What follows belongs to an exercise in optimizing a design on an open flow for small area; a production flow would make more cautious choices.
Function was checked by simulation only, so behaviour that the tests miss may differ from the original.
Some runs may be left out. An edit can pass the tests and still lose a function that they never use.
Power figures rest on the tool's default switching activity, not on a simulated workload.

Fig. 1: run 1, local utilization
Drawn at 1.5 px/um. 25 x 25 tiles, from black (low) to pale yellow (high), 0 to 100% covered.
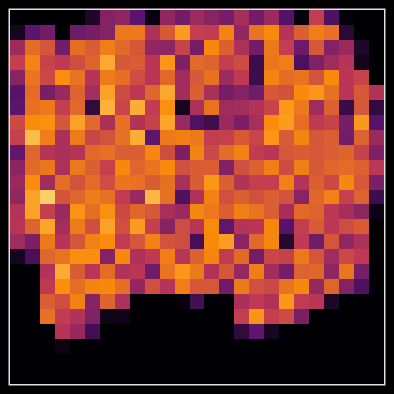
Fig. 2: run 1, track usage over the die
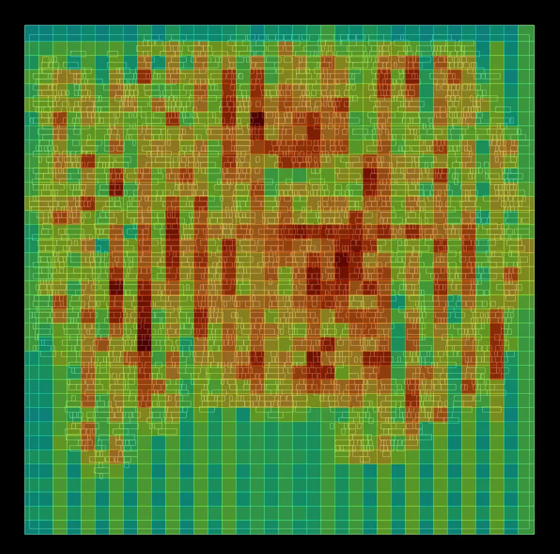
Fig. 3: run 1, selected gate families
Drawn at 2 px/um.
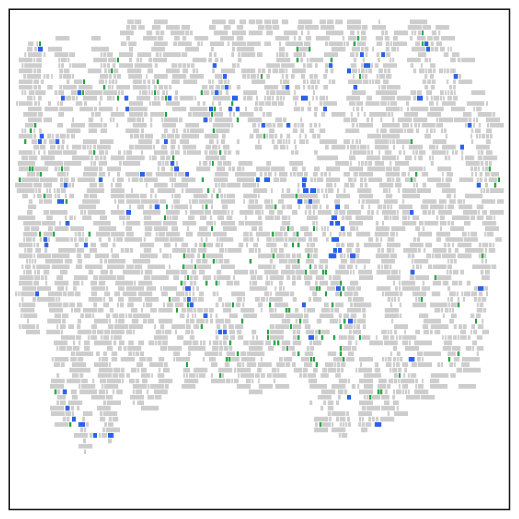
Fig. 4: run 1, signal wires by layer
Drawn at 1.5 px/um.
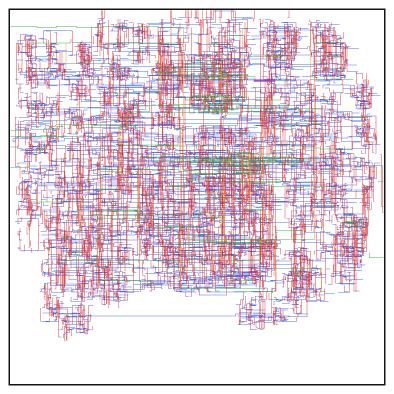
[run.sh]
#!/bin/bash
# synth_recipe.tcl (not shown) runs the flow's synth.tcl, then flattens the netlist and writes it again
# the make line also repeats each setting of config.mk as NAME=value (left out here)
make -C /OpenROAD-flow-scripts/flow DESIGN_CONFIG=/design/flow/config.mk WORK_HOME=/design/flow/orfs CLKGATE_MAP_FILE= SYNTH_SCRIPT=/design/flow/synth_recipe.tcl finish
[constraint.sdc]
create_clock -name core_clock -period 6.0 [get_ports {clk}]
set_input_delay 1.2000 -clock core_clock [delete_from_list [all_inputs] [get_ports {clk}]]
set_output_delay 1.2000 -clock core_clock [all_outputs]
set_load 0.01 [all_outputs]
[config.mk]
export PLATFORM = sky130hd
export DESIGN_NAME = UNIT_FINAL
export DESIGN_NICKNAME = UNIT_FINAL
export VERILOG_FILES = /design/flow/design.v
export SDC_FILE = /design/flow/constraint.sdc
export NUM_CORES = 4
export LEC_CHECK = 0
export CAP_MARGIN = 20
export CORE_MARGIN = 2
export CORE_UTILIZATION = 40
export SLEW_MARGIN = 20
[design.v]
module ad(clk, reset, t_data, ad_in, adclk, cs_n, volt);
    input	clk;
    input	reset;
    input	[15:0]t_data;  
    input	ad_in;
    output	adclk;
    output	cs_n;
    output	[15:0]volt;
    reg		cs_n;
    reg		adclk;
    reg		[15:0]volt;
    reg		[15:0]rsr;
    reg		[5:0]clk_div;
    reg		[4:0]ad_count;
    always@(posedge clk)
    begin
    if(reset)
        cs_n <= 1'b1;
    else if(t_data >= 16'd1 && t_data <= 16'd700)
        cs_n <= 1'b0;
    else
        cs_n <= 1'b1;
    end
    always@(posedge clk)
    begin
    if(reset || cs_n)
        clk_div <= 6'b0;
    else
        begin
        if(clk_div < 6'd39) 
            clk_div <= clk_div + 1'b1;
        else
            clk_div <= 6'b0;
        end
    end
    always@(posedge clk) 
    begin
    if(reset || cs_n)
		adclk <= 1'b1;
    else if(clk_div == 6'd19)
        adclk <= 1'b1;
    else if(clk_div == 6'd39)
        begin
        if(ad_count >= 6'd16)
            adclk <= 1'b1;
        else
            adclk <= 1'b0;
        end
    end
    always@(posedge clk)
    begin
    if(reset)
        begin
        volt <= 16'b0;
        ad_count <= 5'b0;
        end
    else if(cs_n)
        begin
        volt <= rsr;
        ad_count <= 5'b0;
        end
    else if(clk_div == 6'd39)
        begin
        if(ad_count < 5'd16)
            ad_count <= ad_count + 1'b1;
        else
            ad_count <= 5'd16;
        end
    end
    always@(posedge clk)
    begin
    if(reset)
        rsr <= 16'b0;
    else if(clk_div == 6'd19)
        begin
        if(ad_count < 5'd16)
            begin
            rsr[0] <= ad_in;
            rsr[15:1] <= rsr[14:0];
            end
        end
    end
endmodule
module rcvr(clk, reset, t, rcvd, over, tsr, clk_div, no_bits_rcvd, clk1x_en);
    input	clk;
    input	reset;
    input	[9:0]t;
    input	rcvd;
    output	over;
    output	[19:0]tsr;
    output	[1:0]clk_div;
    output	[4:0]no_bits_rcvd;
    output	clk1x_en;
    reg		over;
    reg		[19:0]tsr;
    reg		[1:0]clk_div;
    reg		[4:0]no_bits_rcvd;
    reg		clk1x_en;
    reg		error;
    reg		parity;
    reg		[11:0]tt;
    always@(posedge clk or negedge clk1x_en)
    begin
    if(!clk1x_en)
        clk_div <= 2'b0;
    else
        clk_div <= clk_div + 1'b1;
    end
	always@(posedge clk)
	begin
	if (reset)
		tt <= 12'b0;
	else if (t == 10'h3FF)
		begin
		if (tt < 12'hFFF)
			tt <= tt + 1'b1;
		else
			tt <= 12'hFFF;
		end
	else
		tt <= 12'b0;
	end
    always@(posedge clk)
    begin
    if(reset)
        clk1x_en <= 1'b0;
    else if(rcvd && tt == 12'hFFF)
        clk1x_en <= 1'b1;
    else if(error || over)
        clk1x_en <= 1'b0;
    else if(no_bits_rcvd == 5'd22 && clk_div == 2'b11)
        clk1x_en <= 1'b0;
    end
    always@(posedge clk or negedge clk1x_en)
    begin
    if(!clk1x_en)
        no_bits_rcvd <= 5'b0;
    else if(clk_div == 2'b11)
        no_bits_rcvd <= no_bits_rcvd + 1'b1;
    end
    always@(posedge clk or negedge clk1x_en)
    begin
    if(!clk1x_en)
        begin
        parity <= 1'b1;
        error <= 1'b0;
        over <= 1'b0;
        tsr <= 20'b0;
        end
    else if(clk_div == 2'b01)
        begin
        if(no_bits_rcvd == 5'b0)
            begin
            if(!rcvd)
                error <= 1'b1;
            end
        else if(no_bits_rcvd >= 5'd1 && no_bits_rcvd <= 5'd4)
            begin
            tsr[19:1] <= tsr[18:0];
            tsr[0] <= ~rcvd;
            parity <= parity^(~rcvd);
            end
        else if(no_bits_rcvd == 5'd5)
            begin
            if(tsr[3:0] == 4'b1100 || tsr[3:0] == 4'b1000)
                over <= 1'b1;
            else
                begin
                tsr[19:1] <= tsr[18:0];
                tsr[0] <= ~rcvd;
                parity <= parity^(~rcvd);
                end
            end
        else if(no_bits_rcvd >= 5'd5 && no_bits_rcvd <= 5'd20)
            begin
            tsr[19:1] <= tsr[18:0];
            tsr[0] <= ~rcvd;
            parity <= parity^(~rcvd);
            end
        else if(no_bits_rcvd == 5'd21)
            begin
            parity <= parity^(~rcvd);
            end
        else if(no_bits_rcvd == 5'd22)
            begin
            if(rcvd || parity)
                error <= 1'b1;
            end
        end
    else
        begin
        over <= 1'b0;
        error <= 1'b0;
        end
    end
endmodule
module down_deal(clk, reset, comp_tri, over, tsr, clk_div, no_bits_rcvd, clk1x_en, fault,
			start, stop, rst, check, pass,
			syn, Lockn, fre_data, pose, nege);
	input	clk;
	input	reset;
	input	[15:0]comp_tri;
	input	over;
	input	[19:0]tsr;
	input	[1:0]clk_div;
	input	[4:0]no_bits_rcvd;
	input	clk1x_en;
	input	fault;
	output	start, stop, rst, check, pass;
	output	syn;
	output	Lockn;
	output	[15:0]fre_data;
	output	[15:0]pose, nege;
	reg		start, stop, rst, check, pass;
	reg		syn;
	reg		Lockn;
	reg		[15:0]fre_data;
	reg		[15:0]pose, nege;
	reg		lock_delay;
	reg		[1:0]syn_error;
	reg		[15:0]ref_data, cmd_data;
	reg		ref_over, cmd_over;
	reg		[19:0]rsr1, rsr2;
	reg		[1:0]cs;
	reg		[15:0]cnt;
    always@(posedge clk or posedge rst)
    begin
    if(rst)
        Lockn <= 1'b1;
    else if(reset)
        Lockn <= 1'b1;
    else if(over && tsr[3:0] == 4'b1100)
        begin
        if(!(!lock_delay && Lockn))
            Lockn <= 1'b0;
        end
    end
    always@(posedge clk)
    begin
    if(reset)
        lock_delay <= 1'b0;
    else if(!rst)
        begin
        if(over && tsr[3:0] == 4'b1100)
            begin
            if(!lock_delay && Lockn)
                lock_delay <= 1'b1;
            else
                lock_delay <= 1'b0;
            end
        else if(cnt >= 16'd400)
            lock_delay <= 1'b0;
        end
    end
    always@(posedge clk)
    begin
    if(reset)
        begin
        syn_error <= 2'b0;
        syn <= 1'b0;
        end
    else if(over && tsr[3:0] == 4'b1000)
        begin
        if(!start || comp_tri <= 16'd10 || syn_error == 2'b11)
            begin
            syn_error <= 2'b0;
            syn <= 1'b1;
            end
        else
            syn_error <= syn_error + 1'b1;
        end
    else
        syn <= 1'b0;
    end
    always@(posedge clk)
    begin
    if(reset)
        begin
        cs <= 2'b0;
        ref_data <= 16'b0;
        ref_over <= 1'b0;
        cmd_data <= 16'b0;
        cmd_over <= 1'b0;
        fre_data <= 16'd40000;
        rsr1 <= 20'b0;
        rsr2 <= 20'b0;
        end
    else if(no_bits_rcvd == 5'd22 && clk_div == 2'b11)
        begin
        if(tsr == rsr1 || tsr == rsr2)
            begin
            cs <= 2'b0;
            if(tsr[19:16] == 4'b1001)
                begin
                ref_data <= tsr[15:0];
                ref_over <= 1'b1;
                end
            else if(tsr[19:16] == 4'b1010)
                begin
                cmd_data <= tsr[15:0];
                cmd_over <= 1'b1;
                end
            else if(tsr[19:16] == 4'b1011 && !start)
                begin
                fre_data <= tsr[15:0];
                end
            end
		else 
            begin
            if(cs == 2'b0)
                begin
                cs <= 2'b01;
                rsr1 <= tsr;
                end
            else if(cs == 2'b01)
                begin
                cs <= 2'b10;
                rsr2 <= tsr;
                end
            else if(cs == 2'b10)
                begin
                cs <= 2'b0;
                rsr1 <= tsr;
                end
            end
        end
    else
        begin
        ref_over <= 1'b0;
        cmd_over <= 1'b0;
        if(cnt >= 16'd400)
            begin
            cs <= 2'b0;
            rsr1 <= 20'b0;
            rsr2 <= 20'b0;
            end
        end
    end
    always@(posedge clk)
    begin
    if(reset || clk1x_en)
        cnt <= 16'd0;
    else
        begin
        if(cnt < 16'd400)
            cnt <= cnt + 1'b1;
        else
            cnt <= 16'd400;
        end
    end
	always@(posedge clk)
	begin
	if(reset || !start)
		begin
		pose <= 16'b0;
		nege <= 16'b0;
		end
	else if(ref_over)
		begin
		if(ref_data >= fre_data)
			begin
			pose <= 16'b0;
			nege <= 16'b0;
			end
		else
			begin
			pose <= fre_data - ref_data;
			nege <= ref_data;
			end
		end
	end
    always@(posedge clk)
    begin
    if(reset)
        start <= 1'b0;
    else if(cmd_over)
        begin
        if(cmd_data == 16'h1111 && !fault && Lockn)
            start <= 1'b1;
        else if(cmd_data == 16'h2222 || cmd_data == 16'h6666)
            start <= 1'b0;
        end
    else if(fault || !Lockn)
        start <= 1'b0;
    end
    always@(posedge clk)
    begin
    if(reset)
        stop <= 1'b0;
    else if(cmd_over)
        begin
        if(cmd_data == 16'h2222)
            stop <= 1'b1;
        else if(cmd_data == 16'h1111 || cmd_data == 16'h4444 || cmd_data == 16'h6666)
            stop <= 1'b0;
        end
    else if(fault || !Lockn)
        stop <= 1'b1;
    end
    always@(posedge clk)
    begin
    if(reset)
        rst <= 1'b0;
    else if(cmd_over)
        begin
        if(cmd_data == 16'h4444 && !start)
            rst <= 1'b1;
        end
    else
        rst <= 1'b0;
    end
    always@(posedge clk)
    begin
    if(reset)
        check <= 1'b0;
    else if(cmd_over)
        begin
        if(cmd_data == 16'h8888 && !start && Lockn)
            check <= 1'b1;
        else if(cmd_data == 16'h1111 || cmd_data == 16'h2222 ||
				cmd_data == 16'h4444 || cmd_data == 16'h6666)
			check <= 1'b0;
        end
    else if(!Lockn)
        check <= 1'b0;
    end
    always@(posedge clk)
    begin
    if(reset)
        pass <= 1'b0;
    else if(cmd_over)
        begin
        if(cmd_data == 16'h6666 && Lockn)
            pass <= 1'b1;
        else if(cmd_data == 16'h1111 || cmd_data == 16'h2222 || cmd_data == 16'h4444)
			pass <= 1'b0;
        end
    else if(!Lockn)
        pass <= 1'b0;
    end
endmodule
module PWM(clk, reset, syn, start, check, pass, pose, nege, fre,
            fault, fault1, fault2, fault3, fault4,
            col1, col2, col3, col4,
            K_1, K_2, K_3, K_4, comp_tri, check_data);
    input	clk;
    input	reset;
    input	syn;                   
    input	start, check, pass;
    input	[15:0]pose;        
    input	[15:0]nege;
    input	[15:0]fre;
    input	fault;
    input	fault1, fault2, fault3, fault4;
    input	col1, col2, col3, col4;
    output	K_1, K_2, K_3, K_4;
    output	[15:0]comp_tri;
    output	[15:0]check_data;
    reg		K_1, K_2, K_3, K_4;
    reg		[15:0]comp_tri;            
    reg		[15:0]check_data;
    reg		[15:0]bypass;
    reg		PA1;
    reg		PA2;
    reg		[9:0]d_data1;
    reg		[9:0]d_data2;
    reg		DIR;                     
    always@(posedge clk)
    begin
    if(reset)
        begin
        comp_tri <= 16'b0;
        DIR <= 1'b0;
        end
    else if(syn)                       
        begin
        comp_tri <= 16'b0;
        DIR <= 1'b1;
        end
    else if(DIR)                          
        begin
        if(comp_tri == fre)           
            begin
            DIR <= 1'b0;
            comp_tri <= comp_tri - 1'b1;
            end
        else
            comp_tri <= comp_tri + 1'b1;
        end
    else                             
        begin
        if(comp_tri == 16'b0)         
            begin
            DIR <= 1'b1;
            comp_tri <= comp_tri + 1'b1;
            end
        else
            comp_tri <= comp_tri - 1'b1;
        end
    end
    always@(posedge clk)
    begin
    if(reset)
        PA1 <= 1'b0;
    else if(pose < fre[15:1])
        begin
        if(DIR)
            begin
            if(comp_tri[15:1] > pose)
                PA1 <= 1'b1;
            end
        else
            begin
            if(comp_tri[15:1] < pose)
                PA1 <= 1'b0;
            end
        end
    else
        PA1 <= 1'b0;
    end
    always@(posedge clk)
    begin
    if(reset)
        PA2 <= 1'b0;
    else if(nege < fre[15:1])
        begin
        if(DIR)
            begin
            if(comp_tri[15:1] > nege)
                PA2 <= 1'b1;
            end
        else
            begin
            if(comp_tri[15:1] < nege)
                PA2 <= 1'b0;
            end
        end
    else
        PA2 <= 1'b0;
    end
    always@(posedge clk)
    begin
    if(reset || !fault)
        bypass <= 16'b0;
    else if(bypass < 16'd20000)
        bypass <= bypass + 1'b1;
    else
		bypass <= 16'd20000;
    end
    always@(posedge clk)
    begin
	if(reset)
		d_data1 <= 10'b0;
	else if(PA1)
		begin
        if(d_data1 < 10'd280)
            d_data1 <= d_data1 + 1'b1;
        else
            d_data1 <= 10'd280;
        end
    else
        begin
        if(d_data1 != 10'b0)
            d_data1 <= d_data1 - 1'b1;
        else
            d_data1 <= 10'b0;
        end
    end
    always@(posedge clk)
    begin
	if(reset)
		d_data2 <= 10'b0;
	else if(PA2)
		begin
        if(d_data2 < 10'd280)
            d_data2 <= d_data2 + 1'b1;
        else
            d_data2 <= 10'd280;
        end
    else
        begin
        if(d_data2 != 10'b0)
            d_data2 <= d_data2 - 1'b1;
        else
            d_data2 <= 10'b0;
        end
    end
    always@(posedge clk)
    begin
    if(reset)
        begin
        K_1 <= 1'b0;
        K_2 <= 1'b0;
        end
    else if(start && pose != 16'b0 && nege != 16'b0)
        begin
        if(d_data1 == 10'd280) 
			K_1 <= 1'b1;
		else
			K_1 <= 1'b0;
		if(d_data1 == 10'b0)
			K_2 <= 1'b1;
		else
			K_2 <= 1'b0;
		end
    else
        begin
        if(check)
            begin
            if(check_data <= 16'd9500 && col2)
                K_1 <= 1'b1;
            else
                K_1 <= 1'b0;
            if(check_data >= 16'd10000 && check_data <= 16'd19500 && col1)
                K_2 <= 1'b1;
            else
                K_2 <= 1'b0;
            end
        else if((bypass > 16'b0 && bypass < 16'd20000) || pass)
            begin
            if(!fault1 && !fault3 && col2 && col4)
                K_1 <= 1'b1;
            else
				begin
                K_1 <= 1'b0;
				if(!fault2 && !fault4 && col1 && col3)
					K_2 <= 1'b1;
                else
                    K_2 <= 1'b0;
                end
            end
        else
            begin
            K_1 <= 1'b0;
            K_2 <= 1'b0;
            end
        end
    end
    always@(posedge clk)
    begin
    if(reset)
        begin
        K_3 <= 1'b0;
        K_4 <= 1'b0;
        end
    else if(start && pose != 16'b0 && nege != 16'b0)
        begin
        if(d_data2 == 10'd280)
			K_3 <= 1'b1;
		else
			K_3 <= 1'b0;
		if(d_data2 == 10'b0)
			K_4 <= 1'b1;
		else
			K_4 <= 1'b0;
		end
    else
        begin
        if(check)
            begin
            if(check_data >= 16'd20000 && check_data <= 29500 && col4)
                K_3 <= 1'b1;
            else
                K_3 <= 1'b0;
            if(check_data >= 16'd30000 && check_data <= 16'd39500 && col3)
                K_4 <= 1'b1;
            else
                K_4 <= 1'b0;
            end
        else if((bypass > 16'b0 && bypass < 16'd20000) || pass)
            begin
            if(!fault1 && !fault3 && col2 && col4)
                K_3 <= 1'b1;
            else
				begin
                K_3 <= 1'b0;
				if(!fault2 && !fault4 && col1 && col3)
					K_4 <= 1'b1;
                else
                    K_4 <= 1'b0;
                end
            end
        else
            begin
            K_3 <= 1'b0;
            K_4 <= 1'b0;
            end
        end
    end
    always@(posedge clk)
    begin
    if(reset || !check)
        check_data <= 16'd0;
    else if(check_data < 16'd60000)
        check_data <= check_data + 1'b1;
    else
        check_data <= 16'd60000;
    end
endmodule
module pwm_down(clk, reset, t, rcvd,
            fault, fault1, fault2, fault3, fault4,
            col1, col2, col3, col4,
            start, stop, rst, check, pass,
			check_data, comp_tri,
			syn, Lockn, fre_data,
			K_1, K_2, K_3, K_4);
	input	clk;
	input	reset;
    input	[9:0]t;
    input	rcvd;
    input	fault;
    input	fault1, fault2, fault3, fault4;
    input	col1, col2, col3, col4;
    output	start, stop, rst, check, pass;
    output	[15:0]check_data;
	output	syn;
	output	Lockn;
	output	[15:0]fre_data;
    output	K_1, K_2, K_3, K_4;
    output	[15:0]comp_tri;
    wire	over;
    wire	[19:0]tsr;
    wire	[1:0]clk_div;
    wire	[4:0]no_bits_rcvd;
    wire	clk1x_en;
    wire	[15:0]pose, nege;
    rcvr rcvr(clk, reset, t, rcvd, over, tsr, clk_div, no_bits_rcvd, clk1x_en);
    down_deal down_deal(clk, reset, comp_tri, over, tsr, clk_div, no_bits_rcvd, clk1x_en, fault,
			start, stop, rst, check, pass,
			syn, Lockn, fre_data, pose, nege);
	PWM PWM(clk, reset, syn, start, check, pass, pose, nege, fre_data,
            fault, fault1, fault2, fault3, fault4,
            col1, col2, col3, col4,
            K_1, K_2, K_3, K_4, comp_tri, check_data);
endmodule
module sign_deal(clk, reset, start, stop, rst, check, pass, Lockn, syn, rcvd,
			tr1, tr2, tr3, tr4, ov, uv, TEM, db, col1, col2, col3, col4,
			check_data, fre_data, state, comp_tri,
            fault, fault1, fault2, fault3, fault4, call_fault,
            ov_fault, uv_fault, db_fault, TEM_fault);
	input	clk;
	input	reset;
	input	start, stop, rst, check, pass, Lockn, syn; 
	input	rcvd;
	input	[15:0]comp_tri; 
	input	tr1, tr2, tr3, tr4;
	input	ov, uv, TEM, db;
	input	col1, col2, col3, col4;
	input	[15:0]check_data, fre_data;
	output	[15:0]state;
	output	fault;
	output	fault1, fault2, fault3, fault4, call_fault;
	output	ov_fault, uv_fault, db_fault, TEM_fault;   
	wire	[15:0]state;
	wire	fault;
	reg		fault1, fault2, fault3, fault4;
	reg		[9:0]call_count1;
	reg		[3:0]call_count2;
	reg		connect;
	reg		call_fault;
	reg		ready;
	wire	switch_fault1, switch_fault2, switch_fault3, switch_fault4;
	wire	tr1_n, tr2_n, tr3_n, tr4_n;
	always@(posedge clk or posedge rst)
    begin
    if(rst)
        ready <= 1'b0;
    else if(reset)
        ready <= 1'b0;
    else if(syn || start || check)
        ready <= 1'b1;
    end
    always@(posedge clk)
    begin
    if(reset)
        call_count1 <= 10'b0;
    else if(ready)
        begin
        if(!rcvd)
            call_count1 <= 10'b0;
        else if(call_count1 < 10'd400)
            call_count1 <= call_count1 + 1'b1;
        else
            call_count1 <= 10'd400;
        end
    else
        call_count1 <= 10'b0;
    end
    always@(posedge clk)
    begin
	if(reset)
		begin
		connect <= 1'b0;
		call_count2 <= 4'b0;
		end
	else if(ready)
		begin
		if(syn)
			connect <= 1'b1;
		else if(comp_tri == fre_data)
			begin
			connect <= 1'b0;
			if(connect)
				call_count2 <= 4'b0;
			else if(call_count2 < 4'b0100)
				call_count2 <= call_count2 + 1'b1;
			else
				call_count2 <= 4'b0100;
			end
		end
	else
		call_count2 <= 4'b0;
	end
    always@(posedge clk)
    begin
    if(reset || !ready)
        call_fault <= 1'b0;
    else if(call_count1 >= 10'd400 || 
			call_count2 >= 4'b0100)
        call_fault <= 1'b1;
    end
	always@(posedge clk or posedge rst)
	begin
	if(rst)
		begin
		fault1 <= 1'b0;
		fault2 <= 1'b0;
		fault3 <= 1'b0;
		fault4 <= 1'b0;
		end
	else if(reset)
		begin
		fault1 <= 1'b0;
		fault2 <= 1'b0;
		fault3 <= 1'b0;
		fault4 <= 1'b0;
		end
	else if(check_data == 16'd5000)
        begin
        if(col1 && col2)
            fault1 <= 1'b1;
        if(!col2)
            fault2 <= 1'b1;
        if(!col3)
            fault3 <= 1'b1;
        if(!col4)
            fault4 <= 1'b1;
        end
    else if(check_data == 16'd15000)
        begin
        if(!col1)
            fault1 <= 1'b1;
        if(col2 && col1)
            fault2 <= 1'b1;
        if(!col3)
            fault3 <= 1'b1;
        if(!col4)
            fault4 <= 1'b1;
        end
    else if(check_data == 16'd25000)
        begin
        if(!col1)
            fault1 <= 1'b1;
        if(!col2)
            fault2 <= 1'b1;
        if(col3 && col4)
            fault3 <= 1'b1;
        if(!col4)
            fault4 <= 1'b1;
        end
    else if(check_data == 16'd35000)
        begin
        if(!col1)
            fault1 <= 1'b1;
        if(!col2)
            fault2 <= 1'b1;
        if(!col3)
            fault3 <= 1'b1;
        if(col4 && col3)
            fault4 <= 1'b1;
        end
    else
		begin
		if(switch_fault1)
			fault1 <= 1'b1;
		if(switch_fault2)
			fault2 <= 1'b1;
		if(switch_fault3)
			fault3 <= 1'b1;
		if(switch_fault4)
			fault4 <= 1'b1;
		end
    end
    assign state = {2'b0, pass, check, ov_fault, uv_fault, TEM_fault, db_fault,
					fault1, fault2, fault3, fault4, start, (~Lockn), 1'b0, call_fault};
    assign tr1_n = ~tr1;
    assign tr2_n = ~tr2;
    assign tr3_n = ~tr3;
    assign tr4_n = ~tr4;
    error t1(clk, reset, rst, tr1_n, switch_fault1);
    error t2(clk, reset, rst, tr2_n, switch_fault2);
    error t3(clk, reset, rst, tr3_n, switch_fault3);
    error t4(clk, reset, rst, tr4_n, switch_fault4);
 error ov_f(clk, reset, rst, ov, ov_fault);  
    alarm uv_f(clk, reset, rst, uv, uv_fault);
  error  TEM_f(clk, reset, rst, TEM, TEM_fault); 
   alarm db_f(clk, reset, rst, db, db_fault);  
    assign fault = (call_fault || ov_fault || TEM_fault || fault1 || fault2 || fault3 || fault4);
endmodule
module error(clk, reset, rst, in, out);
    input	clk;
    input	reset;
    input	rst;
    input	in;
    output	out;
    reg		out;
    reg		[3:0]count;
    always@(posedge clk)
    begin
    if(rst || reset)
        begin
        count <= 4'b0;
        out <= 1'b0;
        end
    else if(in)
        begin
        if(count < 4'b1000)
            count <= count + 1'b1;
        else
			begin
			count <= 4'b1000;
            out <= 1'b1;
            end
        end
    else begin
		count <= 4'b0;
		 out <= 1'b0;  
		end
    end
endmodule
module alarm(clk, reset, rst, in, out);
    input	clk;
    input	reset;
    input	rst;
    input	in;
    output	out;
    reg		out;
    reg		[3:0]count;
    always@(posedge clk)
    begin
    if(rst || reset)
        begin
        count <= 4'b0;
        out <= 1'b0;
        end
    else if(in)
        begin
        if(count < 4'b1000)
            count <= count + 1'b1;
        else
            begin
			count <= 4'b1000;
            out <= 1'b1;
            end
        end
    else
		begin
        if(count != 4'b0)
            count <= count - 1'b1;
        else
            begin
			count <= 4'b0;
            out <= 1'b0;
            end
        end
    end
endmodule
module up_sign(clk, reset, t_data, clk1x_en, fault,
			fault_en, fre_en, volt_en, state_en);
    input	clk;
    input	reset;
    input	[15:0]t_data;
    input	clk1x_en;
    input	fault;
    output	fault_en, fre_en, volt_en, state_en;
    reg		fault_en, fre_en, volt_en, state_en;
    reg		fault_delay1, fault_delay2, fre_en_delay, volt_en_delay, state_en_delay;
    always@(posedge clk)
    begin
    if(reset)
        begin
        fault_delay1 <= 1'b0;
        fault_delay2 <= 1'b0;
        fault_en <= 1'b0;
        end
    else
        begin
        fault_delay1 <= fault;
        fault_delay2 <= fault_delay1;
        if(fault_delay1 && !fault_delay2)
        fault_en <= 1'b1;
    else
        fault_en <= 1'b0;
        end
    end
    always@(posedge clk)
    begin
    if(reset)
        begin
        volt_en <= 1'b0;
        volt_en_delay <= 1'b0;
        end
    else if(t_data == 16'd1000)
        begin
        if(!clk1x_en)
            begin
            volt_en <= 1'b1;
            volt_en_delay <= 1'b0;
            end
        else
            volt_en_delay <= 1'b1;
        end
    else if(volt_en_delay && !clk1x_en)
        begin
        volt_en <= 1'b1;
        volt_en_delay <= 1'b0;
        end
    else
        volt_en <= 1'b0;
    end
    always@(posedge clk)
    begin
    if(reset)
        begin
        state_en <= 1'b0;
        state_en_delay <= 1'b0;
        end
    else if(t_data == 16'd2000)
        begin
        if(!clk1x_en)
            begin
            state_en <= 1'b1;
            state_en_delay <= 1'b0;
            end
        else
            state_en_delay <= 1'b1;
        end
    else if(state_en_delay && !clk1x_en)
        begin
        state_en <= 1'b1;
        state_en_delay <= 1'b0;
        end
    else
        state_en <= 1'b0;
    end
    always@(posedge clk)
    begin
    if(reset)
        begin
        fre_en <= 1'b0;
        fre_en_delay <= 1'b0;
        end
    else if(t_data == 16'd3000)
        begin
        if(!clk1x_en)
            begin
            fre_en <= 1'b1;
            fre_en_delay <= 1'b0;
            end
        else
            fre_en_delay <= 1'b1;
        end
    else if(fre_en_delay && !clk1x_en)
        begin
        fre_en <= 1'b1;
        fre_en_delay <= 1'b0;
        end
    else
        fre_en <= 1'b0;
    end
endmodule
module send(clk, reset, fault_en, fre_en, volt_en, state_en,
			fre_data, volt, state, clk1x_en, sent);
    input	clk;
    input	reset;
    input	fault_en, fre_en, volt_en, state_en;
    input	[15:0]fre_data, volt, state;
    output	clk1x_en;
    output	sent;
    reg		clk1x_en;
    reg		sent;
    reg		[7:0]no_bits_sent;
    reg		[1:0]cs;
    reg		[2:0]clk_div;
    reg		[20:0]rsr;
    reg		parity;
    reg		[20:0]tsr;
    reg		en;
    always@(posedge clk)
    begin
    if(reset || !clk1x_en)
        clk_div <= 3'b0;
    else
        clk_div <= clk_div + 1'b1;
    end
    always@(posedge clk)
    begin
    if(reset)
        begin
        cs <= 2'b0;
        clk1x_en <= 1'b0;
        rsr <= 21'b0;
        end
    else if(fault_en)
        begin
        cs <= 2'b01;
        clk1x_en <= 1'b1;
        rsr <= {5'b00101, 3'b111, 5'b00101, 3'b111, 5'b00101};
        end
    else if(fre_en)
		begin
		cs <= 2'b10;
		clk1x_en <= 1'b1;
		rsr <= {5'b00010, fre_data};
		end
    else if(state_en)
        begin
        cs <= 2'b10;
        clk1x_en <= 1'b1;
        rsr <= {5'b00100, state};
        end
    else if(volt_en)
        begin
        cs <= 2'b10;
        clk1x_en <= 1'b1;
        rsr <= {5'b00001, volt};
        end
    else if((cs == 2'b10 && no_bits_sent == 8'd75)||(cs == 2'b01 && no_bits_sent == 8'd150))
        begin
        cs <= 2'b0;
        clk1x_en <= 1'b0;
        end
    end
    always@(posedge clk)
    begin
    if(reset)
        en <= 1'b0;
    else if(clk_div == 3'b011 && (no_bits_sent == 8'b0 || no_bits_sent == 8'd25 ||
		no_bits_sent == 8'd50 || no_bits_sent == 8'd75 || no_bits_sent == 8'd100 ||
		no_bits_sent == 8'd125))
        en <= 1'b1;
    else
        en <= 1'b0;
    end
    always@(posedge clk or negedge clk1x_en)
    begin
    if(!clk1x_en)
        no_bits_sent <= 8'b0;
    else if(clk_div == 3'b111)
        no_bits_sent <= no_bits_sent + 1'b1;
    end
    always@(posedge clk or negedge clk1x_en)
    begin
    if(!clk1x_en)
        begin
        parity <= 1'b1;
        sent <= 1'b1;
        end
    else if(en)
        begin
        parity <= 1'b1;
        end
    else if(clk_div == 3'b011)
        begin
        if((no_bits_sent >= 8'd1 && no_bits_sent <= 8'd21) ||
			(no_bits_sent >= 8'd26 && no_bits_sent <= 8'd46) ||
			(no_bits_sent >= 8'd51 && no_bits_sent <= 8'd71) ||
			(no_bits_sent >= 8'd76 && no_bits_sent <= 8'd96) ||
			(no_bits_sent >= 8'd101 && no_bits_sent <= 8'd121) ||
			(no_bits_sent >= 8'd126 && no_bits_sent <= 8'd146))
            begin
            sent <= tsr[20];
            parity <= parity^tsr[20];
            end
        else if(no_bits_sent == 8'd22 || no_bits_sent == 8'd47 ||
				no_bits_sent == 8'd72 || no_bits_sent == 8'd97 ||
				no_bits_sent == 8'd122 || no_bits_sent == 8'd147)
            sent <= parity;
        else
            sent <= 1'b1;
        end
    end
    always@(posedge clk)
    begin
    if(reset)
        tsr <= 21'b0;
    else if(clk1x_en)
        begin
        if(en)
            tsr <= rsr;
        else if(clk_div == 3'b011 &&
			((no_bits_sent >= 8'd1 && no_bits_sent <= 8'd21) ||
			(no_bits_sent >= 8'd26 && no_bits_sent <= 8'd46) ||
			(no_bits_sent >= 8'd51 && no_bits_sent <= 8'd71) ||
			(no_bits_sent >= 8'd76 && no_bits_sent <= 8'd96) ||
			(no_bits_sent >= 8'd101 && no_bits_sent <= 8'd121) ||
			(no_bits_sent >= 8'd126 && no_bits_sent <= 8'd146)))
            tsr[20:1] <= tsr[19:0];
        end
    end
endmodule
module pwm_up(clk, reset, start, stop, rst, check, pass, Lockn, syn, sent, rcvd, comp_tri,
            tr1, tr2, tr3, tr4, ov, uv, TEM, db, col1, col2, col3, col4,
            check_data, volt, t_data, fre_data,
            fault, fault1, fault2, fault3, fault4, call_fault,
            ov_fault, uv_fault, db_fault, TEM_fault);
	input	clk;
	input	reset;
	input	start, stop, rst, check, pass, Lockn, syn;
	input	rcvd;
	input	[15:0]comp_tri;
	input	tr1, tr2, tr3, tr4;
	input	ov, uv, TEM, db;
	input	col1, col2, col3, col4;
	input	[15:0]check_data, volt, t_data, fre_data;
	output	sent;
	output	fault;
	output	fault1, fault2, fault3, fault4, call_fault;
	output	ov_fault, uv_fault, db_fault, TEM_fault;
	wire	[15:0]state;
	wire	clk1x_en;
	wire	fault_en, fre_en, volt_en, state_en;
	sign_deal sign_deal(clk, reset, start, stop, rst, check, pass, Lockn, syn, rcvd,
			tr1, tr2, tr3, tr4, ov, uv, TEM, db, col1, col2, col3, col4,
			check_data, fre_data, state, comp_tri,
            fault, fault1, fault2, fault3, fault4, call_fault,
            ov_fault, uv_fault, db_fault, TEM_fault);
	up_sign up_sign(clk, reset, t_data, clk1x_en, fault,
			fault_en, fre_en, volt_en, state_en);
	send send(clk, reset, fault_en, fre_en, volt_en, state_en,
			fre_data, volt, state, clk1x_en, sent);
endmodule
module UNIT_FINAL(clk, reset, tr1, tr2, tr3, tr4, ov, uv, TEM, db, col1, col2, col3, col4,
            ad_in, adclk, cs_n, K_1, K_2, K_3, K_4, K_5, rcvd, sent,
            LED1, LED2, LED3, LED4, LED5, LED6, LED7, LED8, LED9, LED10);
	input	clk;
	input	reset;
	input	tr1, tr2, tr3, tr4;
	input	ov, db, uv, TEM;
	input	col1, col2, col3, col4;
	input	rcvd;
	input	ad_in;
	output	adclk, cs_n;
	output	sent;
	output	K_1, K_2, K_3, K_4, K_5;
	output	LED1, LED2, LED3, LED4, LED5, LED6, LED7, LED8, LED9, LED10;
	wire	[15:0]check_data;
	wire	[15:0]comp_tri;
	wire	fault;
	wire	fault1, fault2, fault3, fault4, call_fault;
	wire	syn;
	wire	start, stop, rst, check, pass;
	wire	Lockn;
	wire	[15:0]fre_data;
	wire	[15:0]volt;
	wire	ov_fault, uv_fault, db_fault, TEM_fault;
	reg		LED1, LED2, LED3, LED4, LED5, LED6, LED7, LED8, LED9, LED10;
	reg		[9:0]t;
	reg		[15:0]tri_200us;
	reg		[4:0]tri_count;
	wire	K_5;
	assign	K_5 = 1'b0;
	always@(posedge clk)
	begin
	if(reset)
		begin
		LED1 <= 1'b0;
		LED2 <= 1'b0;
		LED3 <= 1'b0;
		LED4 <= 1'b0;
		LED5 <= 1'b0;
		LED6 <= 1'b0;
		LED7 <= 1'b0;
		LED8 <= 1'b0;
		LED9 <= 1'b0;
		LED10 <= 1'b0;
		end
	else if(tri_count >= 5'd30) 
		begin
		LED1 <= ~fault1;
		LED2 <= ~fault2;
		LED3 <= ~fault3;
		LED4 <= ~fault4;
		LED5 <= ~ov_fault; 
		LED6 <= ~uv_fault; 
		LED7 <= ~TEM_fault; 
		LED8 <= ~call_fault;
		LED9 <= ~start;
		LED10 <= ~stop;
		end
	else if(tri_count <= 5'd5) 
		begin
		LED1 <= 1'b0;
		LED2 <= 1'b0;
		LED3 <= 1'b0;
		LED4 <= 1'b0;
		LED5 <= 1'b0;
		LED6 <= 1'b0;
		LED7 <= 1'b0;
		LED8 <= 1'b0;
		LED9 <= 1'b0;
		LED10 <= 1'b0;
		end
	else if(tri_count <= 5'd10) 
		begin
		LED1 <= 1'b1;
		LED2 <= 1'b1;
		LED3 <= 1'b1;
		LED4 <= 1'b1;
		LED5 <= 1'b1;
		LED6 <= 1'b1;
		LED7 <= 1'b1;
		LED8 <= 1'b1;
		LED9 <= 1'b1;
		LED10 <= 1'b1;
		end
	else if(tri_count <= 5'd20) 
		begin
		LED1 <= 1'b0;
		LED2 <= 1'b0;
		LED3 <= 1'b0;
		LED4 <= 1'b0;
		LED5 <= 1'b0;
		LED6 <= 1'b0;
		LED7 <= 1'b0;
		LED8 <= 1'b0;
		LED9 <= 1'b0;
		LED10 <= 1'b0;
		end
	else
		begin
		LED1 <= 1'b1;
		LED2 <= 1'b1;
		LED3 <= 1'b1;
		LED4 <= 1'b1;
		LED5 <= 1'b1;
		LED6 <= 1'b1;
		LED7 <= 1'b1;
		LED8 <= 1'b1;
		LED9 <= 1'b1;
		LED10 <= 1'b1;
		end
	end
	always@(posedge clk)
	begin
	if(reset)
		t <= 10'b0;
	else if(t < 10'h3FF)
		t <= t + 1'b1;
	else
		t <= 10'h3FF;
	end
	always@(posedge clk)
	begin
	if(reset)
		begin
		tri_200us <= 16'b0;
		tri_count <= 5'b0;
		end
	else if(t < 10'h3FF)
		tri_200us <= 16'b0;
	else if(tri_200us < 16'd7999)
		tri_200us <= tri_200us + 1'b1;    
	else
		begin
		tri_200us <= 16'b0;
		if(tri_count < 5'd30)
			tri_count <= tri_count + 1'b1;
		else
			tri_count <= 5'd30;
		end
	end
	ad ad(clk, reset, tri_200us, ad_in, adclk, cs_n, volt);
	pwm_down pwm_down(clk, reset, t, rcvd,
            fault, fault1, fault2, fault3, fault4,
            col1, col2, col3, col4,
            start, stop, rst, check, pass,
			check_data, comp_tri,
			syn, Lockn, fre_data,
			K_1, K_2, K_3, K_4);
	pwm_up pwm_up(clk, reset, start, stop, rst, check, pass, Lockn, syn, sent, rcvd, comp_tri,
            tr1, tr2, tr3, tr4, ov, uv, TEM, db, col1, col2, col3, col4,
            check_data, volt, tri_200us, fre_data,
            fault, fault1, fault2, fault3, fault4, call_fault,
            ov_fault, uv_fault, db_fault, TEM_fault);
endmodule
==> flow_summary.ini, run 1 <==
[synth]
synthTopCellsByCount = 435 x dfxtp_1, 359 x nor2_1, 208 x nand2_1
synth_compound_area_frac = 0.1280
synth.most_common_cell = dfxtp_1
netlist_area_mm2 = 0.02409
synth_top_family_by_area = simple AND/OR/NAND/NOR gates
synth_edf_count = 0
synth_top_area_frac = 0.3615
yosys.area_share.simple = 0.2098
syn_avg_cell_area_um2 = 8.706
ys_seq_area_frac = 0.4095
ys.flop_type = dfxtp_1

[worst_setup_path]
cp-startpoint = pwm_down.down_deal.fre_data[12]
endpoint_kind = register
crit_path_top_delay_cell = nor2_1
cp_top_family = simple AND/OR/NAND/NOR gates
crit_type = register to register
critPathMostFrequentCell = a211oi_1
start_kind = register
required_ps = 6500
ff2ff_setup_slack_ps = 2740
cp_max_fo = 15

[timing]
fin_ws_ps = 2736
fmax_mhz = 306.3
setup_viol = 0
tightest_slew_ps = 1083
finalHoldViolCount = 0

[floorplan]
num_rows = 89
die_w_um = 249.4

[detailed_routing]
drtIter0Drc = 1276
drc = 0
dr.pass1.iters = 5
route.met3.wl_mm = 3.830
wl_met1_mm = 28.13
highest_layer = met5
ant_nets = 0

[power_and_ir_drop]
p_seq_frac = 0.439
total_power_w = 0.008223
p_leak_nw = 10.28
swShare = 0.2769
pg_comb_w = 0.00126
power_sequential_w = 0.00361
p_int_w = 0.005946
clkPwrFrac = 0.408
combPwrFrac = 0.153

[grt]
use_met1 = 0.2566
globalRouteOverflowTotal = 0
grt_max_degree = 125
antenna_found_initial = 1
grt_pass1_vias = 18660

[cells_and_area]
drive_gt1_frac = 0.06198
layout_common_cells = 435 x dfxtp_1, 358 x nor2_1, 208 x nand2_1, 166 x a21oi_1
seq_area_frac = 0.3694
multiInputGateArea_mm2 = 0.01306
seq_cells = 481
fin_nets = 2863
multi_input_cells = 1993

[clock_network]
clockRootBuffer = clkbuf_16
clock_sinks = 481
cts_buffers = 52
cts_tree = done
cts.path.max_buffers = 3
postCtsSetupBuffers = 0

[place]
place_inst = 3433
io_buffers = 32
dpl_cell_area_mm2 = 0.02486
gp_congestion = 0.9008

[outcome]
run_status = complete, no violations
-- Fig. 1 (at the start) --
- mean over tiles: 41%
- tiles over 75% full: 6.2%
- fullest tile: 90%
- nearly empty tiles: 23%
final core area utilization: 0.4508
Starting Density: 0.4066

-- Fig. 2 (at the start) --
grt met3 use: 0.03890
met2 Use GR: 0.3188

-- Fig. 3 (at the start) --
- green: inverters (cells 141)
- blue: AND and OR gates (cells 91)
Post-Layout Cell Count: 3532
commonest non-fill, non-tap cell in the layout: dfxtp_1
multi-input combinational area share: 0.4891

-- Fig. 4 (at the start) --
- orange: met4 (wire length 1480 um)
- red: met2 (wire length 28.0 mm)
- green: met3 (wire length 3830 um)
- purple: met5 (wire length 12.9 um)
- blue: met1 (wire length 28.1 mm)
total routed wirelength: 61.45 mm
routed length per placed instance: 17.40 um
routed vias: 19404
overall routing resource usage: 0.1940

Fig. 5: run 1, placed cells, one color a class
Drawn at 2 px/um.
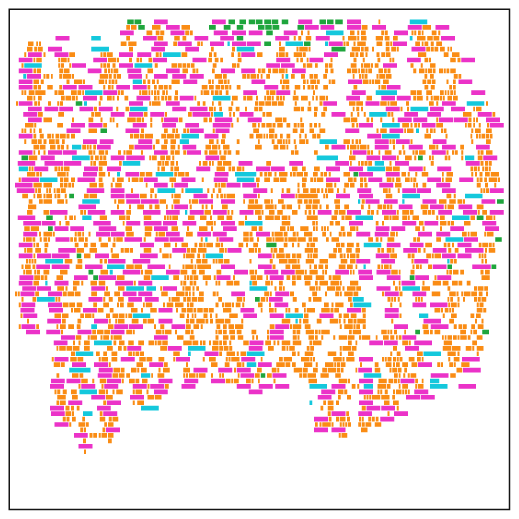

## Run 2: files that changed since run 1, shown whole
==> design.v <==
module UNIT_FINAL(clk, reset, tr1, tr2, tr3, tr4, ov, uv, TEM, db, col1, col2, col3, col4,
            ad_in, adclk, cs_n, K_1, K_2, K_3, K_4, K_5, rcvd, sent,
            LED1, LED2, LED3, LED4, LED5, LED6, LED7, LED8, LED9, LED10);
	input	clk;
	input	reset;
	input	tr1, tr2, tr3, tr4;
	input	ov, db, uv, TEM;
	input	col1, col2, col3, col4;
	input	rcvd;
	input	ad_in;
	output	adclk, cs_n;
	output	sent;
	output	K_1, K_2, K_3, K_4, K_5;
	output	LED1, LED2, LED3, LED4, LED5, LED6, LED7, LED8, LED9, LED10;
	reg		LED1, LED2, LED3, LED4, LED5, LED6, LED7, LED8, LED9, LED10;
	reg		K_1, K_2, K_3, K_4;
	assign	K_5 = 1'b0;
	reg		[7:0]fh;
	reg		[5:0]fl;
	reg		[4:0]fc;         
	reg		rx_rdy;          
	always@(posedge clk)
	begin
	if(reset)
		begin
		fh <= 8'd174;
		fl <= 6'd15;
		fc <= 5'd31;
		rx_rdy <= 1'b0;
		end
	else
		begin
		if(fl == 6'd39)
			begin
			fl <= 6'd0;
			if(fh == 8'd199)
				fh <= 8'd0;
			else
				fh <= fh + 1'b1;
			end
		else
			fl <= fl + 1'b1;
		if(fh == 8'd199 && fl == 6'd37)           
			begin
			if(fc != 5'd30)
				fc <= fc + 1'b1;
			end
		if(fh == 8'd102 && fl == 6'd12)           
			rx_rdy <= 1'b1;
		end
	end
	wire	t1000 = (fh == 8'd24) && (fl == 6'd38);
	wire	t2000 = (fh == 8'd49) && (fl == 6'd38);
	wire	t3000 = (fh == 8'd74) && (fl == 6'd38);
	reg		[15:0]ad_sr;
	reg		[15:0]volt;
	assign	cs_n = ~((fh < 8'd17) || (fh == 8'd17 && fl < 6'd20));
	assign	adclk = ~((fh != 8'd0) && (fh < 8'd17) && (fl < 6'd20));
	always@(posedge clk)
	begin
	if(fh < 8'd16 && fl == 6'd19)
		ad_sr <= {ad_sr[14:0], ad_in};
	end
	always@(posedge clk)
	begin
	if(cs_n)
		volt <= ad_sr;
	end
	reg		rx_en;
	reg		[1:0]rcd;
	reg		[4:0]nb;
	reg		rx_err, over, rx_par;
	reg		[19:0]tsr;
	always@(posedge clk or negedge rx_en)
	begin
	if(!rx_en)
		rcd <= 2'b0;
	else
		rcd <= rcd + 1'b1;
	end
	always@(posedge clk or negedge rx_en)
	begin
	if(!rx_en)
		nb <= 5'b0;
	else if(rcd == 2'b11)
		nb <= nb + 1'b1;
	end
	wire	cap = (nb == 5'd22) && (rcd == 2'b11);
	wire	short_fr = (tsr[3:0] == 4'b1100 || tsr[3:0] == 4'b1000);
	wire	rx_shift = (rcd == 2'b01) &&
			((nb >= 5'd1 && nb <= 5'd4) || (nb == 5'd5 && !short_fr) ||
			 (nb >= 5'd6 && nb <= 5'd20));
	always@(posedge clk)
	begin
	if(reset)
		rx_en <= 1'b0;
	else if(rcvd && rx_rdy)
		rx_en <= 1'b1;
	else if(rx_err || over)
		rx_en <= 1'b0;
	else if(cap)
		rx_en <= 1'b0;
	end
	always@(posedge clk or negedge rx_en)
	begin
	if(!rx_en)
		begin
		rx_par <= 1'b1;
		rx_err <= 1'b0;
		over <= 1'b0;
		end
	else if(rcd == 2'b01)
		begin
		if(nb == 5'd0)
			begin
			if(!rcvd)
				rx_err <= 1'b1;
			end
		else if(nb == 5'd5 && short_fr)
			over <= 1'b1;
		else if(rx_shift || nb == 5'd21)
			rx_par <= rx_par ^ (~rcvd);
		else if(nb == 5'd22)
			begin
			if(rcvd || rx_par)
				rx_err <= 1'b1;
			end
		end
	else
		begin
		over <= 1'b0;
		rx_err <= 1'b0;
		end
	end
	always@(posedge clk)
	begin
	if(!rx_en)
		tsr <= 20'b0;
	else if(rx_shift)
		tsr <= {tsr[18:0], ~rcvd};
	end
	reg		start, stop, rst, check, pass;
	reg		syn;
	reg		Lockn;
	reg		[15:0]fre_data;
	reg		[15:0]nege;
	reg		pv;              
	reg		lock_delay;
	reg		[1:0]syn_error;
	reg		acc;             
	reg		[19:0]rsr1, rsr2;
	reg		[1:0]cs;
	reg		[8:0]cnt;
	reg		[15:0]comp_tri;
	wire	fault;
	wire	cnt_full = (cnt == 9'd400);
	wire	lock_fr = over && tsr[3:0] == 4'b1100;
	wire	syn_fr = over && tsr[3:0] == 4'b1000;
	wire	match = (tsr == rsr1) || (tsr == rsr2);
	wire	ref_over = acc && tsr[19:16] == 4'b1001;
	wire	cmd_over = acc && tsr[19:16] == 4'b1010;
	wire	[15:0]wd = tsr[15:0];
	wire	c1111 = (wd == 16'h1111);
	wire	c2222 = (wd == 16'h2222);
	wire	c4444 = (wd == 16'h4444);
	wire	c6666 = (wd == 16'h6666);
	wire	c8888 = (wd == 16'h8888);
	always@(posedge clk or posedge rst)
	begin
	if(rst)
		Lockn <= 1'b1;
	else if(reset)
		Lockn <= 1'b1;
	else if(lock_fr)
		begin
		if(!(!lock_delay && Lockn))
			Lockn <= 1'b0;
		end
	end
	always@(posedge clk)
	begin
	if(reset)
		lock_delay <= 1'b0;
	else if(!rst)
		begin
		if(lock_fr)
			lock_delay <= (!lock_delay && Lockn);
		else if(cnt_full)
			lock_delay <= 1'b0;
		end
	end
	always@(posedge clk)
	begin
	if(reset)
		begin
		syn_error <= 2'b0;
		syn <= 1'b0;
		end
	else if(syn_fr)
		begin
		if(!start || comp_tri <= 16'd10 || syn_error == 2'b11)
			begin
			syn_error <= 2'b0;
			syn <= 1'b1;
			end
		else
			syn_error <= syn_error + 1'b1;
		end
	else
		syn <= 1'b0;
	end
	always@(posedge clk)
	begin
	if(reset)
		begin
		cs <= 2'b0;
		fre_data <= 16'd40000;
		rsr1 <= 20'b0;
		rsr2 <= 20'b0;
		acc <= 1'b0;
		end
	else
		begin
		acc <= cap && match;
		if(cap)
			begin
			if(match)
				begin
				cs <= 2'b0;
				if(tsr[19:16] == 4'b1011 && !start)
					fre_data <= tsr[15:0];
				end
			else if(cs == 2'b00)
				begin
				cs <= 2'b01;
				rsr1 <= tsr;
				end
			else if(cs == 2'b01)
				begin
				cs <= 2'b10;
				rsr2 <= tsr;
				end
			else if(cs == 2'b10)
				begin
				cs <= 2'b00;
				rsr1 <= tsr;
				end
			end
		else if(cnt_full)
			begin
			cs <= 2'b0;
			rsr1 <= 20'b0;
			rsr2 <= 20'b0;
			end
		end
	end
	always@(posedge clk)
	begin
	if(reset || rx_en)
		cnt <= 9'd0;
	else if(!cnt_full)
		cnt <= cnt + 1'b1;
	end
	always@(posedge clk)
	begin
	if(reset || !start)
		begin
		nege <= 16'b0;
		pv <= 1'b0;
		end
	else if(ref_over)
		begin
		if(wd >= fre_data)
			begin
			nege <= 16'b0;
			pv <= 1'b0;
			end
		else
			begin
			nege <= wd;
			pv <= 1'b1;
			end
		end
	end
	wire	[15:0]pose = pv ? (fre_data - nege) : 16'd0;
	always@(posedge clk)
	begin
	if(reset)
		start <= 1'b0;
	else if(cmd_over)
		begin
		if(c1111 && !fault && Lockn)
			start <= 1'b1;
		else if(c2222 || c6666)
			start <= 1'b0;
		end
	else if(fault || !Lockn)
		start <= 1'b0;
	end
	always@(posedge clk)
	begin
	if(reset)
		stop <= 1'b0;
	else if(cmd_over)
		begin
		if(c2222)
			stop <= 1'b1;
		else if(c1111 || c4444 || c6666)
			stop <= 1'b0;
		end
	else if(fault || !Lockn)
		stop <= 1'b1;
	end
	always@(posedge clk)
	begin
	if(reset)
		rst <= 1'b0;
	else if(cmd_over)
		begin
		if(c4444 && !start)
			rst <= 1'b1;
		end
	else
		rst <= 1'b0;
	end
	always@(posedge clk)
	begin
	if(reset)
		check <= 1'b0;
	else if(cmd_over)
		begin
		if(c8888 && !start && Lockn)
			check <= 1'b1;
		else if(c1111 || c2222 || c4444 || c6666)
			check <= 1'b0;
		end
	else if(!Lockn)
		check <= 1'b0;
	end
	always@(posedge clk)
	begin
	if(reset)
		pass <= 1'b0;
	else if(cmd_over)
		begin
		if(c6666 && Lockn)
			pass <= 1'b1;
		else if(c1111 || c2222 || c4444)
			pass <= 1'b0;
		end
	else if(!Lockn)
		pass <= 1'b0;
	end
	reg		[15:0]check_data;
	reg		[14:0]bypass;
	reg		PA1, PA2;
	reg		[8:0]d_data1, d_data2;
	reg		DIR;
	reg		fault1, fault2, fault3, fault4;
	always@(posedge clk)
	begin
	if(reset)
		begin
		comp_tri <= 16'b0;
		DIR <= 1'b0;
		end
	else if(syn)
		begin
		comp_tri <= 16'b0;
		DIR <= 1'b1;
		end
	else if(DIR)
		begin
		if(comp_tri == fre_data)
			begin
			DIR <= 1'b0;
			comp_tri <= comp_tri - 1'b1;
			end
		else
			comp_tri <= comp_tri + 1'b1;
		end
	else
		begin
		if(comp_tri == 16'b0)
			begin
			DIR <= 1'b1;
			comp_tri <= comp_tri + 1'b1;
			end
		else
			comp_tri <= comp_tri - 1'b1;
		end
	end
	always@(posedge clk)
	begin
	if(reset)
		PA1 <= 1'b0;
	else if(pose < fre_data[15:1])
		begin
		if(DIR)
			begin
			if(comp_tri[15:1] > pose)
				PA1 <= 1'b1;
			end
		else
			begin
			if(comp_tri[15:1] < pose)
				PA1 <= 1'b0;
			end
		end
	else
		PA1 <= 1'b0;
	end
	always@(posedge clk)
	begin
	if(reset)
		PA2 <= 1'b0;
	else if(nege < fre_data[15:1])
		begin
		if(DIR)
			begin
			if(comp_tri[15:1] > nege)
				PA2 <= 1'b1;
			end
		else
			begin
			if(comp_tri[15:1] < nege)
				PA2 <= 1'b0;
			end
		end
	else
		PA2 <= 1'b0;
	end
	always@(posedge clk)
	begin
	if(reset || !fault)
		bypass <= 15'b0;
	else if(bypass != 15'd20000)
		bypass <= bypass + 1'b1;
	end
	always@(posedge clk)
	begin
	if(reset)
		d_data1 <= 9'b0;
	else if(PA1)
		begin
		if(d_data1 != 9'd280)
			d_data1 <= d_data1 + 1'b1;
		end
	else if(d_data1 != 9'b0)
		d_data1 <= d_data1 - 1'b1;
	end
	always@(posedge clk)
	begin
	if(reset)
		d_data2 <= 9'b0;
	else if(PA2)
		begin
		if(d_data2 != 9'd280)
			d_data2 <= d_data2 + 1'b1;
		end
	else if(d_data2 != 9'b0)
		d_data2 <= d_data2 - 1'b1;
	end
	wire	pwm_on = start && pv && (nege != 16'b0);
	wire	byp_on = (bypass != 15'b0 && bypass != 15'd20000) || pass;
	always@(posedge clk)
	begin
	if(reset)
		begin
		K_1 <= 1'b0;
		K_2 <= 1'b0;
		end
	else if(pwm_on)
		begin
		K_1 <= (d_data1 == 9'd280);
		K_2 <= (d_data1 == 9'd0);
		end
	else if(check)
		begin
		K_1 <= (check_data <= 16'd9500 && col2);
		K_2 <= (check_data >= 16'd10000 && check_data <= 16'd19500 && col1);
		end
	else if(byp_on)
		begin
		if(!fault1 && !fault3 && col2 && col4)
			K_1 <= 1'b1;
		else
			begin
			K_1 <= 1'b0;
			K_2 <= (!fault2 && !fault4 && col1 && col3);
			end
		end
	else
		begin
		K_1 <= 1'b0;
		K_2 <= 1'b0;
		end
	end
	always@(posedge clk)
	begin
	if(reset)
		begin
		K_3 <= 1'b0;
		K_4 <= 1'b0;
		end
	else if(pwm_on)
		begin
		K_3 <= (d_data2 == 9'd280);
		K_4 <= (d_data2 == 9'd0);
		end
	else if(check)
		begin
		K_3 <= (check_data >= 16'd20000 && check_data <= 16'd29500 && col4);
		K_4 <= (check_data >= 16'd30000 && check_data <= 16'd39500 && col3);
		end
	else if(byp_on)
		begin
		if(!fault1 && !fault3 && col2 && col4)
			K_3 <= 1'b1;
		else
			begin
			K_3 <= 1'b0;
			K_4 <= (!fault2 && !fault4 && col1 && col3);
			end
		end
	else
		begin
		K_3 <= 1'b0;
		K_4 <= 1'b0;
		end
	end
	always@(posedge clk)
	begin
	if(reset || !check)
		check_data <= 16'd0;
	else if(check_data != 16'd60000)
		check_data <= check_data + 1'b1;
	end
	reg		[8:0]call_count1;
	reg		[2:0]call_count2;
	reg		connect;
	reg		call_fault;
	reg		ready;
	wire	switch_fault1, switch_fault2, switch_fault3, switch_fault4;
	wire	ov_fault, uv_fault, TEM_fault, db_fault;
	always@(posedge clk or posedge rst)
	begin
	if(rst)
		ready <= 1'b0;
	else if(reset)
		ready <= 1'b0;
	else if(syn || start || check)
		ready <= 1'b1;
	end
	always@(posedge clk)
	begin
	if(reset || !ready || !rcvd)
		call_count1 <= 9'b0;
	else if(call_count1 != 9'd400)
		call_count1 <= call_count1 + 1'b1;
	end
	always@(posedge clk)
	begin
	if(reset)
		begin
		connect <= 1'b0;
		call_count2 <= 3'b0;
		end
	else if(ready)
		begin
		if(syn)
			connect <= 1'b1;
		else if(comp_tri == fre_data)
			begin
			connect <= 1'b0;
			if(connect)
				call_count2 <= 3'b0;
			else if(call_count2 != 3'd4)
				call_count2 <= call_count2 + 1'b1;
			end
		end
	else
		call_count2 <= 3'b0;
	end
	always@(posedge clk)
	begin
	if(reset || !ready)
		call_fault <= 1'b0;
	else if(call_count1 == 9'd400 || call_count2 == 3'd4)
		call_fault <= 1'b1;
	end
	always@(posedge clk or posedge rst)
	begin
	if(rst)
		begin
		fault1 <= 1'b0;
		fault2 <= 1'b0;
		fault3 <= 1'b0;
		fault4 <= 1'b0;
		end
	else if(reset)
		begin
		fault1 <= 1'b0;
		fault2 <= 1'b0;
		fault3 <= 1'b0;
		fault4 <= 1'b0;
		end
	else if(check_data == 16'd5000)
		begin
		if(col1 && col2)
			fault1 <= 1'b1;
		if(!col2)
			fault2 <= 1'b1;
		if(!col3)
			fault3 <= 1'b1;
		if(!col4)
			fault4 <= 1'b1;
		end
	else if(check_data == 16'd15000)
		begin
		if(!col1)
			fault1 <= 1'b1;
		if(col2 && col1)
			fault2 <= 1'b1;
		if(!col3)
			fault3 <= 1'b1;
		if(!col4)
			fault4 <= 1'b1;
		end
	else if(check_data == 16'd25000)
		begin
		if(!col1)
			fault1 <= 1'b1;
		if(!col2)
			fault2 <= 1'b1;
		if(col3 && col4)
			fault3 <= 1'b1;
		if(!col4)
			fault4 <= 1'b1;
		end
	else if(check_data == 16'd35000)
		begin
		if(!col1)
			fault1 <= 1'b1;
		if(!col2)
			fault2 <= 1'b1;
		if(!col3)
			fault3 <= 1'b1;
		if(col4 && col3)
			fault4 <= 1'b1;
		end
	else
		begin
		if(switch_fault1)
			fault1 <= 1'b1;
		if(switch_fault2)
			fault2 <= 1'b1;
		if(switch_fault3)
			fault3 <= 1'b1;
		if(switch_fault4)
			fault4 <= 1'b1;
		end
	end
	wire	fclr = rst || reset;
	uf_error t1(clk, fclr, ~tr1, switch_fault1);
	uf_error t2(clk, fclr, ~tr2, switch_fault2);
	uf_error t3(clk, fclr, ~tr3, switch_fault3);
	uf_error t4(clk, fclr, ~tr4, switch_fault4);
	uf_error ov_f(clk, fclr, ov, ov_fault);
	uf_error TEM_f(clk, fclr, TEM, TEM_fault);
	uf_alarm uv_f(clk, fclr, uv, uv_fault);
	uf_alarm db_f(clk, fclr, db, db_fault);
	assign	fault = (call_fault || ov_fault || TEM_fault || fault1 || fault2 || fault3 || fault4);
	wire	[15:0]state = {2'b0, pass, check, ov_fault, uv_fault, TEM_fault, db_fault,
					fault1, fault2, fault3, fault4, start, (~Lockn), 1'b0, call_fault};
	reg		fault_en, fre_en, volt_en, state_en;
	reg		fault_delay1, fault_delay2, fre_en_delay, volt_en_delay, state_en_delay;
	reg		tx_en;
	always@(posedge clk)
	begin
	if(reset)
		begin
		fault_delay1 <= 1'b0;
		fault_delay2 <= 1'b0;
		fault_en <= 1'b0;
		end
	else
		begin
		fault_delay1 <= fault;
		fault_delay2 <= fault_delay1;
		fault_en <= fault_delay1 && !fault_delay2;
		end
	end
	always@(posedge clk)
	begin
	if(reset)
		begin
		volt_en <= 1'b0;
		volt_en_delay <= 1'b0;
		end
	else if(t1000)
		begin
		if(!tx_en)
			begin
			volt_en <= 1'b1;
			volt_en_delay <= 1'b0;
			end
		else
			volt_en_delay <= 1'b1;
		end
	else if(volt_en_delay && !tx_en)
		begin
		volt_en <= 1'b1;
		volt_en_delay <= 1'b0;
		end
	else
		volt_en <= 1'b0;
	end
	always@(posedge clk)
	begin
	if(reset)
		begin
		state_en <= 1'b0;
		state_en_delay <= 1'b0;
		end
	else if(t2000)
		begin
		if(!tx_en)
			begin
			state_en <= 1'b1;
			state_en_delay <= 1'b0;
			end
		else
			state_en_delay <= 1'b1;
		end
	else if(state_en_delay && !tx_en)
		begin
		state_en <= 1'b1;
		state_en_delay <= 1'b0;
		end
	else
		state_en <= 1'b0;
	end
	always@(posedge clk)
	begin
	if(reset)
		begin
		fre_en <= 1'b0;
		fre_en_delay <= 1'b0;
		end
	else if(t3000)
		begin
		if(!tx_en)
			begin
			fre_en <= 1'b1;
			fre_en_delay <= 1'b0;
			end
		else
			fre_en_delay <= 1'b1;
		end
	else if(fre_en_delay && !tx_en)
		begin
		fre_en <= 1'b1;
		fre_en_delay <= 1'b0;
		end
	else
		fre_en <= 1'b0;
	end
	reg		sent;
	reg		[7:0]nbs;
	reg		[2:0]tcd;
	reg		ta, tb;          
	reg		[15:0]trd;       
	reg		tx_par;
	reg		[20:0]txr;
	wire	tx_fault = ta & tb;
	wire	[20:0]rsr_w = {2'b00, ta, ~(ta | tb), tb, trd};
	wire	slot0 = (nbs == 8'd0 || nbs == 8'd25 || nbs == 8'd50 ||
			nbs == 8'd75 || nbs == 8'd100 || nbs == 8'd125);
	wire	en = (tcd == 3'd4) && slot0;
	wire	tx_bit = (nbs >= 8'd1 && nbs <= 8'd21) ||
			(nbs >= 8'd26 && nbs <= 8'd46) ||
			(nbs >= 8'd51 && nbs <= 8'd71) ||
			(nbs >= 8'd76 && nbs <= 8'd96) ||
			(nbs >= 8'd101 && nbs <= 8'd121) ||
			(nbs >= 8'd126 && nbs <= 8'd146);
	wire	tx_pb = (nbs == 8'd22 || nbs == 8'd47 || nbs == 8'd72 ||
			nbs == 8'd97 || nbs == 8'd122 || nbs == 8'd147);
	always@(posedge clk)
	begin
	if(reset || !tx_en)
		tcd <= 3'b0;
	else
		tcd <= tcd + 1'b1;
	end
	always@(posedge clk)
	begin
	if(reset)
		tx_en <= 1'b0;
	else if(fault_en || fre_en || state_en || volt_en)
		tx_en <= 1'b1;
	else if(tx_en && (tx_fault ? (nbs == 8'd150) : (nbs == 8'd75)))
		tx_en <= 1'b0;
	end
	always@(posedge clk)
	begin
	if(fault_en)
		begin
		ta <= 1'b1;
		tb <= 1'b1;
		trd <= 16'hE5E5;
		end
	else if(fre_en)
		begin
		ta <= 1'b0;
		tb <= 1'b0;
		trd <= fre_data;
		end
	else if(state_en)
		begin
		ta <= 1'b1;
		tb <= 1'b0;
		trd <= state;
		end
	else if(volt_en)
		begin
		ta <= 1'b0;
		tb <= 1'b1;
		trd <= volt;
		end
	end
	always@(posedge clk or negedge tx_en)
	begin
	if(!tx_en)
		nbs <= 8'b0;
	else if(tcd == 3'b111)
		nbs <= nbs + 1'b1;
	end
	always@(posedge clk or negedge tx_en)
	begin
	if(!tx_en)
		begin
		tx_par <= 1'b1;
		sent <= 1'b1;
		end
	else if(en)
		tx_par <= 1'b1;
	else if(tcd == 3'b011)
		begin
		if(tx_bit)
			begin
			sent <= txr[20];
			tx_par <= tx_par ^ txr[20];
			end
		else if(tx_pb)
			sent <= tx_par;
		else
			sent <= 1'b1;
		end
	end
	always@(posedge clk)
	begin
	if(tx_en)
		begin
		if(en)
			txr <= rsr_w;
		else if(tcd == 3'b011 && tx_bit)
			txr[20:1] <= txr[19:0];
		end
	end
	wire	led_st = (fc == 5'd30);
	wire	led_on = (fc >= 5'd6 && fc <= 5'd10) || (fc >= 5'd21 && fc <= 5'd29);
	always@(posedge clk)
	begin
	if(reset)
		begin
		{LED1, LED2, LED3, LED4, LED5, LED6, LED7, LED8, LED9, LED10} <= 10'b0;
		end
	else if(led_st)
		begin
		LED1 <= ~fault1;
		LED2 <= ~fault2;
		LED3 <= ~fault3;
		LED4 <= ~fault4;
		LED5 <= ~ov_fault;
		LED6 <= ~uv_fault;
		LED7 <= ~TEM_fault;
		LED8 <= ~call_fault;
		LED9 <= ~start;
		LED10 <= ~stop;
		end
	else
		{LED1, LED2, LED3, LED4, LED5, LED6, LED7, LED8, LED9, LED10} <= {10{led_on}};
	end
endmodule
module uf_error(clk, clr, in, out);
	input	clk;
	input	clr;
	input	in;
	output	out;
	reg		[3:0]e;
	always@(posedge clk)
	begin
	if(clr || !in)
		e <= 4'b0;
	else if(e != 4'd9)
		e <= e + 1'b1;
	end
	assign	out = (e == 4'd9);
endmodule
module uf_alarm(clk, clr, in, out);
	input	clk;
	input	clr;
	input	in;
	output	out;
	reg		out;
	reg		[3:0]count;
	always@(posedge clk)
	begin
	if(clr)
		begin
		count <= 4'b0;
		out <= 1'b0;
		end
	else if(in)
		begin
		if(count != 4'd8)
			count <= count + 1'b1;
		else
			out <= 1'b1;
		end
	else
		begin
		if(count != 4'b0)
			count <= count - 1'b1;
		else
			out <= 1'b0;
		end
	end
endmodule
==> config.mk <==
export PLATFORM = sky130hd
export DESIGN_NAME = UNIT_FINAL
export DESIGN_NICKNAME = UNIT_FINAL
export VERILOG_FILES = /design/flow/design.v
export SDC_FILE = /design/flow/constraint.sdc
export NUM_CORES = 4
export LEC_CHECK = 0
export CAP_MARGIN = 20
export CORE_MARGIN = 2
export CORE_UTILIZATION = 55
export CTS_BUF_LIST = sky130_fd_sc_hd__clkbuf_8
export CTS_CLUSTER_DIAMETER = 60
export CTS_CLUSTER_SIZE = 16
export SLEW_MARGIN = 20
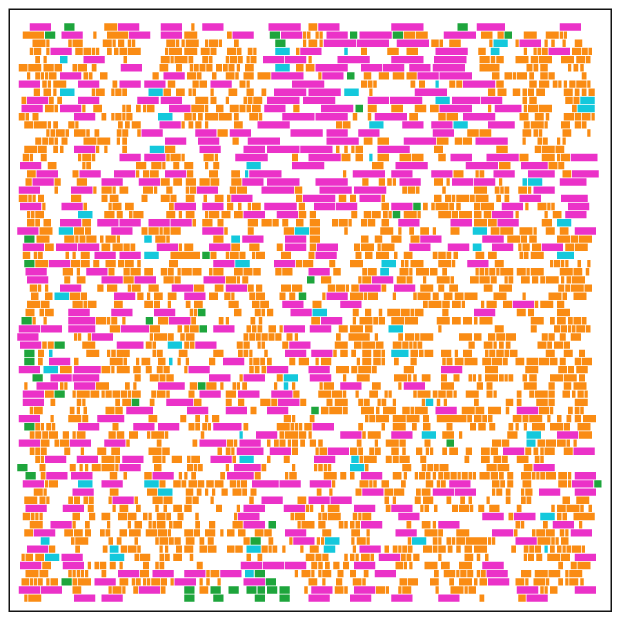
Fig. 6. Placed cells, one color a class (run 2).
Drawn at 3 px/um.
- orange: all other logic (cells 1850; share of their area 57%)
- magenta: flip-flops (cells 375; share of their area 37%)
- green: other buffers and delay cells (cells 50; share of their area 2.1%)
- cyan: clock drivers and dummy loads (cells 67; share of their area 3.5%)
row count: 71
fin area: 0.02256 mm^2
core footprint: 0.03776 mm^2

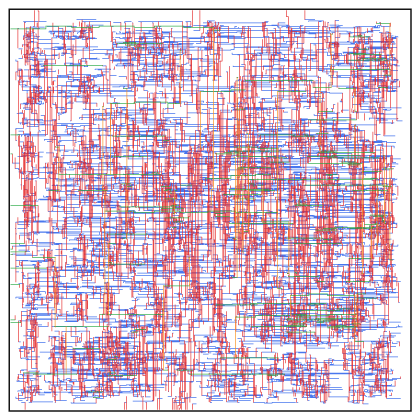
Fig. 7. Signal wires by layer (run 2).
Drawn at 2 px/um.
- orange: met4 (wire length 1330 um)
- green: met3 (wire length 2280 um)
- blue: met1 (wire length 24.8 mm)
- red: met2 (wire length 23.8 mm)
routed length per placed instance: 18.30 um
overall routing resource usage: 0.2607
routed vias: 16764

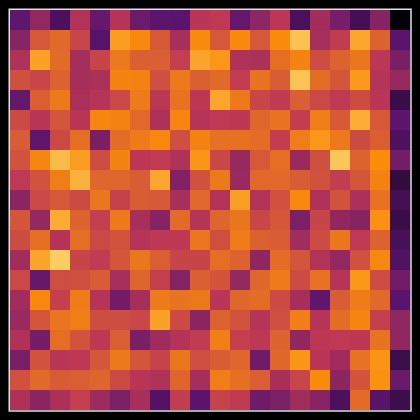
Fig. 8. Local utilization (run 2).
Drawn at 2 px/um. 20 x 20 tiles, from black (low) to pale yellow (high), 0 to 100% covered.
- tiles over 75% full: 7.0%
- mean over tiles: 55%
- fullest tile: 89%
- nearly empty tiles: 0.30%
Starting Density: 0.5604
final core area utilization: 0.5976

==> run 2 against run 1 <==
Effect of this change:
- still clean on timing, DRC and antenna
- first-iteration DRC count down 4.7%
- die area shrank 36%
- highest routed layer is now met4
- critical path type is now register to output pin
- critical endpoint is now cs_n
- largest cell class unchanged
- clock skew is 8.3 ps higher
- utilization grew 15 points
==> flow_summary.ini, run 2 <==
[outcome]
run_status = complete, no violations

[place]
io_buffers = 32
place_worst_setup_slack_ps = 2277
dpl_cell_area_mm2 = 0.02179
place_inst = 2786
gp_congestion = 0.9214
hpwl_mm = 37.68

[cells_and_area]
top_register = txr
multiInputGateArea_mm2 = 0.01211
n_all_buffers = 50
drive_gt1_frac = 0.06020
fin_cells = 2853
inv_count = 113
nonClkBufAreaFrac = 0.02007
regArea_mm2 = 0.008173
seq_area_frac = 0.3622
antennaDiodeCount = 0
fill_cells = 3348
fin_nets = 2495
layout_common_cells = 296 x dfxtp_1, 238 x nor2_1, 162 x nand2_1, 160 x ha_1, 121 x inv_1
multi_input_area_share = 0.5367
largest_reg_flops = 21
area_growth_pct = 6.653
final_common_cell = dfxtp_1
clkbuf_count = 41
multi_input_cells = 1737
seq_cells = 375
dominant_cells = multi-input combinational cells
clk_share = 0.03388

[worst_setup_path]
worstReg2RegStart = fre_data[0]
regToRegEndpoint = PA1
slowest_delay_ps = 680
crit_path_top_delay_cell = clkdlybuf4s50_1
ff2ff_path_depth = 16
crit_chain = inv_1 -> ha_1 -> a21oi_1 -> o31ai_1 -> nand2_1 -> clkdlybuf4s50_1
required_ps = 4800
worst-path-stages = 6
crit_type = register to output pin
endpoint_kind = output pin
cp-startpoint = fh[0]
cp_max_fo = 17
ff2ff_setup_slack_ps = 2270
cp-endpoint = cs_n
crit_buf_inv = 2
cp_top_family = buffers and inverters
cp.arrival_ps = 2840
start_kind = register

[power_and_ir_drop]
pg_comb_w = 0.00166
total_power_w = 0.006301
p_sw_w = 0.002173
ir_drop_mv = 0.2373
clkPwrFrac = 0.268
swShare = 0.3449
maxPowerGroup = registers
p_seq_frac = 0.469
combPwrFrac = 0.263
p_per_area_mw_per_mm2 = 279.2
clock_net_power_w = 0.00169
p_leak_nw = 9.269
p_int_w = 0.004128
power_sequential_w = 0.00296

[detailed_routing]
wl_met1_mm = 24.76
ant_nets = 0
route.met3.wl_mm = 2.279
highest_layer = met4
drtIter0Drc = 1216
dr.pass1.iters = 6
drc = 0
wl_met2_mm = 23.85
drt_wl_total_mm = 52.22
vias_per_cell = 5.876

[grt]
grt_pass1_vias = 16063
grt_max_degree = 47
globalRouteMet3Util = 0.03140
globalRouteOverflowTotal = 0
use_met2 = 0.4286
use_met1 = 0.3588
grt_pass1_wl_mm = 85.38
grt.busiest_layer = met2
antenna_found_initial = 0

[timing]
rsz0062_at_grt = false
finClkSkew_ps = 29.62
relSlewSlack = 0.4433
period_share = 0.6729
slew_viol_final = 0
fin_setup_tns_ps = 0
finalHoldViolCount = 0
setup_viol = 0
tightest_slew_ps = 833.9
fmax_mhz = 247.7
fin_hold_ws_ps = 331.3
fin_ws_ps = 1962
period_minus_slack_ps = 4038

[synth]
ys.flop_type = dfxtp_1
synthXorXnorAreaFrac = 0.06955
synth_compound_area_frac = 0.1305
ys_types = 82
synth_top_cell_by_area = dfxtp_1
synth_fa_ha_area_frac = 0.09983
netlist_area_mm2 = 0.02116
synth.most_common_cell = dfxtp_1
syn_avg_cell_area_um2 = 9.007
syn_inst = 2349
synth_top_family_by_area = simple AND/OR/NAND/NOR gates
synth-seq-cells = 375
synthArstFlopShare = 0.06933
yosys.area_share.simple = 0.2120
synthMuxAreaShare = 0.05790
ys_warn_count = 3
ys_seq_area_frac = 0.3863
synth_edf_count = 53
synth_top_area_frac = 0.2801
synth.area.top_cells = dfxtp_1 28%, ha_1 9.5%, edfxtp_1 7.5%
synthTopCellsByCount = 296 x dfxtp_1, 239 x nor2_1, 162 x nand2_1

[clock_network]
cts-resized-gates = 0
cts_hold_buf = 0
htree_levels = 2
cts.clk_slew.worst_paths_ps = 90
postCtsSetupBuffers = 0
clock_latency_ps = 630
clockRootBuffer = clkbuf_8
cts_tree = done
clock_sinks = 375
cts.path.max_buffers = 3
cts_buffers = 37

[job]
maxCapViolCount = 0

[floorplan]
die_area_mm2 = 0.04005
taps = 511
fp.dieH_um = 200.1
die_w_um = 200.1
io_pins = 34

[hold_path]
hp-class = register to asynchronous set/reset pin
Fig. 9: run 2, track usage over the die
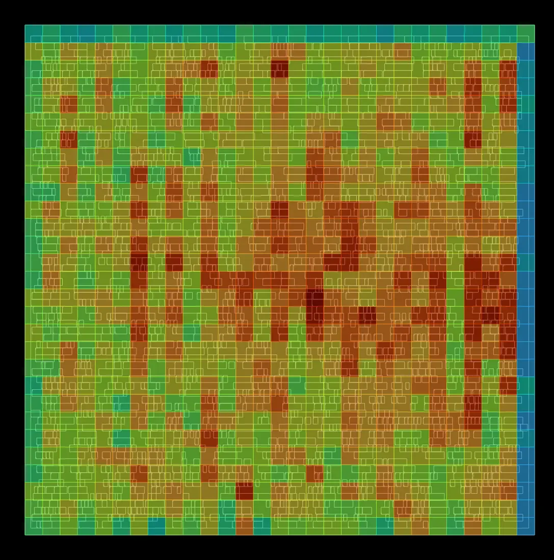

--- run 3 (diff from run 2) ---
--- a/config.mk
+++ b/config.mk
@@ -9,6 +9,6 @@
 export CORE_MARGIN = 2
 export CORE_UTILIZATION = 55
-export CTS_BUF_LIST = sky130_fd_sc_hd__clkbuf_8
-export CTS_CLUSTER_DIAMETER = 60
-export CTS_CLUSTER_SIZE = 16
+export CTS_BUF_LIST = sky130_fd_sc_hd__clkbuf_4
+export CTS_CLUSTER_DIAMETER = 40
+export CTS_CLUSTER_SIZE = 10
 export SLEW_MARGIN = 20
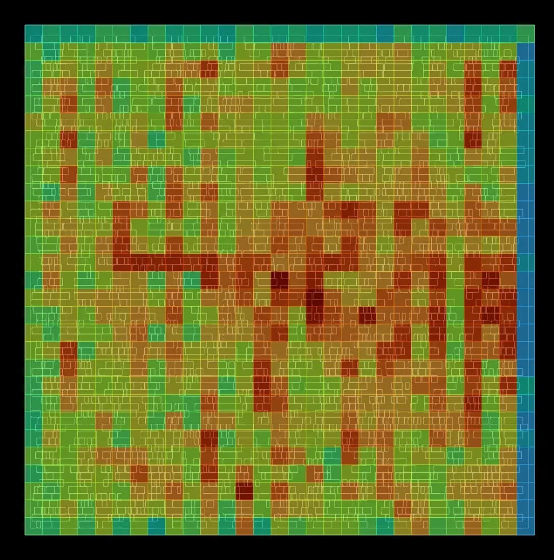
Fig. 10. Track usage over the die (run 3).
final core area utilization: 0.6066
GR Util met1: 0.3574
grt peak-use layer: met2
grt met3 use: 0.03466
met2 Use GR: 0.4231

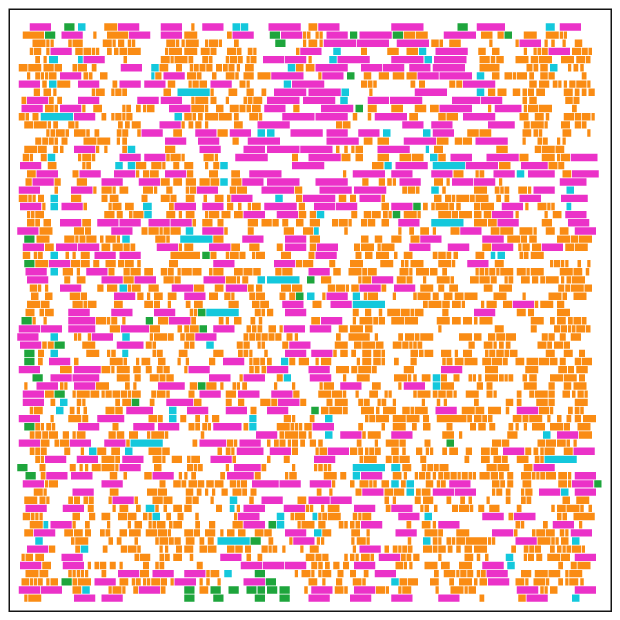
Fig. 11. Placed cells, one color a class (run 3).
Drawn at 3 px/um.
- cyan: clock drivers and dummy loads (cells 113; share of their area 4.9%)
- green: other buffers and delay cells (cells 50; share of their area 2.0%)
- orange: all other logic (cells 1850; share of their area 56%)
- magenta: flip-flops (cells 375; share of their area 37%)
fin area: 0.02290 mm^2
Seq/total area: 0.3568

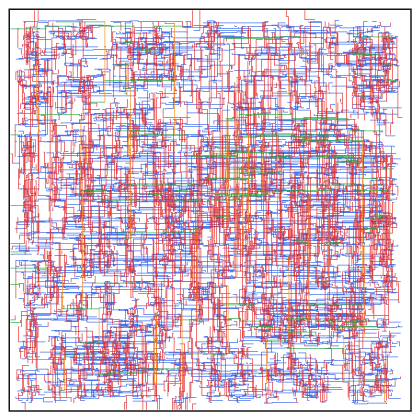
Fig. 12. Signal wires by layer (run 3).
Drawn at 2 px/um.
routed length per placed instance: 18.04 um
overall routing resource usage: 0.2621

==> run 3 against run 2 <==
Effect of this change:
- final cell count increased by 1.7%
- critical path depth unchanged
- utilization rose by 0.90 points
- wire length grew 0.22%
- highest routed layer unchanged
- global-route usage rose by 0.14 points
- register-to-register slack worse by 40 ps
- still clean
- power up 8.0%
- critical endpoint unchanged
- via count grew 0.92%
- critical path type unchanged
- final area is 1.5% higher
- die area unchanged
==> flow_summary.ini, run 3 <==
[synth]
synth_top_area_frac = 0.2801
yosys.area_share.simple = 0.2120
ys_types = 82
synth_top_cell_by_area = dfxtp_1
synth_top_family_by_area = simple AND/OR/NAND/NOR gates
synthArstFlopShare = 0.06933
synth_edf_count = 53
syn_avg_cell_area_um2 = 9.007
ys_warn_count = 3
synth_fa_ha_area_frac = 0.09983
syn_inst = 2349
ys.flop_type = dfxtp_1
synthXorXnorAreaFrac = 0.06955
synth.most_common_cell = dfxtp_1
synth.area.top_cells = dfxtp_1 28%, ha_1 9.5%, edfxtp_1 7.5%
synthMuxAreaShare = 0.05790
ys_seq_area_frac = 0.3863
synthTopCellsByCount = 296 x dfxtp_1, 239 x nor2_1, 162 x nand2_1

[worst_setup_path]
required_ps = 4800
cp_max_fo = 17
worst-path-stages = 6
cp-startpoint = fh[0]
ff2ff_setup_slack_ps = 2230
cp_top_family = buffers and inverters
crit_buf_inv = 2
crit_chain = inv_1 -> ha_1 -> a21oi_1 -> o31ai_1 -> nand2_1 -> clkdlybuf4s50_1
crit_type = register to output pin
cp-endpoint = cs_n
endpoint_kind = output pin

[detailed_routing]
ant_nets = 0
drt_wl_total_mm = 52.33
wl_met2_mm = 23.63
via_count = 16918
drc = 0
highest_layer = met4
wl_met1_mm = 24.75
dr.pass1.iters = 6
vias_per_cell = 5.832
route.met3.wl_mm = 2.269

[outcome]
run_status = complete, no violations

[floorplan]
num_rows = 71
io_pins = 34
fp.dieH_um = 200.1
initial_core_util = 0.5604
die_w_um = 200.1
die_area_mm2 = 0.04005

[cells_and_area]
fill_cells = 3322
area_growth_pct = 8.256
multi_input_area_share = 0.5288
top_register = txr
inv_count = 113
regArea_mm2 = 0.008173
drive_gt1_frac = 0.08124
nonClkBufAreaFrac = 0.01978
n_all_buffers = 50
layout_common_cells = 296 x dfxtp_1, 238 x nor2_1, 162 x nand2_1, 160 x ha_1, 113 x inv_1
fin_nets = 2518
fin_cells = 2901
dominant_cells = multi-input combinational cells

[grt]
grt_pass1_wl_mm = 85.71
antenna_found_initial = 1
grt_pass1_vias = 16304
globalRouteOverflowTotal = 0

[timing]
setup_viol = 0
finClkSkew_ps = 51.23
fin_hold_ws_ps = 314.5
fin_setup_tns_ps = 0
rsz0062_at_grt = false
tightest_slew_ps = 839.2
period_share = 0.7112
fmax_mhz = 234.3
period_minus_slack_ps = 4267
finalHoldViolCount = 0
slew_viol_final = 0

[clock_network]
cts-resized-gates = 0
cts_tree = done
clockRootBuffer = clkbuf_4
cts.path.max_buffers = 3
cts.clk_slew.worst_paths_ps = 110
htree_levels = 2
clock_sinks = 375

[power_and_ir_drop]
total_power_w = 0.006806
clock_net_power_w = 0.00220
power_sequential_w = 0.00295
clkPwrFrac = 0.322
swShare = 0.3230
p_seq_frac = 0.434
p_leak_nw = 9.450
ir_drop_mv = 0.1958
p_int_w = 0.004608
pg_comb_w = 0.00166
combPwrFrac = 0.244
p_per_area_mw_per_mm2 = 297.2
p_sw_w = 0.002199

[hold_path]
hp-class = register to asynchronous set/reset pin

[job]
maxCapViolCount = 0

[place]
place_worst_setup_slack_ps = 2277
dpl_cell_area_mm2 = 0.02179
hpwl_mm = 37.68
gp_congestion = 0.9214
place_inst = 2786
io_buffers = 32
Fig. 13: run 3, local utilization
Drawn at 2 px/um. 20 x 20 tiles, from black (low) to pale yellow (high), 0 to 100% covered.
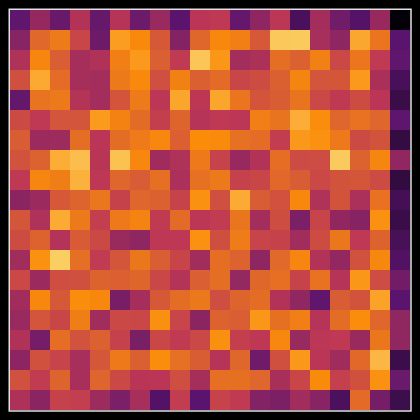

--- run 4 (diff from run 3) ---
--- a/config.mk
+++ b/config.mk
@@ -8,7 +8,4 @@
 export CAP_MARGIN = 20
 export CORE_MARGIN = 2
-export CORE_UTILIZATION = 55
-export CTS_BUF_LIST = sky130_fd_sc_hd__clkbuf_4
-export CTS_CLUSTER_DIAMETER = 40
-export CTS_CLUSTER_SIZE = 10
+export CORE_UTILIZATION = 40
 export SLEW_MARGIN = 20
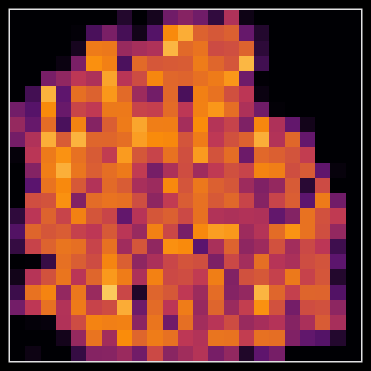
Fig. 14. Local utilization (run 4).
Drawn at 1.5 px/um. 23 x 23 tiles, from black (low) to pale yellow (high), 0 to 100% covered.
core footprint: 0.05245 mm^2
final core area utilization: 0.4467
Starting Density: 0.4034

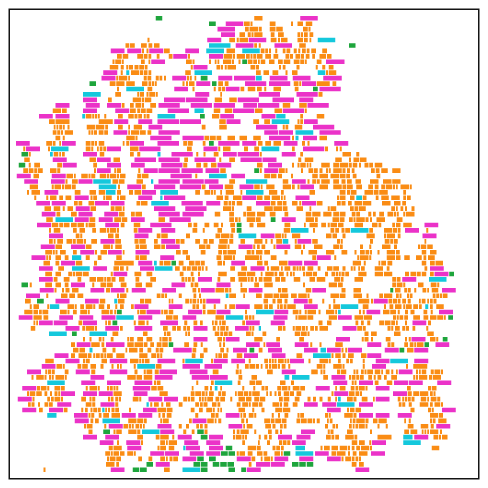
Fig. 15. Placed cells, one color a class (run 4).
Drawn at 2 px/um.
- cyan: clock drivers and dummy loads (cells 78; share of their area 6.1%)
- magenta: flip-flops (cells 375; share of their area 36%)
- orange: all other logic (cells 1850; share of their area 56%)
- green: other buffers and delay cells (cells 53; share of their area 2.1%)
fin area: 0.02343 mm^2
Seq/total area: 0.3489
row count: 84

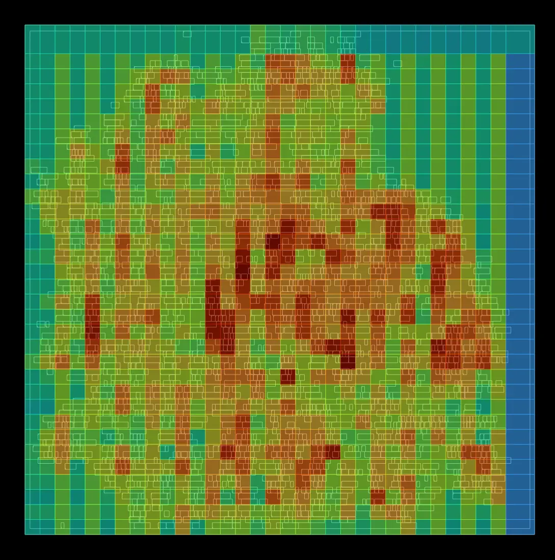
Fig. 16. Track usage over the die (run 4).
routed length per placed instance: 17.58 um
grt met3 use: 0.02602
GR Util met1: 0.2592

==> run 4 against run 3 <==
Effect of this change:
- register-to-register slack worse by 190 ps
- final cell count up 4.9%
- combinational power up 5%
- power up 6.7%
- critical endpoint unchanged
- still clean
- sequential share of layout area down 0.80 points
- final area up 2.3%
- sequential power about the same
- synthesized cell count unchanged
- clock power up 18%
- critical path depth unchanged
==> flow_summary.ini, run 4 <==
[outcome]
run_status = complete, no violations

[worst_setup_path]
start_kind = register
crit_path_top_delay_cell = clkdlybuf4s50_1
worst-path-stages = 6
ff2ff_setup_slack_ps = 2040
cp_max_fo = 17
crit_type = register to output pin
endpoint_kind = output pin
ff2ff_path_depth = 15
crit_chain = inv_1 -> ha_1 -> a21oi_1 -> o31ai_1 -> nand2_1 -> clkdlybuf4s50_1
crit_buf_inv = 2
cp_top_family = buffers and inverters
cp-endpoint = cs_n
cp-startpoint = fh[0]
required_ps = 4800

[power_and_ir_drop]
clock_net_power_w = 0.00259
clkPwrFrac = 0.357
p_per_area_mw_per_mm2 = 310.2
swShare = 0.3143
p_sw_w = 0.002284
p_int_w = 0.004982
total_power_w = 0.007266
p_leak_nw = 9.568
p_seq_frac = 0.402
pg_comb_w = 0.00175
combPwrFrac = 0.241
ir_drop_mv = 0.2304
power_sequential_w = 0.00292

[cells_and_area]
inv_count = 113
regArea_mm2 = 0.008173
drive_gt1_frac = 0.06664
antennaDiodeCount = 0
final_common_cell = dfxtp_1
multi_input_cells = 1737
top_register = txr
multiInputGateArea_mm2 = 0.01211
n_all_buffers = 53
nonClkBufAreaFrac = 0.02019
fin_nets = 2504
layout_common_cells = 296 x dfxtp_1, 238 x nor2_1, 162 x nand2_1, 160 x ha_1, 113 x inv_1
multi_input_area_share = 0.5169
fill_cells = 4997
fin_cells = 3044
seq_cells = 375
area_growth_pct = 10.73
dominant_cells = multi-input combinational cells

[detailed_routing]
dr.pass1.iters = 6
highest_layer = met4
via_count = 16927
drc = 0
wl_met1_mm = 24.76
drt_wl_total_mm = 53.50
wl_met2_mm = 24.55
ant_nets = 0
drtIter0Drc = 1203
vias_per_cell = 5.561
route.met3.wl_mm = 2.366

[place]
hpwl_mm = 39.16
dpl_cell_area_mm2 = 0.02203
place_inst = 2965
gp_congestion = 0.9319
place_worst_setup_slack_ps = 2156
io_buffers = 32

[synth]
yosys.area_share.simple = 0.2120
ys.flop_type = dfxtp_1
ys_seq_area_frac = 0.3863
synth_compound_area_frac = 0.1305
synth_fa_ha_area_frac = 0.09983
synthMuxAreaShare = 0.05790
synth.area.top_cells = dfxtp_1 28%, ha_1 9.5%, edfxtp_1 7.5%
synth_edf_count = 53
netlist_area_mm2 = 0.02116
syn_avg_cell_area_um2 = 9.007
synth_top_area_frac = 0.2801
ys_warn_count = 3
synthArstFlopShare = 0.06933
synth_top_family_by_area = simple AND/OR/NAND/NOR gates
synthXorXnorAreaFrac = 0.06955
ys_types = 82
synth.most_common_cell = dfxtp_1
syn_inst = 2349
synthTopCellsByCount = 296 x dfxtp_1, 239 x nor2_1, 162 x nand2_1
synth_top_cell_by_area = dfxtp_1

[clock_network]
cts.clk_slew.worst_paths_ps = 60
htree_levels = 2
cts_buffers = 43
clockRootBuffer = clkbuf_16
cts-resized-gates = 0
cts.path.max_buffers = 3
cts_tree = done
clock_sinks = 375

[timing]
tightest_slew_ps = 934.0
rsz0062_at_grt = false
finClkSkew_ps = 17.27
setup_viol = 0
fin_setup_tns_ps = 0
period_share = 0.6620
fin_hold_ws_ps = 118.8
relSlewSlack = 0.3721
finalHoldViolCount = 0
slew_viol_final = 0
period_minus_slack_ps = 3972
fmax_mhz = 251.8
fin_ws_ps = 2028

[grt]
grt.busiest_layer = met2
antenna_found_initial = 0
use_met2 = 0.3216
grt_max_degree = 72
globalRouteOverflowTotal = 0
grt_pass1_vias = 16305
track_usage = 0.1946
grt_pass1_wl_mm = 85.95

[floorplan]
die_area_mm2 = 0.05475
die_w_um = 234.0
io_pins = 34
taps = 688
fp.dieH_um = 234.0

[job]
maxCapViolCount = 0

[hold_path]
hp-class = register to asynchronous set/reset pin
Fig. 17: run 4, selected gate families
Drawn at 2 px/um.
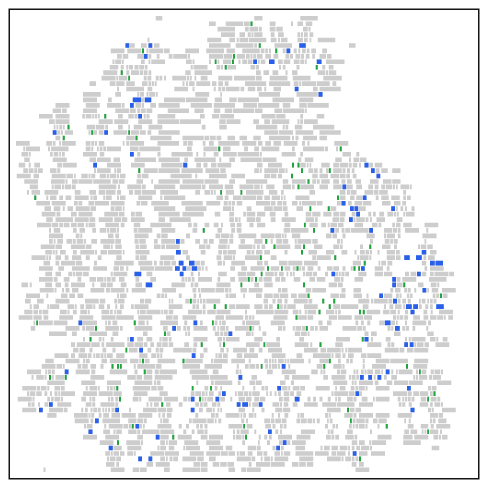

--- run 5 (diff from run 4) ---
--- a/design.v
+++ b/design.v
@@ -16,4 +16,21 @@
 	reg		K_1, K_2, K_3, K_4;
 	assign	K_5 = 1'b0;
+	function [8:0] lfsr9;
+		input [8:0] s;
+		lfsr9 = {s[7:0], ~(s[8] ^ s[4])};
+	endfunction
+	function [13:0] lfsr14;
+		input [13:0] s;
+		lfsr14 = {s[12:0], ~(s[13] ^ s[4] ^ s[2] ^ s[0])};
+	endfunction
+	function [14:0] lfsr15;
+		input [14:0] s;
+		lfsr15 = {s[13:0], ~(s[14] ^ s[13])};
+	endfunction
+	localparam	[8:0]L9_400 = 9'h150;
+	localparam	[13:0]L14_5000 = 14'h3C07;
+	localparam	[13:0]L14_9500 = 14'h39F4;
+	localparam	[13:0]L14_9999 = 14'h3FF3;
+	localparam	[14:0]L15_20000 = 15'h45E6;
 	reg		[7:0]fh;
 	reg		[5:0]fl;
@@ -151,8 +168,8 @@
 	reg		[19:0]rsr1, rsr2;
 	reg		[1:0]cs;
-	reg		[8:0]cnt;
+	reg		[8:0]cnt;            
 	reg		[15:0]comp_tri;
 	wire	fault;
-	wire	cnt_full = (cnt == 9'd400);
+	wire	cnt_full = (cnt == L9_400);
 	wire	lock_fr = over && tsr[3:0] == 4'b1100;
 	wire	syn_fr = over && tsr[3:0] == 4'b1000;
@@ -260,5 +277,5 @@
 		cnt <= 9'd0;
 	else if(!cnt_full)
-		cnt <= cnt + 1'b1;
+		cnt <= lfsr9(cnt);
 	end
 	always@(posedge clk)
@@ -352,6 +369,8 @@
 		pass <= 1'b0;
 	end
-	reg		[15:0]check_data;
-	reg		[14:0]bypass;
+	reg		[13:0]ck_s;
+	reg		[1:0]ck_p;
+	reg		ck_w;
+	reg		[14:0]bypass;        
 	reg		PA1, PA2;
 	reg		[8:0]d_data1, d_data2;
@@ -435,6 +454,6 @@
 	if(reset || !fault)
 		bypass <= 15'b0;
-	else if(bypass != 15'd20000)
-		bypass <= bypass + 1'b1;
+	else if(bypass != L15_20000)
+		bypass <= lfsr15(bypass);
 	end
 	always@(posedge clk)
@@ -463,5 +482,5 @@
 	end
 	wire	pwm_on = start && pv && (nege != 16'b0);
-	wire	byp_on = (bypass != 15'b0 && bypass != 15'd20000) || pass;
+	wire	byp_on = (bypass != 15'b0 && bypass != L15_20000) || pass;
 	always@(posedge clk)
 	begin
@@ -478,6 +497,6 @@
 	else if(check)
 		begin
-		K_1 <= (check_data <= 16'd9500 && col2);
-		K_2 <= (check_data >= 16'd10000 && check_data <= 16'd19500 && col1);
+		K_1 <= (ck_p == 2'd0 && ck_w && col2);
+		K_2 <= (ck_p == 2'd1 && ck_w && col1);
 		end
 	else if(byp_on)
@@ -511,6 +530,6 @@
 	else if(check)
 		begin
-		K_3 <= (check_data >= 16'd20000 && check_data <= 16'd29500 && col4);
-		K_4 <= (check_data >= 16'd30000 && check_data <= 16'd39500 && col3);
+		K_3 <= (ck_p == 2'd2 && ck_w && col4);
+		K_4 <= (ck_p == 2'd3 && ck_w && col3);
 		end
 	else if(byp_on)
@@ -533,7 +552,23 @@
 	begin
 	if(reset || !check)
-		check_data <= 16'd0;
-	else if(check_data != 16'd60000)
-		check_data <= check_data + 1'b1;
+		begin
+		ck_s <= 14'd0;
+		ck_p <= 2'd0;
+		ck_w <= 1'b1;
+		end
+	else if(ck_p == 2'd3 && !ck_w)
+		;
+	else if(ck_s == L14_9999)
+		begin
+		ck_s <= 14'd0;
+		ck_p <= ck_p + 1'b1;
+		ck_w <= 1'b1;
+		end
+	else
+		begin
+		ck_s <= lfsr14(ck_s);
+		if(ck_s == L14_9500)
+			ck_w <= 1'b0;
+		end
 	end
 	reg		[8:0]call_count1;
@@ -557,6 +592,6 @@
 	if(reset || !ready || !rcvd)
 		call_count1 <= 9'b0;
-	else if(call_count1 != 9'd400)
-		call_count1 <= call_count1 + 1'b1;
+	else if(call_count1 != L9_400)
+		call_count1 <= lfsr9(call_count1);
 	end
 	always@(posedge clk)
@@ -587,7 +622,8 @@
 	if(reset || !ready)
 		call_fault <= 1'b0;
-	else if(call_count1 == 9'd400 || call_count2 == 3'd4)
+	else if(call_count1 == L9_400 || call_count2 == 3'd4)
 		call_fault <= 1'b1;
 	end
+	wire	ck_at5000 = (ck_s == L14_5000);
 	always@(posedge clk or posedge rst)
 	begin
@@ -606,5 +642,5 @@
 		fault4 <= 1'b0;
 		end
-	else if(check_data == 16'd5000)
+	else if(ck_at5000 && ck_p == 2'd0)
 		begin
 		if(col1 && col2)
@@ -617,5 +653,5 @@
 			fault4 <= 1'b1;
 		end
-	else if(check_data == 16'd15000)
+	else if(ck_at5000 && ck_p == 2'd1)
 		begin
 		if(!col1)
@@ -628,5 +664,5 @@
 			fault4 <= 1'b1;
 		end
-	else if(check_data == 16'd25000)
+	else if(ck_at5000 && ck_p == 2'd2)
 		begin
 		if(!col1)
@@ -639,5 +675,5 @@
 			fault4 <= 1'b1;
 		end
-	else if(check_data == 16'd35000)
+	else if(ck_at5000 && ck_p == 2'd3)
 		begin
 		if(!col1)
@@ -768,23 +804,28 @@
 	end
 	reg		sent;
-	reg		[7:0]nbs;
+	reg		[3:0]tx_slot;
+	reg		[4:0]tx_pos;
 	reg		[2:0]tcd;
 	reg		ta, tb;          
 	reg		[15:0]trd;       
+	reg		tf;              
+	reg		tf_cur;          
 	reg		tx_par;
-	reg		[20:0]txr;
-	wire	tx_fault = ta & tb;
-	wire	[20:0]rsr_w = {2'b00, ta, ~(ta | tb), tb, trd};
-	wire	slot0 = (nbs == 8'd0 || nbs == 8'd25 || nbs == 8'd50 ||
-			nbs == 8'd75 || nbs == 8'd100 || nbs == 8'd125);
-	wire	en = (tcd == 3'd4) && slot0;
-	wire	tx_bit = (nbs >= 8'd1 && nbs <= 8'd21) ||
-			(nbs >= 8'd26 && nbs <= 8'd46) ||
-			(nbs >= 8'd51 && nbs <= 8'd71) ||
-			(nbs >= 8'd76 && nbs <= 8'd96) ||
-			(nbs >= 8'd101 && nbs <= 8'd121) ||
-			(nbs >= 8'd126 && nbs <= 8'd146);
-	wire	tx_pb = (nbs == 8'd22 || nbs == 8'd47 || nbs == 8'd72 ||
-			nbs == 8'd97 || nbs == 8'd122 || nbs == 8'd147);
+	wire	[20:0]tx_word = tf_cur ? 21'b00101_111_00101_111_00101 :
+			{2'b00, ta, ~(ta | tb), tb, trd};
+	wire	[21:0]tx_rev;
+	genvar	gi;
+	generate
+	for(gi = 0; gi < 21; gi = gi + 1)
+		begin : g_rev
+		assign tx_rev[gi + 1] = tx_word[20 - gi];
+		end
+	endgenerate
+	assign	tx_rev[0] = 1'b0;
+	wire	txb = tx_rev[tx_pos];            
+	wire	tx_in = (tx_slot <= 4'd5);
+	wire	en = (tcd == 3'd4) && tx_in && (tx_pos == 5'd0);
+	wire	tx_bit = tx_in && (tx_pos != 5'd0) && (tx_pos <= 5'd21);
+	wire	tx_pb = tx_in && (tx_pos == 5'd22);
 	always@(posedge clk)
 	begin
@@ -800,5 +841,5 @@
 	else if(fault_en || fre_en || state_en || volt_en)
 		tx_en <= 1'b1;
-	else if(tx_en && (tx_fault ? (nbs == 8'd150) : (nbs == 8'd75)))
+	else if(tx_en && tx_pos == 5'd0 && (tf ? (tx_slot == 4'd6) : (tx_slot == 4'd3)))
 		tx_en <= 1'b0;
 	end
@@ -806,11 +847,8 @@
 	begin
 	if(fault_en)
-		begin
-		ta <= 1'b1;
-		tb <= 1'b1;
-		trd <= 16'hE5E5;
-		end
+		tf <= 1'b1;
 	else if(fre_en)
 		begin
+		tf <= 1'b0;
 		ta <= 1'b0;
 		tb <= 1'b0;
@@ -819,4 +857,5 @@
 	else if(state_en)
 		begin
+		tf <= 1'b0;
 		ta <= 1'b1;
 		tb <= 1'b0;
@@ -825,4 +864,5 @@
 	else if(volt_en)
 		begin
+		tf <= 1'b0;
 		ta <= 1'b0;
 		tb <= 1'b1;
@@ -830,10 +870,31 @@
 		end
 	end
+	always@(posedge clk)
+	begin
+	if(tx_en && en)
+		tf_cur <= tf;
+	end
 	always@(posedge clk or negedge tx_en)
 	begin
 	if(!tx_en)
-		nbs <= 8'b0;
+		begin
+		tx_slot <= 4'd0;
+		tx_pos <= 5'd0;
+		end
 	else if(tcd == 3'b111)
-		nbs <= nbs + 1'b1;
+		begin
+		if(tx_slot == 4'd10 && tx_pos == 5'd5)
+			begin
+			tx_slot <= 4'd0;
+			tx_pos <= 5'd0;
+			end
+		else if(tx_pos == 5'd24)
+			begin
+			tx_slot <= tx_slot + 1'b1;
+			tx_pos <= 5'd0;
+			end
+		else
+			tx_pos <= tx_pos + 1'b1;
+		end
 	end
 	always@(posedge clk or negedge tx_en)
@@ -850,6 +911,6 @@
 		if(tx_bit)
 			begin
-			sent <= txr[20];
-			tx_par <= tx_par ^ txr[20];
+			sent <= txb;
+			tx_par <= tx_par ^ txb;
 			end
 		else if(tx_pb)
@@ -859,14 +920,4 @@
 		end
 	end
-	always@(posedge clk)
-	begin
-	if(tx_en)
-		begin
-		if(en)
-			txr <= rsr_w;
-		else if(tcd == 3'b011 && tx_bit)
-			txr[20:1] <= txr[19:0];
-		end
-	end
 	wire	led_st = (fc == 5'd30);
 	wire	led_on = (fc >= 5'd6 && fc <= 5'd10) || (fc >= 5'd21 && fc <= 5'd29);
--- a/config.mk
+++ b/config.mk
@@ -8,4 +8,7 @@
 export CAP_MARGIN = 20
 export CORE_MARGIN = 2
-export CORE_UTILIZATION = 40
+export CORE_UTILIZATION = 55
+export CTS_BUF_LIST = sky130_fd_sc_hd__clkbuf_8
+export CTS_CLUSTER_DIAMETER = 60
+export CTS_CLUSTER_SIZE = 16
 export SLEW_MARGIN = 20
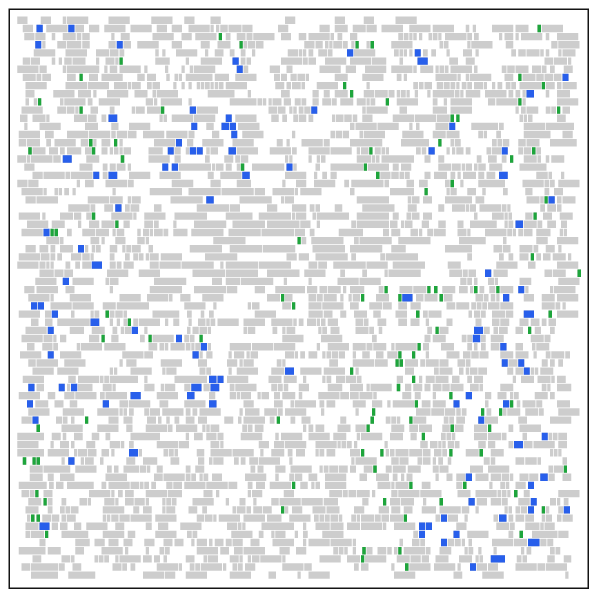
Fig. 18. Selected gate families (run 5).
Drawn at 3 px/um.
- green: inverters (cells 112; where spread over the die)
- blue: AND and OR gates (cells 104; where spread over the die)
multi-input combinational area share: 0.5212
Post-Layout Cell Count: 2631

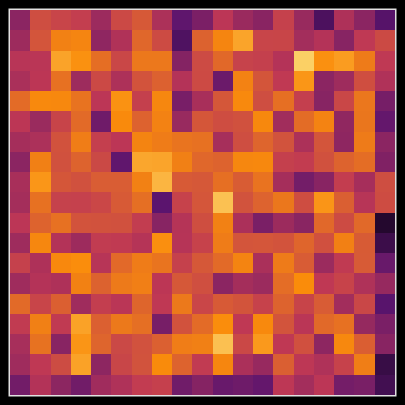
Fig. 19. Local utilization (run 5).
Drawn at 2 px/um. 19 x 19 tiles, from black (low) to pale yellow (high), 0 to 100% covered.
- fullest tile: 90%
- densest ninth of the die: middle
- mean over tiles: 55%
- tiles over 75% full: 6.4%
final core area utilization: 0.5916
core footprint: 0.03531 mm^2
Starting Density: 0.5533

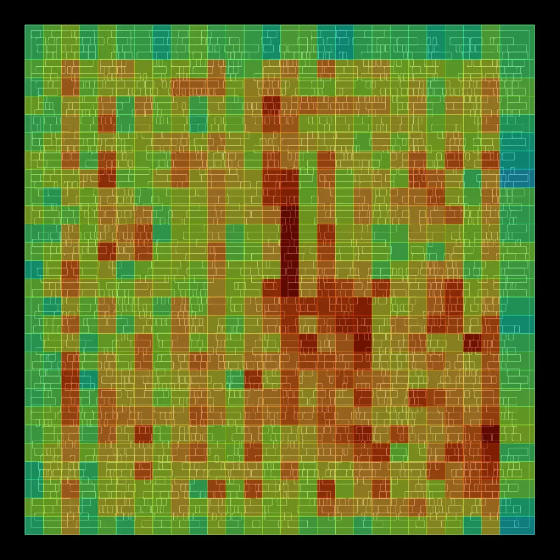
Fig. 20. Track usage over the die (run 5).
met2 Use GR: 0.4261
routed length per placed instance: 18.36 um

==> run 5 against run 4 <==
Effect of this change:
- maximum frequency is 2.9% lower
- flip-flop and latch count is 17 lower
- largest cell class unchanged
- sequential power is 4% lower
- clock power is 35% lower
- die area is 32% lower
- still clean
- largest power group unchanged
- final area is 11% lower
- sequential share of layout area is 2.5 points higher
- critical endpoint unchanged
==> flow_summary.ini, run 5 <==
[cells_and_area]
inv_count = 112
drive_gt1_frac = 0.05161
final_common_cell = dfxtp_1
multiInputGateArea_mm2 = 0.01089
seq_cells = 358
nonClkBufAreaFrac = 0.02096
regArea_mm2 = 0.007818
antennaDiodeCount = 0
area_growth_pct = 6.923
multi_input_cells = 1592
dominant_cells = multi-input combinational cells
seq_area_frac = 0.3742
fin_nets = 2327
fill_cells = 3196

[place]
dpl_cell_area_mm2 = 0.02014
io_buffers = 32
hpwl_mm = 35.09
place_worst_setup_slack_ps = 2117
place_inst = 2571

[timing]
setup_viol = 0
fin_ws_ps = 1909
fin_setup_tns_ps = 0
finClkSkew_ps = 23.93
fin_hold_ws_ps = 210.9
rsz0062_at_grt = false
relSlewSlack = 0.2926
period_minus_slack_ps = 4091
slew_viol_final = 0

[detailed_routing]
via_count = 15463
vias_per_cell = 5.877
drc = 0
ant_nets = 0
route.met3.wl_mm = 2.163
drtIter0Drc = 1173
drt_wl_total_mm = 48.31
highest_layer = met4
wl_met1_mm = 23.30
wl_met2_mm = 21.48
dr.pass1.iters = 5

[power_and_ir_drop]
p_int_w = 0.003995
p_sw_w = 0.001947
ir_drop_mv = 0.3270
pg_comb_w = 0.00144
p_leak_nw = 8.784
clkPwrFrac = 0.284
swShare = 0.3277
total_power_w = 0.005942
combPwrFrac = 0.242
clock_net_power_w = 0.00169
p_per_area_mw_per_mm2 = 284.4
p_seq_frac = 0.474
power_sequential_w = 0.00281

[floorplan]
num_rows = 69
fp.dieH_um = 192.5
die_area_mm2 = 0.03705
taps = 461
io_pins = 34
die_w_um = 192.5

[synth]
synth_edf_count = 51
synth_fa_ha_area_frac = 0.1069
synthXorXnorAreaFrac = 0.05648
synth_top_area_frac = 0.2869
synthMuxAreaShare = 0.04515
netlist_area_mm2 = 0.01954
ys_seq_area_frac = 0.4001
synth_top_family_by_area = simple AND/OR/NAND/NOR gates
synth_top_cell_by_area = dfxtp_1
syn_avg_cell_area_um2 = 9.003
ys.flop_type = dfxtp_1
synth_compound_area_frac = 0.1398
synthTopCellsByCount = 280 x dfxtp_1, 207 x nand2_1, 201 x nor2_1
ys_types = 90
synthArstFlopShare = 0.07542
synth.most_common_cell = dfxtp_1
synth.area.top_cells = dfxtp_1 29%, ha_1 10%, edfxtp_1 7.8%
yosys.area_share.simple = 0.2071

[job]
maxCapViolCount = 0

[grt]
globalRouteOverflowTotal = 0
grt_pass1_vias = 14649
antenna_found_initial = 0
track_usage = 0.2666
grt_pass1_wl_mm = 78.30
globalRouteMet3Util = 0.03983
grt_max_degree = 48

[worst_setup_path]
endpoint_kind = output pin
crit_type = register to output pin
cp_max_fo = 17
cp-startpoint = fh[0]
start_kind = register
cp-endpoint = cs_n
ff2ff_path_depth = 14
cp_top_family = buffers and inverters
worst-path-stages = 6
crit_buf_inv = 2
ff2ff_setup_slack_ps = 2070
crit_path_top_delay_cell = clkdlybuf4s50_1
required_ps = 4800

[hold_path]
hp-class = register to asynchronous set/reset pin

[clock_network]
cts_buffers = 35
clock_sinks = 358
cts.clk_slew.worst_paths_ps = 100
cts-resized-gates = 0
clockRootBuffer = clkbuf_8
cts.path.max_buffers = 3
htree_levels = 2

[outcome]
run_status = complete, no violations
Fig. 21: run 5, signal wires by layer
Drawn at 2 px/um.
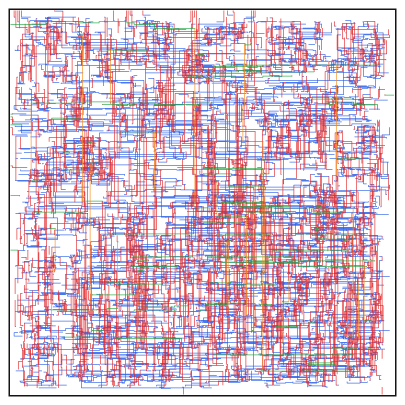

--- run 6 (diff from run 5) ---
==> flow/run.sh (new file) <==
#!/bin/bash
# Layout flow: the standard ORFS flow, with synthesis mapped for area.
# Synthesis runs the standard script (standard.sh synth, synth_recipe.tcl)
# with three ORFS settings changed:
#  - ABC_AREA=1 with an area-only ABC script (flow/abc_area.script),
#  - ADDER_MAP_FILE empty: no full/half-adder cell extraction,
#  - SYNTH_OPERATIONS_ARGS set: no Kogge-Stone carry-lookahead mapping.
# Registers are mapped by dfflibmap before ABC, exactly as in the
# standard synthesis. Everything after synthesis is the standard flow.
set -euo pipefail
S="$PWD/scripts_area"
rm -rf "$S"
cp -r "$FLOW_HOME/scripts" "$S"
cp flow/abc_area.script "$S/abc_area.script"
bash standard.sh SCRIPTS_DIR="$S" ABC_AREA=1 ADDER_MAP_FILE= \
    SYNTH_OPERATIONS_ARGS=-nofsm synth > synth.log 2>&1
bash standard.sh > layout.log 2>&1
==> flow/abc_area.script (new file) <==
strash
dch
amap
topo
stime -c
==> standard.sh (new file) <==
#!/bin/bash
# synth_recipe.tcl (not shown) runs the flow's synth.tcl, then flattens the netlist and writes it again
# the make line also repeats each setting of config.mk as NAME=value (left out here)
make -C /OpenROAD-flow-scripts/flow DESIGN_CONFIG=/design/flow/config.mk WORK_HOME=/design/flow/orfs CLKGATE_MAP_FILE= SYNTH_SCRIPT=/design/flow/synth_recipe.tcl "${@:-finish}"
removed: run.sh
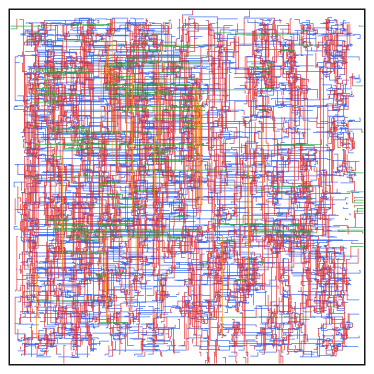
Fig. 22. Signal wires by layer (run 6).
Drawn at 2 px/um.
- red: met2 (wire length 21.9 mm)
- blue: met1 (wire length 20.5 mm)
- orange: met4 (wire length 1410 um)
- green: met3 (wire length 3310 um)
routed length per placed instance: 18.49 um
routed vias: 15480

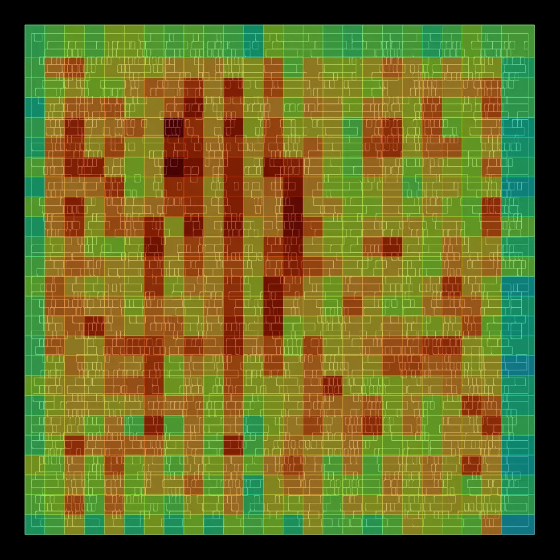
Fig. 23. Track usage over the die (run 6).
overall routing resource usage: 0.2978
grt met3 use: 0.04790
final core area utilization: 0.6091

==> run 6 against run 5 <==
Effect of this change:
- still clean
- sequential power decreased by 3%
- clock power decreased by 19%
- register-to-register slack got worse by 950 ps
- critical path depth increased by 16
- die area decreased by 15%
- synthesized cell count decreased by 5.2%
- critical endpoint is now PA1
- largest cell class is now flip-flops and latches
- highest routed layer unchanged
==> flow_summary.ini, run 6 <==
[outcome]
run_status = complete, no violations

[floorplan]
initial_core_util = 0.5569
die_area_mm2 = 0.03133
taps = 390
io_pins = 34
die_w_um = 177.0
fp.dieH_um = 177.0

[cells_and_area]
regArea_mm2 = 0.007818
final_common_cell = nor2_1
multiInputGateArea_mm2 = 0.007602
multi_input_area_share = 0.4223
inv_count = 286
dominant_cells = flip-flops and latches
fill_cells = 2675
antennaDiodeCount = 0
fin_cells = 2547
area_growth_pct = 9.364
fin_nets = 2153
drive_gt1_frac = 0.03384
multi_input_cells = 1412
nonClkBufAreaFrac = 0.02474

[grt]
globalRouteOverflowTotal = 0
use_met2 = 0.5006
grt_pass1_vias = 14242
grt_max_degree = 52
antenna_found_initial = 2
grt_pass1_wl_mm = 74.94

[clock_network]
clockRootBuffer = clkbuf_8
cts_buffers = 30
clock_sinks = 358
htree_levels = 1

[detailed_routing]
dr.pass1.iters = 6
wl_met2_mm = 21.85
drtIter0Drc = 1328
drt_wl_total_mm = 47.09
wl_met1_mm = 20.51
vias_per_cell = 6.078
ant_nets = 0
highest_layer = met4
drc = 0
route.met3.wl_mm = 3.313

[timing]
setup_viol = 0
period_minus_slack_ps = 4876
fin_ws_ps = 1124
finClkSkew_ps = 38.16
fin_hold_ws_ps = 183.1
fin_setup_tns_ps = 0
relSlewSlack = 0.3422
rsz0062_at_grt = false

[power_and_ir_drop]
p_per_area_mw_per_mm2 = 296.0
power_sequential_w = 0.00273
p_leak_nw = 6.216
p_seq_frac = 0.512
p_sw_w = 0.001792
total_power_w = 0.005330
p_int_w = 0.003538
ir_drop_mv = 0.2816
pg_comb_w = 0.00123
clock_net_power_w = 0.00137
combPwrFrac = 0.230

[synth]
synth.most_common_cell = nor2_1
syn_avg_cell_area_um2 = 8.003
yosys.area_share.simple = 0.2209
synth_top_family_by_area = compound AO/OA/AOI/OAI gates
synthArstFlopShare = 0.07542
ys_seq_area_frac = 0.4749
synth_top_area_frac = 0.3405
ys_types = 55
synthXorXnorAreaFrac = 0.002128
synth.area.top_cells = dfxtp_1 34%, nor2_1 9.9%, edfxtp_1 9.3%
netlist_area_mm2 = 0.01646
synthMuxAreaShare = 0
synth_compound_area_frac = 0.2361
synthTopCellsByCount = 436 x nor2_1, 286 x clkinv_1, 280 x dfxtp_1
synth_fa_ha_area_frac = 0

[job]
maxCapViolCount = 0

[worst_setup_path]
ff2ff_setup_slack_ps = 1120
worst-path-stages = 22
cp_max_fo = 9
crit_path_top_delay_cell = a2111oi_0
cp_top_family = compound AO/OA/AOI/OAI gates
cp-endpoint = PA1
ff2ff_path_depth = 22
endpoint_kind = register
cp-startpoint = fre_data[1]
required_ps = 6550
start_kind = register

[place]
place_worst_setup_slack_ps = 1294
io_buffers = 32
hpwl_mm = 34.31

[hold_path]
hp-class = register to asynchronous set/reset pin
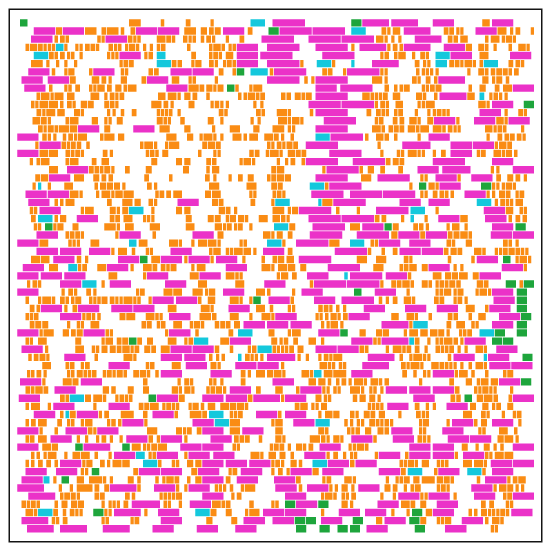
Fig. 24. Placed cells, one color a class (run 6).
Drawn at 3 px/um.
- magenta: flip-flops (cells 358; share of their area 45%)
- cyan: clock drivers and dummy loads (cells 52; share of their area 3.3%)
- orange: all other logic (cells 1698; share of their area 50%)
- green: other buffers and delay cells (cells 49; share of their area 2.5%)
row count: 63
Seq/total area: 0.4342
fin area: 0.01800 mm^2
core footprint: 0.02956 mm^2

Fig. 25: run 6, selected gate families
Drawn at 3 px/um.
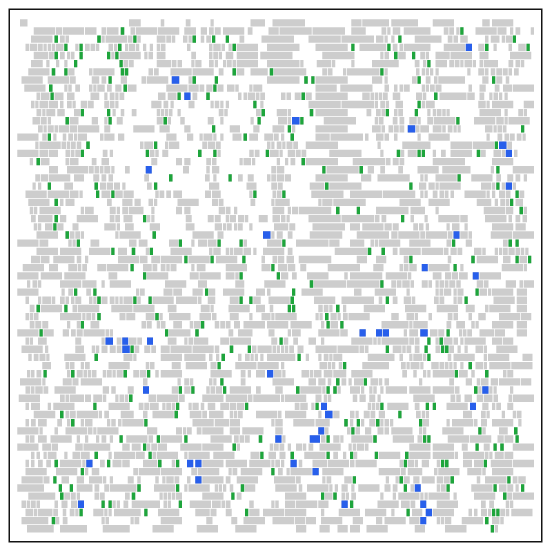

--- run 7 (diff from run 6) ---
--- a/design.v
+++ b/design.v
@@ -28,4 +28,32 @@
 		lfsr15 = {s[13:0], ~(s[14] ^ s[13])};
 	endfunction
+	function [15:0] updn16;
+		input [15:0] v;
+		input up;
+		integer i;
+		reg c;
+		begin
+		c = 1'b1;
+		for(i = 0; i < 16; i = i + 1)
+			begin
+			updn16[i] = v[i] ^ c;
+			c = c & (v[i] == up);
+			end
+		end
+	endfunction
+	function [8:0] updn9;
+		input [8:0] v;
+		input up;
+		integer i;
+		reg c;
+		begin
+		c = 1'b1;
+		for(i = 0; i < 9; i = i + 1)
+			begin
+			updn9[i] = v[i] ^ c;
+			c = c & (v[i] == up);
+			end
+		end
+	endfunction
 	localparam	[8:0]L9_400 = 9'h150;
 	localparam	[13:0]L14_5000 = 14'h3C07;
@@ -37,4 +65,11 @@
 	reg		[4:0]fc;         
 	reg		rx_rdy;          
+	wire	fh_199 = fh[7] & fh[6] & fh[2] & fh[1] & fh[0];
+	wire	fl_39 = fl[5] & fl[2] & fl[1] & fl[0];
+	wire	fl_37 = fl[5] & fl[2] & ~fl[1] & fl[0];
+	wire	fl_38 = fl[5] & fl[2] & fl[1] & ~fl[0];
+	wire	fl_12 = ~fl[4] & fl[3] & fl[2] & ~fl[1] & ~fl[0];
+	wire	fl_19 = ~fl[5] & fl[4] & ~fl[3] & ~fl[2] & fl[1] & fl[0];
+	wire	fl_lt20 = ~(fl[5] | (fl[4] & (fl[3] | fl[2])));
 	always@(posedge clk)
 	begin
@@ -48,8 +83,8 @@
 	else
 		begin
-		if(fl == 6'd39)
+		if(fl_39)
 			begin
 			fl <= 6'd0;
-			if(fh == 8'd199)
+			if(fh_199)
 				fh <= 8'd0;
 			else
@@ -58,23 +93,23 @@
 		else
 			fl <= fl + 1'b1;
-		if(fh == 8'd199 && fl == 6'd37)           
+		if(fh_199 && fl_37)                       
 			begin
 			if(fc != 5'd30)
 				fc <= fc + 1'b1;
 			end
-		if(fh == 8'd102 && fl == 6'd12)           
+		if(fh == 8'd102 && fl_12)                 
 			rx_rdy <= 1'b1;
 		end
 	end
-	wire	t1000 = (fh == 8'd24) && (fl == 6'd38);
-	wire	t2000 = (fh == 8'd49) && (fl == 6'd38);
-	wire	t3000 = (fh == 8'd74) && (fl == 6'd38);
+	wire	t1000 = (fh == 8'd24) && fl_38;
+	wire	t2000 = (fh == 8'd49) && fl_38;
+	wire	t3000 = (fh == 8'd74) && fl_38;
 	reg		[15:0]ad_sr;
 	reg		[15:0]volt;
-	assign	cs_n = ~((fh < 8'd17) || (fh == 8'd17 && fl < 6'd20));
-	assign	adclk = ~((fh != 8'd0) && (fh < 8'd17) && (fl < 6'd20));
+	assign	cs_n = ~((fh < 8'd17) || (fh == 8'd17 && fl_lt20));
+	assign	adclk = ~((fh != 8'd0) && (fh < 8'd17) && fl_lt20);
 	always@(posedge clk)
 	begin
-	if(fh < 8'd16 && fl == 6'd19)
+	if(fh < 8'd16 && fl_19)
 		ad_sr <= {ad_sr[14:0], ad_in};
 	end
@@ -166,5 +201,6 @@
 	reg		[1:0]syn_error;
 	reg		acc;             
-	reg		[19:0]rsr1, rsr2;
+	reg		[19:0]rsr1, rsr2;    
+	reg		rv1, rv2;            
 	reg		[1:0]cs;
 	reg		[8:0]cnt;            
@@ -174,5 +210,6 @@
 	wire	lock_fr = over && tsr[3:0] == 4'b1100;
 	wire	syn_fr = over && tsr[3:0] == 4'b1000;
-	wire	match = (tsr == rsr1) || (tsr == rsr2);
+	wire	tsr_zero = (tsr == 20'b0);
+	wire	match = (rv1 ? (tsr == rsr1) : tsr_zero) || (rv2 ? (tsr == rsr2) : tsr_zero);
 	wire	ref_over = acc && tsr[19:16] == 4'b1001;
 	wire	cmd_over = acc && tsr[19:16] == 4'b1010;
@@ -233,6 +270,6 @@
 		cs <= 2'b0;
 		fre_data <= 16'd40000;
-		rsr1 <= 20'b0;
-		rsr2 <= 20'b0;
+		rv1 <= 1'b0;
+		rv2 <= 1'b0;
 		acc <= 1'b0;
 		end
@@ -251,15 +288,15 @@
 				begin
 				cs <= 2'b01;
-				rsr1 <= tsr;
+				rv1 <= 1'b1;
 				end
 			else if(cs == 2'b01)
 				begin
 				cs <= 2'b10;
-				rsr2 <= tsr;
+				rv2 <= 1'b1;
 				end
 			else if(cs == 2'b10)
 				begin
 				cs <= 2'b00;
-				rsr1 <= tsr;
+				rv1 <= 1'b1;
 				end
 			end
@@ -267,6 +304,6 @@
 			begin
 			cs <= 2'b0;
-			rsr1 <= 20'b0;
-			rsr2 <= 20'b0;
+			rv1 <= 1'b0;
+			rv2 <= 1'b0;
 			end
 		end
@@ -274,4 +311,14 @@
 	always@(posedge clk)
 	begin
+	if(cap && !match)
+		begin
+		if(cs == 2'b00 || cs == 2'b10)
+			rsr1 <= tsr;
+		if(cs == 2'b01)
+			rsr2 <= tsr;
+		end
+	end
+	always@(posedge clk)
+	begin
 	if(reset || rx_en)
 		cnt <= 9'd0;
@@ -374,7 +421,17 @@
 	reg		[14:0]bypass;        
 	reg		PA1, PA2;
-	reg		[8:0]d_data1, d_data2;
+	reg		[8:0]d_data1, d_data2;      
+	wire	d1_full = d_data1[8] & d_data1[4] & d_data1[3];
+	wire	d2_full = d_data2[8] & d_data2[4] & d_data2[3];
+	wire	d1_zero = (d_data1 == 9'b0);
+	wire	d2_zero = (d_data2 == 9'b0);
 	reg		DIR;
 	reg		fault1, fault2, fault3, fault4;
+	wire	ct_top = (comp_tri == fre_data);
+	wire	ct_zero = (comp_tri == 16'b0);
+	wire	ct_up = DIR ? ~ct_top : ct_zero;
+	wire	[15:0]ct = {1'b0, comp_tri[15:1]};
+	wire	[16:0]pa1_s = {1'b0, pose} + {1'b0, ~ct} + {16'b0, DIR};
+	wire	[16:0]pa2_s = {1'b0, nege} + {1'b0, ~ct} + {16'b0, DIR};
 	always@(posedge clk)
 	begin
@@ -389,23 +446,9 @@
 		DIR <= 1'b1;
 		end
-	else if(DIR)
-		begin
-		if(comp_tri == fre_data)
-			begin
-			DIR <= 1'b0;
-			comp_tri <= comp_tri - 1'b1;
-			end
-		else
-			comp_tri <= comp_tri + 1'b1;
-		end
 	else
 		begin
-		if(comp_tri == 16'b0)
-			begin
-			DIR <= 1'b1;
-			comp_tri <= comp_tri + 1'b1;
-			end
-		else
-			comp_tri <= comp_tri - 1'b1;
+		if(DIR ? ct_top : ct_zero)
+			DIR <= ~DIR;
+		comp_tri <= updn16(comp_tri, ct_up);
 		end
 	end
@@ -416,14 +459,6 @@
 	else if(pose < fre_data[15:1])
 		begin
-		if(DIR)
-			begin
-			if(comp_tri[15:1] > pose)
-				PA1 <= 1'b1;
-			end
-		else
-			begin
-			if(comp_tri[15:1] < pose)
-				PA1 <= 1'b0;
-			end
+		if(DIR ^ pa1_s[16])
+			PA1 <= DIR;
 		end
 	else
@@ -436,14 +471,6 @@
 	else if(nege < fre_data[15:1])
 		begin
-		if(DIR)
-			begin
-			if(comp_tri[15:1] > nege)
-				PA2 <= 1'b1;
-			end
-		else
-			begin
-			if(comp_tri[15:1] < nege)
-				PA2 <= 1'b0;
-			end
+		if(DIR ^ pa2_s[16])
+			PA2 <= DIR;
 		end
 	else
@@ -461,11 +488,6 @@
 	if(reset)
 		d_data1 <= 9'b0;
-	else if(PA1)
-		begin
-		if(d_data1 != 9'd280)
-			d_data1 <= d_data1 + 1'b1;
-		end
-	else if(d_data1 != 9'b0)
-		d_data1 <= d_data1 - 1'b1;
+	else if(!(PA1 ? d1_full : d1_zero))
+		d_data1 <= updn9(d_data1, PA1);
 	end
 	always@(posedge clk)
@@ -473,11 +495,6 @@
 	if(reset)
 		d_data2 <= 9'b0;
-	else if(PA2)
-		begin
-		if(d_data2 != 9'd280)
-			d_data2 <= d_data2 + 1'b1;
-		end
-	else if(d_data2 != 9'b0)
-		d_data2 <= d_data2 - 1'b1;
+	else if(!(PA2 ? d2_full : d2_zero))
+		d_data2 <= updn9(d_data2, PA2);
 	end
 	wire	pwm_on = start && pv && (nege != 16'b0);
@@ -492,6 +509,6 @@
 	else if(pwm_on)
 		begin
-		K_1 <= (d_data1 == 9'd280);
-		K_2 <= (d_data1 == 9'd0);
+		K_1 <= d1_full;
+		K_2 <= d1_zero;
 		end
 	else if(check)
@@ -525,6 +542,6 @@
 	else if(pwm_on)
 		begin
-		K_3 <= (d_data2 == 9'd280);
-		K_4 <= (d_data2 == 9'd0);
+		K_3 <= d2_full;
+		K_4 <= d2_zero;
 		end
 	else if(check)
@@ -606,10 +623,10 @@
 		if(syn)
 			connect <= 1'b1;
-		else if(comp_tri == fre_data)
+		else if(ct_top)
 			begin
 			connect <= 1'b0;
 			if(connect)
 				call_count2 <= 3'b0;
-			else if(call_count2 != 3'd4)
+			else if(!call_count2[2])
 				call_count2 <= call_count2 + 1'b1;
 			end
@@ -622,5 +639,5 @@
 	if(reset || !ready)
 		call_fault <= 1'b0;
-	else if(call_count1 == L9_400 || call_count2 == 3'd4)
+	else if(call_count1 == L9_400 || call_count2[2])
 		call_fault <= 1'b1;
 	end
@@ -824,8 +841,11 @@
 	assign	tx_rev[0] = 1'b0;
 	wire	txb = tx_rev[tx_pos];            
-	wire	tx_in = (tx_slot <= 4'd5);
-	wire	en = (tcd == 3'd4) && tx_in && (tx_pos == 5'd0);
-	wire	tx_bit = tx_in && (tx_pos != 5'd0) && (tx_pos <= 5'd21);
-	wire	tx_pb = tx_in && (tx_pos == 5'd22);
+	wire	tx_in = ~tx_slot[3] & ~(tx_slot[2] & tx_slot[1]);        
+	wire	tx_p0 = (tx_pos == 5'd0);
+	wire	en = (tcd == 3'd4) && tx_in && tx_p0;
+	wire	tx_bit = tx_in && !tx_p0 && !(tx_pos[4] & (tx_pos[3] | (tx_pos[2] & tx_pos[1])));
+	wire	tx_pb = tx_in && tx_pos[4] && tx_pos[2] && tx_pos[1] && !tx_pos[0];
+	wire	tx_s3 = ~tx_slot[2] & tx_slot[1] & tx_slot[0];
+	wire	tx_s6 = tx_slot[2] & tx_slot[1] & ~tx_slot[0];
 	always@(posedge clk)
 	begin
@@ -841,5 +861,5 @@
 	else if(fault_en || fre_en || state_en || volt_en)
 		tx_en <= 1'b1;
-	else if(tx_en && tx_pos == 5'd0 && (tf ? (tx_slot == 4'd6) : (tx_slot == 4'd3)))
+	else if(tx_en && tx_p0 && (tf ? tx_s6 : tx_s3))
 		tx_en <= 1'b0;
 	end
@@ -884,10 +904,10 @@
 	else if(tcd == 3'b111)
 		begin
-		if(tx_slot == 4'd10 && tx_pos == 5'd5)
+		if(tx_slot[3] && tx_slot[1] && tx_pos == 5'd5)
 			begin
 			tx_slot <= 4'd0;
 			tx_pos <= 5'd0;
 			end
-		else if(tx_pos == 5'd24)
+		else if(tx_pos[4] && tx_pos[3])
 			begin
 			tx_slot <= tx_slot + 1'b1;
@@ -955,8 +975,8 @@
 	if(clr || !in)
 		e <= 4'b0;
-	else if(e != 4'd9)
+	else if(!out)
 		e <= e + 1'b1;
 	end
-	assign	out = (e == 4'd9);
+	assign	out = e[3] & e[0];       
 endmodule
 module uf_alarm(clk, clr, in, out);
@@ -976,5 +996,5 @@
 	else if(in)
 		begin
-		if(count != 4'd8)
+		if(!count[3])                    
 			count <= count + 1'b1;
 		else
--- a/flow/run.sh
+++ b/flow/run.sh
@@ -7,5 +7,6 @@
 #  - SYNTH_OPERATIONS_ARGS set: no Kogge-Stone carry-lookahead mapping.
 # Registers are mapped by dfflibmap before ABC, exactly as in the
-# standard synthesis. Everything after synthesis is the standard flow.
+# standard synthesis. After synthesis the standard flow runs, with the
+# clock tree built without dummy loads (flow/cts_args).
 set -euo pipefail
 S="$PWD/scripts_area"
@@ -15,3 +16,3 @@
 bash standard.sh SCRIPTS_DIR="$S" ABC_AREA=1 ADDER_MAP_FILE= \
     SYNTH_OPERATIONS_ARGS=-nofsm synth > synth.log 2>&1
-bash standard.sh > layout.log 2>&1
+bash standard.sh "CTS_ARGS=$(cat flow/cts_args)" > layout.log 2>&1
==> flow/abc_area.script (replaced) <==
strash
dc2
dc2
dch -f
amap -m -F 2 -A 8
topo
stime -c
==> flow/cts_args (new file) <==
-sink_clustering_enable -repair_clock_nets -sink_clustering_size 16 -sink_clustering_max_diameter 60 -buf_list sky130_fd_sc_hd__clkbuf_8 -dont_use_dummy_load
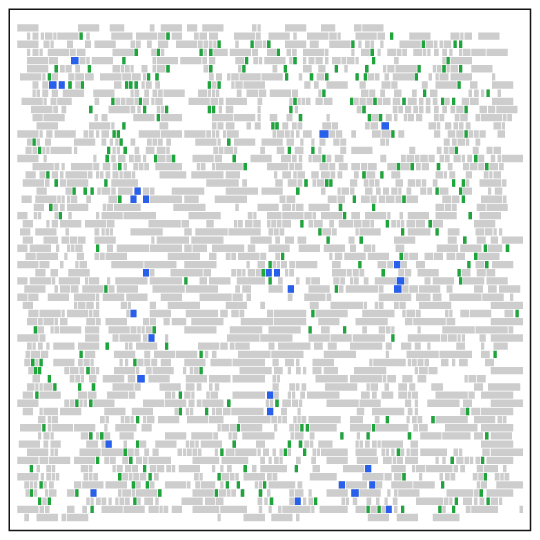
Fig. 26. Selected gate families (run 7).
Drawn at 3 px/um.
commonest non-fill, non-tap cell in the layout: nor2_1
multi-input combinational area share: 0.3868

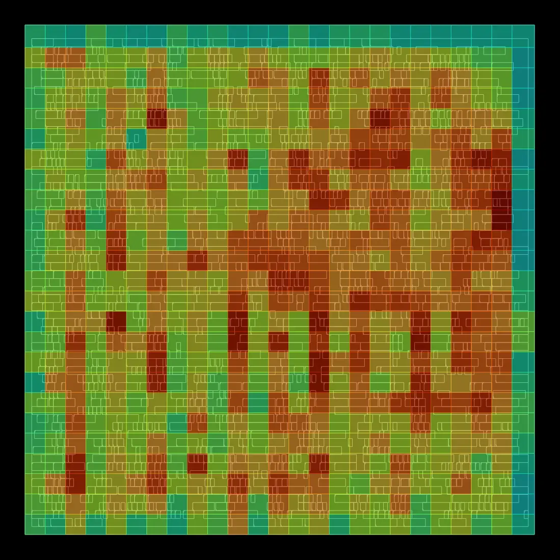
Fig. 27. Track usage over the die (run 7).
routed length per placed instance: 18.93 um
final core area utilization: 0.6098
GR Util met1: 0.3798

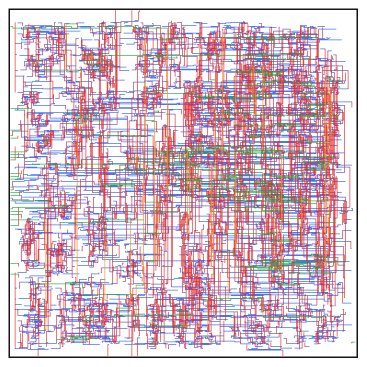
Fig. 28. Signal wires by layer (run 7).
Drawn at 2 px/um.
- blue: met1 (wire length 18800 um)
- green: met3 (wire length 2960 um)
- red: met2 (wire length 19000 um)
- orange: met4 (wire length 1400 um)
total routed wirelength: 42.16 mm
routed vias: 13853

==> run 7 against run 6 <==
Effect of this change:
- maximum frequency is 2.3% lower
- sequential share of layout area rose by 4.9 points
- first-iteration DRC count rose by 7.7%
- critical path type unchanged
- wire length decreased by 10%
- register-to-register slack got worse by 110 ps
- clock skew grew 3.8 ps
- synthesized cell count fell by 14%
- setup slack got worse by 110 ps
- power down 8.9%
- largest power group unchanged
- die area fell by 4.2%
- combinational power is 25% lower
==> flow_summary.ini, run 7 <==
[cells_and_area]
final_area_mm2 = 0.01708
multiInputGateArea_mm2 = 0.006606
dominant_cells = flip-flops and latches
layout_common_cells = 293 x nor2_1, 248 x clkinv_1, 242 x dfxtp_1, 136 x o21ai_0, 91 x edfxtp_1
n_all_buffers = 45
antennaDiodeCount = 0
inv_count = 248
seq_cells = 360
fin_nets = 1867
clk_share = 0.02337
fin_cells = 2227
nonClkBufAreaFrac = 0.02417
area_growth_pct = 8.401
regArea_mm2 = 0.008258
seq_area_frac = 0.4835
reg_top3 = rsr1 (20), rsr2 (20), tsr (20)
multi_input_cells = 1167
drive_gt1_frac = 0.02812
clkbuf_count = 29
fill_cells = 2493

[power_and_ir_drop]
ir_drop_mv = 0.1814
p_seq_frac = 0.567
swShare = 0.3059
p_sw_w = 0.001484
p_leak_nw = 5.698
clkPwrFrac = 0.242
p_int_w = 0.003368
pg_comb_w = 0.000923
power_sequential_w = 0.00275
p_per_area_mw_per_mm2 = 284.1
clock_net_power_w = 0.00118
total_power_w = 0.004853
maxPowerGroup = registers
combPwrFrac = 0.190

[floorplan]
initial_core_util = 0.5625
taps = 378
die_w_um = 173.3
coreArea_mm2 = 0.02801
die_area_mm2 = 0.03002
io_pins = 34
fp.dieH_um = 173.3
num_rows = 61

[timing]
fin_ws_ps = 1011
tightest_slew_ps = 1045
period_minus_slack_ps = 4989
setup_viol = 0
period_share = 0.8315
relSlewSlack = 0.2978
finClkSkew_ps = 41.95
finalHoldViolCount = 0
fin_hold_ws_ps = 180.0
slew_viol_final = 0
fin_setup_tns_ps = 0
fmax_mhz = 200.5
rsz0062_at_grt = false

[synth]
synthMuxAreaShare = 0
netlist_area_mm2 = 0.01576
synth_top_family_by_area = compound AO/OA/AOI/OAI gates
ys_types = 55
synth_compound_area_frac = 0.2488
ys.flop_type = dfxtp_1
ys_seq_area_frac = 0.5241
synth_edf_count = 91
synth_top_area_frac = 0.3075
synthTopCellsByCount = 293 x nor2_1, 248 x clkinv_1, 242 x dfxtp_1
synthXorXnorAreaFrac = 0.0005559
synth.area.top_cells = dfxtp_1 31%, edfxtp_1 17%, nor2_1 7.0%
yosys.area_share.simple = 0.1668
synth.most_common_cell = nor2_1
synth_fa_ha_area_frac = 0
synth_top_cell_by_area = dfxtp_1
syn_inst = 1776
synthArstFlopShare = 0.07500
syn_avg_cell_area_um2 = 8.872
ys_warn_count = 3
synth-seq-cells = 360

[grt]
grt.busiest_layer = met2
grt_pass1_vias = 12670
antenna_found_initial = 0
use_met2 = 0.4388
grt_pass1_wl_mm = 66.97
globalRouteMet3Util = 0.04386
track_usage = 0.2738
grt_max_degree = 41
globalRouteOverflowTotal = 0

[worst_setup_path]
cp-startpoint = nege[0]
crit_buf_inv = 2
start_kind = register
cp.arrival_ps = 5480
ff2ff_path_depth = 34
worst-path-stages = 34
ff2ff_setup_slack_ps = 1010
crit_type = register to register
required_ps = 6490
regToRegEndpoint = PA1
cp_max_fo = 5
cp_top_family = compound AO/OA/AOI/OAI gates
cp-endpoint = PA1
critPathMostFrequentCell = a21oi_1
slowest_delay_ps = 380
worstReg2RegStart = nege[0]
endpoint_kind = register
crit_path_top_delay_cell = dfxtp_1

[detailed_routing]
wl_met1_mm = 18.83
vias_per_cell = 6.220
drc = 0
dr.pass1.iters = 6
wl_met2_mm = 18.97
highest_layer = met4
drtIter0Drc = 1430
ant_nets = 0
route.met3.wl_mm = 2.962

[clock_network]
cts_buffers = 29
cts.clk_slew.worst_paths_ps = 100
postCtsSetupBuffers = 0
cts-resized-gates = 0
clock_latency_ps = 620
cts_hold_buf = 0
cts.path.max_buffers = 3
htree_levels = 1
clock_sinks = 360
cts_tree = done
clockRootBuffer = clkbuf_8

[outcome]
run_status = complete, no violations

[job]
maxCapViolCount = 0

[place]
gp_congestion = 0.9410
hpwl_mm = 30.24
place_inst = 2198
place_worst_setup_slack_ps = 1181
dpl_cell_area_mm2 = 0.01667
io_buffers = 32

[hold_path]
hp-class = register to asynchronous set/reset pin
Fig. 29: run 7, local utilization
Drawn at 2 px/um. 17 x 17 tiles, from black (low) to pale yellow (high), 0 to 100% covered.
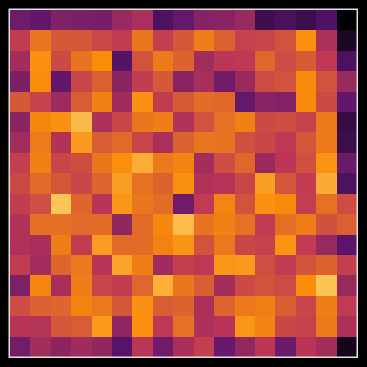

--- run 8 (diff from run 7) ---
--- a/flow/run.sh
+++ b/flow/run.sh
@@ -7,6 +7,5 @@
 #  - SYNTH_OPERATIONS_ARGS set: no Kogge-Stone carry-lookahead mapping.
 # Registers are mapped by dfflibmap before ABC, exactly as in the
-# standard synthesis. After synthesis the standard flow runs, with the
-# clock tree built without dummy loads (flow/cts_args).
+# standard synthesis. Everything after synthesis is the standard flow.
 set -euo pipefail
 S="$PWD/scripts_area"
@@ -16,3 +15,3 @@
 bash standard.sh SCRIPTS_DIR="$S" ABC_AREA=1 ADDER_MAP_FILE= \
     SYNTH_OPERATIONS_ARGS=-nofsm synth > synth.log 2>&1
-bash standard.sh "CTS_ARGS=$(cat flow/cts_args)" > layout.log 2>&1
+bash standard.sh > layout.log 2>&1
removed: flow/cts_args
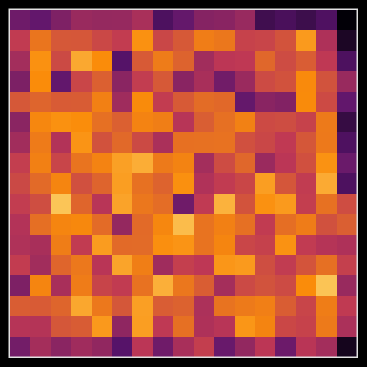
Fig. 30. Local utilization (run 8).
Drawn at 2 px/um. 17 x 17 tiles, from black (low) to pale yellow (high), 0 to 100% covered.
- emptiest ninth of the die: top right
- fullest tile: 88%
- tiles over 75% full: 13%
- mean over tiles: 56%
final core area utilization: 0.6195
core footprint: 0.02801 mm^2

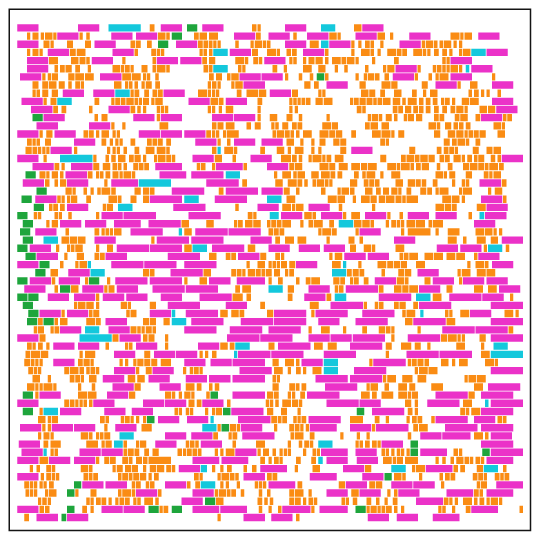
Fig. 31. Placed cells, one color a class (run 8).
Drawn at 3 px/um.
- magenta: flip-flops (cells 360; share of their area 49%)
- green: other buffers and delay cells (cells 45; share of their area 2.4%)
- orange: all other logic (cells 1415; share of their area 45%)
- cyan: clock drivers and dummy loads (cells 54; share of their area 4.0%)
row count: 61
fin area: 0.01735 mm^2

==> run 8 against run 7 <==
Effect of this change:
- largest power group unchanged
- wire length increased by 0.28%
- critical endpoint unchanged
- highest routed layer unchanged
- non-clock buffer count unchanged
- clock skew shrank 16 ps
- area after synthesis is the same
- sequential share of layout area decreased by 0.76 points
- maximum frequency increased by 1.1%
- critical path type unchanged
- largest cell class unchanged
- synthesized cell count did not move
- final cell count increased by 1.1%
==> flow_summary.ini, run 8 <==
[floorplan]
initial_core_util = 0.5625
die_area_mm2 = 0.03002
taps = 378
die_w_um = 173.3
io_pins = 34
fp.dieH_um = 173.3

[clock_network]
htree_levels = 1
cts_buffers = 29
cts_tree = done
cts.clk_slew.worst_paths_ps = 100
cts-resized-gates = 0
clock_sinks = 360
postCtsSetupBuffers = 0
cts.path.max_buffers = 3
cts_hold_buf = 0
clockRootBuffer = clkbuf_8
clock_latency_ps = 630

[power_and_ir_drop]
power_sequential_w = 0.00275
p_sw_w = 0.001560
ir_drop_mv = 0.1834
maxPowerGroup = registers
pg_comb_w = 0.000926
combPwrFrac = 0.178
p_per_area_mw_per_mm2 = 300.0
clkPwrFrac = 0.293
p_leak_nw = 5.864
clock_net_power_w = 0.00153
swShare = 0.2997
p_seq_frac = 0.529
total_power_w = 0.005205
p_int_w = 0.003645

[timing]
period_minus_slack_ps = 4936
tightest_slew_ps = 1032
finClkSkew_ps = 25.63
period_share = 0.8226
fin_setup_tns_ps = 0
fin_ws_ps = 1064
finalHoldViolCount = 0
setup_viol = 0
relSlewSlack = 0.3068
fin_hold_ws_ps = 177.4
slew_viol_final = 0
rsz0062_at_grt = false
fmax_mhz = 202.6

[cells_and_area]
seq_area_frac = 0.4759
drive_gt1_frac = 0.03522
inv_count = 248
clk_share = 0.03865
layout_common_cells = 293 x nor2_1, 249 x clkinv_1, 242 x dfxtp_1, 136 x o21ai_0, 91 x edfxtp_1
multiInputGateArea_mm2 = 0.006606
final_common_cell = nor2_1
fill_cells = 2480
area_growth_pct = 10.12
n_all_buffers = 45
fin_nets = 1867
nonClkBufAreaFrac = 0.02380
antennaDiodeCount = 0
regArea_mm2 = 0.008258
clkbuf_count = 31
dominant_cells = flip-flops and latches
seq_cells = 360
multi_input_cells = 1167
reg_top3 = rsr1 (20), rsr2 (20), tsr (20)

[hold_path]
hp-class = register to asynchronous set/reset pin

[detailed_routing]
ant_nets = 0
wl_per_cell_um = 18.77
wl_met1_mm = 18.60
drc = 0
highest_layer = met4
wl_met2_mm = 19.10
via_count = 13961
drtIter0Drc = 1339
route.met3.wl_mm = 3.154
drt_wl_total_mm = 42.28
vias_per_cell = 6.199
dr.pass1.iters = 8

[synth]
synth.most_common_cell = nor2_1
synthArstFlopShare = 0.07500
ys_types = 55
synth-seq-cells = 360
synthMuxAreaShare = 0
synth_top_family_by_area = compound AO/OA/AOI/OAI gates
synth_edf_count = 91
yosys.area_share.simple = 0.1668
synth_top_area_frac = 0.3075
syn_avg_cell_area_um2 = 8.872
ys_warn_count = 3
synthXorXnorAreaFrac = 0.0005559
synth.area.top_cells = dfxtp_1 31%, edfxtp_1 17%, nor2_1 7.0%
synth_top_cell_by_area = dfxtp_1
synth_compound_area_frac = 0.2488
netlist_area_mm2 = 0.01576
syn_inst = 1776
synthTopCellsByCount = 293 x nor2_1, 248 x clkinv_1, 242 x dfxtp_1
ys.flop_type = dfxtp_1
ys_seq_area_frac = 0.5241
synth_fa_ha_area_frac = 0

[grt]
grt_pass1_vias = 12687
grt_pass1_wl_mm = 67.21
grt_max_degree = 41
use_met2 = 0.4393
antenna_found_initial = 0
globalRouteMet3Util = 0.04211
grt.busiest_layer = met2
globalRouteOverflowTotal = 0
use_met1 = 0.3825
track_usage = 0.2745

[outcome]
run_status = complete, no violations

[worst_setup_path]
required_ps = 6520
slowest_delay_ps = 390
regToRegEndpoint = PA1
worstReg2RegStart = nege[0]
start_kind = register
crit_path_top_delay_cell = dfxtp_1
crit_type = register to register
cp_top_family = compound AO/OA/AOI/OAI gates
cp_max_fo = 5
ff2ff_setup_slack_ps = 1060
crit_buf_inv = 2
endpoint_kind = register
cp.arrival_ps = 5450
critPathMostFrequentCell = a21oi_1
cp-endpoint = PA1
cp-startpoint = nege[0]
ff2ff_path_depth = 34
worst-path-stages = 34

[place]
dpl_cell_area_mm2 = 0.01667
place_worst_setup_slack_ps = 1181
hpwl_mm = 30.24
io_buffers = 32
place_inst = 2198
gp_congestion = 0.9410

[job]
maxCapViolCount = 0
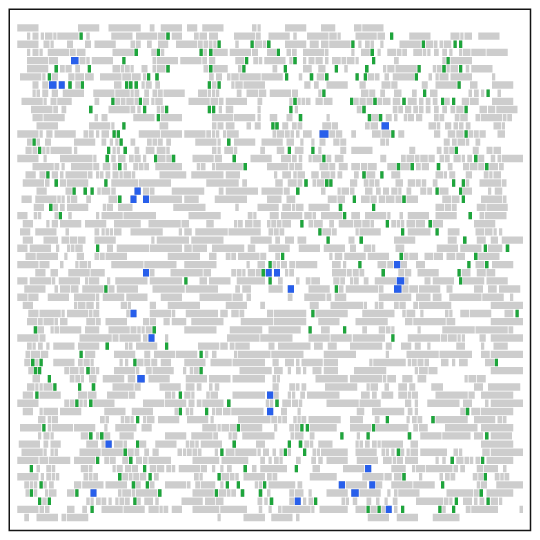
Fig. 32. Selected gate families (run 8).
Drawn at 3 px/um.
- blue: AND and OR gates (cells 28)
- green: inverters (cells 248; where spread over the die)
Post-Layout Cell Count: 2252
multi-input combinational area share: 0.3807

Fig. 33: run 8, signal wires by layer
Drawn at 2 px/um.
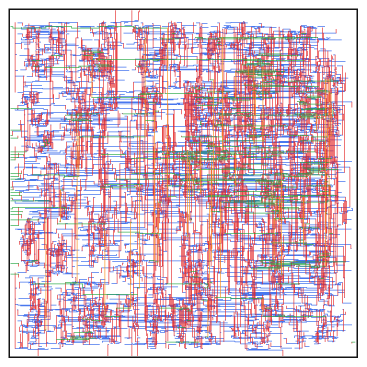

--- run 9 (diff from run 8) ---
--- a/flow/run.sh
+++ b/flow/run.sh
@@ -7,5 +7,7 @@
 #  - SYNTH_OPERATIONS_ARGS set: no Kogge-Stone carry-lookahead mapping.
 # Registers are mapped by dfflibmap before ABC, exactly as in the
-# standard synthesis. Everything after synthesis is the standard flow.
+# standard synthesis. After synthesis the standard flow runs, with the
+# clock tree built without dummy loads (flow/cts_args) and buf_1 cells
+# as the input and output port buffers.
 set -euo pipefail
 S="$PWD/scripts_area"
@@ -15,3 +17,4 @@
 bash standard.sh SCRIPTS_DIR="$S" ABC_AREA=1 ADDER_MAP_FILE= \
     SYNTH_OPERATIONS_ARGS=-nofsm synth > synth.log 2>&1
-bash standard.sh > layout.log 2>&1
+bash standard.sh "CTS_ARGS=$(cat flow/cts_args)" \
+    "BUFFER_PORTS_ARGS=-buffer_cell sky130_fd_sc_hd__buf_1" > layout.log 2>&1
==> flow/cts_args (new file) <==
-sink_clustering_enable -repair_clock_nets -sink_clustering_size 16 -sink_clustering_max_diameter 60 -buf_list sky130_fd_sc_hd__clkbuf_8 -dont_use_dummy_load
--- a/config.mk
+++ b/config.mk
@@ -8,7 +8,8 @@
 export CAP_MARGIN = 20
 export CORE_MARGIN = 2
-export CORE_UTILIZATION = 55
+export CORE_UTILIZATION = 65
 export CTS_BUF_LIST = sky130_fd_sc_hd__clkbuf_8
 export CTS_CLUSTER_DIAMETER = 60
 export CTS_CLUSTER_SIZE = 16
+export GPL_TIMING_DRIVEN = 0
 export SLEW_MARGIN = 20
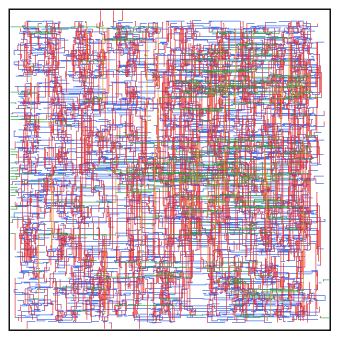
Fig. 34. Signal wires by layer (run 9).
Drawn at 2 px/um.
- red: met2 (wire length 18600 um)
- green: met3 (wire length 3340 um)
- blue: met1 (wire length 17900 um)
- orange: met4 (wire length 1090 um)
overall routing resource usage: 0.3165
routed vias: 14063
total routed wirelength: 40.91 mm
routed length per placed instance: 18.84 um

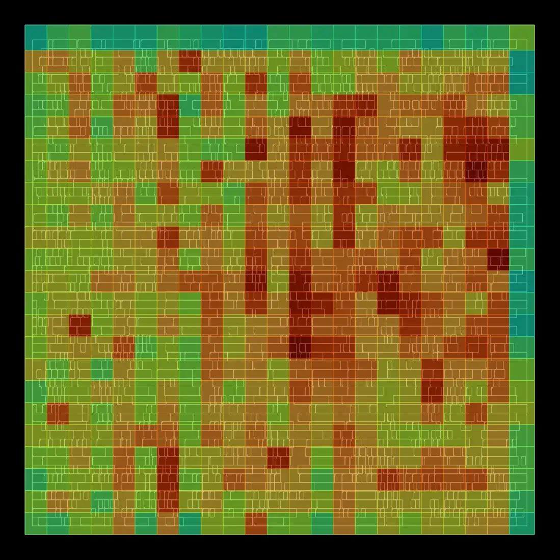
Fig. 35. Track usage over the die (run 9).
met2 Use GR: 0.5004
final core area utilization: 0.7149

==> run 9 against run 8 <==
Effect of this change:
- still clean
- wire length decreased by 3.2%
- die area decreased by 15%
- clock skew increased by 18 ps
- non-clock buffer count increased by 3
- via count increased by 0.73%
- critical path type unchanged
- highest routed layer unchanged
==> flow_summary.ini, run 9 <==
[floorplan]
die_w_um = 159.7

[place]
place_worst_setup_slack_ps = 311.1
io_buffers = 32
hpwl_mm = 29.55

[detailed_routing]
dr.pass1.iters = 6
wl_met1_mm = 17.85
drc = 0
ant_nets = 0
drtIter0Drc = 1608
wl_met2_mm = 18.62
highest_layer = met4

[worst_setup_path]
critPathMostFrequentCell = a21oi_1
ff2ff_path_depth = 34
cp_top_family = compound AO/OA/AOI/OAI gates
slowest_delay_ps = 410
endpoint_kind = register
ff2ff_setup_slack_ps = 770
crit_type = register to register
cp_max_fo = 5
worst-path-stages = 34
crit_path_top_delay_cell = dfxtp_1
cp.arrival_ps = 5700

[cells_and_area]
regArea_mm2 = 0.008258
final_area_mm2 = 0.01688
fin_cells = 2171
antennaDiodeCount = 1
final_common_cell = nor2_1
clkbuf_count = 28
seq_area_frac = 0.4892
reg_top3 = rsr1 (20), rsr2 (20), tsr (20)
seq_cells = 360
drive_gt1_frac = 0.03404
inv_count = 248
multiInputGateArea_mm2 = 0.006629
dominant_cells = flip-flops and latches
clk_share = 0.02283

[timing]
fin_setup_tns_ps = 0
rsz0062_at_grt = false
period_minus_slack_ps = 5235
finClkSkew_ps = 43.44
setup_viol = 0
relSlewSlack = 0.3703
finalHoldViolCount = 0
fin_hold_ws_ps = 122.5
period_share = 0.8725
tightest_slew_ps = 941.1

[job]
maxCapViolCount = 0

[synth]
synth_compound_area_frac = 0.2488
ys.flop_type = dfxtp_1
syn_avg_cell_area_um2 = 8.872
synth_top_family_by_area = compound AO/OA/AOI/OAI gates
synthTopCellsByCount = 293 x nor2_1, 248 x clkinv_1, 242 x dfxtp_1
yosys.area_share.simple = 0.1668
synth_fa_ha_area_frac = 0
synth_edf_count = 91

[grt]
grt.busiest_layer = met2
use_met1 = 0.4533
antenna_found_initial = 0
globalRouteOverflowTotal = 0
globalRouteMet3Util = 0.05013
grt_max_degree = 38

[power_and_ir_drop]
clkPwrFrac = 0.239
maxPowerGroup = registers
combPwrFrac = 0.197
p_int_w = 0.003368
total_power_w = 0.004860
pg_comb_w = 0.000956

[clock_network]
cts-resized-gates = 0
cts_buffers = 28
clock_sinks = 360
cts.clk_slew.worst_paths_ps = 100
clockRootBuffer = clkbuf_8

[hold_path]
hp-class = register to asynchronous set/reset pin

[outcome]
run_status = complete, no violations
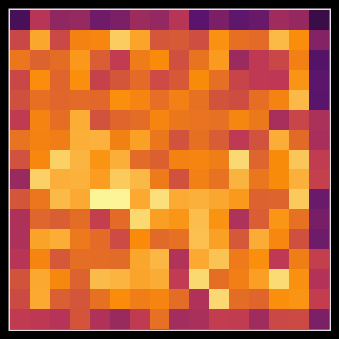
Fig. 36. Local utilization (run 9).
Drawn at 2 px/um. 16 x 16 tiles, from black (low) to pale yellow (high), 0 to 100% covered.
- tiles over 75% full: 28%
- fullest tile: 98%
- emptiest ninth of the die: top right
- mean over tiles: 65%
Starting Density: 0.6673
core footprint: 0.02361 mm^2

Fig. 37: run 9, placed cells, one color a class
Drawn at 4 px/um.
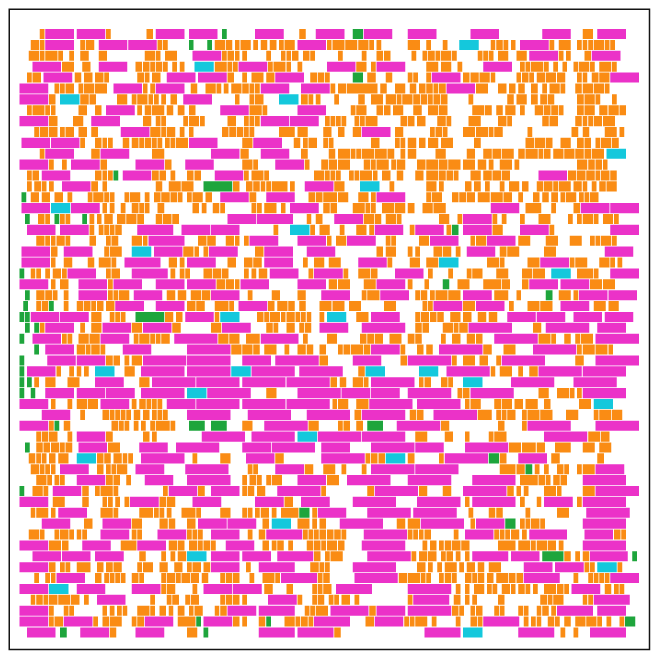

--- run 10 (diff from run 9) ---
--- a/config.mk
+++ b/config.mk
@@ -6,5 +6,5 @@
 export NUM_CORES = 4
 export LEC_CHECK = 0
-export CAP_MARGIN = 20
+export CAP_MARGIN = 0
 export CORE_MARGIN = 2
 export CORE_UTILIZATION = 65
@@ -13,3 +13,3 @@
 export CTS_CLUSTER_SIZE = 16
 export GPL_TIMING_DRIVEN = 0
-export SLEW_MARGIN = 20
+export SLEW_MARGIN = 0
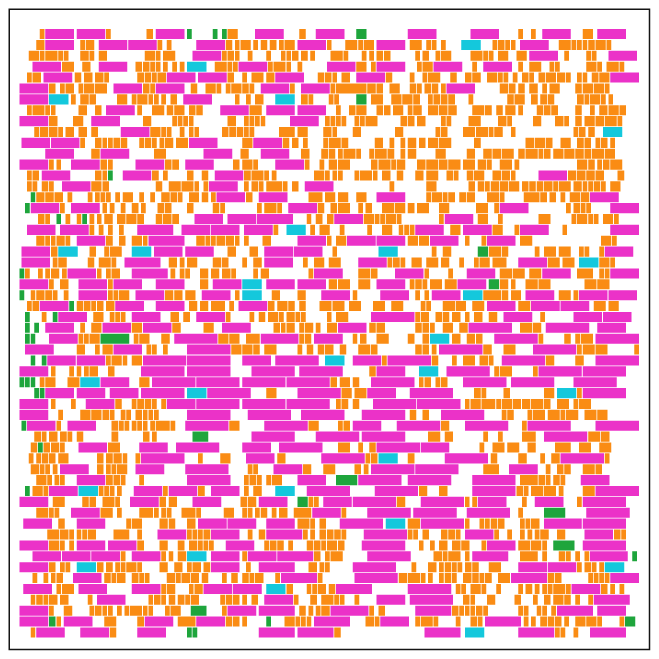
Fig. 38. Placed cells, one color a class (run 10).
Drawn at 4 px/um.
- magenta: flip-flops (cells 360; share of their area 50%)
- cyan: cells driving clock nets (cells 28; share of their area 2.3%)
- green: other buffers and delay cells (cells 44; share of their area 1.5%)
- orange: all other logic (cells 1415; share of their area 46%)
row count: 56
final core area utilization: 0.7136
fin area: 0.01685 mm^2
Seq/total area: 0.4901

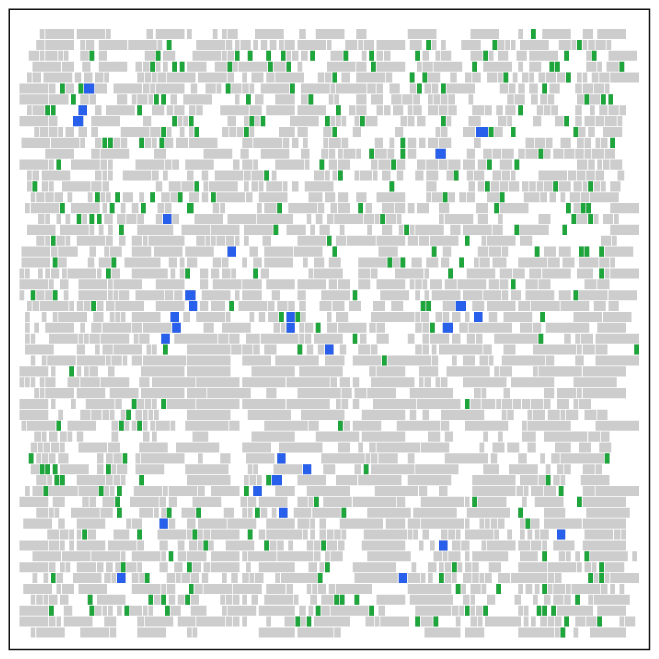
Fig. 39. Selected gate families (run 10).
Drawn at 4 px/um.
- green: inverters (cells 248; where spread over the die)
- blue: AND and OR gates (cells 28)
Post-Layout Cell Count: 2167
multi-input combinational area share: 0.3928

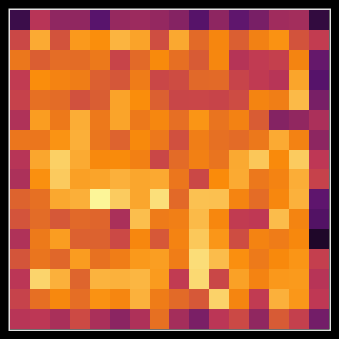
Fig. 40. Local utilization (run 10).
Drawn at 2 px/um. 16 x 16 tiles, from black (low) to pale yellow (high), 0 to 100% covered.
- tiles over 75% full: 28%
- mean over tiles: 65%
- fullest tile: 98%
- emptiest ninth of the die: top right

==> run 10 against run 9 <==
Effect of this change:
- still clean
- flip-flop and latch count is the same
- global-route usage is essentially flat
- via count shrank 0.60%
- clock-buffer cell count is the same
- final cell count shrank 0.18%
- largest cell class unchanged
==> flow_summary.ini, run 10 <==
[place]
io_buffers = 32
dpl_cell_area_mm2 = 0.01643
place_worst_setup_slack_ps = 268.6
place_inst = 2136
hpwl_mm = 29.29

[power_and_ir_drop]
pg_comb_w = 0.000957
maxPowerGroup = registers
clkPwrFrac = 0.237
swShare = 0.3063
combPwrFrac = 0.197
p_int_w = 0.003367
total_power_w = 0.004855

[clock_network]
cts_buffers = 28
cts.path.max_buffers = 3
cts.clk_slew.worst_paths_ps = 90
cts-resized-gates = 0
postCtsSetupBuffers = 0
clock_sinks = 360
clockRootBuffer = clkbuf_8

[synth]
yosys.area_share.simple = 0.1668
syn_avg_cell_area_um2 = 8.872
synthTopCellsByCount = 293 x nor2_1, 248 x clkinv_1, 242 x dfxtp_1
synth_edf_count = 91
synth_top_area_frac = 0.3075
synth_fa_ha_area_frac = 0
synth-seq-cells = 360
synthMuxAreaShare = 0
ys_warn_count = 3
ys.flop_type = dfxtp_1
synth_compound_area_frac = 0.2488
syn_inst = 1776
synth_top_family_by_area = compound AO/OA/AOI/OAI gates
ys_seq_area_frac = 0.5241

[grt]
track_usage = 0.3169
grt_max_degree = 49
grt_pass1_wl_mm = 66.16
use_met1 = 0.4499
antenna_found_initial = 1
use_met2 = 0.4972
globalRouteOverflowTotal = 0
globalRouteMet3Util = 0.04857
grt.busiest_layer = met2

[worst_setup_path]
cp-endpoint = PA1
crit_type = register to register
cp_top_family = compound AO/OA/AOI/OAI gates
endpoint_kind = register
worstReg2RegStart = nege[0]
slowest_delay_ps = 400
ff2ff_setup_slack_ps = 770
worst-path-stages = 34
cp.arrival_ps = 5700
cp_max_fo = 5
crit_path_top_delay_cell = dfxtp_1
critPathMostFrequentCell = a21oi_1
ff2ff_path_depth = 34
start_kind = register

[detailed_routing]
route.met3.wl_mm = 3.420
wl_per_cell_um = 18.70
wl_met2_mm = 18.15
drc = 0
highest_layer = met4
vias_per_cell = 6.451
drt_wl_total_mm = 40.53
ant_nets = 0
dr.pass1.iters = 5
via_count = 13979
drtIter0Drc = 1701
wl_met1_mm = 17.54

[floorplan]
taps = 319
die_w_um = 159.7
coreArea_mm2 = 0.02361
initial_core_util = 0.6673

[cells_and_area]
nonClkBufAreaFrac = 0.01507
dominant_cells = flip-flops and latches
fill_cells = 1879
fin_nets = 1865
clk_share = 0.02287
reg_top3 = rsr1 (20), rsr2 (20), tsr (20)
drive_gt1_frac = 0.03032
antennaDiodeCount = 1
clkbuf_count = 28
multiInputGateArea_mm2 = 0.006619
seq_cells = 360
regArea_mm2 = 0.008258
inv_count = 248
layout_common_cells = 291 x nor2_1, 247 x clkinv_1, 242 x dfxtp_1, 136 x o21ai_0, 91 x edfxtp_1
n_all_buffers = 44
final_common_cell = nor2_1

[timing]
period_minus_slack_ps = 5228
period_share = 0.8714
rsz0062_at_grt = false
setup_viol = 0
finClkSkew_ps = 50.09
fin_hold_ws_ps = 123.5
fin_setup_tns_ps = 0
slew_viol_final = 0
relSlewSlack = 0.1455
finalHoldViolCount = 0
tightest_slew_ps = 1277
fmax_mhz = 191.3

[job]
maxCapViolCount = 0

[outcome]
run_status = complete, no violations

[hold_path]
hp-class = register to asynchronous set/reset pin
Fig. 41: run 10, track usage over the die
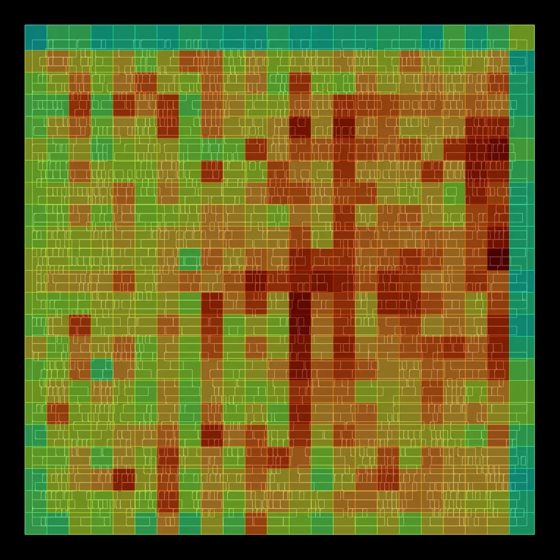

--- run 11 (diff from run 10) ---
--- a/flow/run.sh
+++ b/flow/run.sh
@@ -3,5 +3,6 @@
 # Synthesis runs the standard script (standard.sh synth, synth_recipe.tcl)
 # with three ORFS settings changed:
-#  - ABC_AREA=1 with an area-only ABC script (flow/abc_area.script),
+#  - ABC_AREA=1 with an area-only ABC script (flow/abc_area.script:
+#    deepsyn logic restructuring, then area-only cell mapping),
 #  - ADDER_MAP_FILE empty: no full/half-adder cell extraction,
 #  - SYNTH_OPERATIONS_ARGS set: no Kogge-Stone carry-lookahead mapping.
==> flow/abc_area.script (replaced) <==
strash
&get -n
&deepsyn -T 120
&put
dch -f
amap -m -F 2 -A 8
topo
stime -c
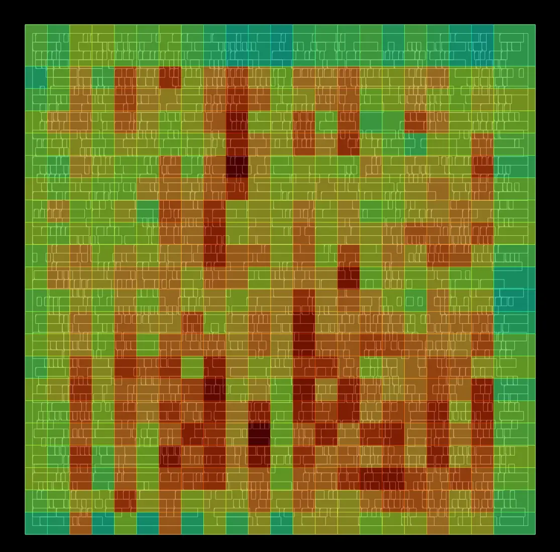
Fig. 42. Track usage over the die (run 11).
overall routing resource usage: 0.3041
GR Util met1: 0.4305

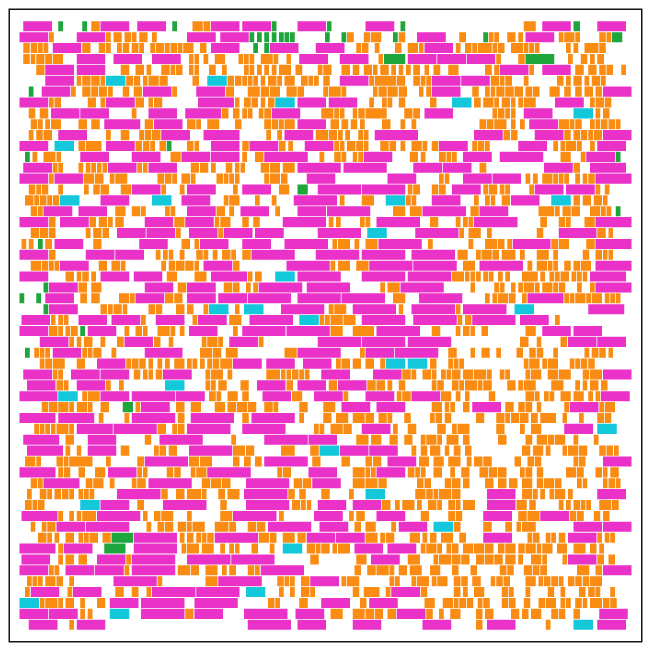
Fig. 43. Placed cells, one color a class (run 11).
Drawn at 4 px/um.
- cyan: cells driving clock nets (cells 30; share of their area 2.6%)
- orange: all other logic (cells 1368; share of their area 45%)
- magenta: flip-flops (cells 360; share of their area 52%)
- green: other buffers and delay cells (cells 39; share of their area 1.3%)
fin area: 0.01642 mm^2
final core area utilization: 0.7036
core footprint: 0.02333 mm^2

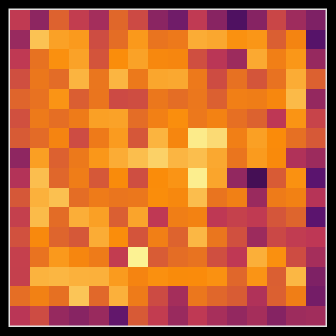
Fig. 44. Local utilization (run 11).
Drawn at 2 px/um. 16 x 16 tiles, from black (low) to pale yellow (high), 0 to 100% covered.
- densest ninth of the die: middle
- fullest tile: 97%
- tiles over 75% full: 27%
- mean over tiles: 64%
Starting Density: 0.6586

==> run 11 against run 10 <==
Effect of this change:
- still clean on timing, DRC and antenna
- maximum frequency up 2.3%
- power down 1.1%
- final area down 2.6%
- die area down 2.4%
- combinational power down 13%
- global-route usage down 1.3 points
- area after synthesis down 2.5%
- clock power about the same
- clock-buffer cell count up 2
==> flow_summary.ini, run 11 <==
[timing]
rsz0062_at_grt = false
period_minus_slack_ps = 5113
fin_hold_ws_ps = 177.8
tightest_slew_ps = 1164
finalHoldViolCount = 0
fmax_mhz = 195.6
setup_viol = 0
slew_viol_final = 0
relSlewSlack = 0.2172
finClkSkew_ps = 102.7
fin_setup_tns_ps = 0

[synth]
netlist_area_mm2 = 0.01537
synth-seq-cells = 360
synth_edf_count = 91
syn_inst = 1729
yosys.area_share.simple = 0.1650
ys.flop_type = dfxtp_1
syn_avg_cell_area_um2 = 8.888
synth_fa_ha_area_frac = 0
synth_compound_area_frac = 0.2378
ys_seq_area_frac = 0.5374
synthMuxAreaShare = 0
synth_top_family_by_area = compound AO/OA/AOI/OAI gates
synth_top_area_frac = 0.3153
synthTopCellsByCount = 248 x nor2_1, 242 x clkinv_1, 242 x dfxtp_1
ys_warn_count = 3

[grt]
grt.busiest_layer = met2
grt_pass1_vias = 12093
globalRouteOverflowTotal = 0
grt_pass1_wl_mm = 60.43
grt_max_degree = 47
use_met2 = 0.4787
globalRouteMet3Util = 0.04927
antenna_found_initial = 0

[clock_network]
cts_hold_buf = 0
clock_latency_ps = 640
cts.clk_slew.worst_paths_ps = 100
clockRootBuffer = clkbuf_8
cts_buffers = 30
clock_sinks = 360
cts-resized-gates = 0
cts.path.max_buffers = 3
postCtsSetupBuffers = 0

[detailed_routing]
dr.pass1.iters = 5
drt_wl_total_mm = 38.31
wl_met1_mm = 17.02
route.met3.wl_mm = 2.808
vias_per_cell = 6.304
drtIter0Drc = 1381
ant_nets = 0
wl_met2_mm = 17.20
via_count = 13340
highest_layer = met4
drc = 0
wl_per_cell_um = 18.11

[cells_and_area]
clkbuf_count = 30
inv_count = 242
n_all_buffers = 39
dominant_cells = flip-flops and latches
multiInputGateArea_mm2 = 0.006230
seq_area_frac = 0.5030
clk_share = 0.02515
multi_input_area_share = 0.3795
fin_cells = 2116
reg_top3 = rsr1 (20), rsr2 (20), tsr (20)
seq_cells = 360
area_growth_pct = 6.831
final_common_cell = nor2_1
regArea_mm2 = 0.008258
fill_cells = 1909
layout_common_cells = 246 x nor2_1, 242 x dfxtp_1, 241 x clkinv_1, 161 x o21ai_0
antennaDiodeCount = 0
nonClkBufAreaFrac = 0.01273
drive_gt1_frac = 0.02782
fin_nets = 1815

[power_and_ir_drop]
clkPwrFrac = 0.246
total_power_w = 0.004804
ir_drop_mv = 0.2097
maxPowerGroup = registers
swShare = 0.3022
power_sequential_w = 0.00279
combPwrFrac = 0.174
pg_comb_w = 0.000835

[floorplan]
die_w_um = 157.8
num_rows = 56
taps = 319

[outcome]
run_status = complete, no violations

[worst_setup_path]
endpoint_kind = register
cp_top_family = compound AO/OA/AOI/OAI gates
cp_max_fo = 7
crit_type = register to register
worst-path-stages = 33
start_kind = register
ff2ff_path_depth = 33
critPathMostFrequentCell = o21ai_0
cp.arrival_ps = 5560
worstReg2RegStart = fre_data[1]
ff2ff_setup_slack_ps = 890
cp-endpoint = PA1
slowest_delay_ps = 500
crit_path_top_delay_cell = dfxtp_1

[hold_path]
hp-class = register to asynchronous set/reset pin

[place]
dpl_cell_area_mm2 = 0.01600
place_inst = 2086
io_buffers = 32
hpwl_mm = 28.12
place_worst_setup_slack_ps = 1081

[job]
maxCapViolCount = 0
Fig. 45: run 11, signal wires by layer
Drawn at 2 px/um.
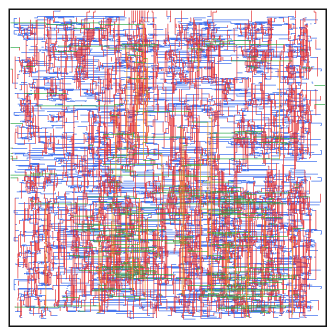

--- run 12 (diff from run 11) ---
--- a/design.v
+++ b/design.v
@@ -111,10 +111,14 @@
 	always@(posedge clk)
 	begin
-	if(fh < 8'd16 && fl_19)
+	if(reset)
+		ad_sr <= 16'b0;
+	else if(fh < 8'd16 && fl_19)
 		ad_sr <= {ad_sr[14:0], ad_in};
 	end
 	always@(posedge clk)
 	begin
-	if(cs_n)
+	if(reset)
+		volt <= 16'b0;
+	else if(cs_n)
 		volt <= ad_sr;
 	end
@@ -311,5 +315,10 @@
 	always@(posedge clk)
 	begin
-	if(cap && !match)
+	if(reset)
+		begin
+		rsr1 <= 20'b0;
+		rsr2 <= 20'b0;
+		end
+	else if(cap && !match)
 		begin
 		if(cs == 2'b00 || cs == 2'b10)
@@ -866,5 +875,12 @@
 	always@(posedge clk)
 	begin
-	if(fault_en)
+	if(reset)
+		begin
+		tf <= 1'b0;
+		ta <= 1'b0;
+		tb <= 1'b0;
+		trd <= 16'b0;
+		end
+	else if(fault_en)
 		tf <= 1'b1;
 	else if(fre_en)
@@ -892,5 +908,7 @@
 	always@(posedge clk)
 	begin
-	if(tx_en && en)
+	if(reset)
+		tf_cur <= 1'b0;
+	else if(tx_en && en)
 		tf_cur <= tf;
 	end
--- a/config.mk
+++ b/config.mk
@@ -8,5 +8,5 @@
 export CAP_MARGIN = 0
 export CORE_MARGIN = 2
-export CORE_UTILIZATION = 65
+export CORE_UTILIZATION = 75
 export CTS_BUF_LIST = sky130_fd_sc_hd__clkbuf_8
 export CTS_CLUSTER_DIAMETER = 60
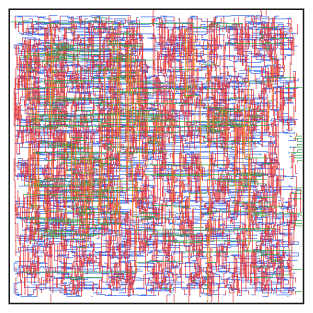
Fig. 46. Signal wires by layer (run 12).
Drawn at 2 px/um.
- blue: met1 (wire length 16200 um)
- orange: met4 (wire length 2050 um)
- red: met2 (wire length 18800 um)
- green: met3 (wire length 3840 um)
routed length per placed instance: 18.64 um
routed vias: 14605
total routed wirelength: 40.89 mm
overall routing resource usage: 0.3739

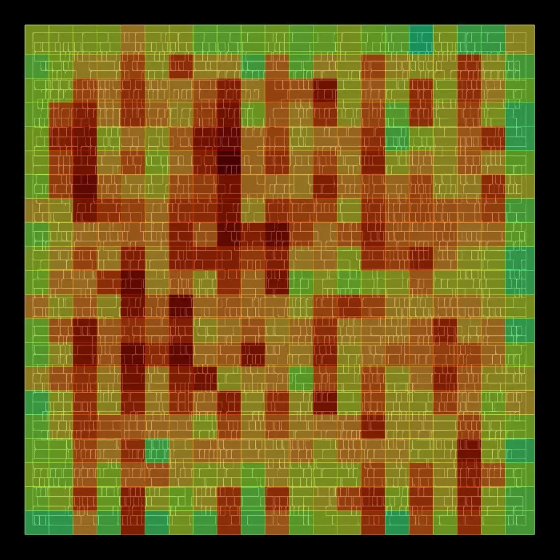
Fig. 47. Track usage over the die (run 12).
grt met3 use: 0.05250
GR Util met1: 0.4902
met2 Use GR: 0.6203
final core area utilization: 0.8040

==> run 12 against run 11 <==
Effect of this change:
- maximum frequency decreased by 0.82%
- non-clock buffer count decreased by 2
- area after synthesis decreased by 1.0%
- final area decreased by 1.9%
- sequential share of layout area decreased by 4.7 points
- die area decreased by 14%
- clock skew decreased by 56 ps
- utilization increased by 10 points
==> flow_summary.ini, run 12 <==
[outcome]
run_status = complete, no violations

[cells_and_area]
inv_count = 319
multi_input_cells = 1179
n_all_buffers = 37
fin_cells = 2194
fill_cells = 1423
fin_nets = 1942
reg_top3 = rsr1 (20), rsr2 (20), tsr (20)
clkbuf_count = 29
final_common_cell = dfxtp_1
multi_input_area_share = 0.4132
drive_gt1_frac = 0.02079
final_area_mm2 = 0.01611
multiInputGateArea_mm2 = 0.006658
seq_cells = 360
clk_share = 0.02477
regArea_mm2 = 0.007347
layout_common_cells = 333 x dfxtp_1, 318 x clkinv_1, 243 x nor2_1, 185 x o22ai_1, 136 x o21ai_0
nonClkBufAreaFrac = 0.01072
seq_area_frac = 0.4560
area_growth_pct = 5.931
antennaDiodeCount = 0
dominant_cells = flip-flops and latches

[synth]
synth_fa_ha_area_frac = 0
ys.flop_type = dfxtp_1
ys_warn_count = 3
synth_edf_count = 0
ys_types = 51
ys_seq_area_frac = 0.4831
syn_inst = 1859
netlist_area_mm2 = 0.01521
synth_top_area_frac = 0.4383
synthXorXnorAreaFrac = 0
synth-seq-cells = 360
syn_avg_cell_area_um2 = 8.182
synth_top_cell_by_area = dfxtp_1
synthTopCellsByCount = 333 x dfxtp_1, 319 x clkinv_1, 243 x nor2_1
synth_compound_area_frac = 0.2739
yosys.area_share.simple = 0.1635
synthMuxAreaShare = 0
synthArstFlopShare = 0.07500
synth.most_common_cell = dfxtp_1
synth.area.top_cells = dfxtp_1 44%, clkinv_1 7.9%, o22ai_1 7.6%
synth_top_family_by_area = compound AO/OA/AOI/OAI gates

[detailed_routing]
drtIter0Drc = 1507
route.met3.wl_mm = 3.843
dr.pass1.iters = 6
wl_met2_mm = 18.77
drc = 0
wl_met1_mm = 16.23
ant_nets = 0
vias_per_cell = 6.657
highest_layer = met4

[clock_network]
cts.clk_slew.worst_paths_ps = 100
clock_latency_ps = 600
cts-resized-gates = 0
clockRootBuffer = clkbuf_8
cts_buffers = 29
cts_tree = done
clock_sinks = 360
postCtsSetupBuffers = 0
htree_levels = 1
cts_hold_buf = 0
cts.path.max_buffers = 3

[power_and_ir_drop]
p_seq_frac = 0.584
p_leak_nw = 5.415
maxPowerGroup = registers
pg_comb_w = 0.000737
swShare = 0.3002
p_per_area_mw_per_mm2 = 283.9
p_int_w = 0.003201
combPwrFrac = 0.161
p_sw_w = 0.001373
ir_drop_mv = 0.2781
power_sequential_w = 0.00267
clock_net_power_w = 0.00117
total_power_w = 0.004574
clkPwrFrac = 0.255

[place]
io_buffers = 32
place_inst = 2164
hpwl_mm = 29.30
place_worst_setup_slack_ps = 1057
dpl_cell_area_mm2 = 0.01571
gp_congestion = 0.9553

[grt]
grt_pass1_vias = 13662
antenna_found_initial = 0
grt.busiest_layer = met2
globalRouteOverflowTotal = 0
grt_max_degree = 46
grt_pass1_wl_mm = 66.48

[worst_setup_path]
cp_top_family = compound AO/OA/AOI/OAI gates
worstReg2RegStart = fre_data[1]
cp-startpoint = fre_data[1]
required_ps = 6540
start_kind = register
endpoint_kind = register
slowest_delay_ps = 530
cp-endpoint = PA1
regToRegEndpoint = PA1
cp.arrival_ps = 5690
ff2ff_setup_slack_ps = 840
crit_path_top_delay_cell = dfxtp_1
crit_type = register to register
crit_buf_inv = 2
worst-path-stages = 32
cp_max_fo = 6
critPathMostFrequentCell = o21ai_0
ff2ff_path_depth = 32

[floorplan]
taps = 270
fp.dieH_um = 146.4
num_rows = 52
die_w_um = 146.4
die_area_mm2 = 0.02143
io_pins = 34

[timing]
tightest_slew_ps = 1128
period_minus_slack_ps = 5155
fin_ws_ps = 844.6
finalHoldViolCount = 0
fin_setup_tns_ps = 0
rsz0062_at_grt = false
relSlewSlack = 0.2479
setup_viol = 0
slew_viol_final = 0
fmax_mhz = 194.0
period_share = 0.8592
finClkSkew_ps = 46.57
fin_hold_ws_ps = 156.3

[hold_path]
hp-class = register to asynchronous set/reset pin

[job]
maxCapViolCount = 0
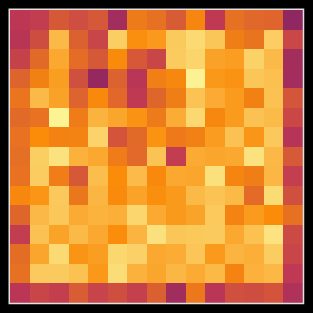
Fig. 48. Local utilization (run 12).
Drawn at 2 px/um. 15 x 15 tiles, from black (low) to pale yellow (high), 0 to 100% covered.
- fullest tile: 98%
- tiles over 75% full: 53%
- mean over tiles: 74%
Starting Density: 0.7590
core footprint: 0.02004 mm^2

Fig. 49: run 12, selected gate families
Drawn at 4 px/um.
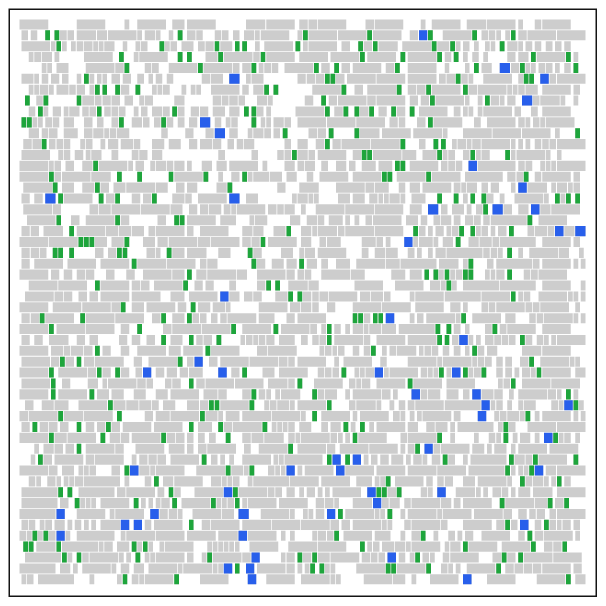

--- run 13 (diff from run 12) ---
--- a/config.mk
+++ b/config.mk
@@ -8,5 +8,5 @@
 export CAP_MARGIN = 0
 export CORE_MARGIN = 2
-export CORE_UTILIZATION = 75
+export CORE_UTILIZATION = 65
 export CTS_BUF_LIST = sky130_fd_sc_hd__clkbuf_8
 export CTS_CLUSTER_DIAMETER = 60
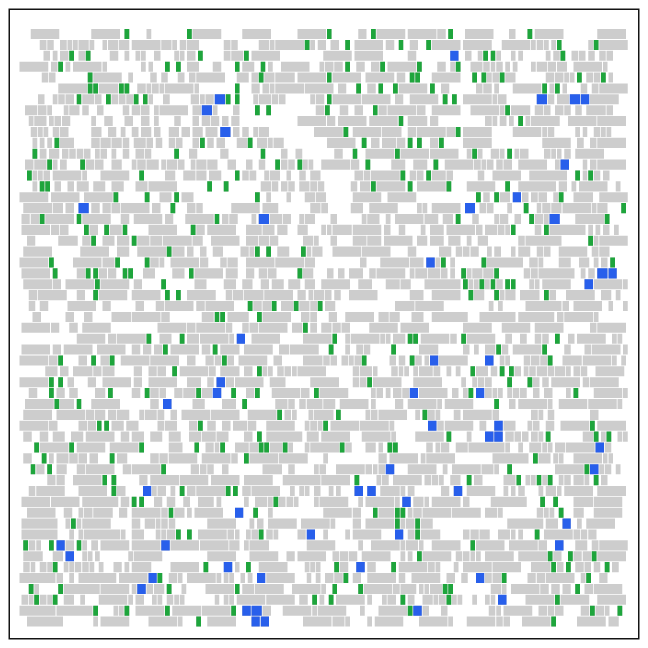
Fig. 50. Selected gate families (run 13).
Drawn at 4 px/um.
- blue: AND and OR gates (cells 57; where spread over the die)
- green: inverters (cells 319; where spread over the die)
multi-input combinational area share: 0.4123
commonest non-fill, non-tap cell in the layout: dfxtp_1
Post-Layout Cell Count: 2236

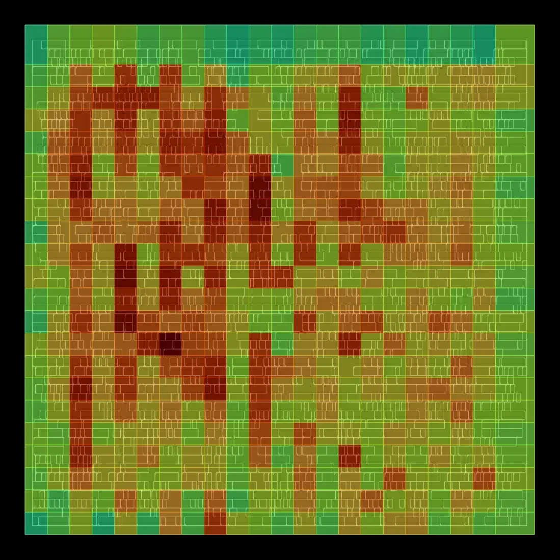
Fig. 51. Track usage over the die (run 13).
overall routing resource usage: 0.3206
routed length per placed instance: 17.80 um
final core area utilization: 0.7096

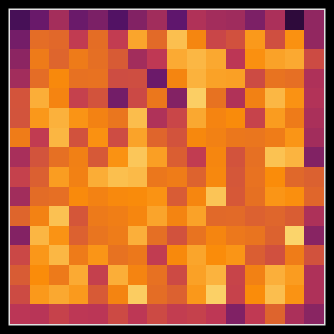
Fig. 52. Local utilization (run 13).
Drawn at 2 px/um. 16 x 16 tiles, from black (low) to pale yellow (high), 0 to 100% covered.
- tiles over 75% full: 26%
- fullest tile: 91%
- mean over tiles: 64%
core footprint: 0.02278 mm^2
Starting Density: 0.6677

==> run 13 against run 12 <==
Effect of this change:
- global-route usage is 5.3 points lower
- first-iteration DRC count is 4.4% lower
- hold slack worse by 4.7 ps
- flip-flop and latch count did not move
- non-clock buffer count is 1 lower
- clock skew is essentially flat
- register-to-register slack better by 50 ps
- combinational power barely moved
- die area up 15%
- setup slack better by 51 ps
- via count is 2.9% lower
- power hardly changed
- largest cell class unchanged
==> flow_summary.ini, run 13 <==
[cells_and_area]
multi_input_cells = 1179
multiInputGateArea_mm2 = 0.006664
clk_share = 0.02469
final_area_mm2 = 0.01616
fin_nets = 1941
seq_area_frac = 0.4545
drive_gt1_frac = 0.02080
inv_count = 319
nonClkBufAreaFrac = 0.01022
dominant_cells = flip-flops and latches
reg_top3 = rsr1 (20), rsr2 (20), tsr (20)
layout_common_cells = 333 x dfxtp_1, 318 x clkinv_1, 243 x nor2_1, 185 x o22ai_1, 136 x o21ai_0
regArea_mm2 = 0.007347

[grt]
antenna_found_initial = 1
grt_pass1_vias = 12818
globalRouteOverflowTotal = 0
grt_max_degree = 46
use_met2 = 0.5343

[synth]
synth_compound_area_frac = 0.2739
ys_types = 51
synthMuxAreaShare = 0
synth_top_area_frac = 0.4383
synthArstFlopShare = 0.07500
synth-seq-cells = 360
syn_avg_cell_area_um2 = 8.182
synthXorXnorAreaFrac = 0
ys_warn_count = 3

[floorplan]
fp.dieH_um = 157.0
die_w_um = 157.0
taps = 313

[timing]
rsz0062_at_grt = false
fmax_mhz = 195.9
fin_setup_tns_ps = 0
fin_ws_ps = 895.9
period_minus_slack_ps = 5104
finClkSkew_ps = 46.22
finalHoldViolCount = 0

[worst_setup_path]
cp_max_fo = 6
crit_type = register to register
crit_buf_inv = 2
worstReg2RegStart = fre_data[1]
start_kind = register
cp.arrival_ps = 5620
ff2ff_path_depth = 32
cp-startpoint = fre_data[1]
worst-path-stages = 32
ff2ff_setup_slack_ps = 900
critPathMostFrequentCell = o21ai_0

[detailed_routing]
drc = 0
via_count = 14185
highest_layer = met5
dr.pass1.iters = 6
vias_per_cell = 6.344
wl_met1_mm = 17.45
wl_met2_mm = 18.30

[clock_network]
clockRootBuffer = clkbuf_8
cts_tree = done
cts-resized-gates = 0
cts_buffers = 29

[power_and_ir_drop]
p_per_area_mw_per_mm2 = 283.1
p_sw_w = 0.001376
total_power_w = 0.004576
clkPwrFrac = 0.255

[place]
dpl_cell_area_mm2 = 0.01576
io_buffers = 32
place_worst_setup_slack_ps = 1125
gp_congestion = 0.9524

[outcome]
run_status = complete, no violations

[hold_path]
hp-class = register to asynchronous set/reset pin
Fig. 53: run 13, placed cells, one color a class
Drawn at 4 px/um.
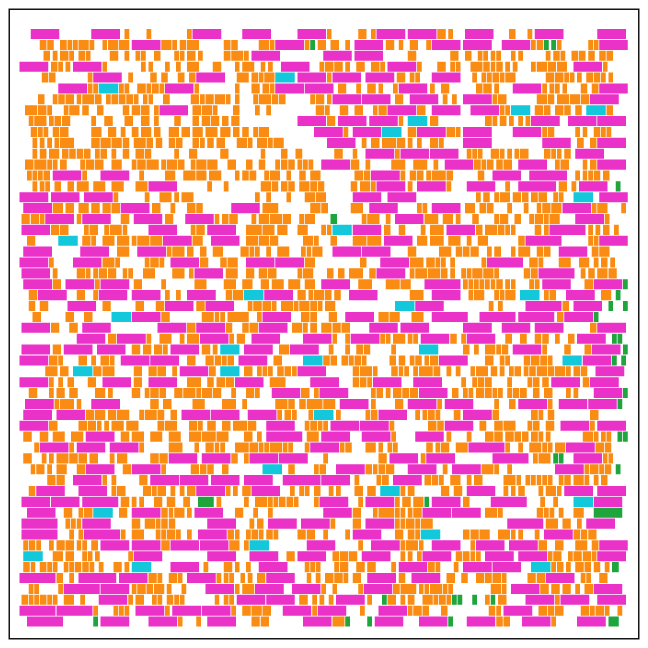

--- run 14 (diff from run 13) ---
--- a/design.v
+++ b/design.v
@@ -20,4 +20,8 @@
 		lfsr9 = {s[7:0], ~(s[8] ^ s[4])};
 	endfunction
+	function [8:0] lfsr9_back;
+		input [8:0] s;
+		lfsr9_back = {~s[0] ^ s[5], s[8:1]};
+	endfunction
 	function [13:0] lfsr14;
 		input [13:0] s;
@@ -56,4 +60,5 @@
 		end
 	endfunction
+	localparam	[8:0]L9_280 = 9'h196;
 	localparam	[8:0]L9_400 = 9'h150;
 	localparam	[13:0]L14_5000 = 14'h3C07;
@@ -430,7 +435,7 @@
 	reg		[14:0]bypass;        
 	reg		PA1, PA2;
-	reg		[8:0]d_data1, d_data2;      
-	wire	d1_full = d_data1[8] & d_data1[4] & d_data1[3];
-	wire	d2_full = d_data2[8] & d_data2[4] & d_data2[3];
+	reg		[8:0]d_data1, d_data2;
+	wire	d1_full = (d_data1 == L9_280);
+	wire	d2_full = (d_data2 == L9_280);
 	wire	d1_zero = (d_data1 == 9'b0);
 	wire	d2_zero = (d_data2 == 9'b0);
@@ -498,5 +503,5 @@
 		d_data1 <= 9'b0;
 	else if(!(PA1 ? d1_full : d1_zero))
-		d_data1 <= updn9(d_data1, PA1);
+		d_data1 <= PA1 ? lfsr9(d_data1) : lfsr9_back(d_data1);
 	end
 	always@(posedge clk)
@@ -505,5 +510,5 @@
 		d_data2 <= 9'b0;
 	else if(!(PA2 ? d2_full : d2_zero))
-		d_data2 <= updn9(d_data2, PA2);
+		d_data2 <= PA2 ? lfsr9(d_data2) : lfsr9_back(d_data2);
 	end
 	wire	pwm_on = start && pv && (nege != 16'b0);
==> flow/abc_area.script (replaced) <==
strash
&get -n
&deepsyn -T 120
&put
dch -f
amap -m -F 4 -A 16
topo
stime -c
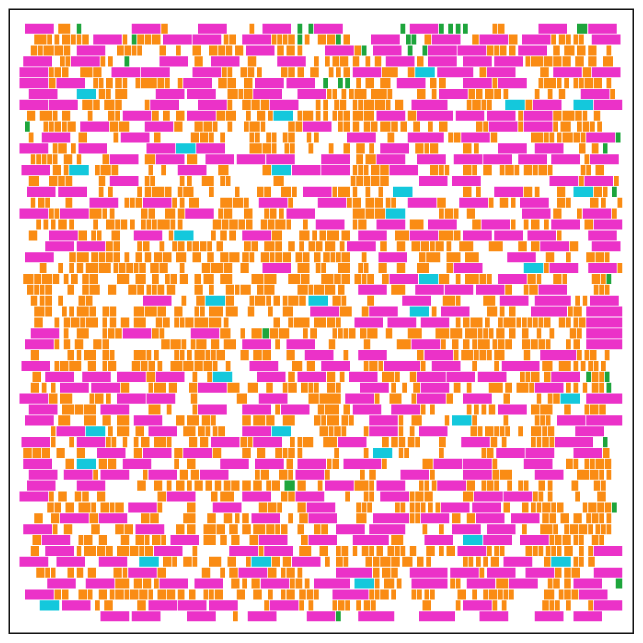
Fig. 54. Placed cells, one color a class (run 14).
Drawn at 4 px/um.
- magenta: flip-flops (cells 360; share of their area 47%)
- cyan: cells driving clock nets (cells 30; share of their area 2.7%)
- green: other buffers and delay cells (cells 35; share of their area 0.91%)
- orange: all other logic (cells 1457; share of their area 49%)
core footprint: 0.02257 mm^2
row count: 55
Seq/total area: 0.4632

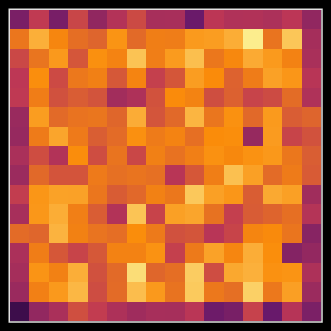
Fig. 55. Local utilization (run 14).
Drawn at 2 px/um. 16 x 16 tiles, from black (low) to pale yellow (high), 0 to 100% covered.
- fullest tile: 96%
- tiles over 75% full: 27%
- mean over tiles: 64%
Starting Density: 0.6621
final core area utilization: 0.7027

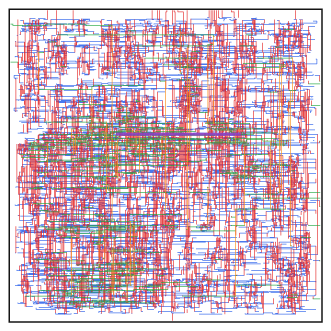
Fig. 56. Signal wires by layer (run 14).
Drawn at 2 px/um.
- purple: met5 (wire length 60.7 um)
- orange: met4 (wire length 1230 um)
- blue: met1 (wire length 17300 um)
- red: met2 (wire length 17800 um)
- green: met3 (wire length 3620 um)
overall routing resource usage: 0.3259
routed length per placed instance: 18.44 um
routed vias: 14196

==> run 14 against run 13 <==
Effect of this change:
- clock skew grew 5.3 ps
- synthesized cell count shrank 2.2%
- register-to-register slack is essentially flat
- sequential power shrank 1%
- non-clock buffer count shrank 1
- die area shrank 1.7%
- clock-buffer cell count grew 1
==> flow_summary.ini, run 14 <==
[outcome]
run_status = complete, no violations

[detailed_routing]
wl_met2_mm = 17.75
drc = 0
highest_layer = met5
drtIter0Drc = 1518
ant_nets = 0
wl_met1_mm = 17.32
vias_per_cell = 6.545
route.met3.wl_mm = 3.620
dr.pass1.iters = 9

[clock_network]
cts-resized-gates = 0
cts_buffers = 30
cts_tree = done
clockRootBuffer = clkbuf_8

[cells_and_area]
regArea_mm2 = 0.007347
reg_top3 = rsr1 (20), rsr2 (20), tsr (20)
clk_share = 0.02603
inv_count = 319
final_common_cell = dfxtp_1
multi_input_area_share = 0.4035
dominant_cells = flip-flops and latches
multi_input_cells = 1138
nonClkBufAreaFrac = 0.008914
fin_nets = 1900
fin_cells = 2169
final_area_mm2 = 0.01586
fill_cells = 1925
layout_common_cells = 333 x dfxtp_1, 318 x clkinv_1, 213 x o22ai_1, 204 x nor2_1, 162 x o21ai_0
drive_gt1_frac = 0.02125
multiInputGateArea_mm2 = 0.006400

[synth]
synthMuxAreaShare = 0
synth_compound_area_frac = 0.2746
synthArstFlopShare = 0.07500
syn_avg_cell_area_um2 = 8.221
yosys.area_share.simple = 0.1530
synth_top_area_frac = 0.4460
synthTopCellsByCount = 333 x dfxtp_1, 319 x clkinv_1, 213 x o22ai_1
synth_top_cell_by_area = dfxtp_1
ys_warn_count = 3
synthXorXnorAreaFrac = 0
ys_types = 51
synth-seq-cells = 360

[power_and_ir_drop]
swShare = 0.2892
p_sw_w = 0.001277
p_per_area_mw_per_mm2 = 278.3
clkPwrFrac = 0.268
total_power_w = 0.004414
combPwrFrac = 0.137

[worst_setup_path]
start_kind = register
cp_max_fo = 7
ff2ff_path_depth = 33
worstReg2RegStart = fre_data[1]
worst-path-stages = 33
cp.arrival_ps = 5610
critPathMostFrequentCell = o21ai_0
ff2ff_setup_slack_ps = 910
crit_type = register to register
cp-startpoint = fre_data[1]
crit_buf_inv = 1

[timing]
fin_hold_ws_ps = 204.6
finalHoldViolCount = 0
fin_ws_ps = 909.0
fin_setup_tns_ps = 0
rsz0062_at_grt = false
period_minus_slack_ps = 5091
finClkSkew_ps = 51.53
fmax_mhz = 196.4

[hold_path]
hp-class = register to asynchronous set/reset pin

[grt]
grt_pass1_vias = 13008
antenna_found_initial = 1
grt_pass1_wl_mm = 64.98
use_met2 = 0.5179
globalRouteOverflowTotal = 0

[floorplan]
die_w_um = 155.6
taps = 285
fp.dieH_um = 155.6

[place]
gp_congestion = 0.9732
dpl_cell_area_mm2 = 0.01544
place_worst_setup_slack_ps = 1157
io_buffers = 32

[job]
maxCapViolCount = 0
Fig. 57: run 14, selected gate families
Drawn at 4 px/um.
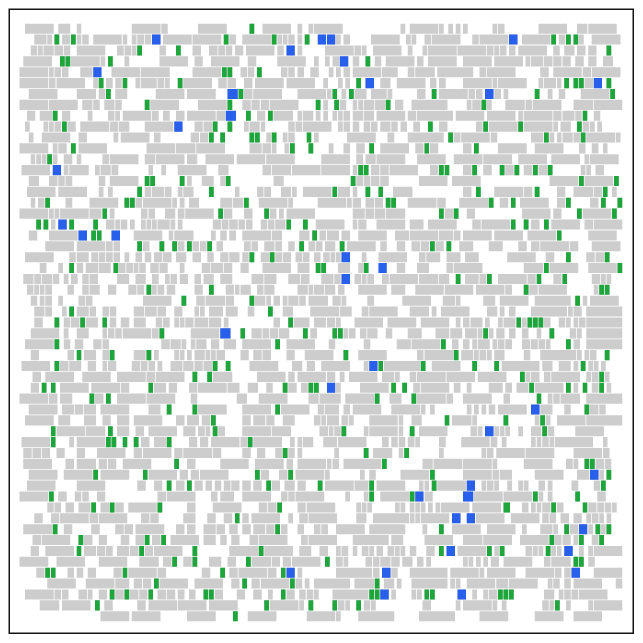

--- run 15 (diff from run 14) ---
--- a/design.v
+++ b/design.v
@@ -123,7 +123,5 @@
 	always@(posedge clk)
 	begin
-	if(reset)
-		volt <= 16'b0;
-	else if(cs_n)
+	if(cs_n)
 		volt <= ad_sr;
 	end
@@ -320,10 +318,5 @@
 	always@(posedge clk)
 	begin
-	if(reset)
-		begin
-		rsr1 <= 20'b0;
-		rsr2 <= 20'b0;
-		end
-	else if(cap && !match)
+	if(cap && !match)
 		begin
 		if(cs == 2'b00 || cs == 2'b10)
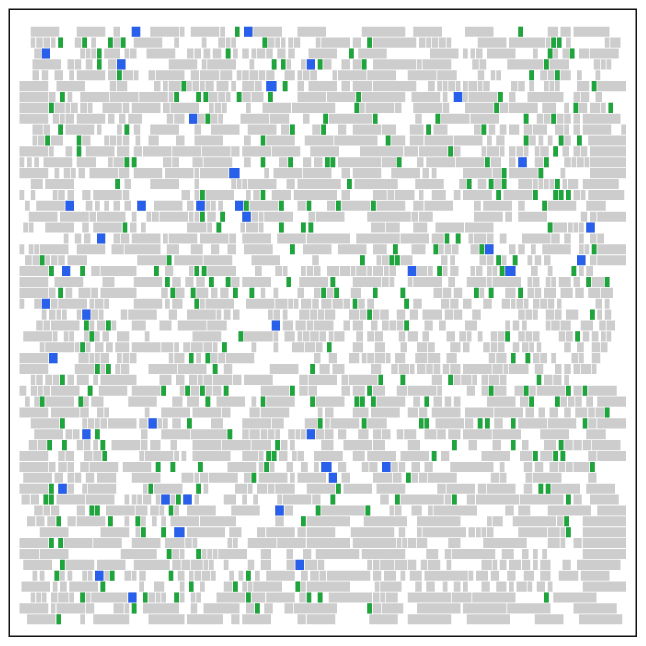
Fig. 58. Selected gate families (run 15).
Drawn at 4 px/um.
Post-Layout Cell Count: 2103
multi-input combinational area share: 0.3840

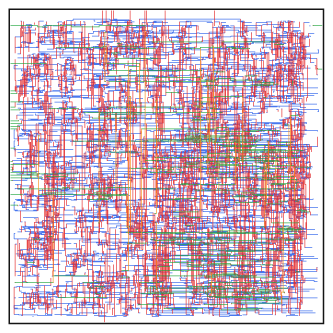
Fig. 59. Signal wires by layer (run 15).
Drawn at 2 px/um.
- red: met2 (wire length 16600 um)
- green: met3 (wire length 3500 um)
- blue: met1 (wire length 17200 um)
- orange: met4 (wire length 1140 um)
routed length per placed instance: 18.27 um
overall routing resource usage: 0.3145
total routed wirelength: 38.43 mm
routed vias: 13395

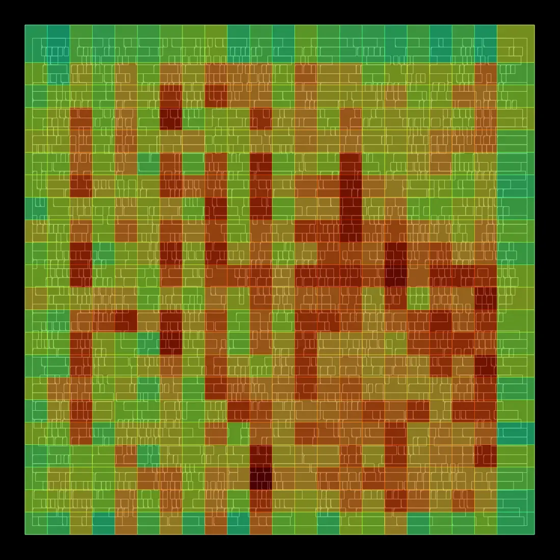
Fig. 60. Track usage over the die (run 15).
grt met3 use: 0.05372
final core area utilization: 0.7058

==> run 15 against run 14 <==
Effect of this change:
- still clean on timing, DRC and antenna
- sequential share of layout area is 3.0 points higher
- hold slack better by 2.8 ps
- non-clock buffer count is 1 higher
- via count is 5.6% lower
- setup slack worse by 66 ps
- critical path type unchanged
==> flow_summary.ini, run 15 <==
[outcome]
run_status = complete, no violations

[synth]
synth_compound_area_frac = 0.2542
synthArstFlopShare = 0.07500
ys_types = 52
yosys.area_share.simple = 0.1528
synthTopCellsByCount = 277 x dfxtp_1, 275 x clkinv_1, 238 x nor2_1
syn_avg_cell_area_um2 = 8.606
synth_edf_count = 56
synth_top_area_frac = 0.3674
synth_top_cell_by_area = dfxtp_1
synthXorXnorAreaFrac = 0
ys_warn_count = 3

[worst_setup_path]
crit_type = register to register
cp_max_fo = 7
start_kind = register
crit_buf_inv = 4
critPathMostFrequentCell = nor2_1
worst-path-stages = 22
cp.arrival_ps = 5640
ff2ff_setup_slack_ps = 840
ff2ff_path_depth = 22
cp-startpoint = fre_data[12]

[floorplan]
io_pins = 34
coreArea_mm2 = 0.02271
die_w_um = 156.4
taps = 285
num_rows = 55
fp.dieH_um = 156.4
initial_core_util = 0.6647

[cells_and_area]
multi_input_cells = 1118
fin_nets = 1836
reg_top3 = rsr1 (20), rsr2 (20), tsr (20)
clk_share = 0.02490
dominant_cells = flip-flops and latches
nonClkBufAreaFrac = 0.01116
final_area_mm2 = 0.01603
regArea_mm2 = 0.007908
inv_count = 275
drive_gt1_frac = 0.02200
multiInputGateArea_mm2 = 0.006155
seq_area_frac = 0.4933
fill_cells = 1845

[clock_network]
cts_buffers = 29
cts-resized-gates = 0
cts_tree = done
htree_levels = 1

[detailed_routing]
highest_layer = met4
dr.pass1.iters = 7
drtIter0Drc = 1480
ant_nets = 0
drc = 0
wl_met1_mm = 17.18
vias_per_cell = 6.369

[grt]
use_met2 = 0.4783
antenna_found_initial = 0
grt_pass1_wl_mm = 62.34

[power_and_ir_drop]
p_sw_w = 0.001259
clkPwrFrac = 0.262
p_int_w = 0.003176
p_per_area_mw_per_mm2 = 276.7
combPwrFrac = 0.135
total_power_w = 0.004435
swShare = 0.2839

[place]
gp_congestion = 0.9581
place_worst_setup_slack_ps = 1045
dpl_cell_area_mm2 = 0.01563

[timing]
fin_setup_tns_ps = 0
finClkSkew_ps = 36.12
fin_hold_ws_ps = 207.3
finalHoldViolCount = 0
rsz0062_at_grt = false
fin_ws_ps = 843.4
fmax_mhz = 193.9

[hold_path]
hp-class = register to asynchronous set/reset pin

[job]
maxCapViolCount = 0
Fig. 61: run 15, local utilization
Drawn at 2 px/um. 16 x 16 tiles, from black (low) to pale yellow (high), 0 to 100% covered.
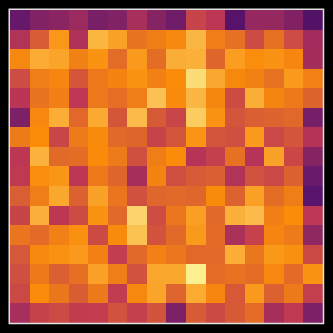

--- run 16 (diff from run 15) ---
--- a/design.v
+++ b/design.v
@@ -123,5 +123,7 @@
 	always@(posedge clk)
 	begin
-	if(cs_n)
+	if(reset)
+		volt <= 16'b0;
+	else if(cs_n)
 		volt <= ad_sr;
 	end
@@ -318,5 +320,10 @@
 	always@(posedge clk)
 	begin
-	if(cap && !match)
+	if(reset)
+		begin
+		rsr1 <= 20'b0;
+		rsr2 <= 20'b0;
+		end
+	else if(cap && !match)
 		begin
 		if(cs == 2'b00 || cs == 2'b10)
==> flow/cts_args (replaced) <==
-sink_clustering_enable -repair_clock_nets -sink_clustering_size 19 -sink_clustering_max_diameter 60 -buf_list sky130_fd_sc_hd__clkbuf_8 -dont_use_dummy_load
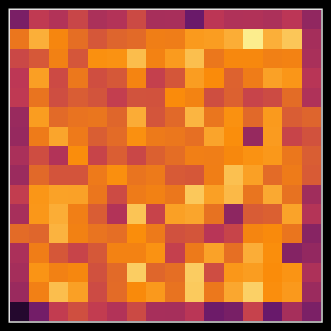
Fig. 62. Local utilization (run 16).
Drawn at 2 px/um. 16 x 16 tiles, from black (low) to pale yellow (high), 0 to 100% covered.
final core area utilization: 0.7019

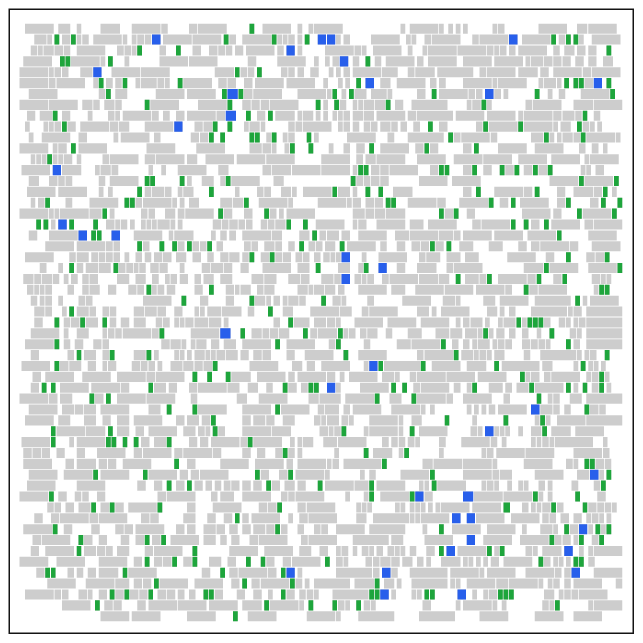
Fig. 63. Selected gate families (run 16).
Drawn at 4 px/um.
- green: inverters (cells 319; where spread over the die)
- blue: AND and OR gates (cells 39; where spread over the die)
multi-input combinational area share: 0.4040
Post-Layout Cell Count: 2166

==> run 16 against run 15 <==
Effect of this change:
- hold slack got worse by 37 ps
- clock-buffer cell count unchanged
- utilization fell by 0.40 points
- setup slack gained 100 ps
- clock skew increased by 14 ps
- flip-flop and latch count did not move
- clock power is essentially flat
- area after synthesis decreased by 0.99%
- register-to-register slack better by 100 ps
- non-clock buffer count decreased by 1
- highest routed layer unchanged
==> flow_summary.ini, run 16 <==
[worst_setup_path]
start_kind = register
cp-startpoint = fre_data[1]
worst-path-stages = 31
cp.arrival_ps = 5580
cp_max_fo = 7
crit_type = register to register
ff2ff_path_depth = 31
ff2ff_setup_slack_ps = 940
slowest_delay_ps = 430
cp-endpoint = PA1
critPathMostFrequentCell = o21ai_0
crit_buf_inv = 2
required_ps = 6520

[job]
maxCapViolCount = 0

[cells_and_area]
inv_count = 319
dominant_cells = flip-flops and latches
seq_area_frac = 0.4637
regArea_mm2 = 0.007347
fin_nets = 1899
fill_cells = 1934
final_area_mm2 = 0.01584
reg_top3 = rsr1 (20), rsr2 (20), tsr (20)
nonClkBufAreaFrac = 0.008924
clk_share = 0.02519
multiInputGateArea_mm2 = 0.006400
antennaDiodeCount = 0
multi_input_cells = 1138
drive_gt1_frac = 0.02073

[timing]
fin_ws_ps = 943.2
period_minus_slack_ps = 5057
fmax_mhz = 197.8
finalHoldViolCount = 0
rsz0062_at_grt = false
tightest_slew_ps = 1057
fin_hold_ws_ps = 169.9
period_share = 0.8428
fin_setup_tns_ps = 0
slew_viol_final = 0
finClkSkew_ps = 50.18

[floorplan]
fp.dieH_um = 155.6
coreArea_mm2 = 0.02257
die_w_um = 155.6
io_pins = 34
initial_core_util = 0.6621
taps = 285
num_rows = 55

[grt]
globalRouteOverflowTotal = 0
use_met2 = 0.5213
antenna_found_initial = 1
globalRouteMet3Util = 0.07083
grt_pass1_wl_mm = 65.27

[synth]
netlist_area_mm2 = 0.01495
synthArstFlopShare = 0.07500
ys.flop_type = dfxtp_1
yosys.area_share.simple = 0.1530
ys_warn_count = 3
synth_edf_count = 0
ys_types = 51
synth_top_area_frac = 0.4460
synth_top_cell_by_area = dfxtp_1
synth.most_common_cell = dfxtp_1
synth_compound_area_frac = 0.2746
synthTopCellsByCount = 333 x dfxtp_1, 319 x clkinv_1, 213 x o22ai_1
synthXorXnorAreaFrac = 0
syn_avg_cell_area_um2 = 8.221
ys_seq_area_frac = 0.4916

[hold_path]
hp-class = register to asynchronous set/reset pin

[power_and_ir_drop]
total_power_w = 0.004408
p_int_w = 0.003124
p_per_area_mw_per_mm2 = 278.3
swShare = 0.2913
clkPwrFrac = 0.266
p_sw_w = 0.001284
combPwrFrac = 0.138
p_seq_frac = 0.596

[clock_network]
cts_tree = done
htree_levels = 1
clock_latency_ps = 620
cts_buffers = 29
cts-resized-gates = 0
cts.path.max_buffers = 3

[detailed_routing]
route.met3.wl_mm = 3.875
dr.pass1.iters = 6
via_count = 14105
highest_layer = met4
vias_per_cell = 6.512
drt_wl_total_mm = 40.25
ant_nets = 0
drc = 0
wl_met1_mm = 17.24
drtIter0Drc = 1620

[outcome]
run_status = complete, no violations

[place]
dpl_cell_area_mm2 = 0.01544
place_worst_setup_slack_ps = 1157
gp_congestion = 0.9732
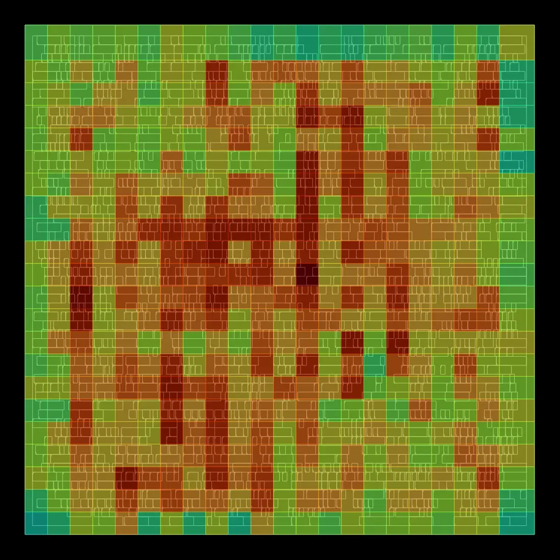
Fig. 64. Track usage over the die (run 16).
GR Util met1: 0.4511
routed length per placed instance: 18.58 um
overall routing resource usage: 0.3285

Fig. 65: run 16, signal wires by layer
Drawn at 2 px/um.
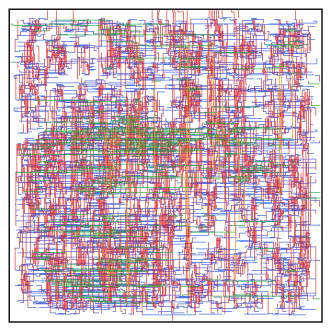

--- run 17 (diff from run 16) ---
--- a/design.v
+++ b/design.v
@@ -20,8 +20,4 @@
 		lfsr9 = {s[7:0], ~(s[8] ^ s[4])};
 	endfunction
-	function [8:0] lfsr9_back;
-		input [8:0] s;
-		lfsr9_back = {~s[0] ^ s[5], s[8:1]};
-	endfunction
 	function [13:0] lfsr14;
 		input [13:0] s;
@@ -60,5 +56,4 @@
 		end
 	endfunction
-	localparam	[8:0]L9_280 = 9'h196;
 	localparam	[8:0]L9_400 = 9'h150;
 	localparam	[13:0]L14_5000 = 14'h3C07;
@@ -116,14 +111,10 @@
 	always@(posedge clk)
 	begin
-	if(reset)
-		ad_sr <= 16'b0;
-	else if(fh < 8'd16 && fl_19)
+	if(fh < 8'd16 && fl_19)
 		ad_sr <= {ad_sr[14:0], ad_in};
 	end
 	always@(posedge clk)
 	begin
-	if(reset)
-		volt <= 16'b0;
-	else if(cs_n)
+	if(cs_n)
 		volt <= ad_sr;
 	end
@@ -320,10 +311,5 @@
 	always@(posedge clk)
 	begin
-	if(reset)
-		begin
-		rsr1 <= 20'b0;
-		rsr2 <= 20'b0;
-		end
-	else if(cap && !match)
+	if(cap && !match)
 		begin
 		if(cs == 2'b00 || cs == 2'b10)
@@ -435,7 +421,7 @@
 	reg		[14:0]bypass;        
 	reg		PA1, PA2;
-	reg		[8:0]d_data1, d_data2;
-	wire	d1_full = (d_data1 == L9_280);
-	wire	d2_full = (d_data2 == L9_280);
+	reg		[8:0]d_data1, d_data2;      
+	wire	d1_full = d_data1[8] & d_data1[4] & d_data1[3];
+	wire	d2_full = d_data2[8] & d_data2[4] & d_data2[3];
 	wire	d1_zero = (d_data1 == 9'b0);
 	wire	d2_zero = (d_data2 == 9'b0);
@@ -503,5 +489,5 @@
 		d_data1 <= 9'b0;
 	else if(!(PA1 ? d1_full : d1_zero))
-		d_data1 <= PA1 ? lfsr9(d_data1) : lfsr9_back(d_data1);
+		d_data1 <= updn9(d_data1, PA1);
 	end
 	always@(posedge clk)
@@ -510,5 +496,5 @@
 		d_data2 <= 9'b0;
 	else if(!(PA2 ? d2_full : d2_zero))
-		d_data2 <= PA2 ? lfsr9(d_data2) : lfsr9_back(d_data2);
+		d_data2 <= updn9(d_data2, PA2);
 	end
 	wire	pwm_on = start && pv && (nege != 16'b0);
@@ -880,12 +866,5 @@
 	always@(posedge clk)
 	begin
-	if(reset)
-		begin
-		tf <= 1'b0;
-		ta <= 1'b0;
-		tb <= 1'b0;
-		trd <= 16'b0;
-		end
-	else if(fault_en)
+	if(fault_en)
 		tf <= 1'b1;
 	else if(fre_en)
@@ -913,7 +892,5 @@
 	always@(posedge clk)
 	begin
-	if(reset)
-		tf_cur <= 1'b0;
-	else if(tx_en && en)
+	if(tx_en && en)
 		tf_cur <= tf;
 	end
--- a/flow/run.sh
+++ b/flow/run.sh
@@ -3,6 +3,5 @@
 # Synthesis runs the standard script (standard.sh synth, synth_recipe.tcl)
 # with three ORFS settings changed:
-#  - ABC_AREA=1 with an area-only ABC script (flow/abc_area.script:
-#    deepsyn logic restructuring, then area-only cell mapping),
+#  - ABC_AREA=1 with an area-only ABC script (flow/abc_area.script),
 #  - ADDER_MAP_FILE empty: no full/half-adder cell extraction,
 #  - SYNTH_OPERATIONS_ARGS set: no Kogge-Stone carry-lookahead mapping.
==> flow/abc_area.script (replaced) <==
strash
dc2
dc2
dch -f
amap -m -F 2 -A 8
topo
stime -c
==> flow/cts_args (replaced) <==
-sink_clustering_enable -repair_clock_nets -sink_clustering_size 30 -sink_clustering_max_diameter 100 -buf_list sky130_fd_sc_hd__clkbuf_16 -dont_use_dummy_load
--- a/config.mk
+++ b/config.mk
@@ -6,5 +6,5 @@
 export NUM_CORES = 4
 export LEC_CHECK = 0
-export CAP_MARGIN = 0
+export CAP_MARGIN = 20
 export CORE_MARGIN = 2
 export CORE_UTILIZATION = 65
@@ -13,3 +13,3 @@
 export CTS_CLUSTER_SIZE = 16
 export GPL_TIMING_DRIVEN = 0
-export SLEW_MARGIN = 0
+export SLEW_MARGIN = 20
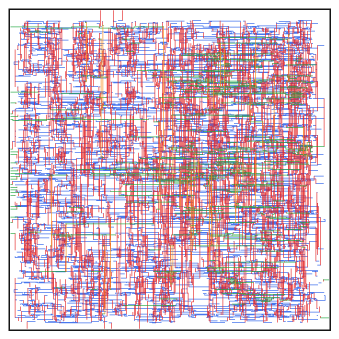
Fig. 66. Signal wires by layer (run 17).
Drawn at 2 px/um.
- green: met3 (wire length 3130 um)
- blue: met1 (wire length 18000 um)
- red: met2 (wire length 18600 um)
- orange: met4 (wire length 982 um)
routed vias: 14003
overall routing resource usage: 0.3136
total routed wirelength: 40.69 mm
routed length per placed instance: 18.84 um

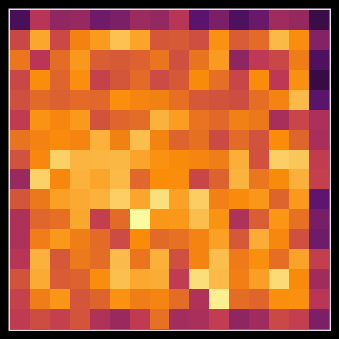
Fig. 67. Local utilization (run 17).
Drawn at 2 px/um. 16 x 16 tiles, from black (low) to pale yellow (high), 0 to 100% covered.
- fullest tile: 99%
- mean over tiles: 65%
- tiles over 75% full: 30%
- emptiest ninth of the die: top right
Starting Density: 0.6673
core footprint: 0.02361 mm^2
final core area utilization: 0.7156

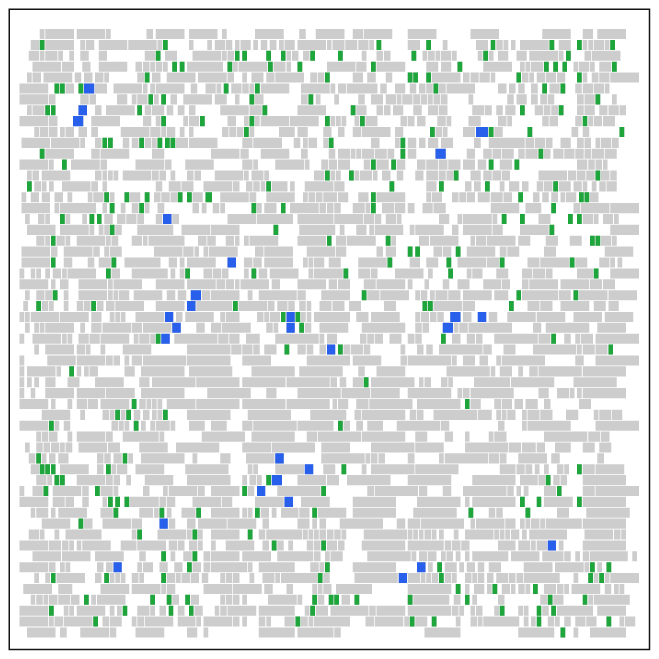
Fig. 68. Selected gate families (run 17).
Drawn at 4 px/um.
- green: inverters (cells 248; where spread over the die)
- blue: AND and OR gates (cells 28)
multi-input combinational area share: 0.3923
Post-Layout Cell Count: 2159
commonest non-fill, non-tap cell in the layout: nor2_1

==> run 17 against run 16 <==
Effect of this change:
- still clean on timing, DRC and antenna
- first-iteration DRC count decreased by 0.12%
- global-route usage decreased by 1.5 points
- via count decreased by 0.72%
- register-to-register slack got worse by 180 ps
- maximum frequency decreased by 3.4%
- combinational power increased by 57%
- die area increased by 5.3%
- flip-flop and latch count unchanged
- power increased by 11%
- sequential power increased by 4%
- largest cell class unchanged
- largest power group unchanged
- highest routed layer unchanged
==> flow_summary.ini, run 17 <==
[outcome]
run_status = complete, no violations

[detailed_routing]
wl_met1_mm = 18.02
vias_per_cell = 6.486
drc = 0
drtIter0Drc = 1618
ant_nets = 0
wl_met2_mm = 18.56
dr.pass1.iters = 6
highest_layer = met4
route.met3.wl_mm = 3.125

[synth]
syn_avg_cell_area_um2 = 8.872
ys_warn_count = 3
yosys.area_share.simple = 0.1668
ys_types = 55
synth_fa_ha_area_frac = 0
synthTopCellsByCount = 293 x nor2_1, 248 x clkinv_1, 242 x dfxtp_1
synth_edf_count = 91
ys.flop_type = dfxtp_1
netlist_area_mm2 = 0.01576
synth-seq-cells = 360
synth_compound_area_frac = 0.2488
synthXorXnorAreaFrac = 0.0005559
synth.most_common_cell = nor2_1
synth_top_area_frac = 0.3075
ys_seq_area_frac = 0.5241
syn_inst = 1776
synth_top_cell_by_area = dfxtp_1
synth_top_family_by_area = compound AO/OA/AOI/OAI gates
synthArstFlopShare = 0.07500
synthMuxAreaShare = 0
synth.area.top_cells = dfxtp_1 31%, edfxtp_1 17%, nor2_1 7.0%

[floorplan]
die_w_um = 159.7
taps = 319
die_area_mm2 = 0.02550
fp.dieH_um = 159.7
num_rows = 56
io_pins = 34

[cells_and_area]
clk_share = 0.02370
regArea_mm2 = 0.008258
multi_input_cells = 1167
seq_cells = 360
fin_nets = 1857
drive_gt1_frac = 0.02773
layout_common_cells = 290 x nor2_1, 247 x clkinv_1, 242 x dfxtp_1, 136 x o21ai_0, 91 x edfxtp_1
fill_cells = 1844
area_growth_pct = 7.234
n_all_buffers = 48
antennaDiodeCount = 1
reg_top3 = rsr1 (20), rsr2 (20), tsr (20)
dominant_cells = flip-flops and latches
seq_area_frac = 0.4887
inv_count = 248
multiInputGateArea_mm2 = 0.006629
final_area_mm2 = 0.01690
nonClkBufAreaFrac = 0.01629
clkbuf_count = 16

[worst_setup_path]
crit_buf_inv = 2
cp_max_fo = 5
endpoint_kind = register
ff2ff_setup_slack_ps = 770
cp_top_family = compound AO/OA/AOI/OAI gates
cp.arrival_ps = 5610
crit_path_top_delay_cell = dfxtp_1
crit_type = register to register
cp-endpoint = PA1
required_ps = 6370
critPathMostFrequentCell = a21oi_1
start_kind = register
worst-path-stages = 34
ff2ff_path_depth = 34
worstReg2RegStart = nege[0]
slowest_delay_ps = 410
cp-startpoint = nege[0]
regToRegEndpoint = PA1

[power_and_ir_drop]
p_leak_nw = 5.643
clock_net_power_w = 0.00120
pg_comb_w = 0.000955
p_sw_w = 0.001462
p_per_area_mw_per_mm2 = 290.0
combPwrFrac = 0.195
ir_drop_mv = 0.2525
maxPowerGroup = registers
power_sequential_w = 0.00274
total_power_w = 0.004900
p_seq_frac = 0.560
clkPwrFrac = 0.245
swShare = 0.2985
p_int_w = 0.003438

[hold_path]
hp-class = register to asynchronous set/reset pin

[clock_network]
cts_hold_buf = 0
cts_buffers = 16
cts-resized-gates = 0
cts.clk_slew.worst_paths_ps = 110
clockRootBuffer = clkbuf_16
htree_levels = 1
cts_tree = done
clock_latency_ps = 510
clock_sinks = 360
cts.path.max_buffers = 3
postCtsSetupBuffers = 0

[timing]
tightest_slew_ps = 936.8
rsz0062_at_grt = false
finClkSkew_ps = 38.44
slew_viol_final = 0
fin_setup_tns_ps = 0
period_share = 0.8722
period_minus_slack_ps = 5233
setup_viol = 0
fmax_mhz = 191.1
fin_ws_ps = 766.7
relSlewSlack = 0.3697
finalHoldViolCount = 0
fin_hold_ws_ps = 128.9

[grt]
grt_max_degree = 38
grt.busiest_layer = met2
globalRouteMet3Util = 0.04156
antenna_found_initial = 0
globalRouteOverflowTotal = 0
use_met2 = 0.5006
use_met1 = 0.4486
grt_pass1_vias = 12929
grt_pass1_wl_mm = 65.76

[place]
place_worst_setup_slack_ps = 311.1
place_inst = 2140
hpwl_mm = 29.55
gp_congestion = 0.9341
io_buffers = 32
dpl_cell_area_mm2 = 0.01646

[job]
maxCapViolCount = 0

[re-timing with driven ports]
No port has a modelled driver above. Below, the same layouts with a new extraction and two added sets of constraints. Step 1, drivers: a clkbuf_16 drives clk and a buf_2 each remaining input, both assumed. Step 2, shift: input delay + t, output delay - t, t = (earliest + latest rising clock arrival at the registers) / 2. This alone moves slack from input paths to output paths. Three values: no drivers, after step 1, after step 2; two values: the first two.
| run | t (ns) | setup WS [ns] | hold WS [ns] | worst setup path after step 2 | worst data-port slew with drivers (ns) |
|---|---|---|---|---|---|
| run 1 | 0.653 | 2.736 / 2.736 / 2.736 | 0.065 / 0.065 / 0.065 | register to register | 0.08 |
| run 2 | 0.672 | 1.962 / 1.910 / 2.268 | 0.331 / 0.331 / 0.331 | register to register | 0.08 |
| run 3 | 0.881 | 1.733 / 1.680 / 2.234 | 0.314 / 0.314 / 0.314 | register to register | 0.07 |
| run 4 | 0.612 | 2.028 / 1.971 / 2.045 | 0.119 / 0.119 / 0.119 | register to register | 0.04 |
| run 5 | 0.657 | 1.909 / 1.855 / 2.070 | 0.211 / 0.211 / 0.211 | register to register | 0.03 |
| run 6 | 0.660 | 1.124 / 1.124 / 1.124 | 0.183 / 0.183 / 0.183 | register to register | 0.04 |
| run 7 | 0.647 | 1.011 / 1.011 / 1.011 | 0.180 / 0.180 / 0.180 | register to register | 0.03 |
| run 8 | 0.665 | 1.064 / 1.064 / 1.064 | 0.177 / 0.177 / 0.177 | register to register | 0.03 |
| run 9 | 0.639 | 0.765 / 0.765 / 0.765 | 0.122 / 0.122 / 0.122 | register to register | 0.04 |
| run 10 | 0.631 | 0.772 / 0.772 / 0.772 | 0.123 / 0.123 / 0.123 | register to register | 0.04 |
| run 11 | 0.629 | 0.887 / 0.887 / 0.887 | 0.178 / 0.178 / 0.178 | register to register | 0.07 |
| run 12 | 0.619 | 0.845 / 0.845 / 0.845 | 0.156 / 0.156 / 0.156 | register to register | 0.06 |
| run 13 | 0.622 | 0.896 / 0.896 / 0.896 | 0.152 / 0.152 / 0.152 | register to register | 0.04 |
| run 14 | 0.624 | 0.909 / 0.909 / 0.909 | 0.205 / 0.205 / 0.205 | register to register | 0.04 |
| run 15 | 0.629 | 0.843 / 0.843 / 0.843 | 0.207 / 0.207 / 0.207 | register to register | 0.05 |
| run 16 | 0.639 | 0.943 / 0.943 / 0.943 | 0.170 / 0.170 / 0.170 | register to register | 0.04 |
| run 17 | 0.543 | 0.767 / 0.767 / 0.767 | 0.129 / 0.129 / 0.129 | register to register | 0.04 |
After both steps setup and hold are still met in every run listed.
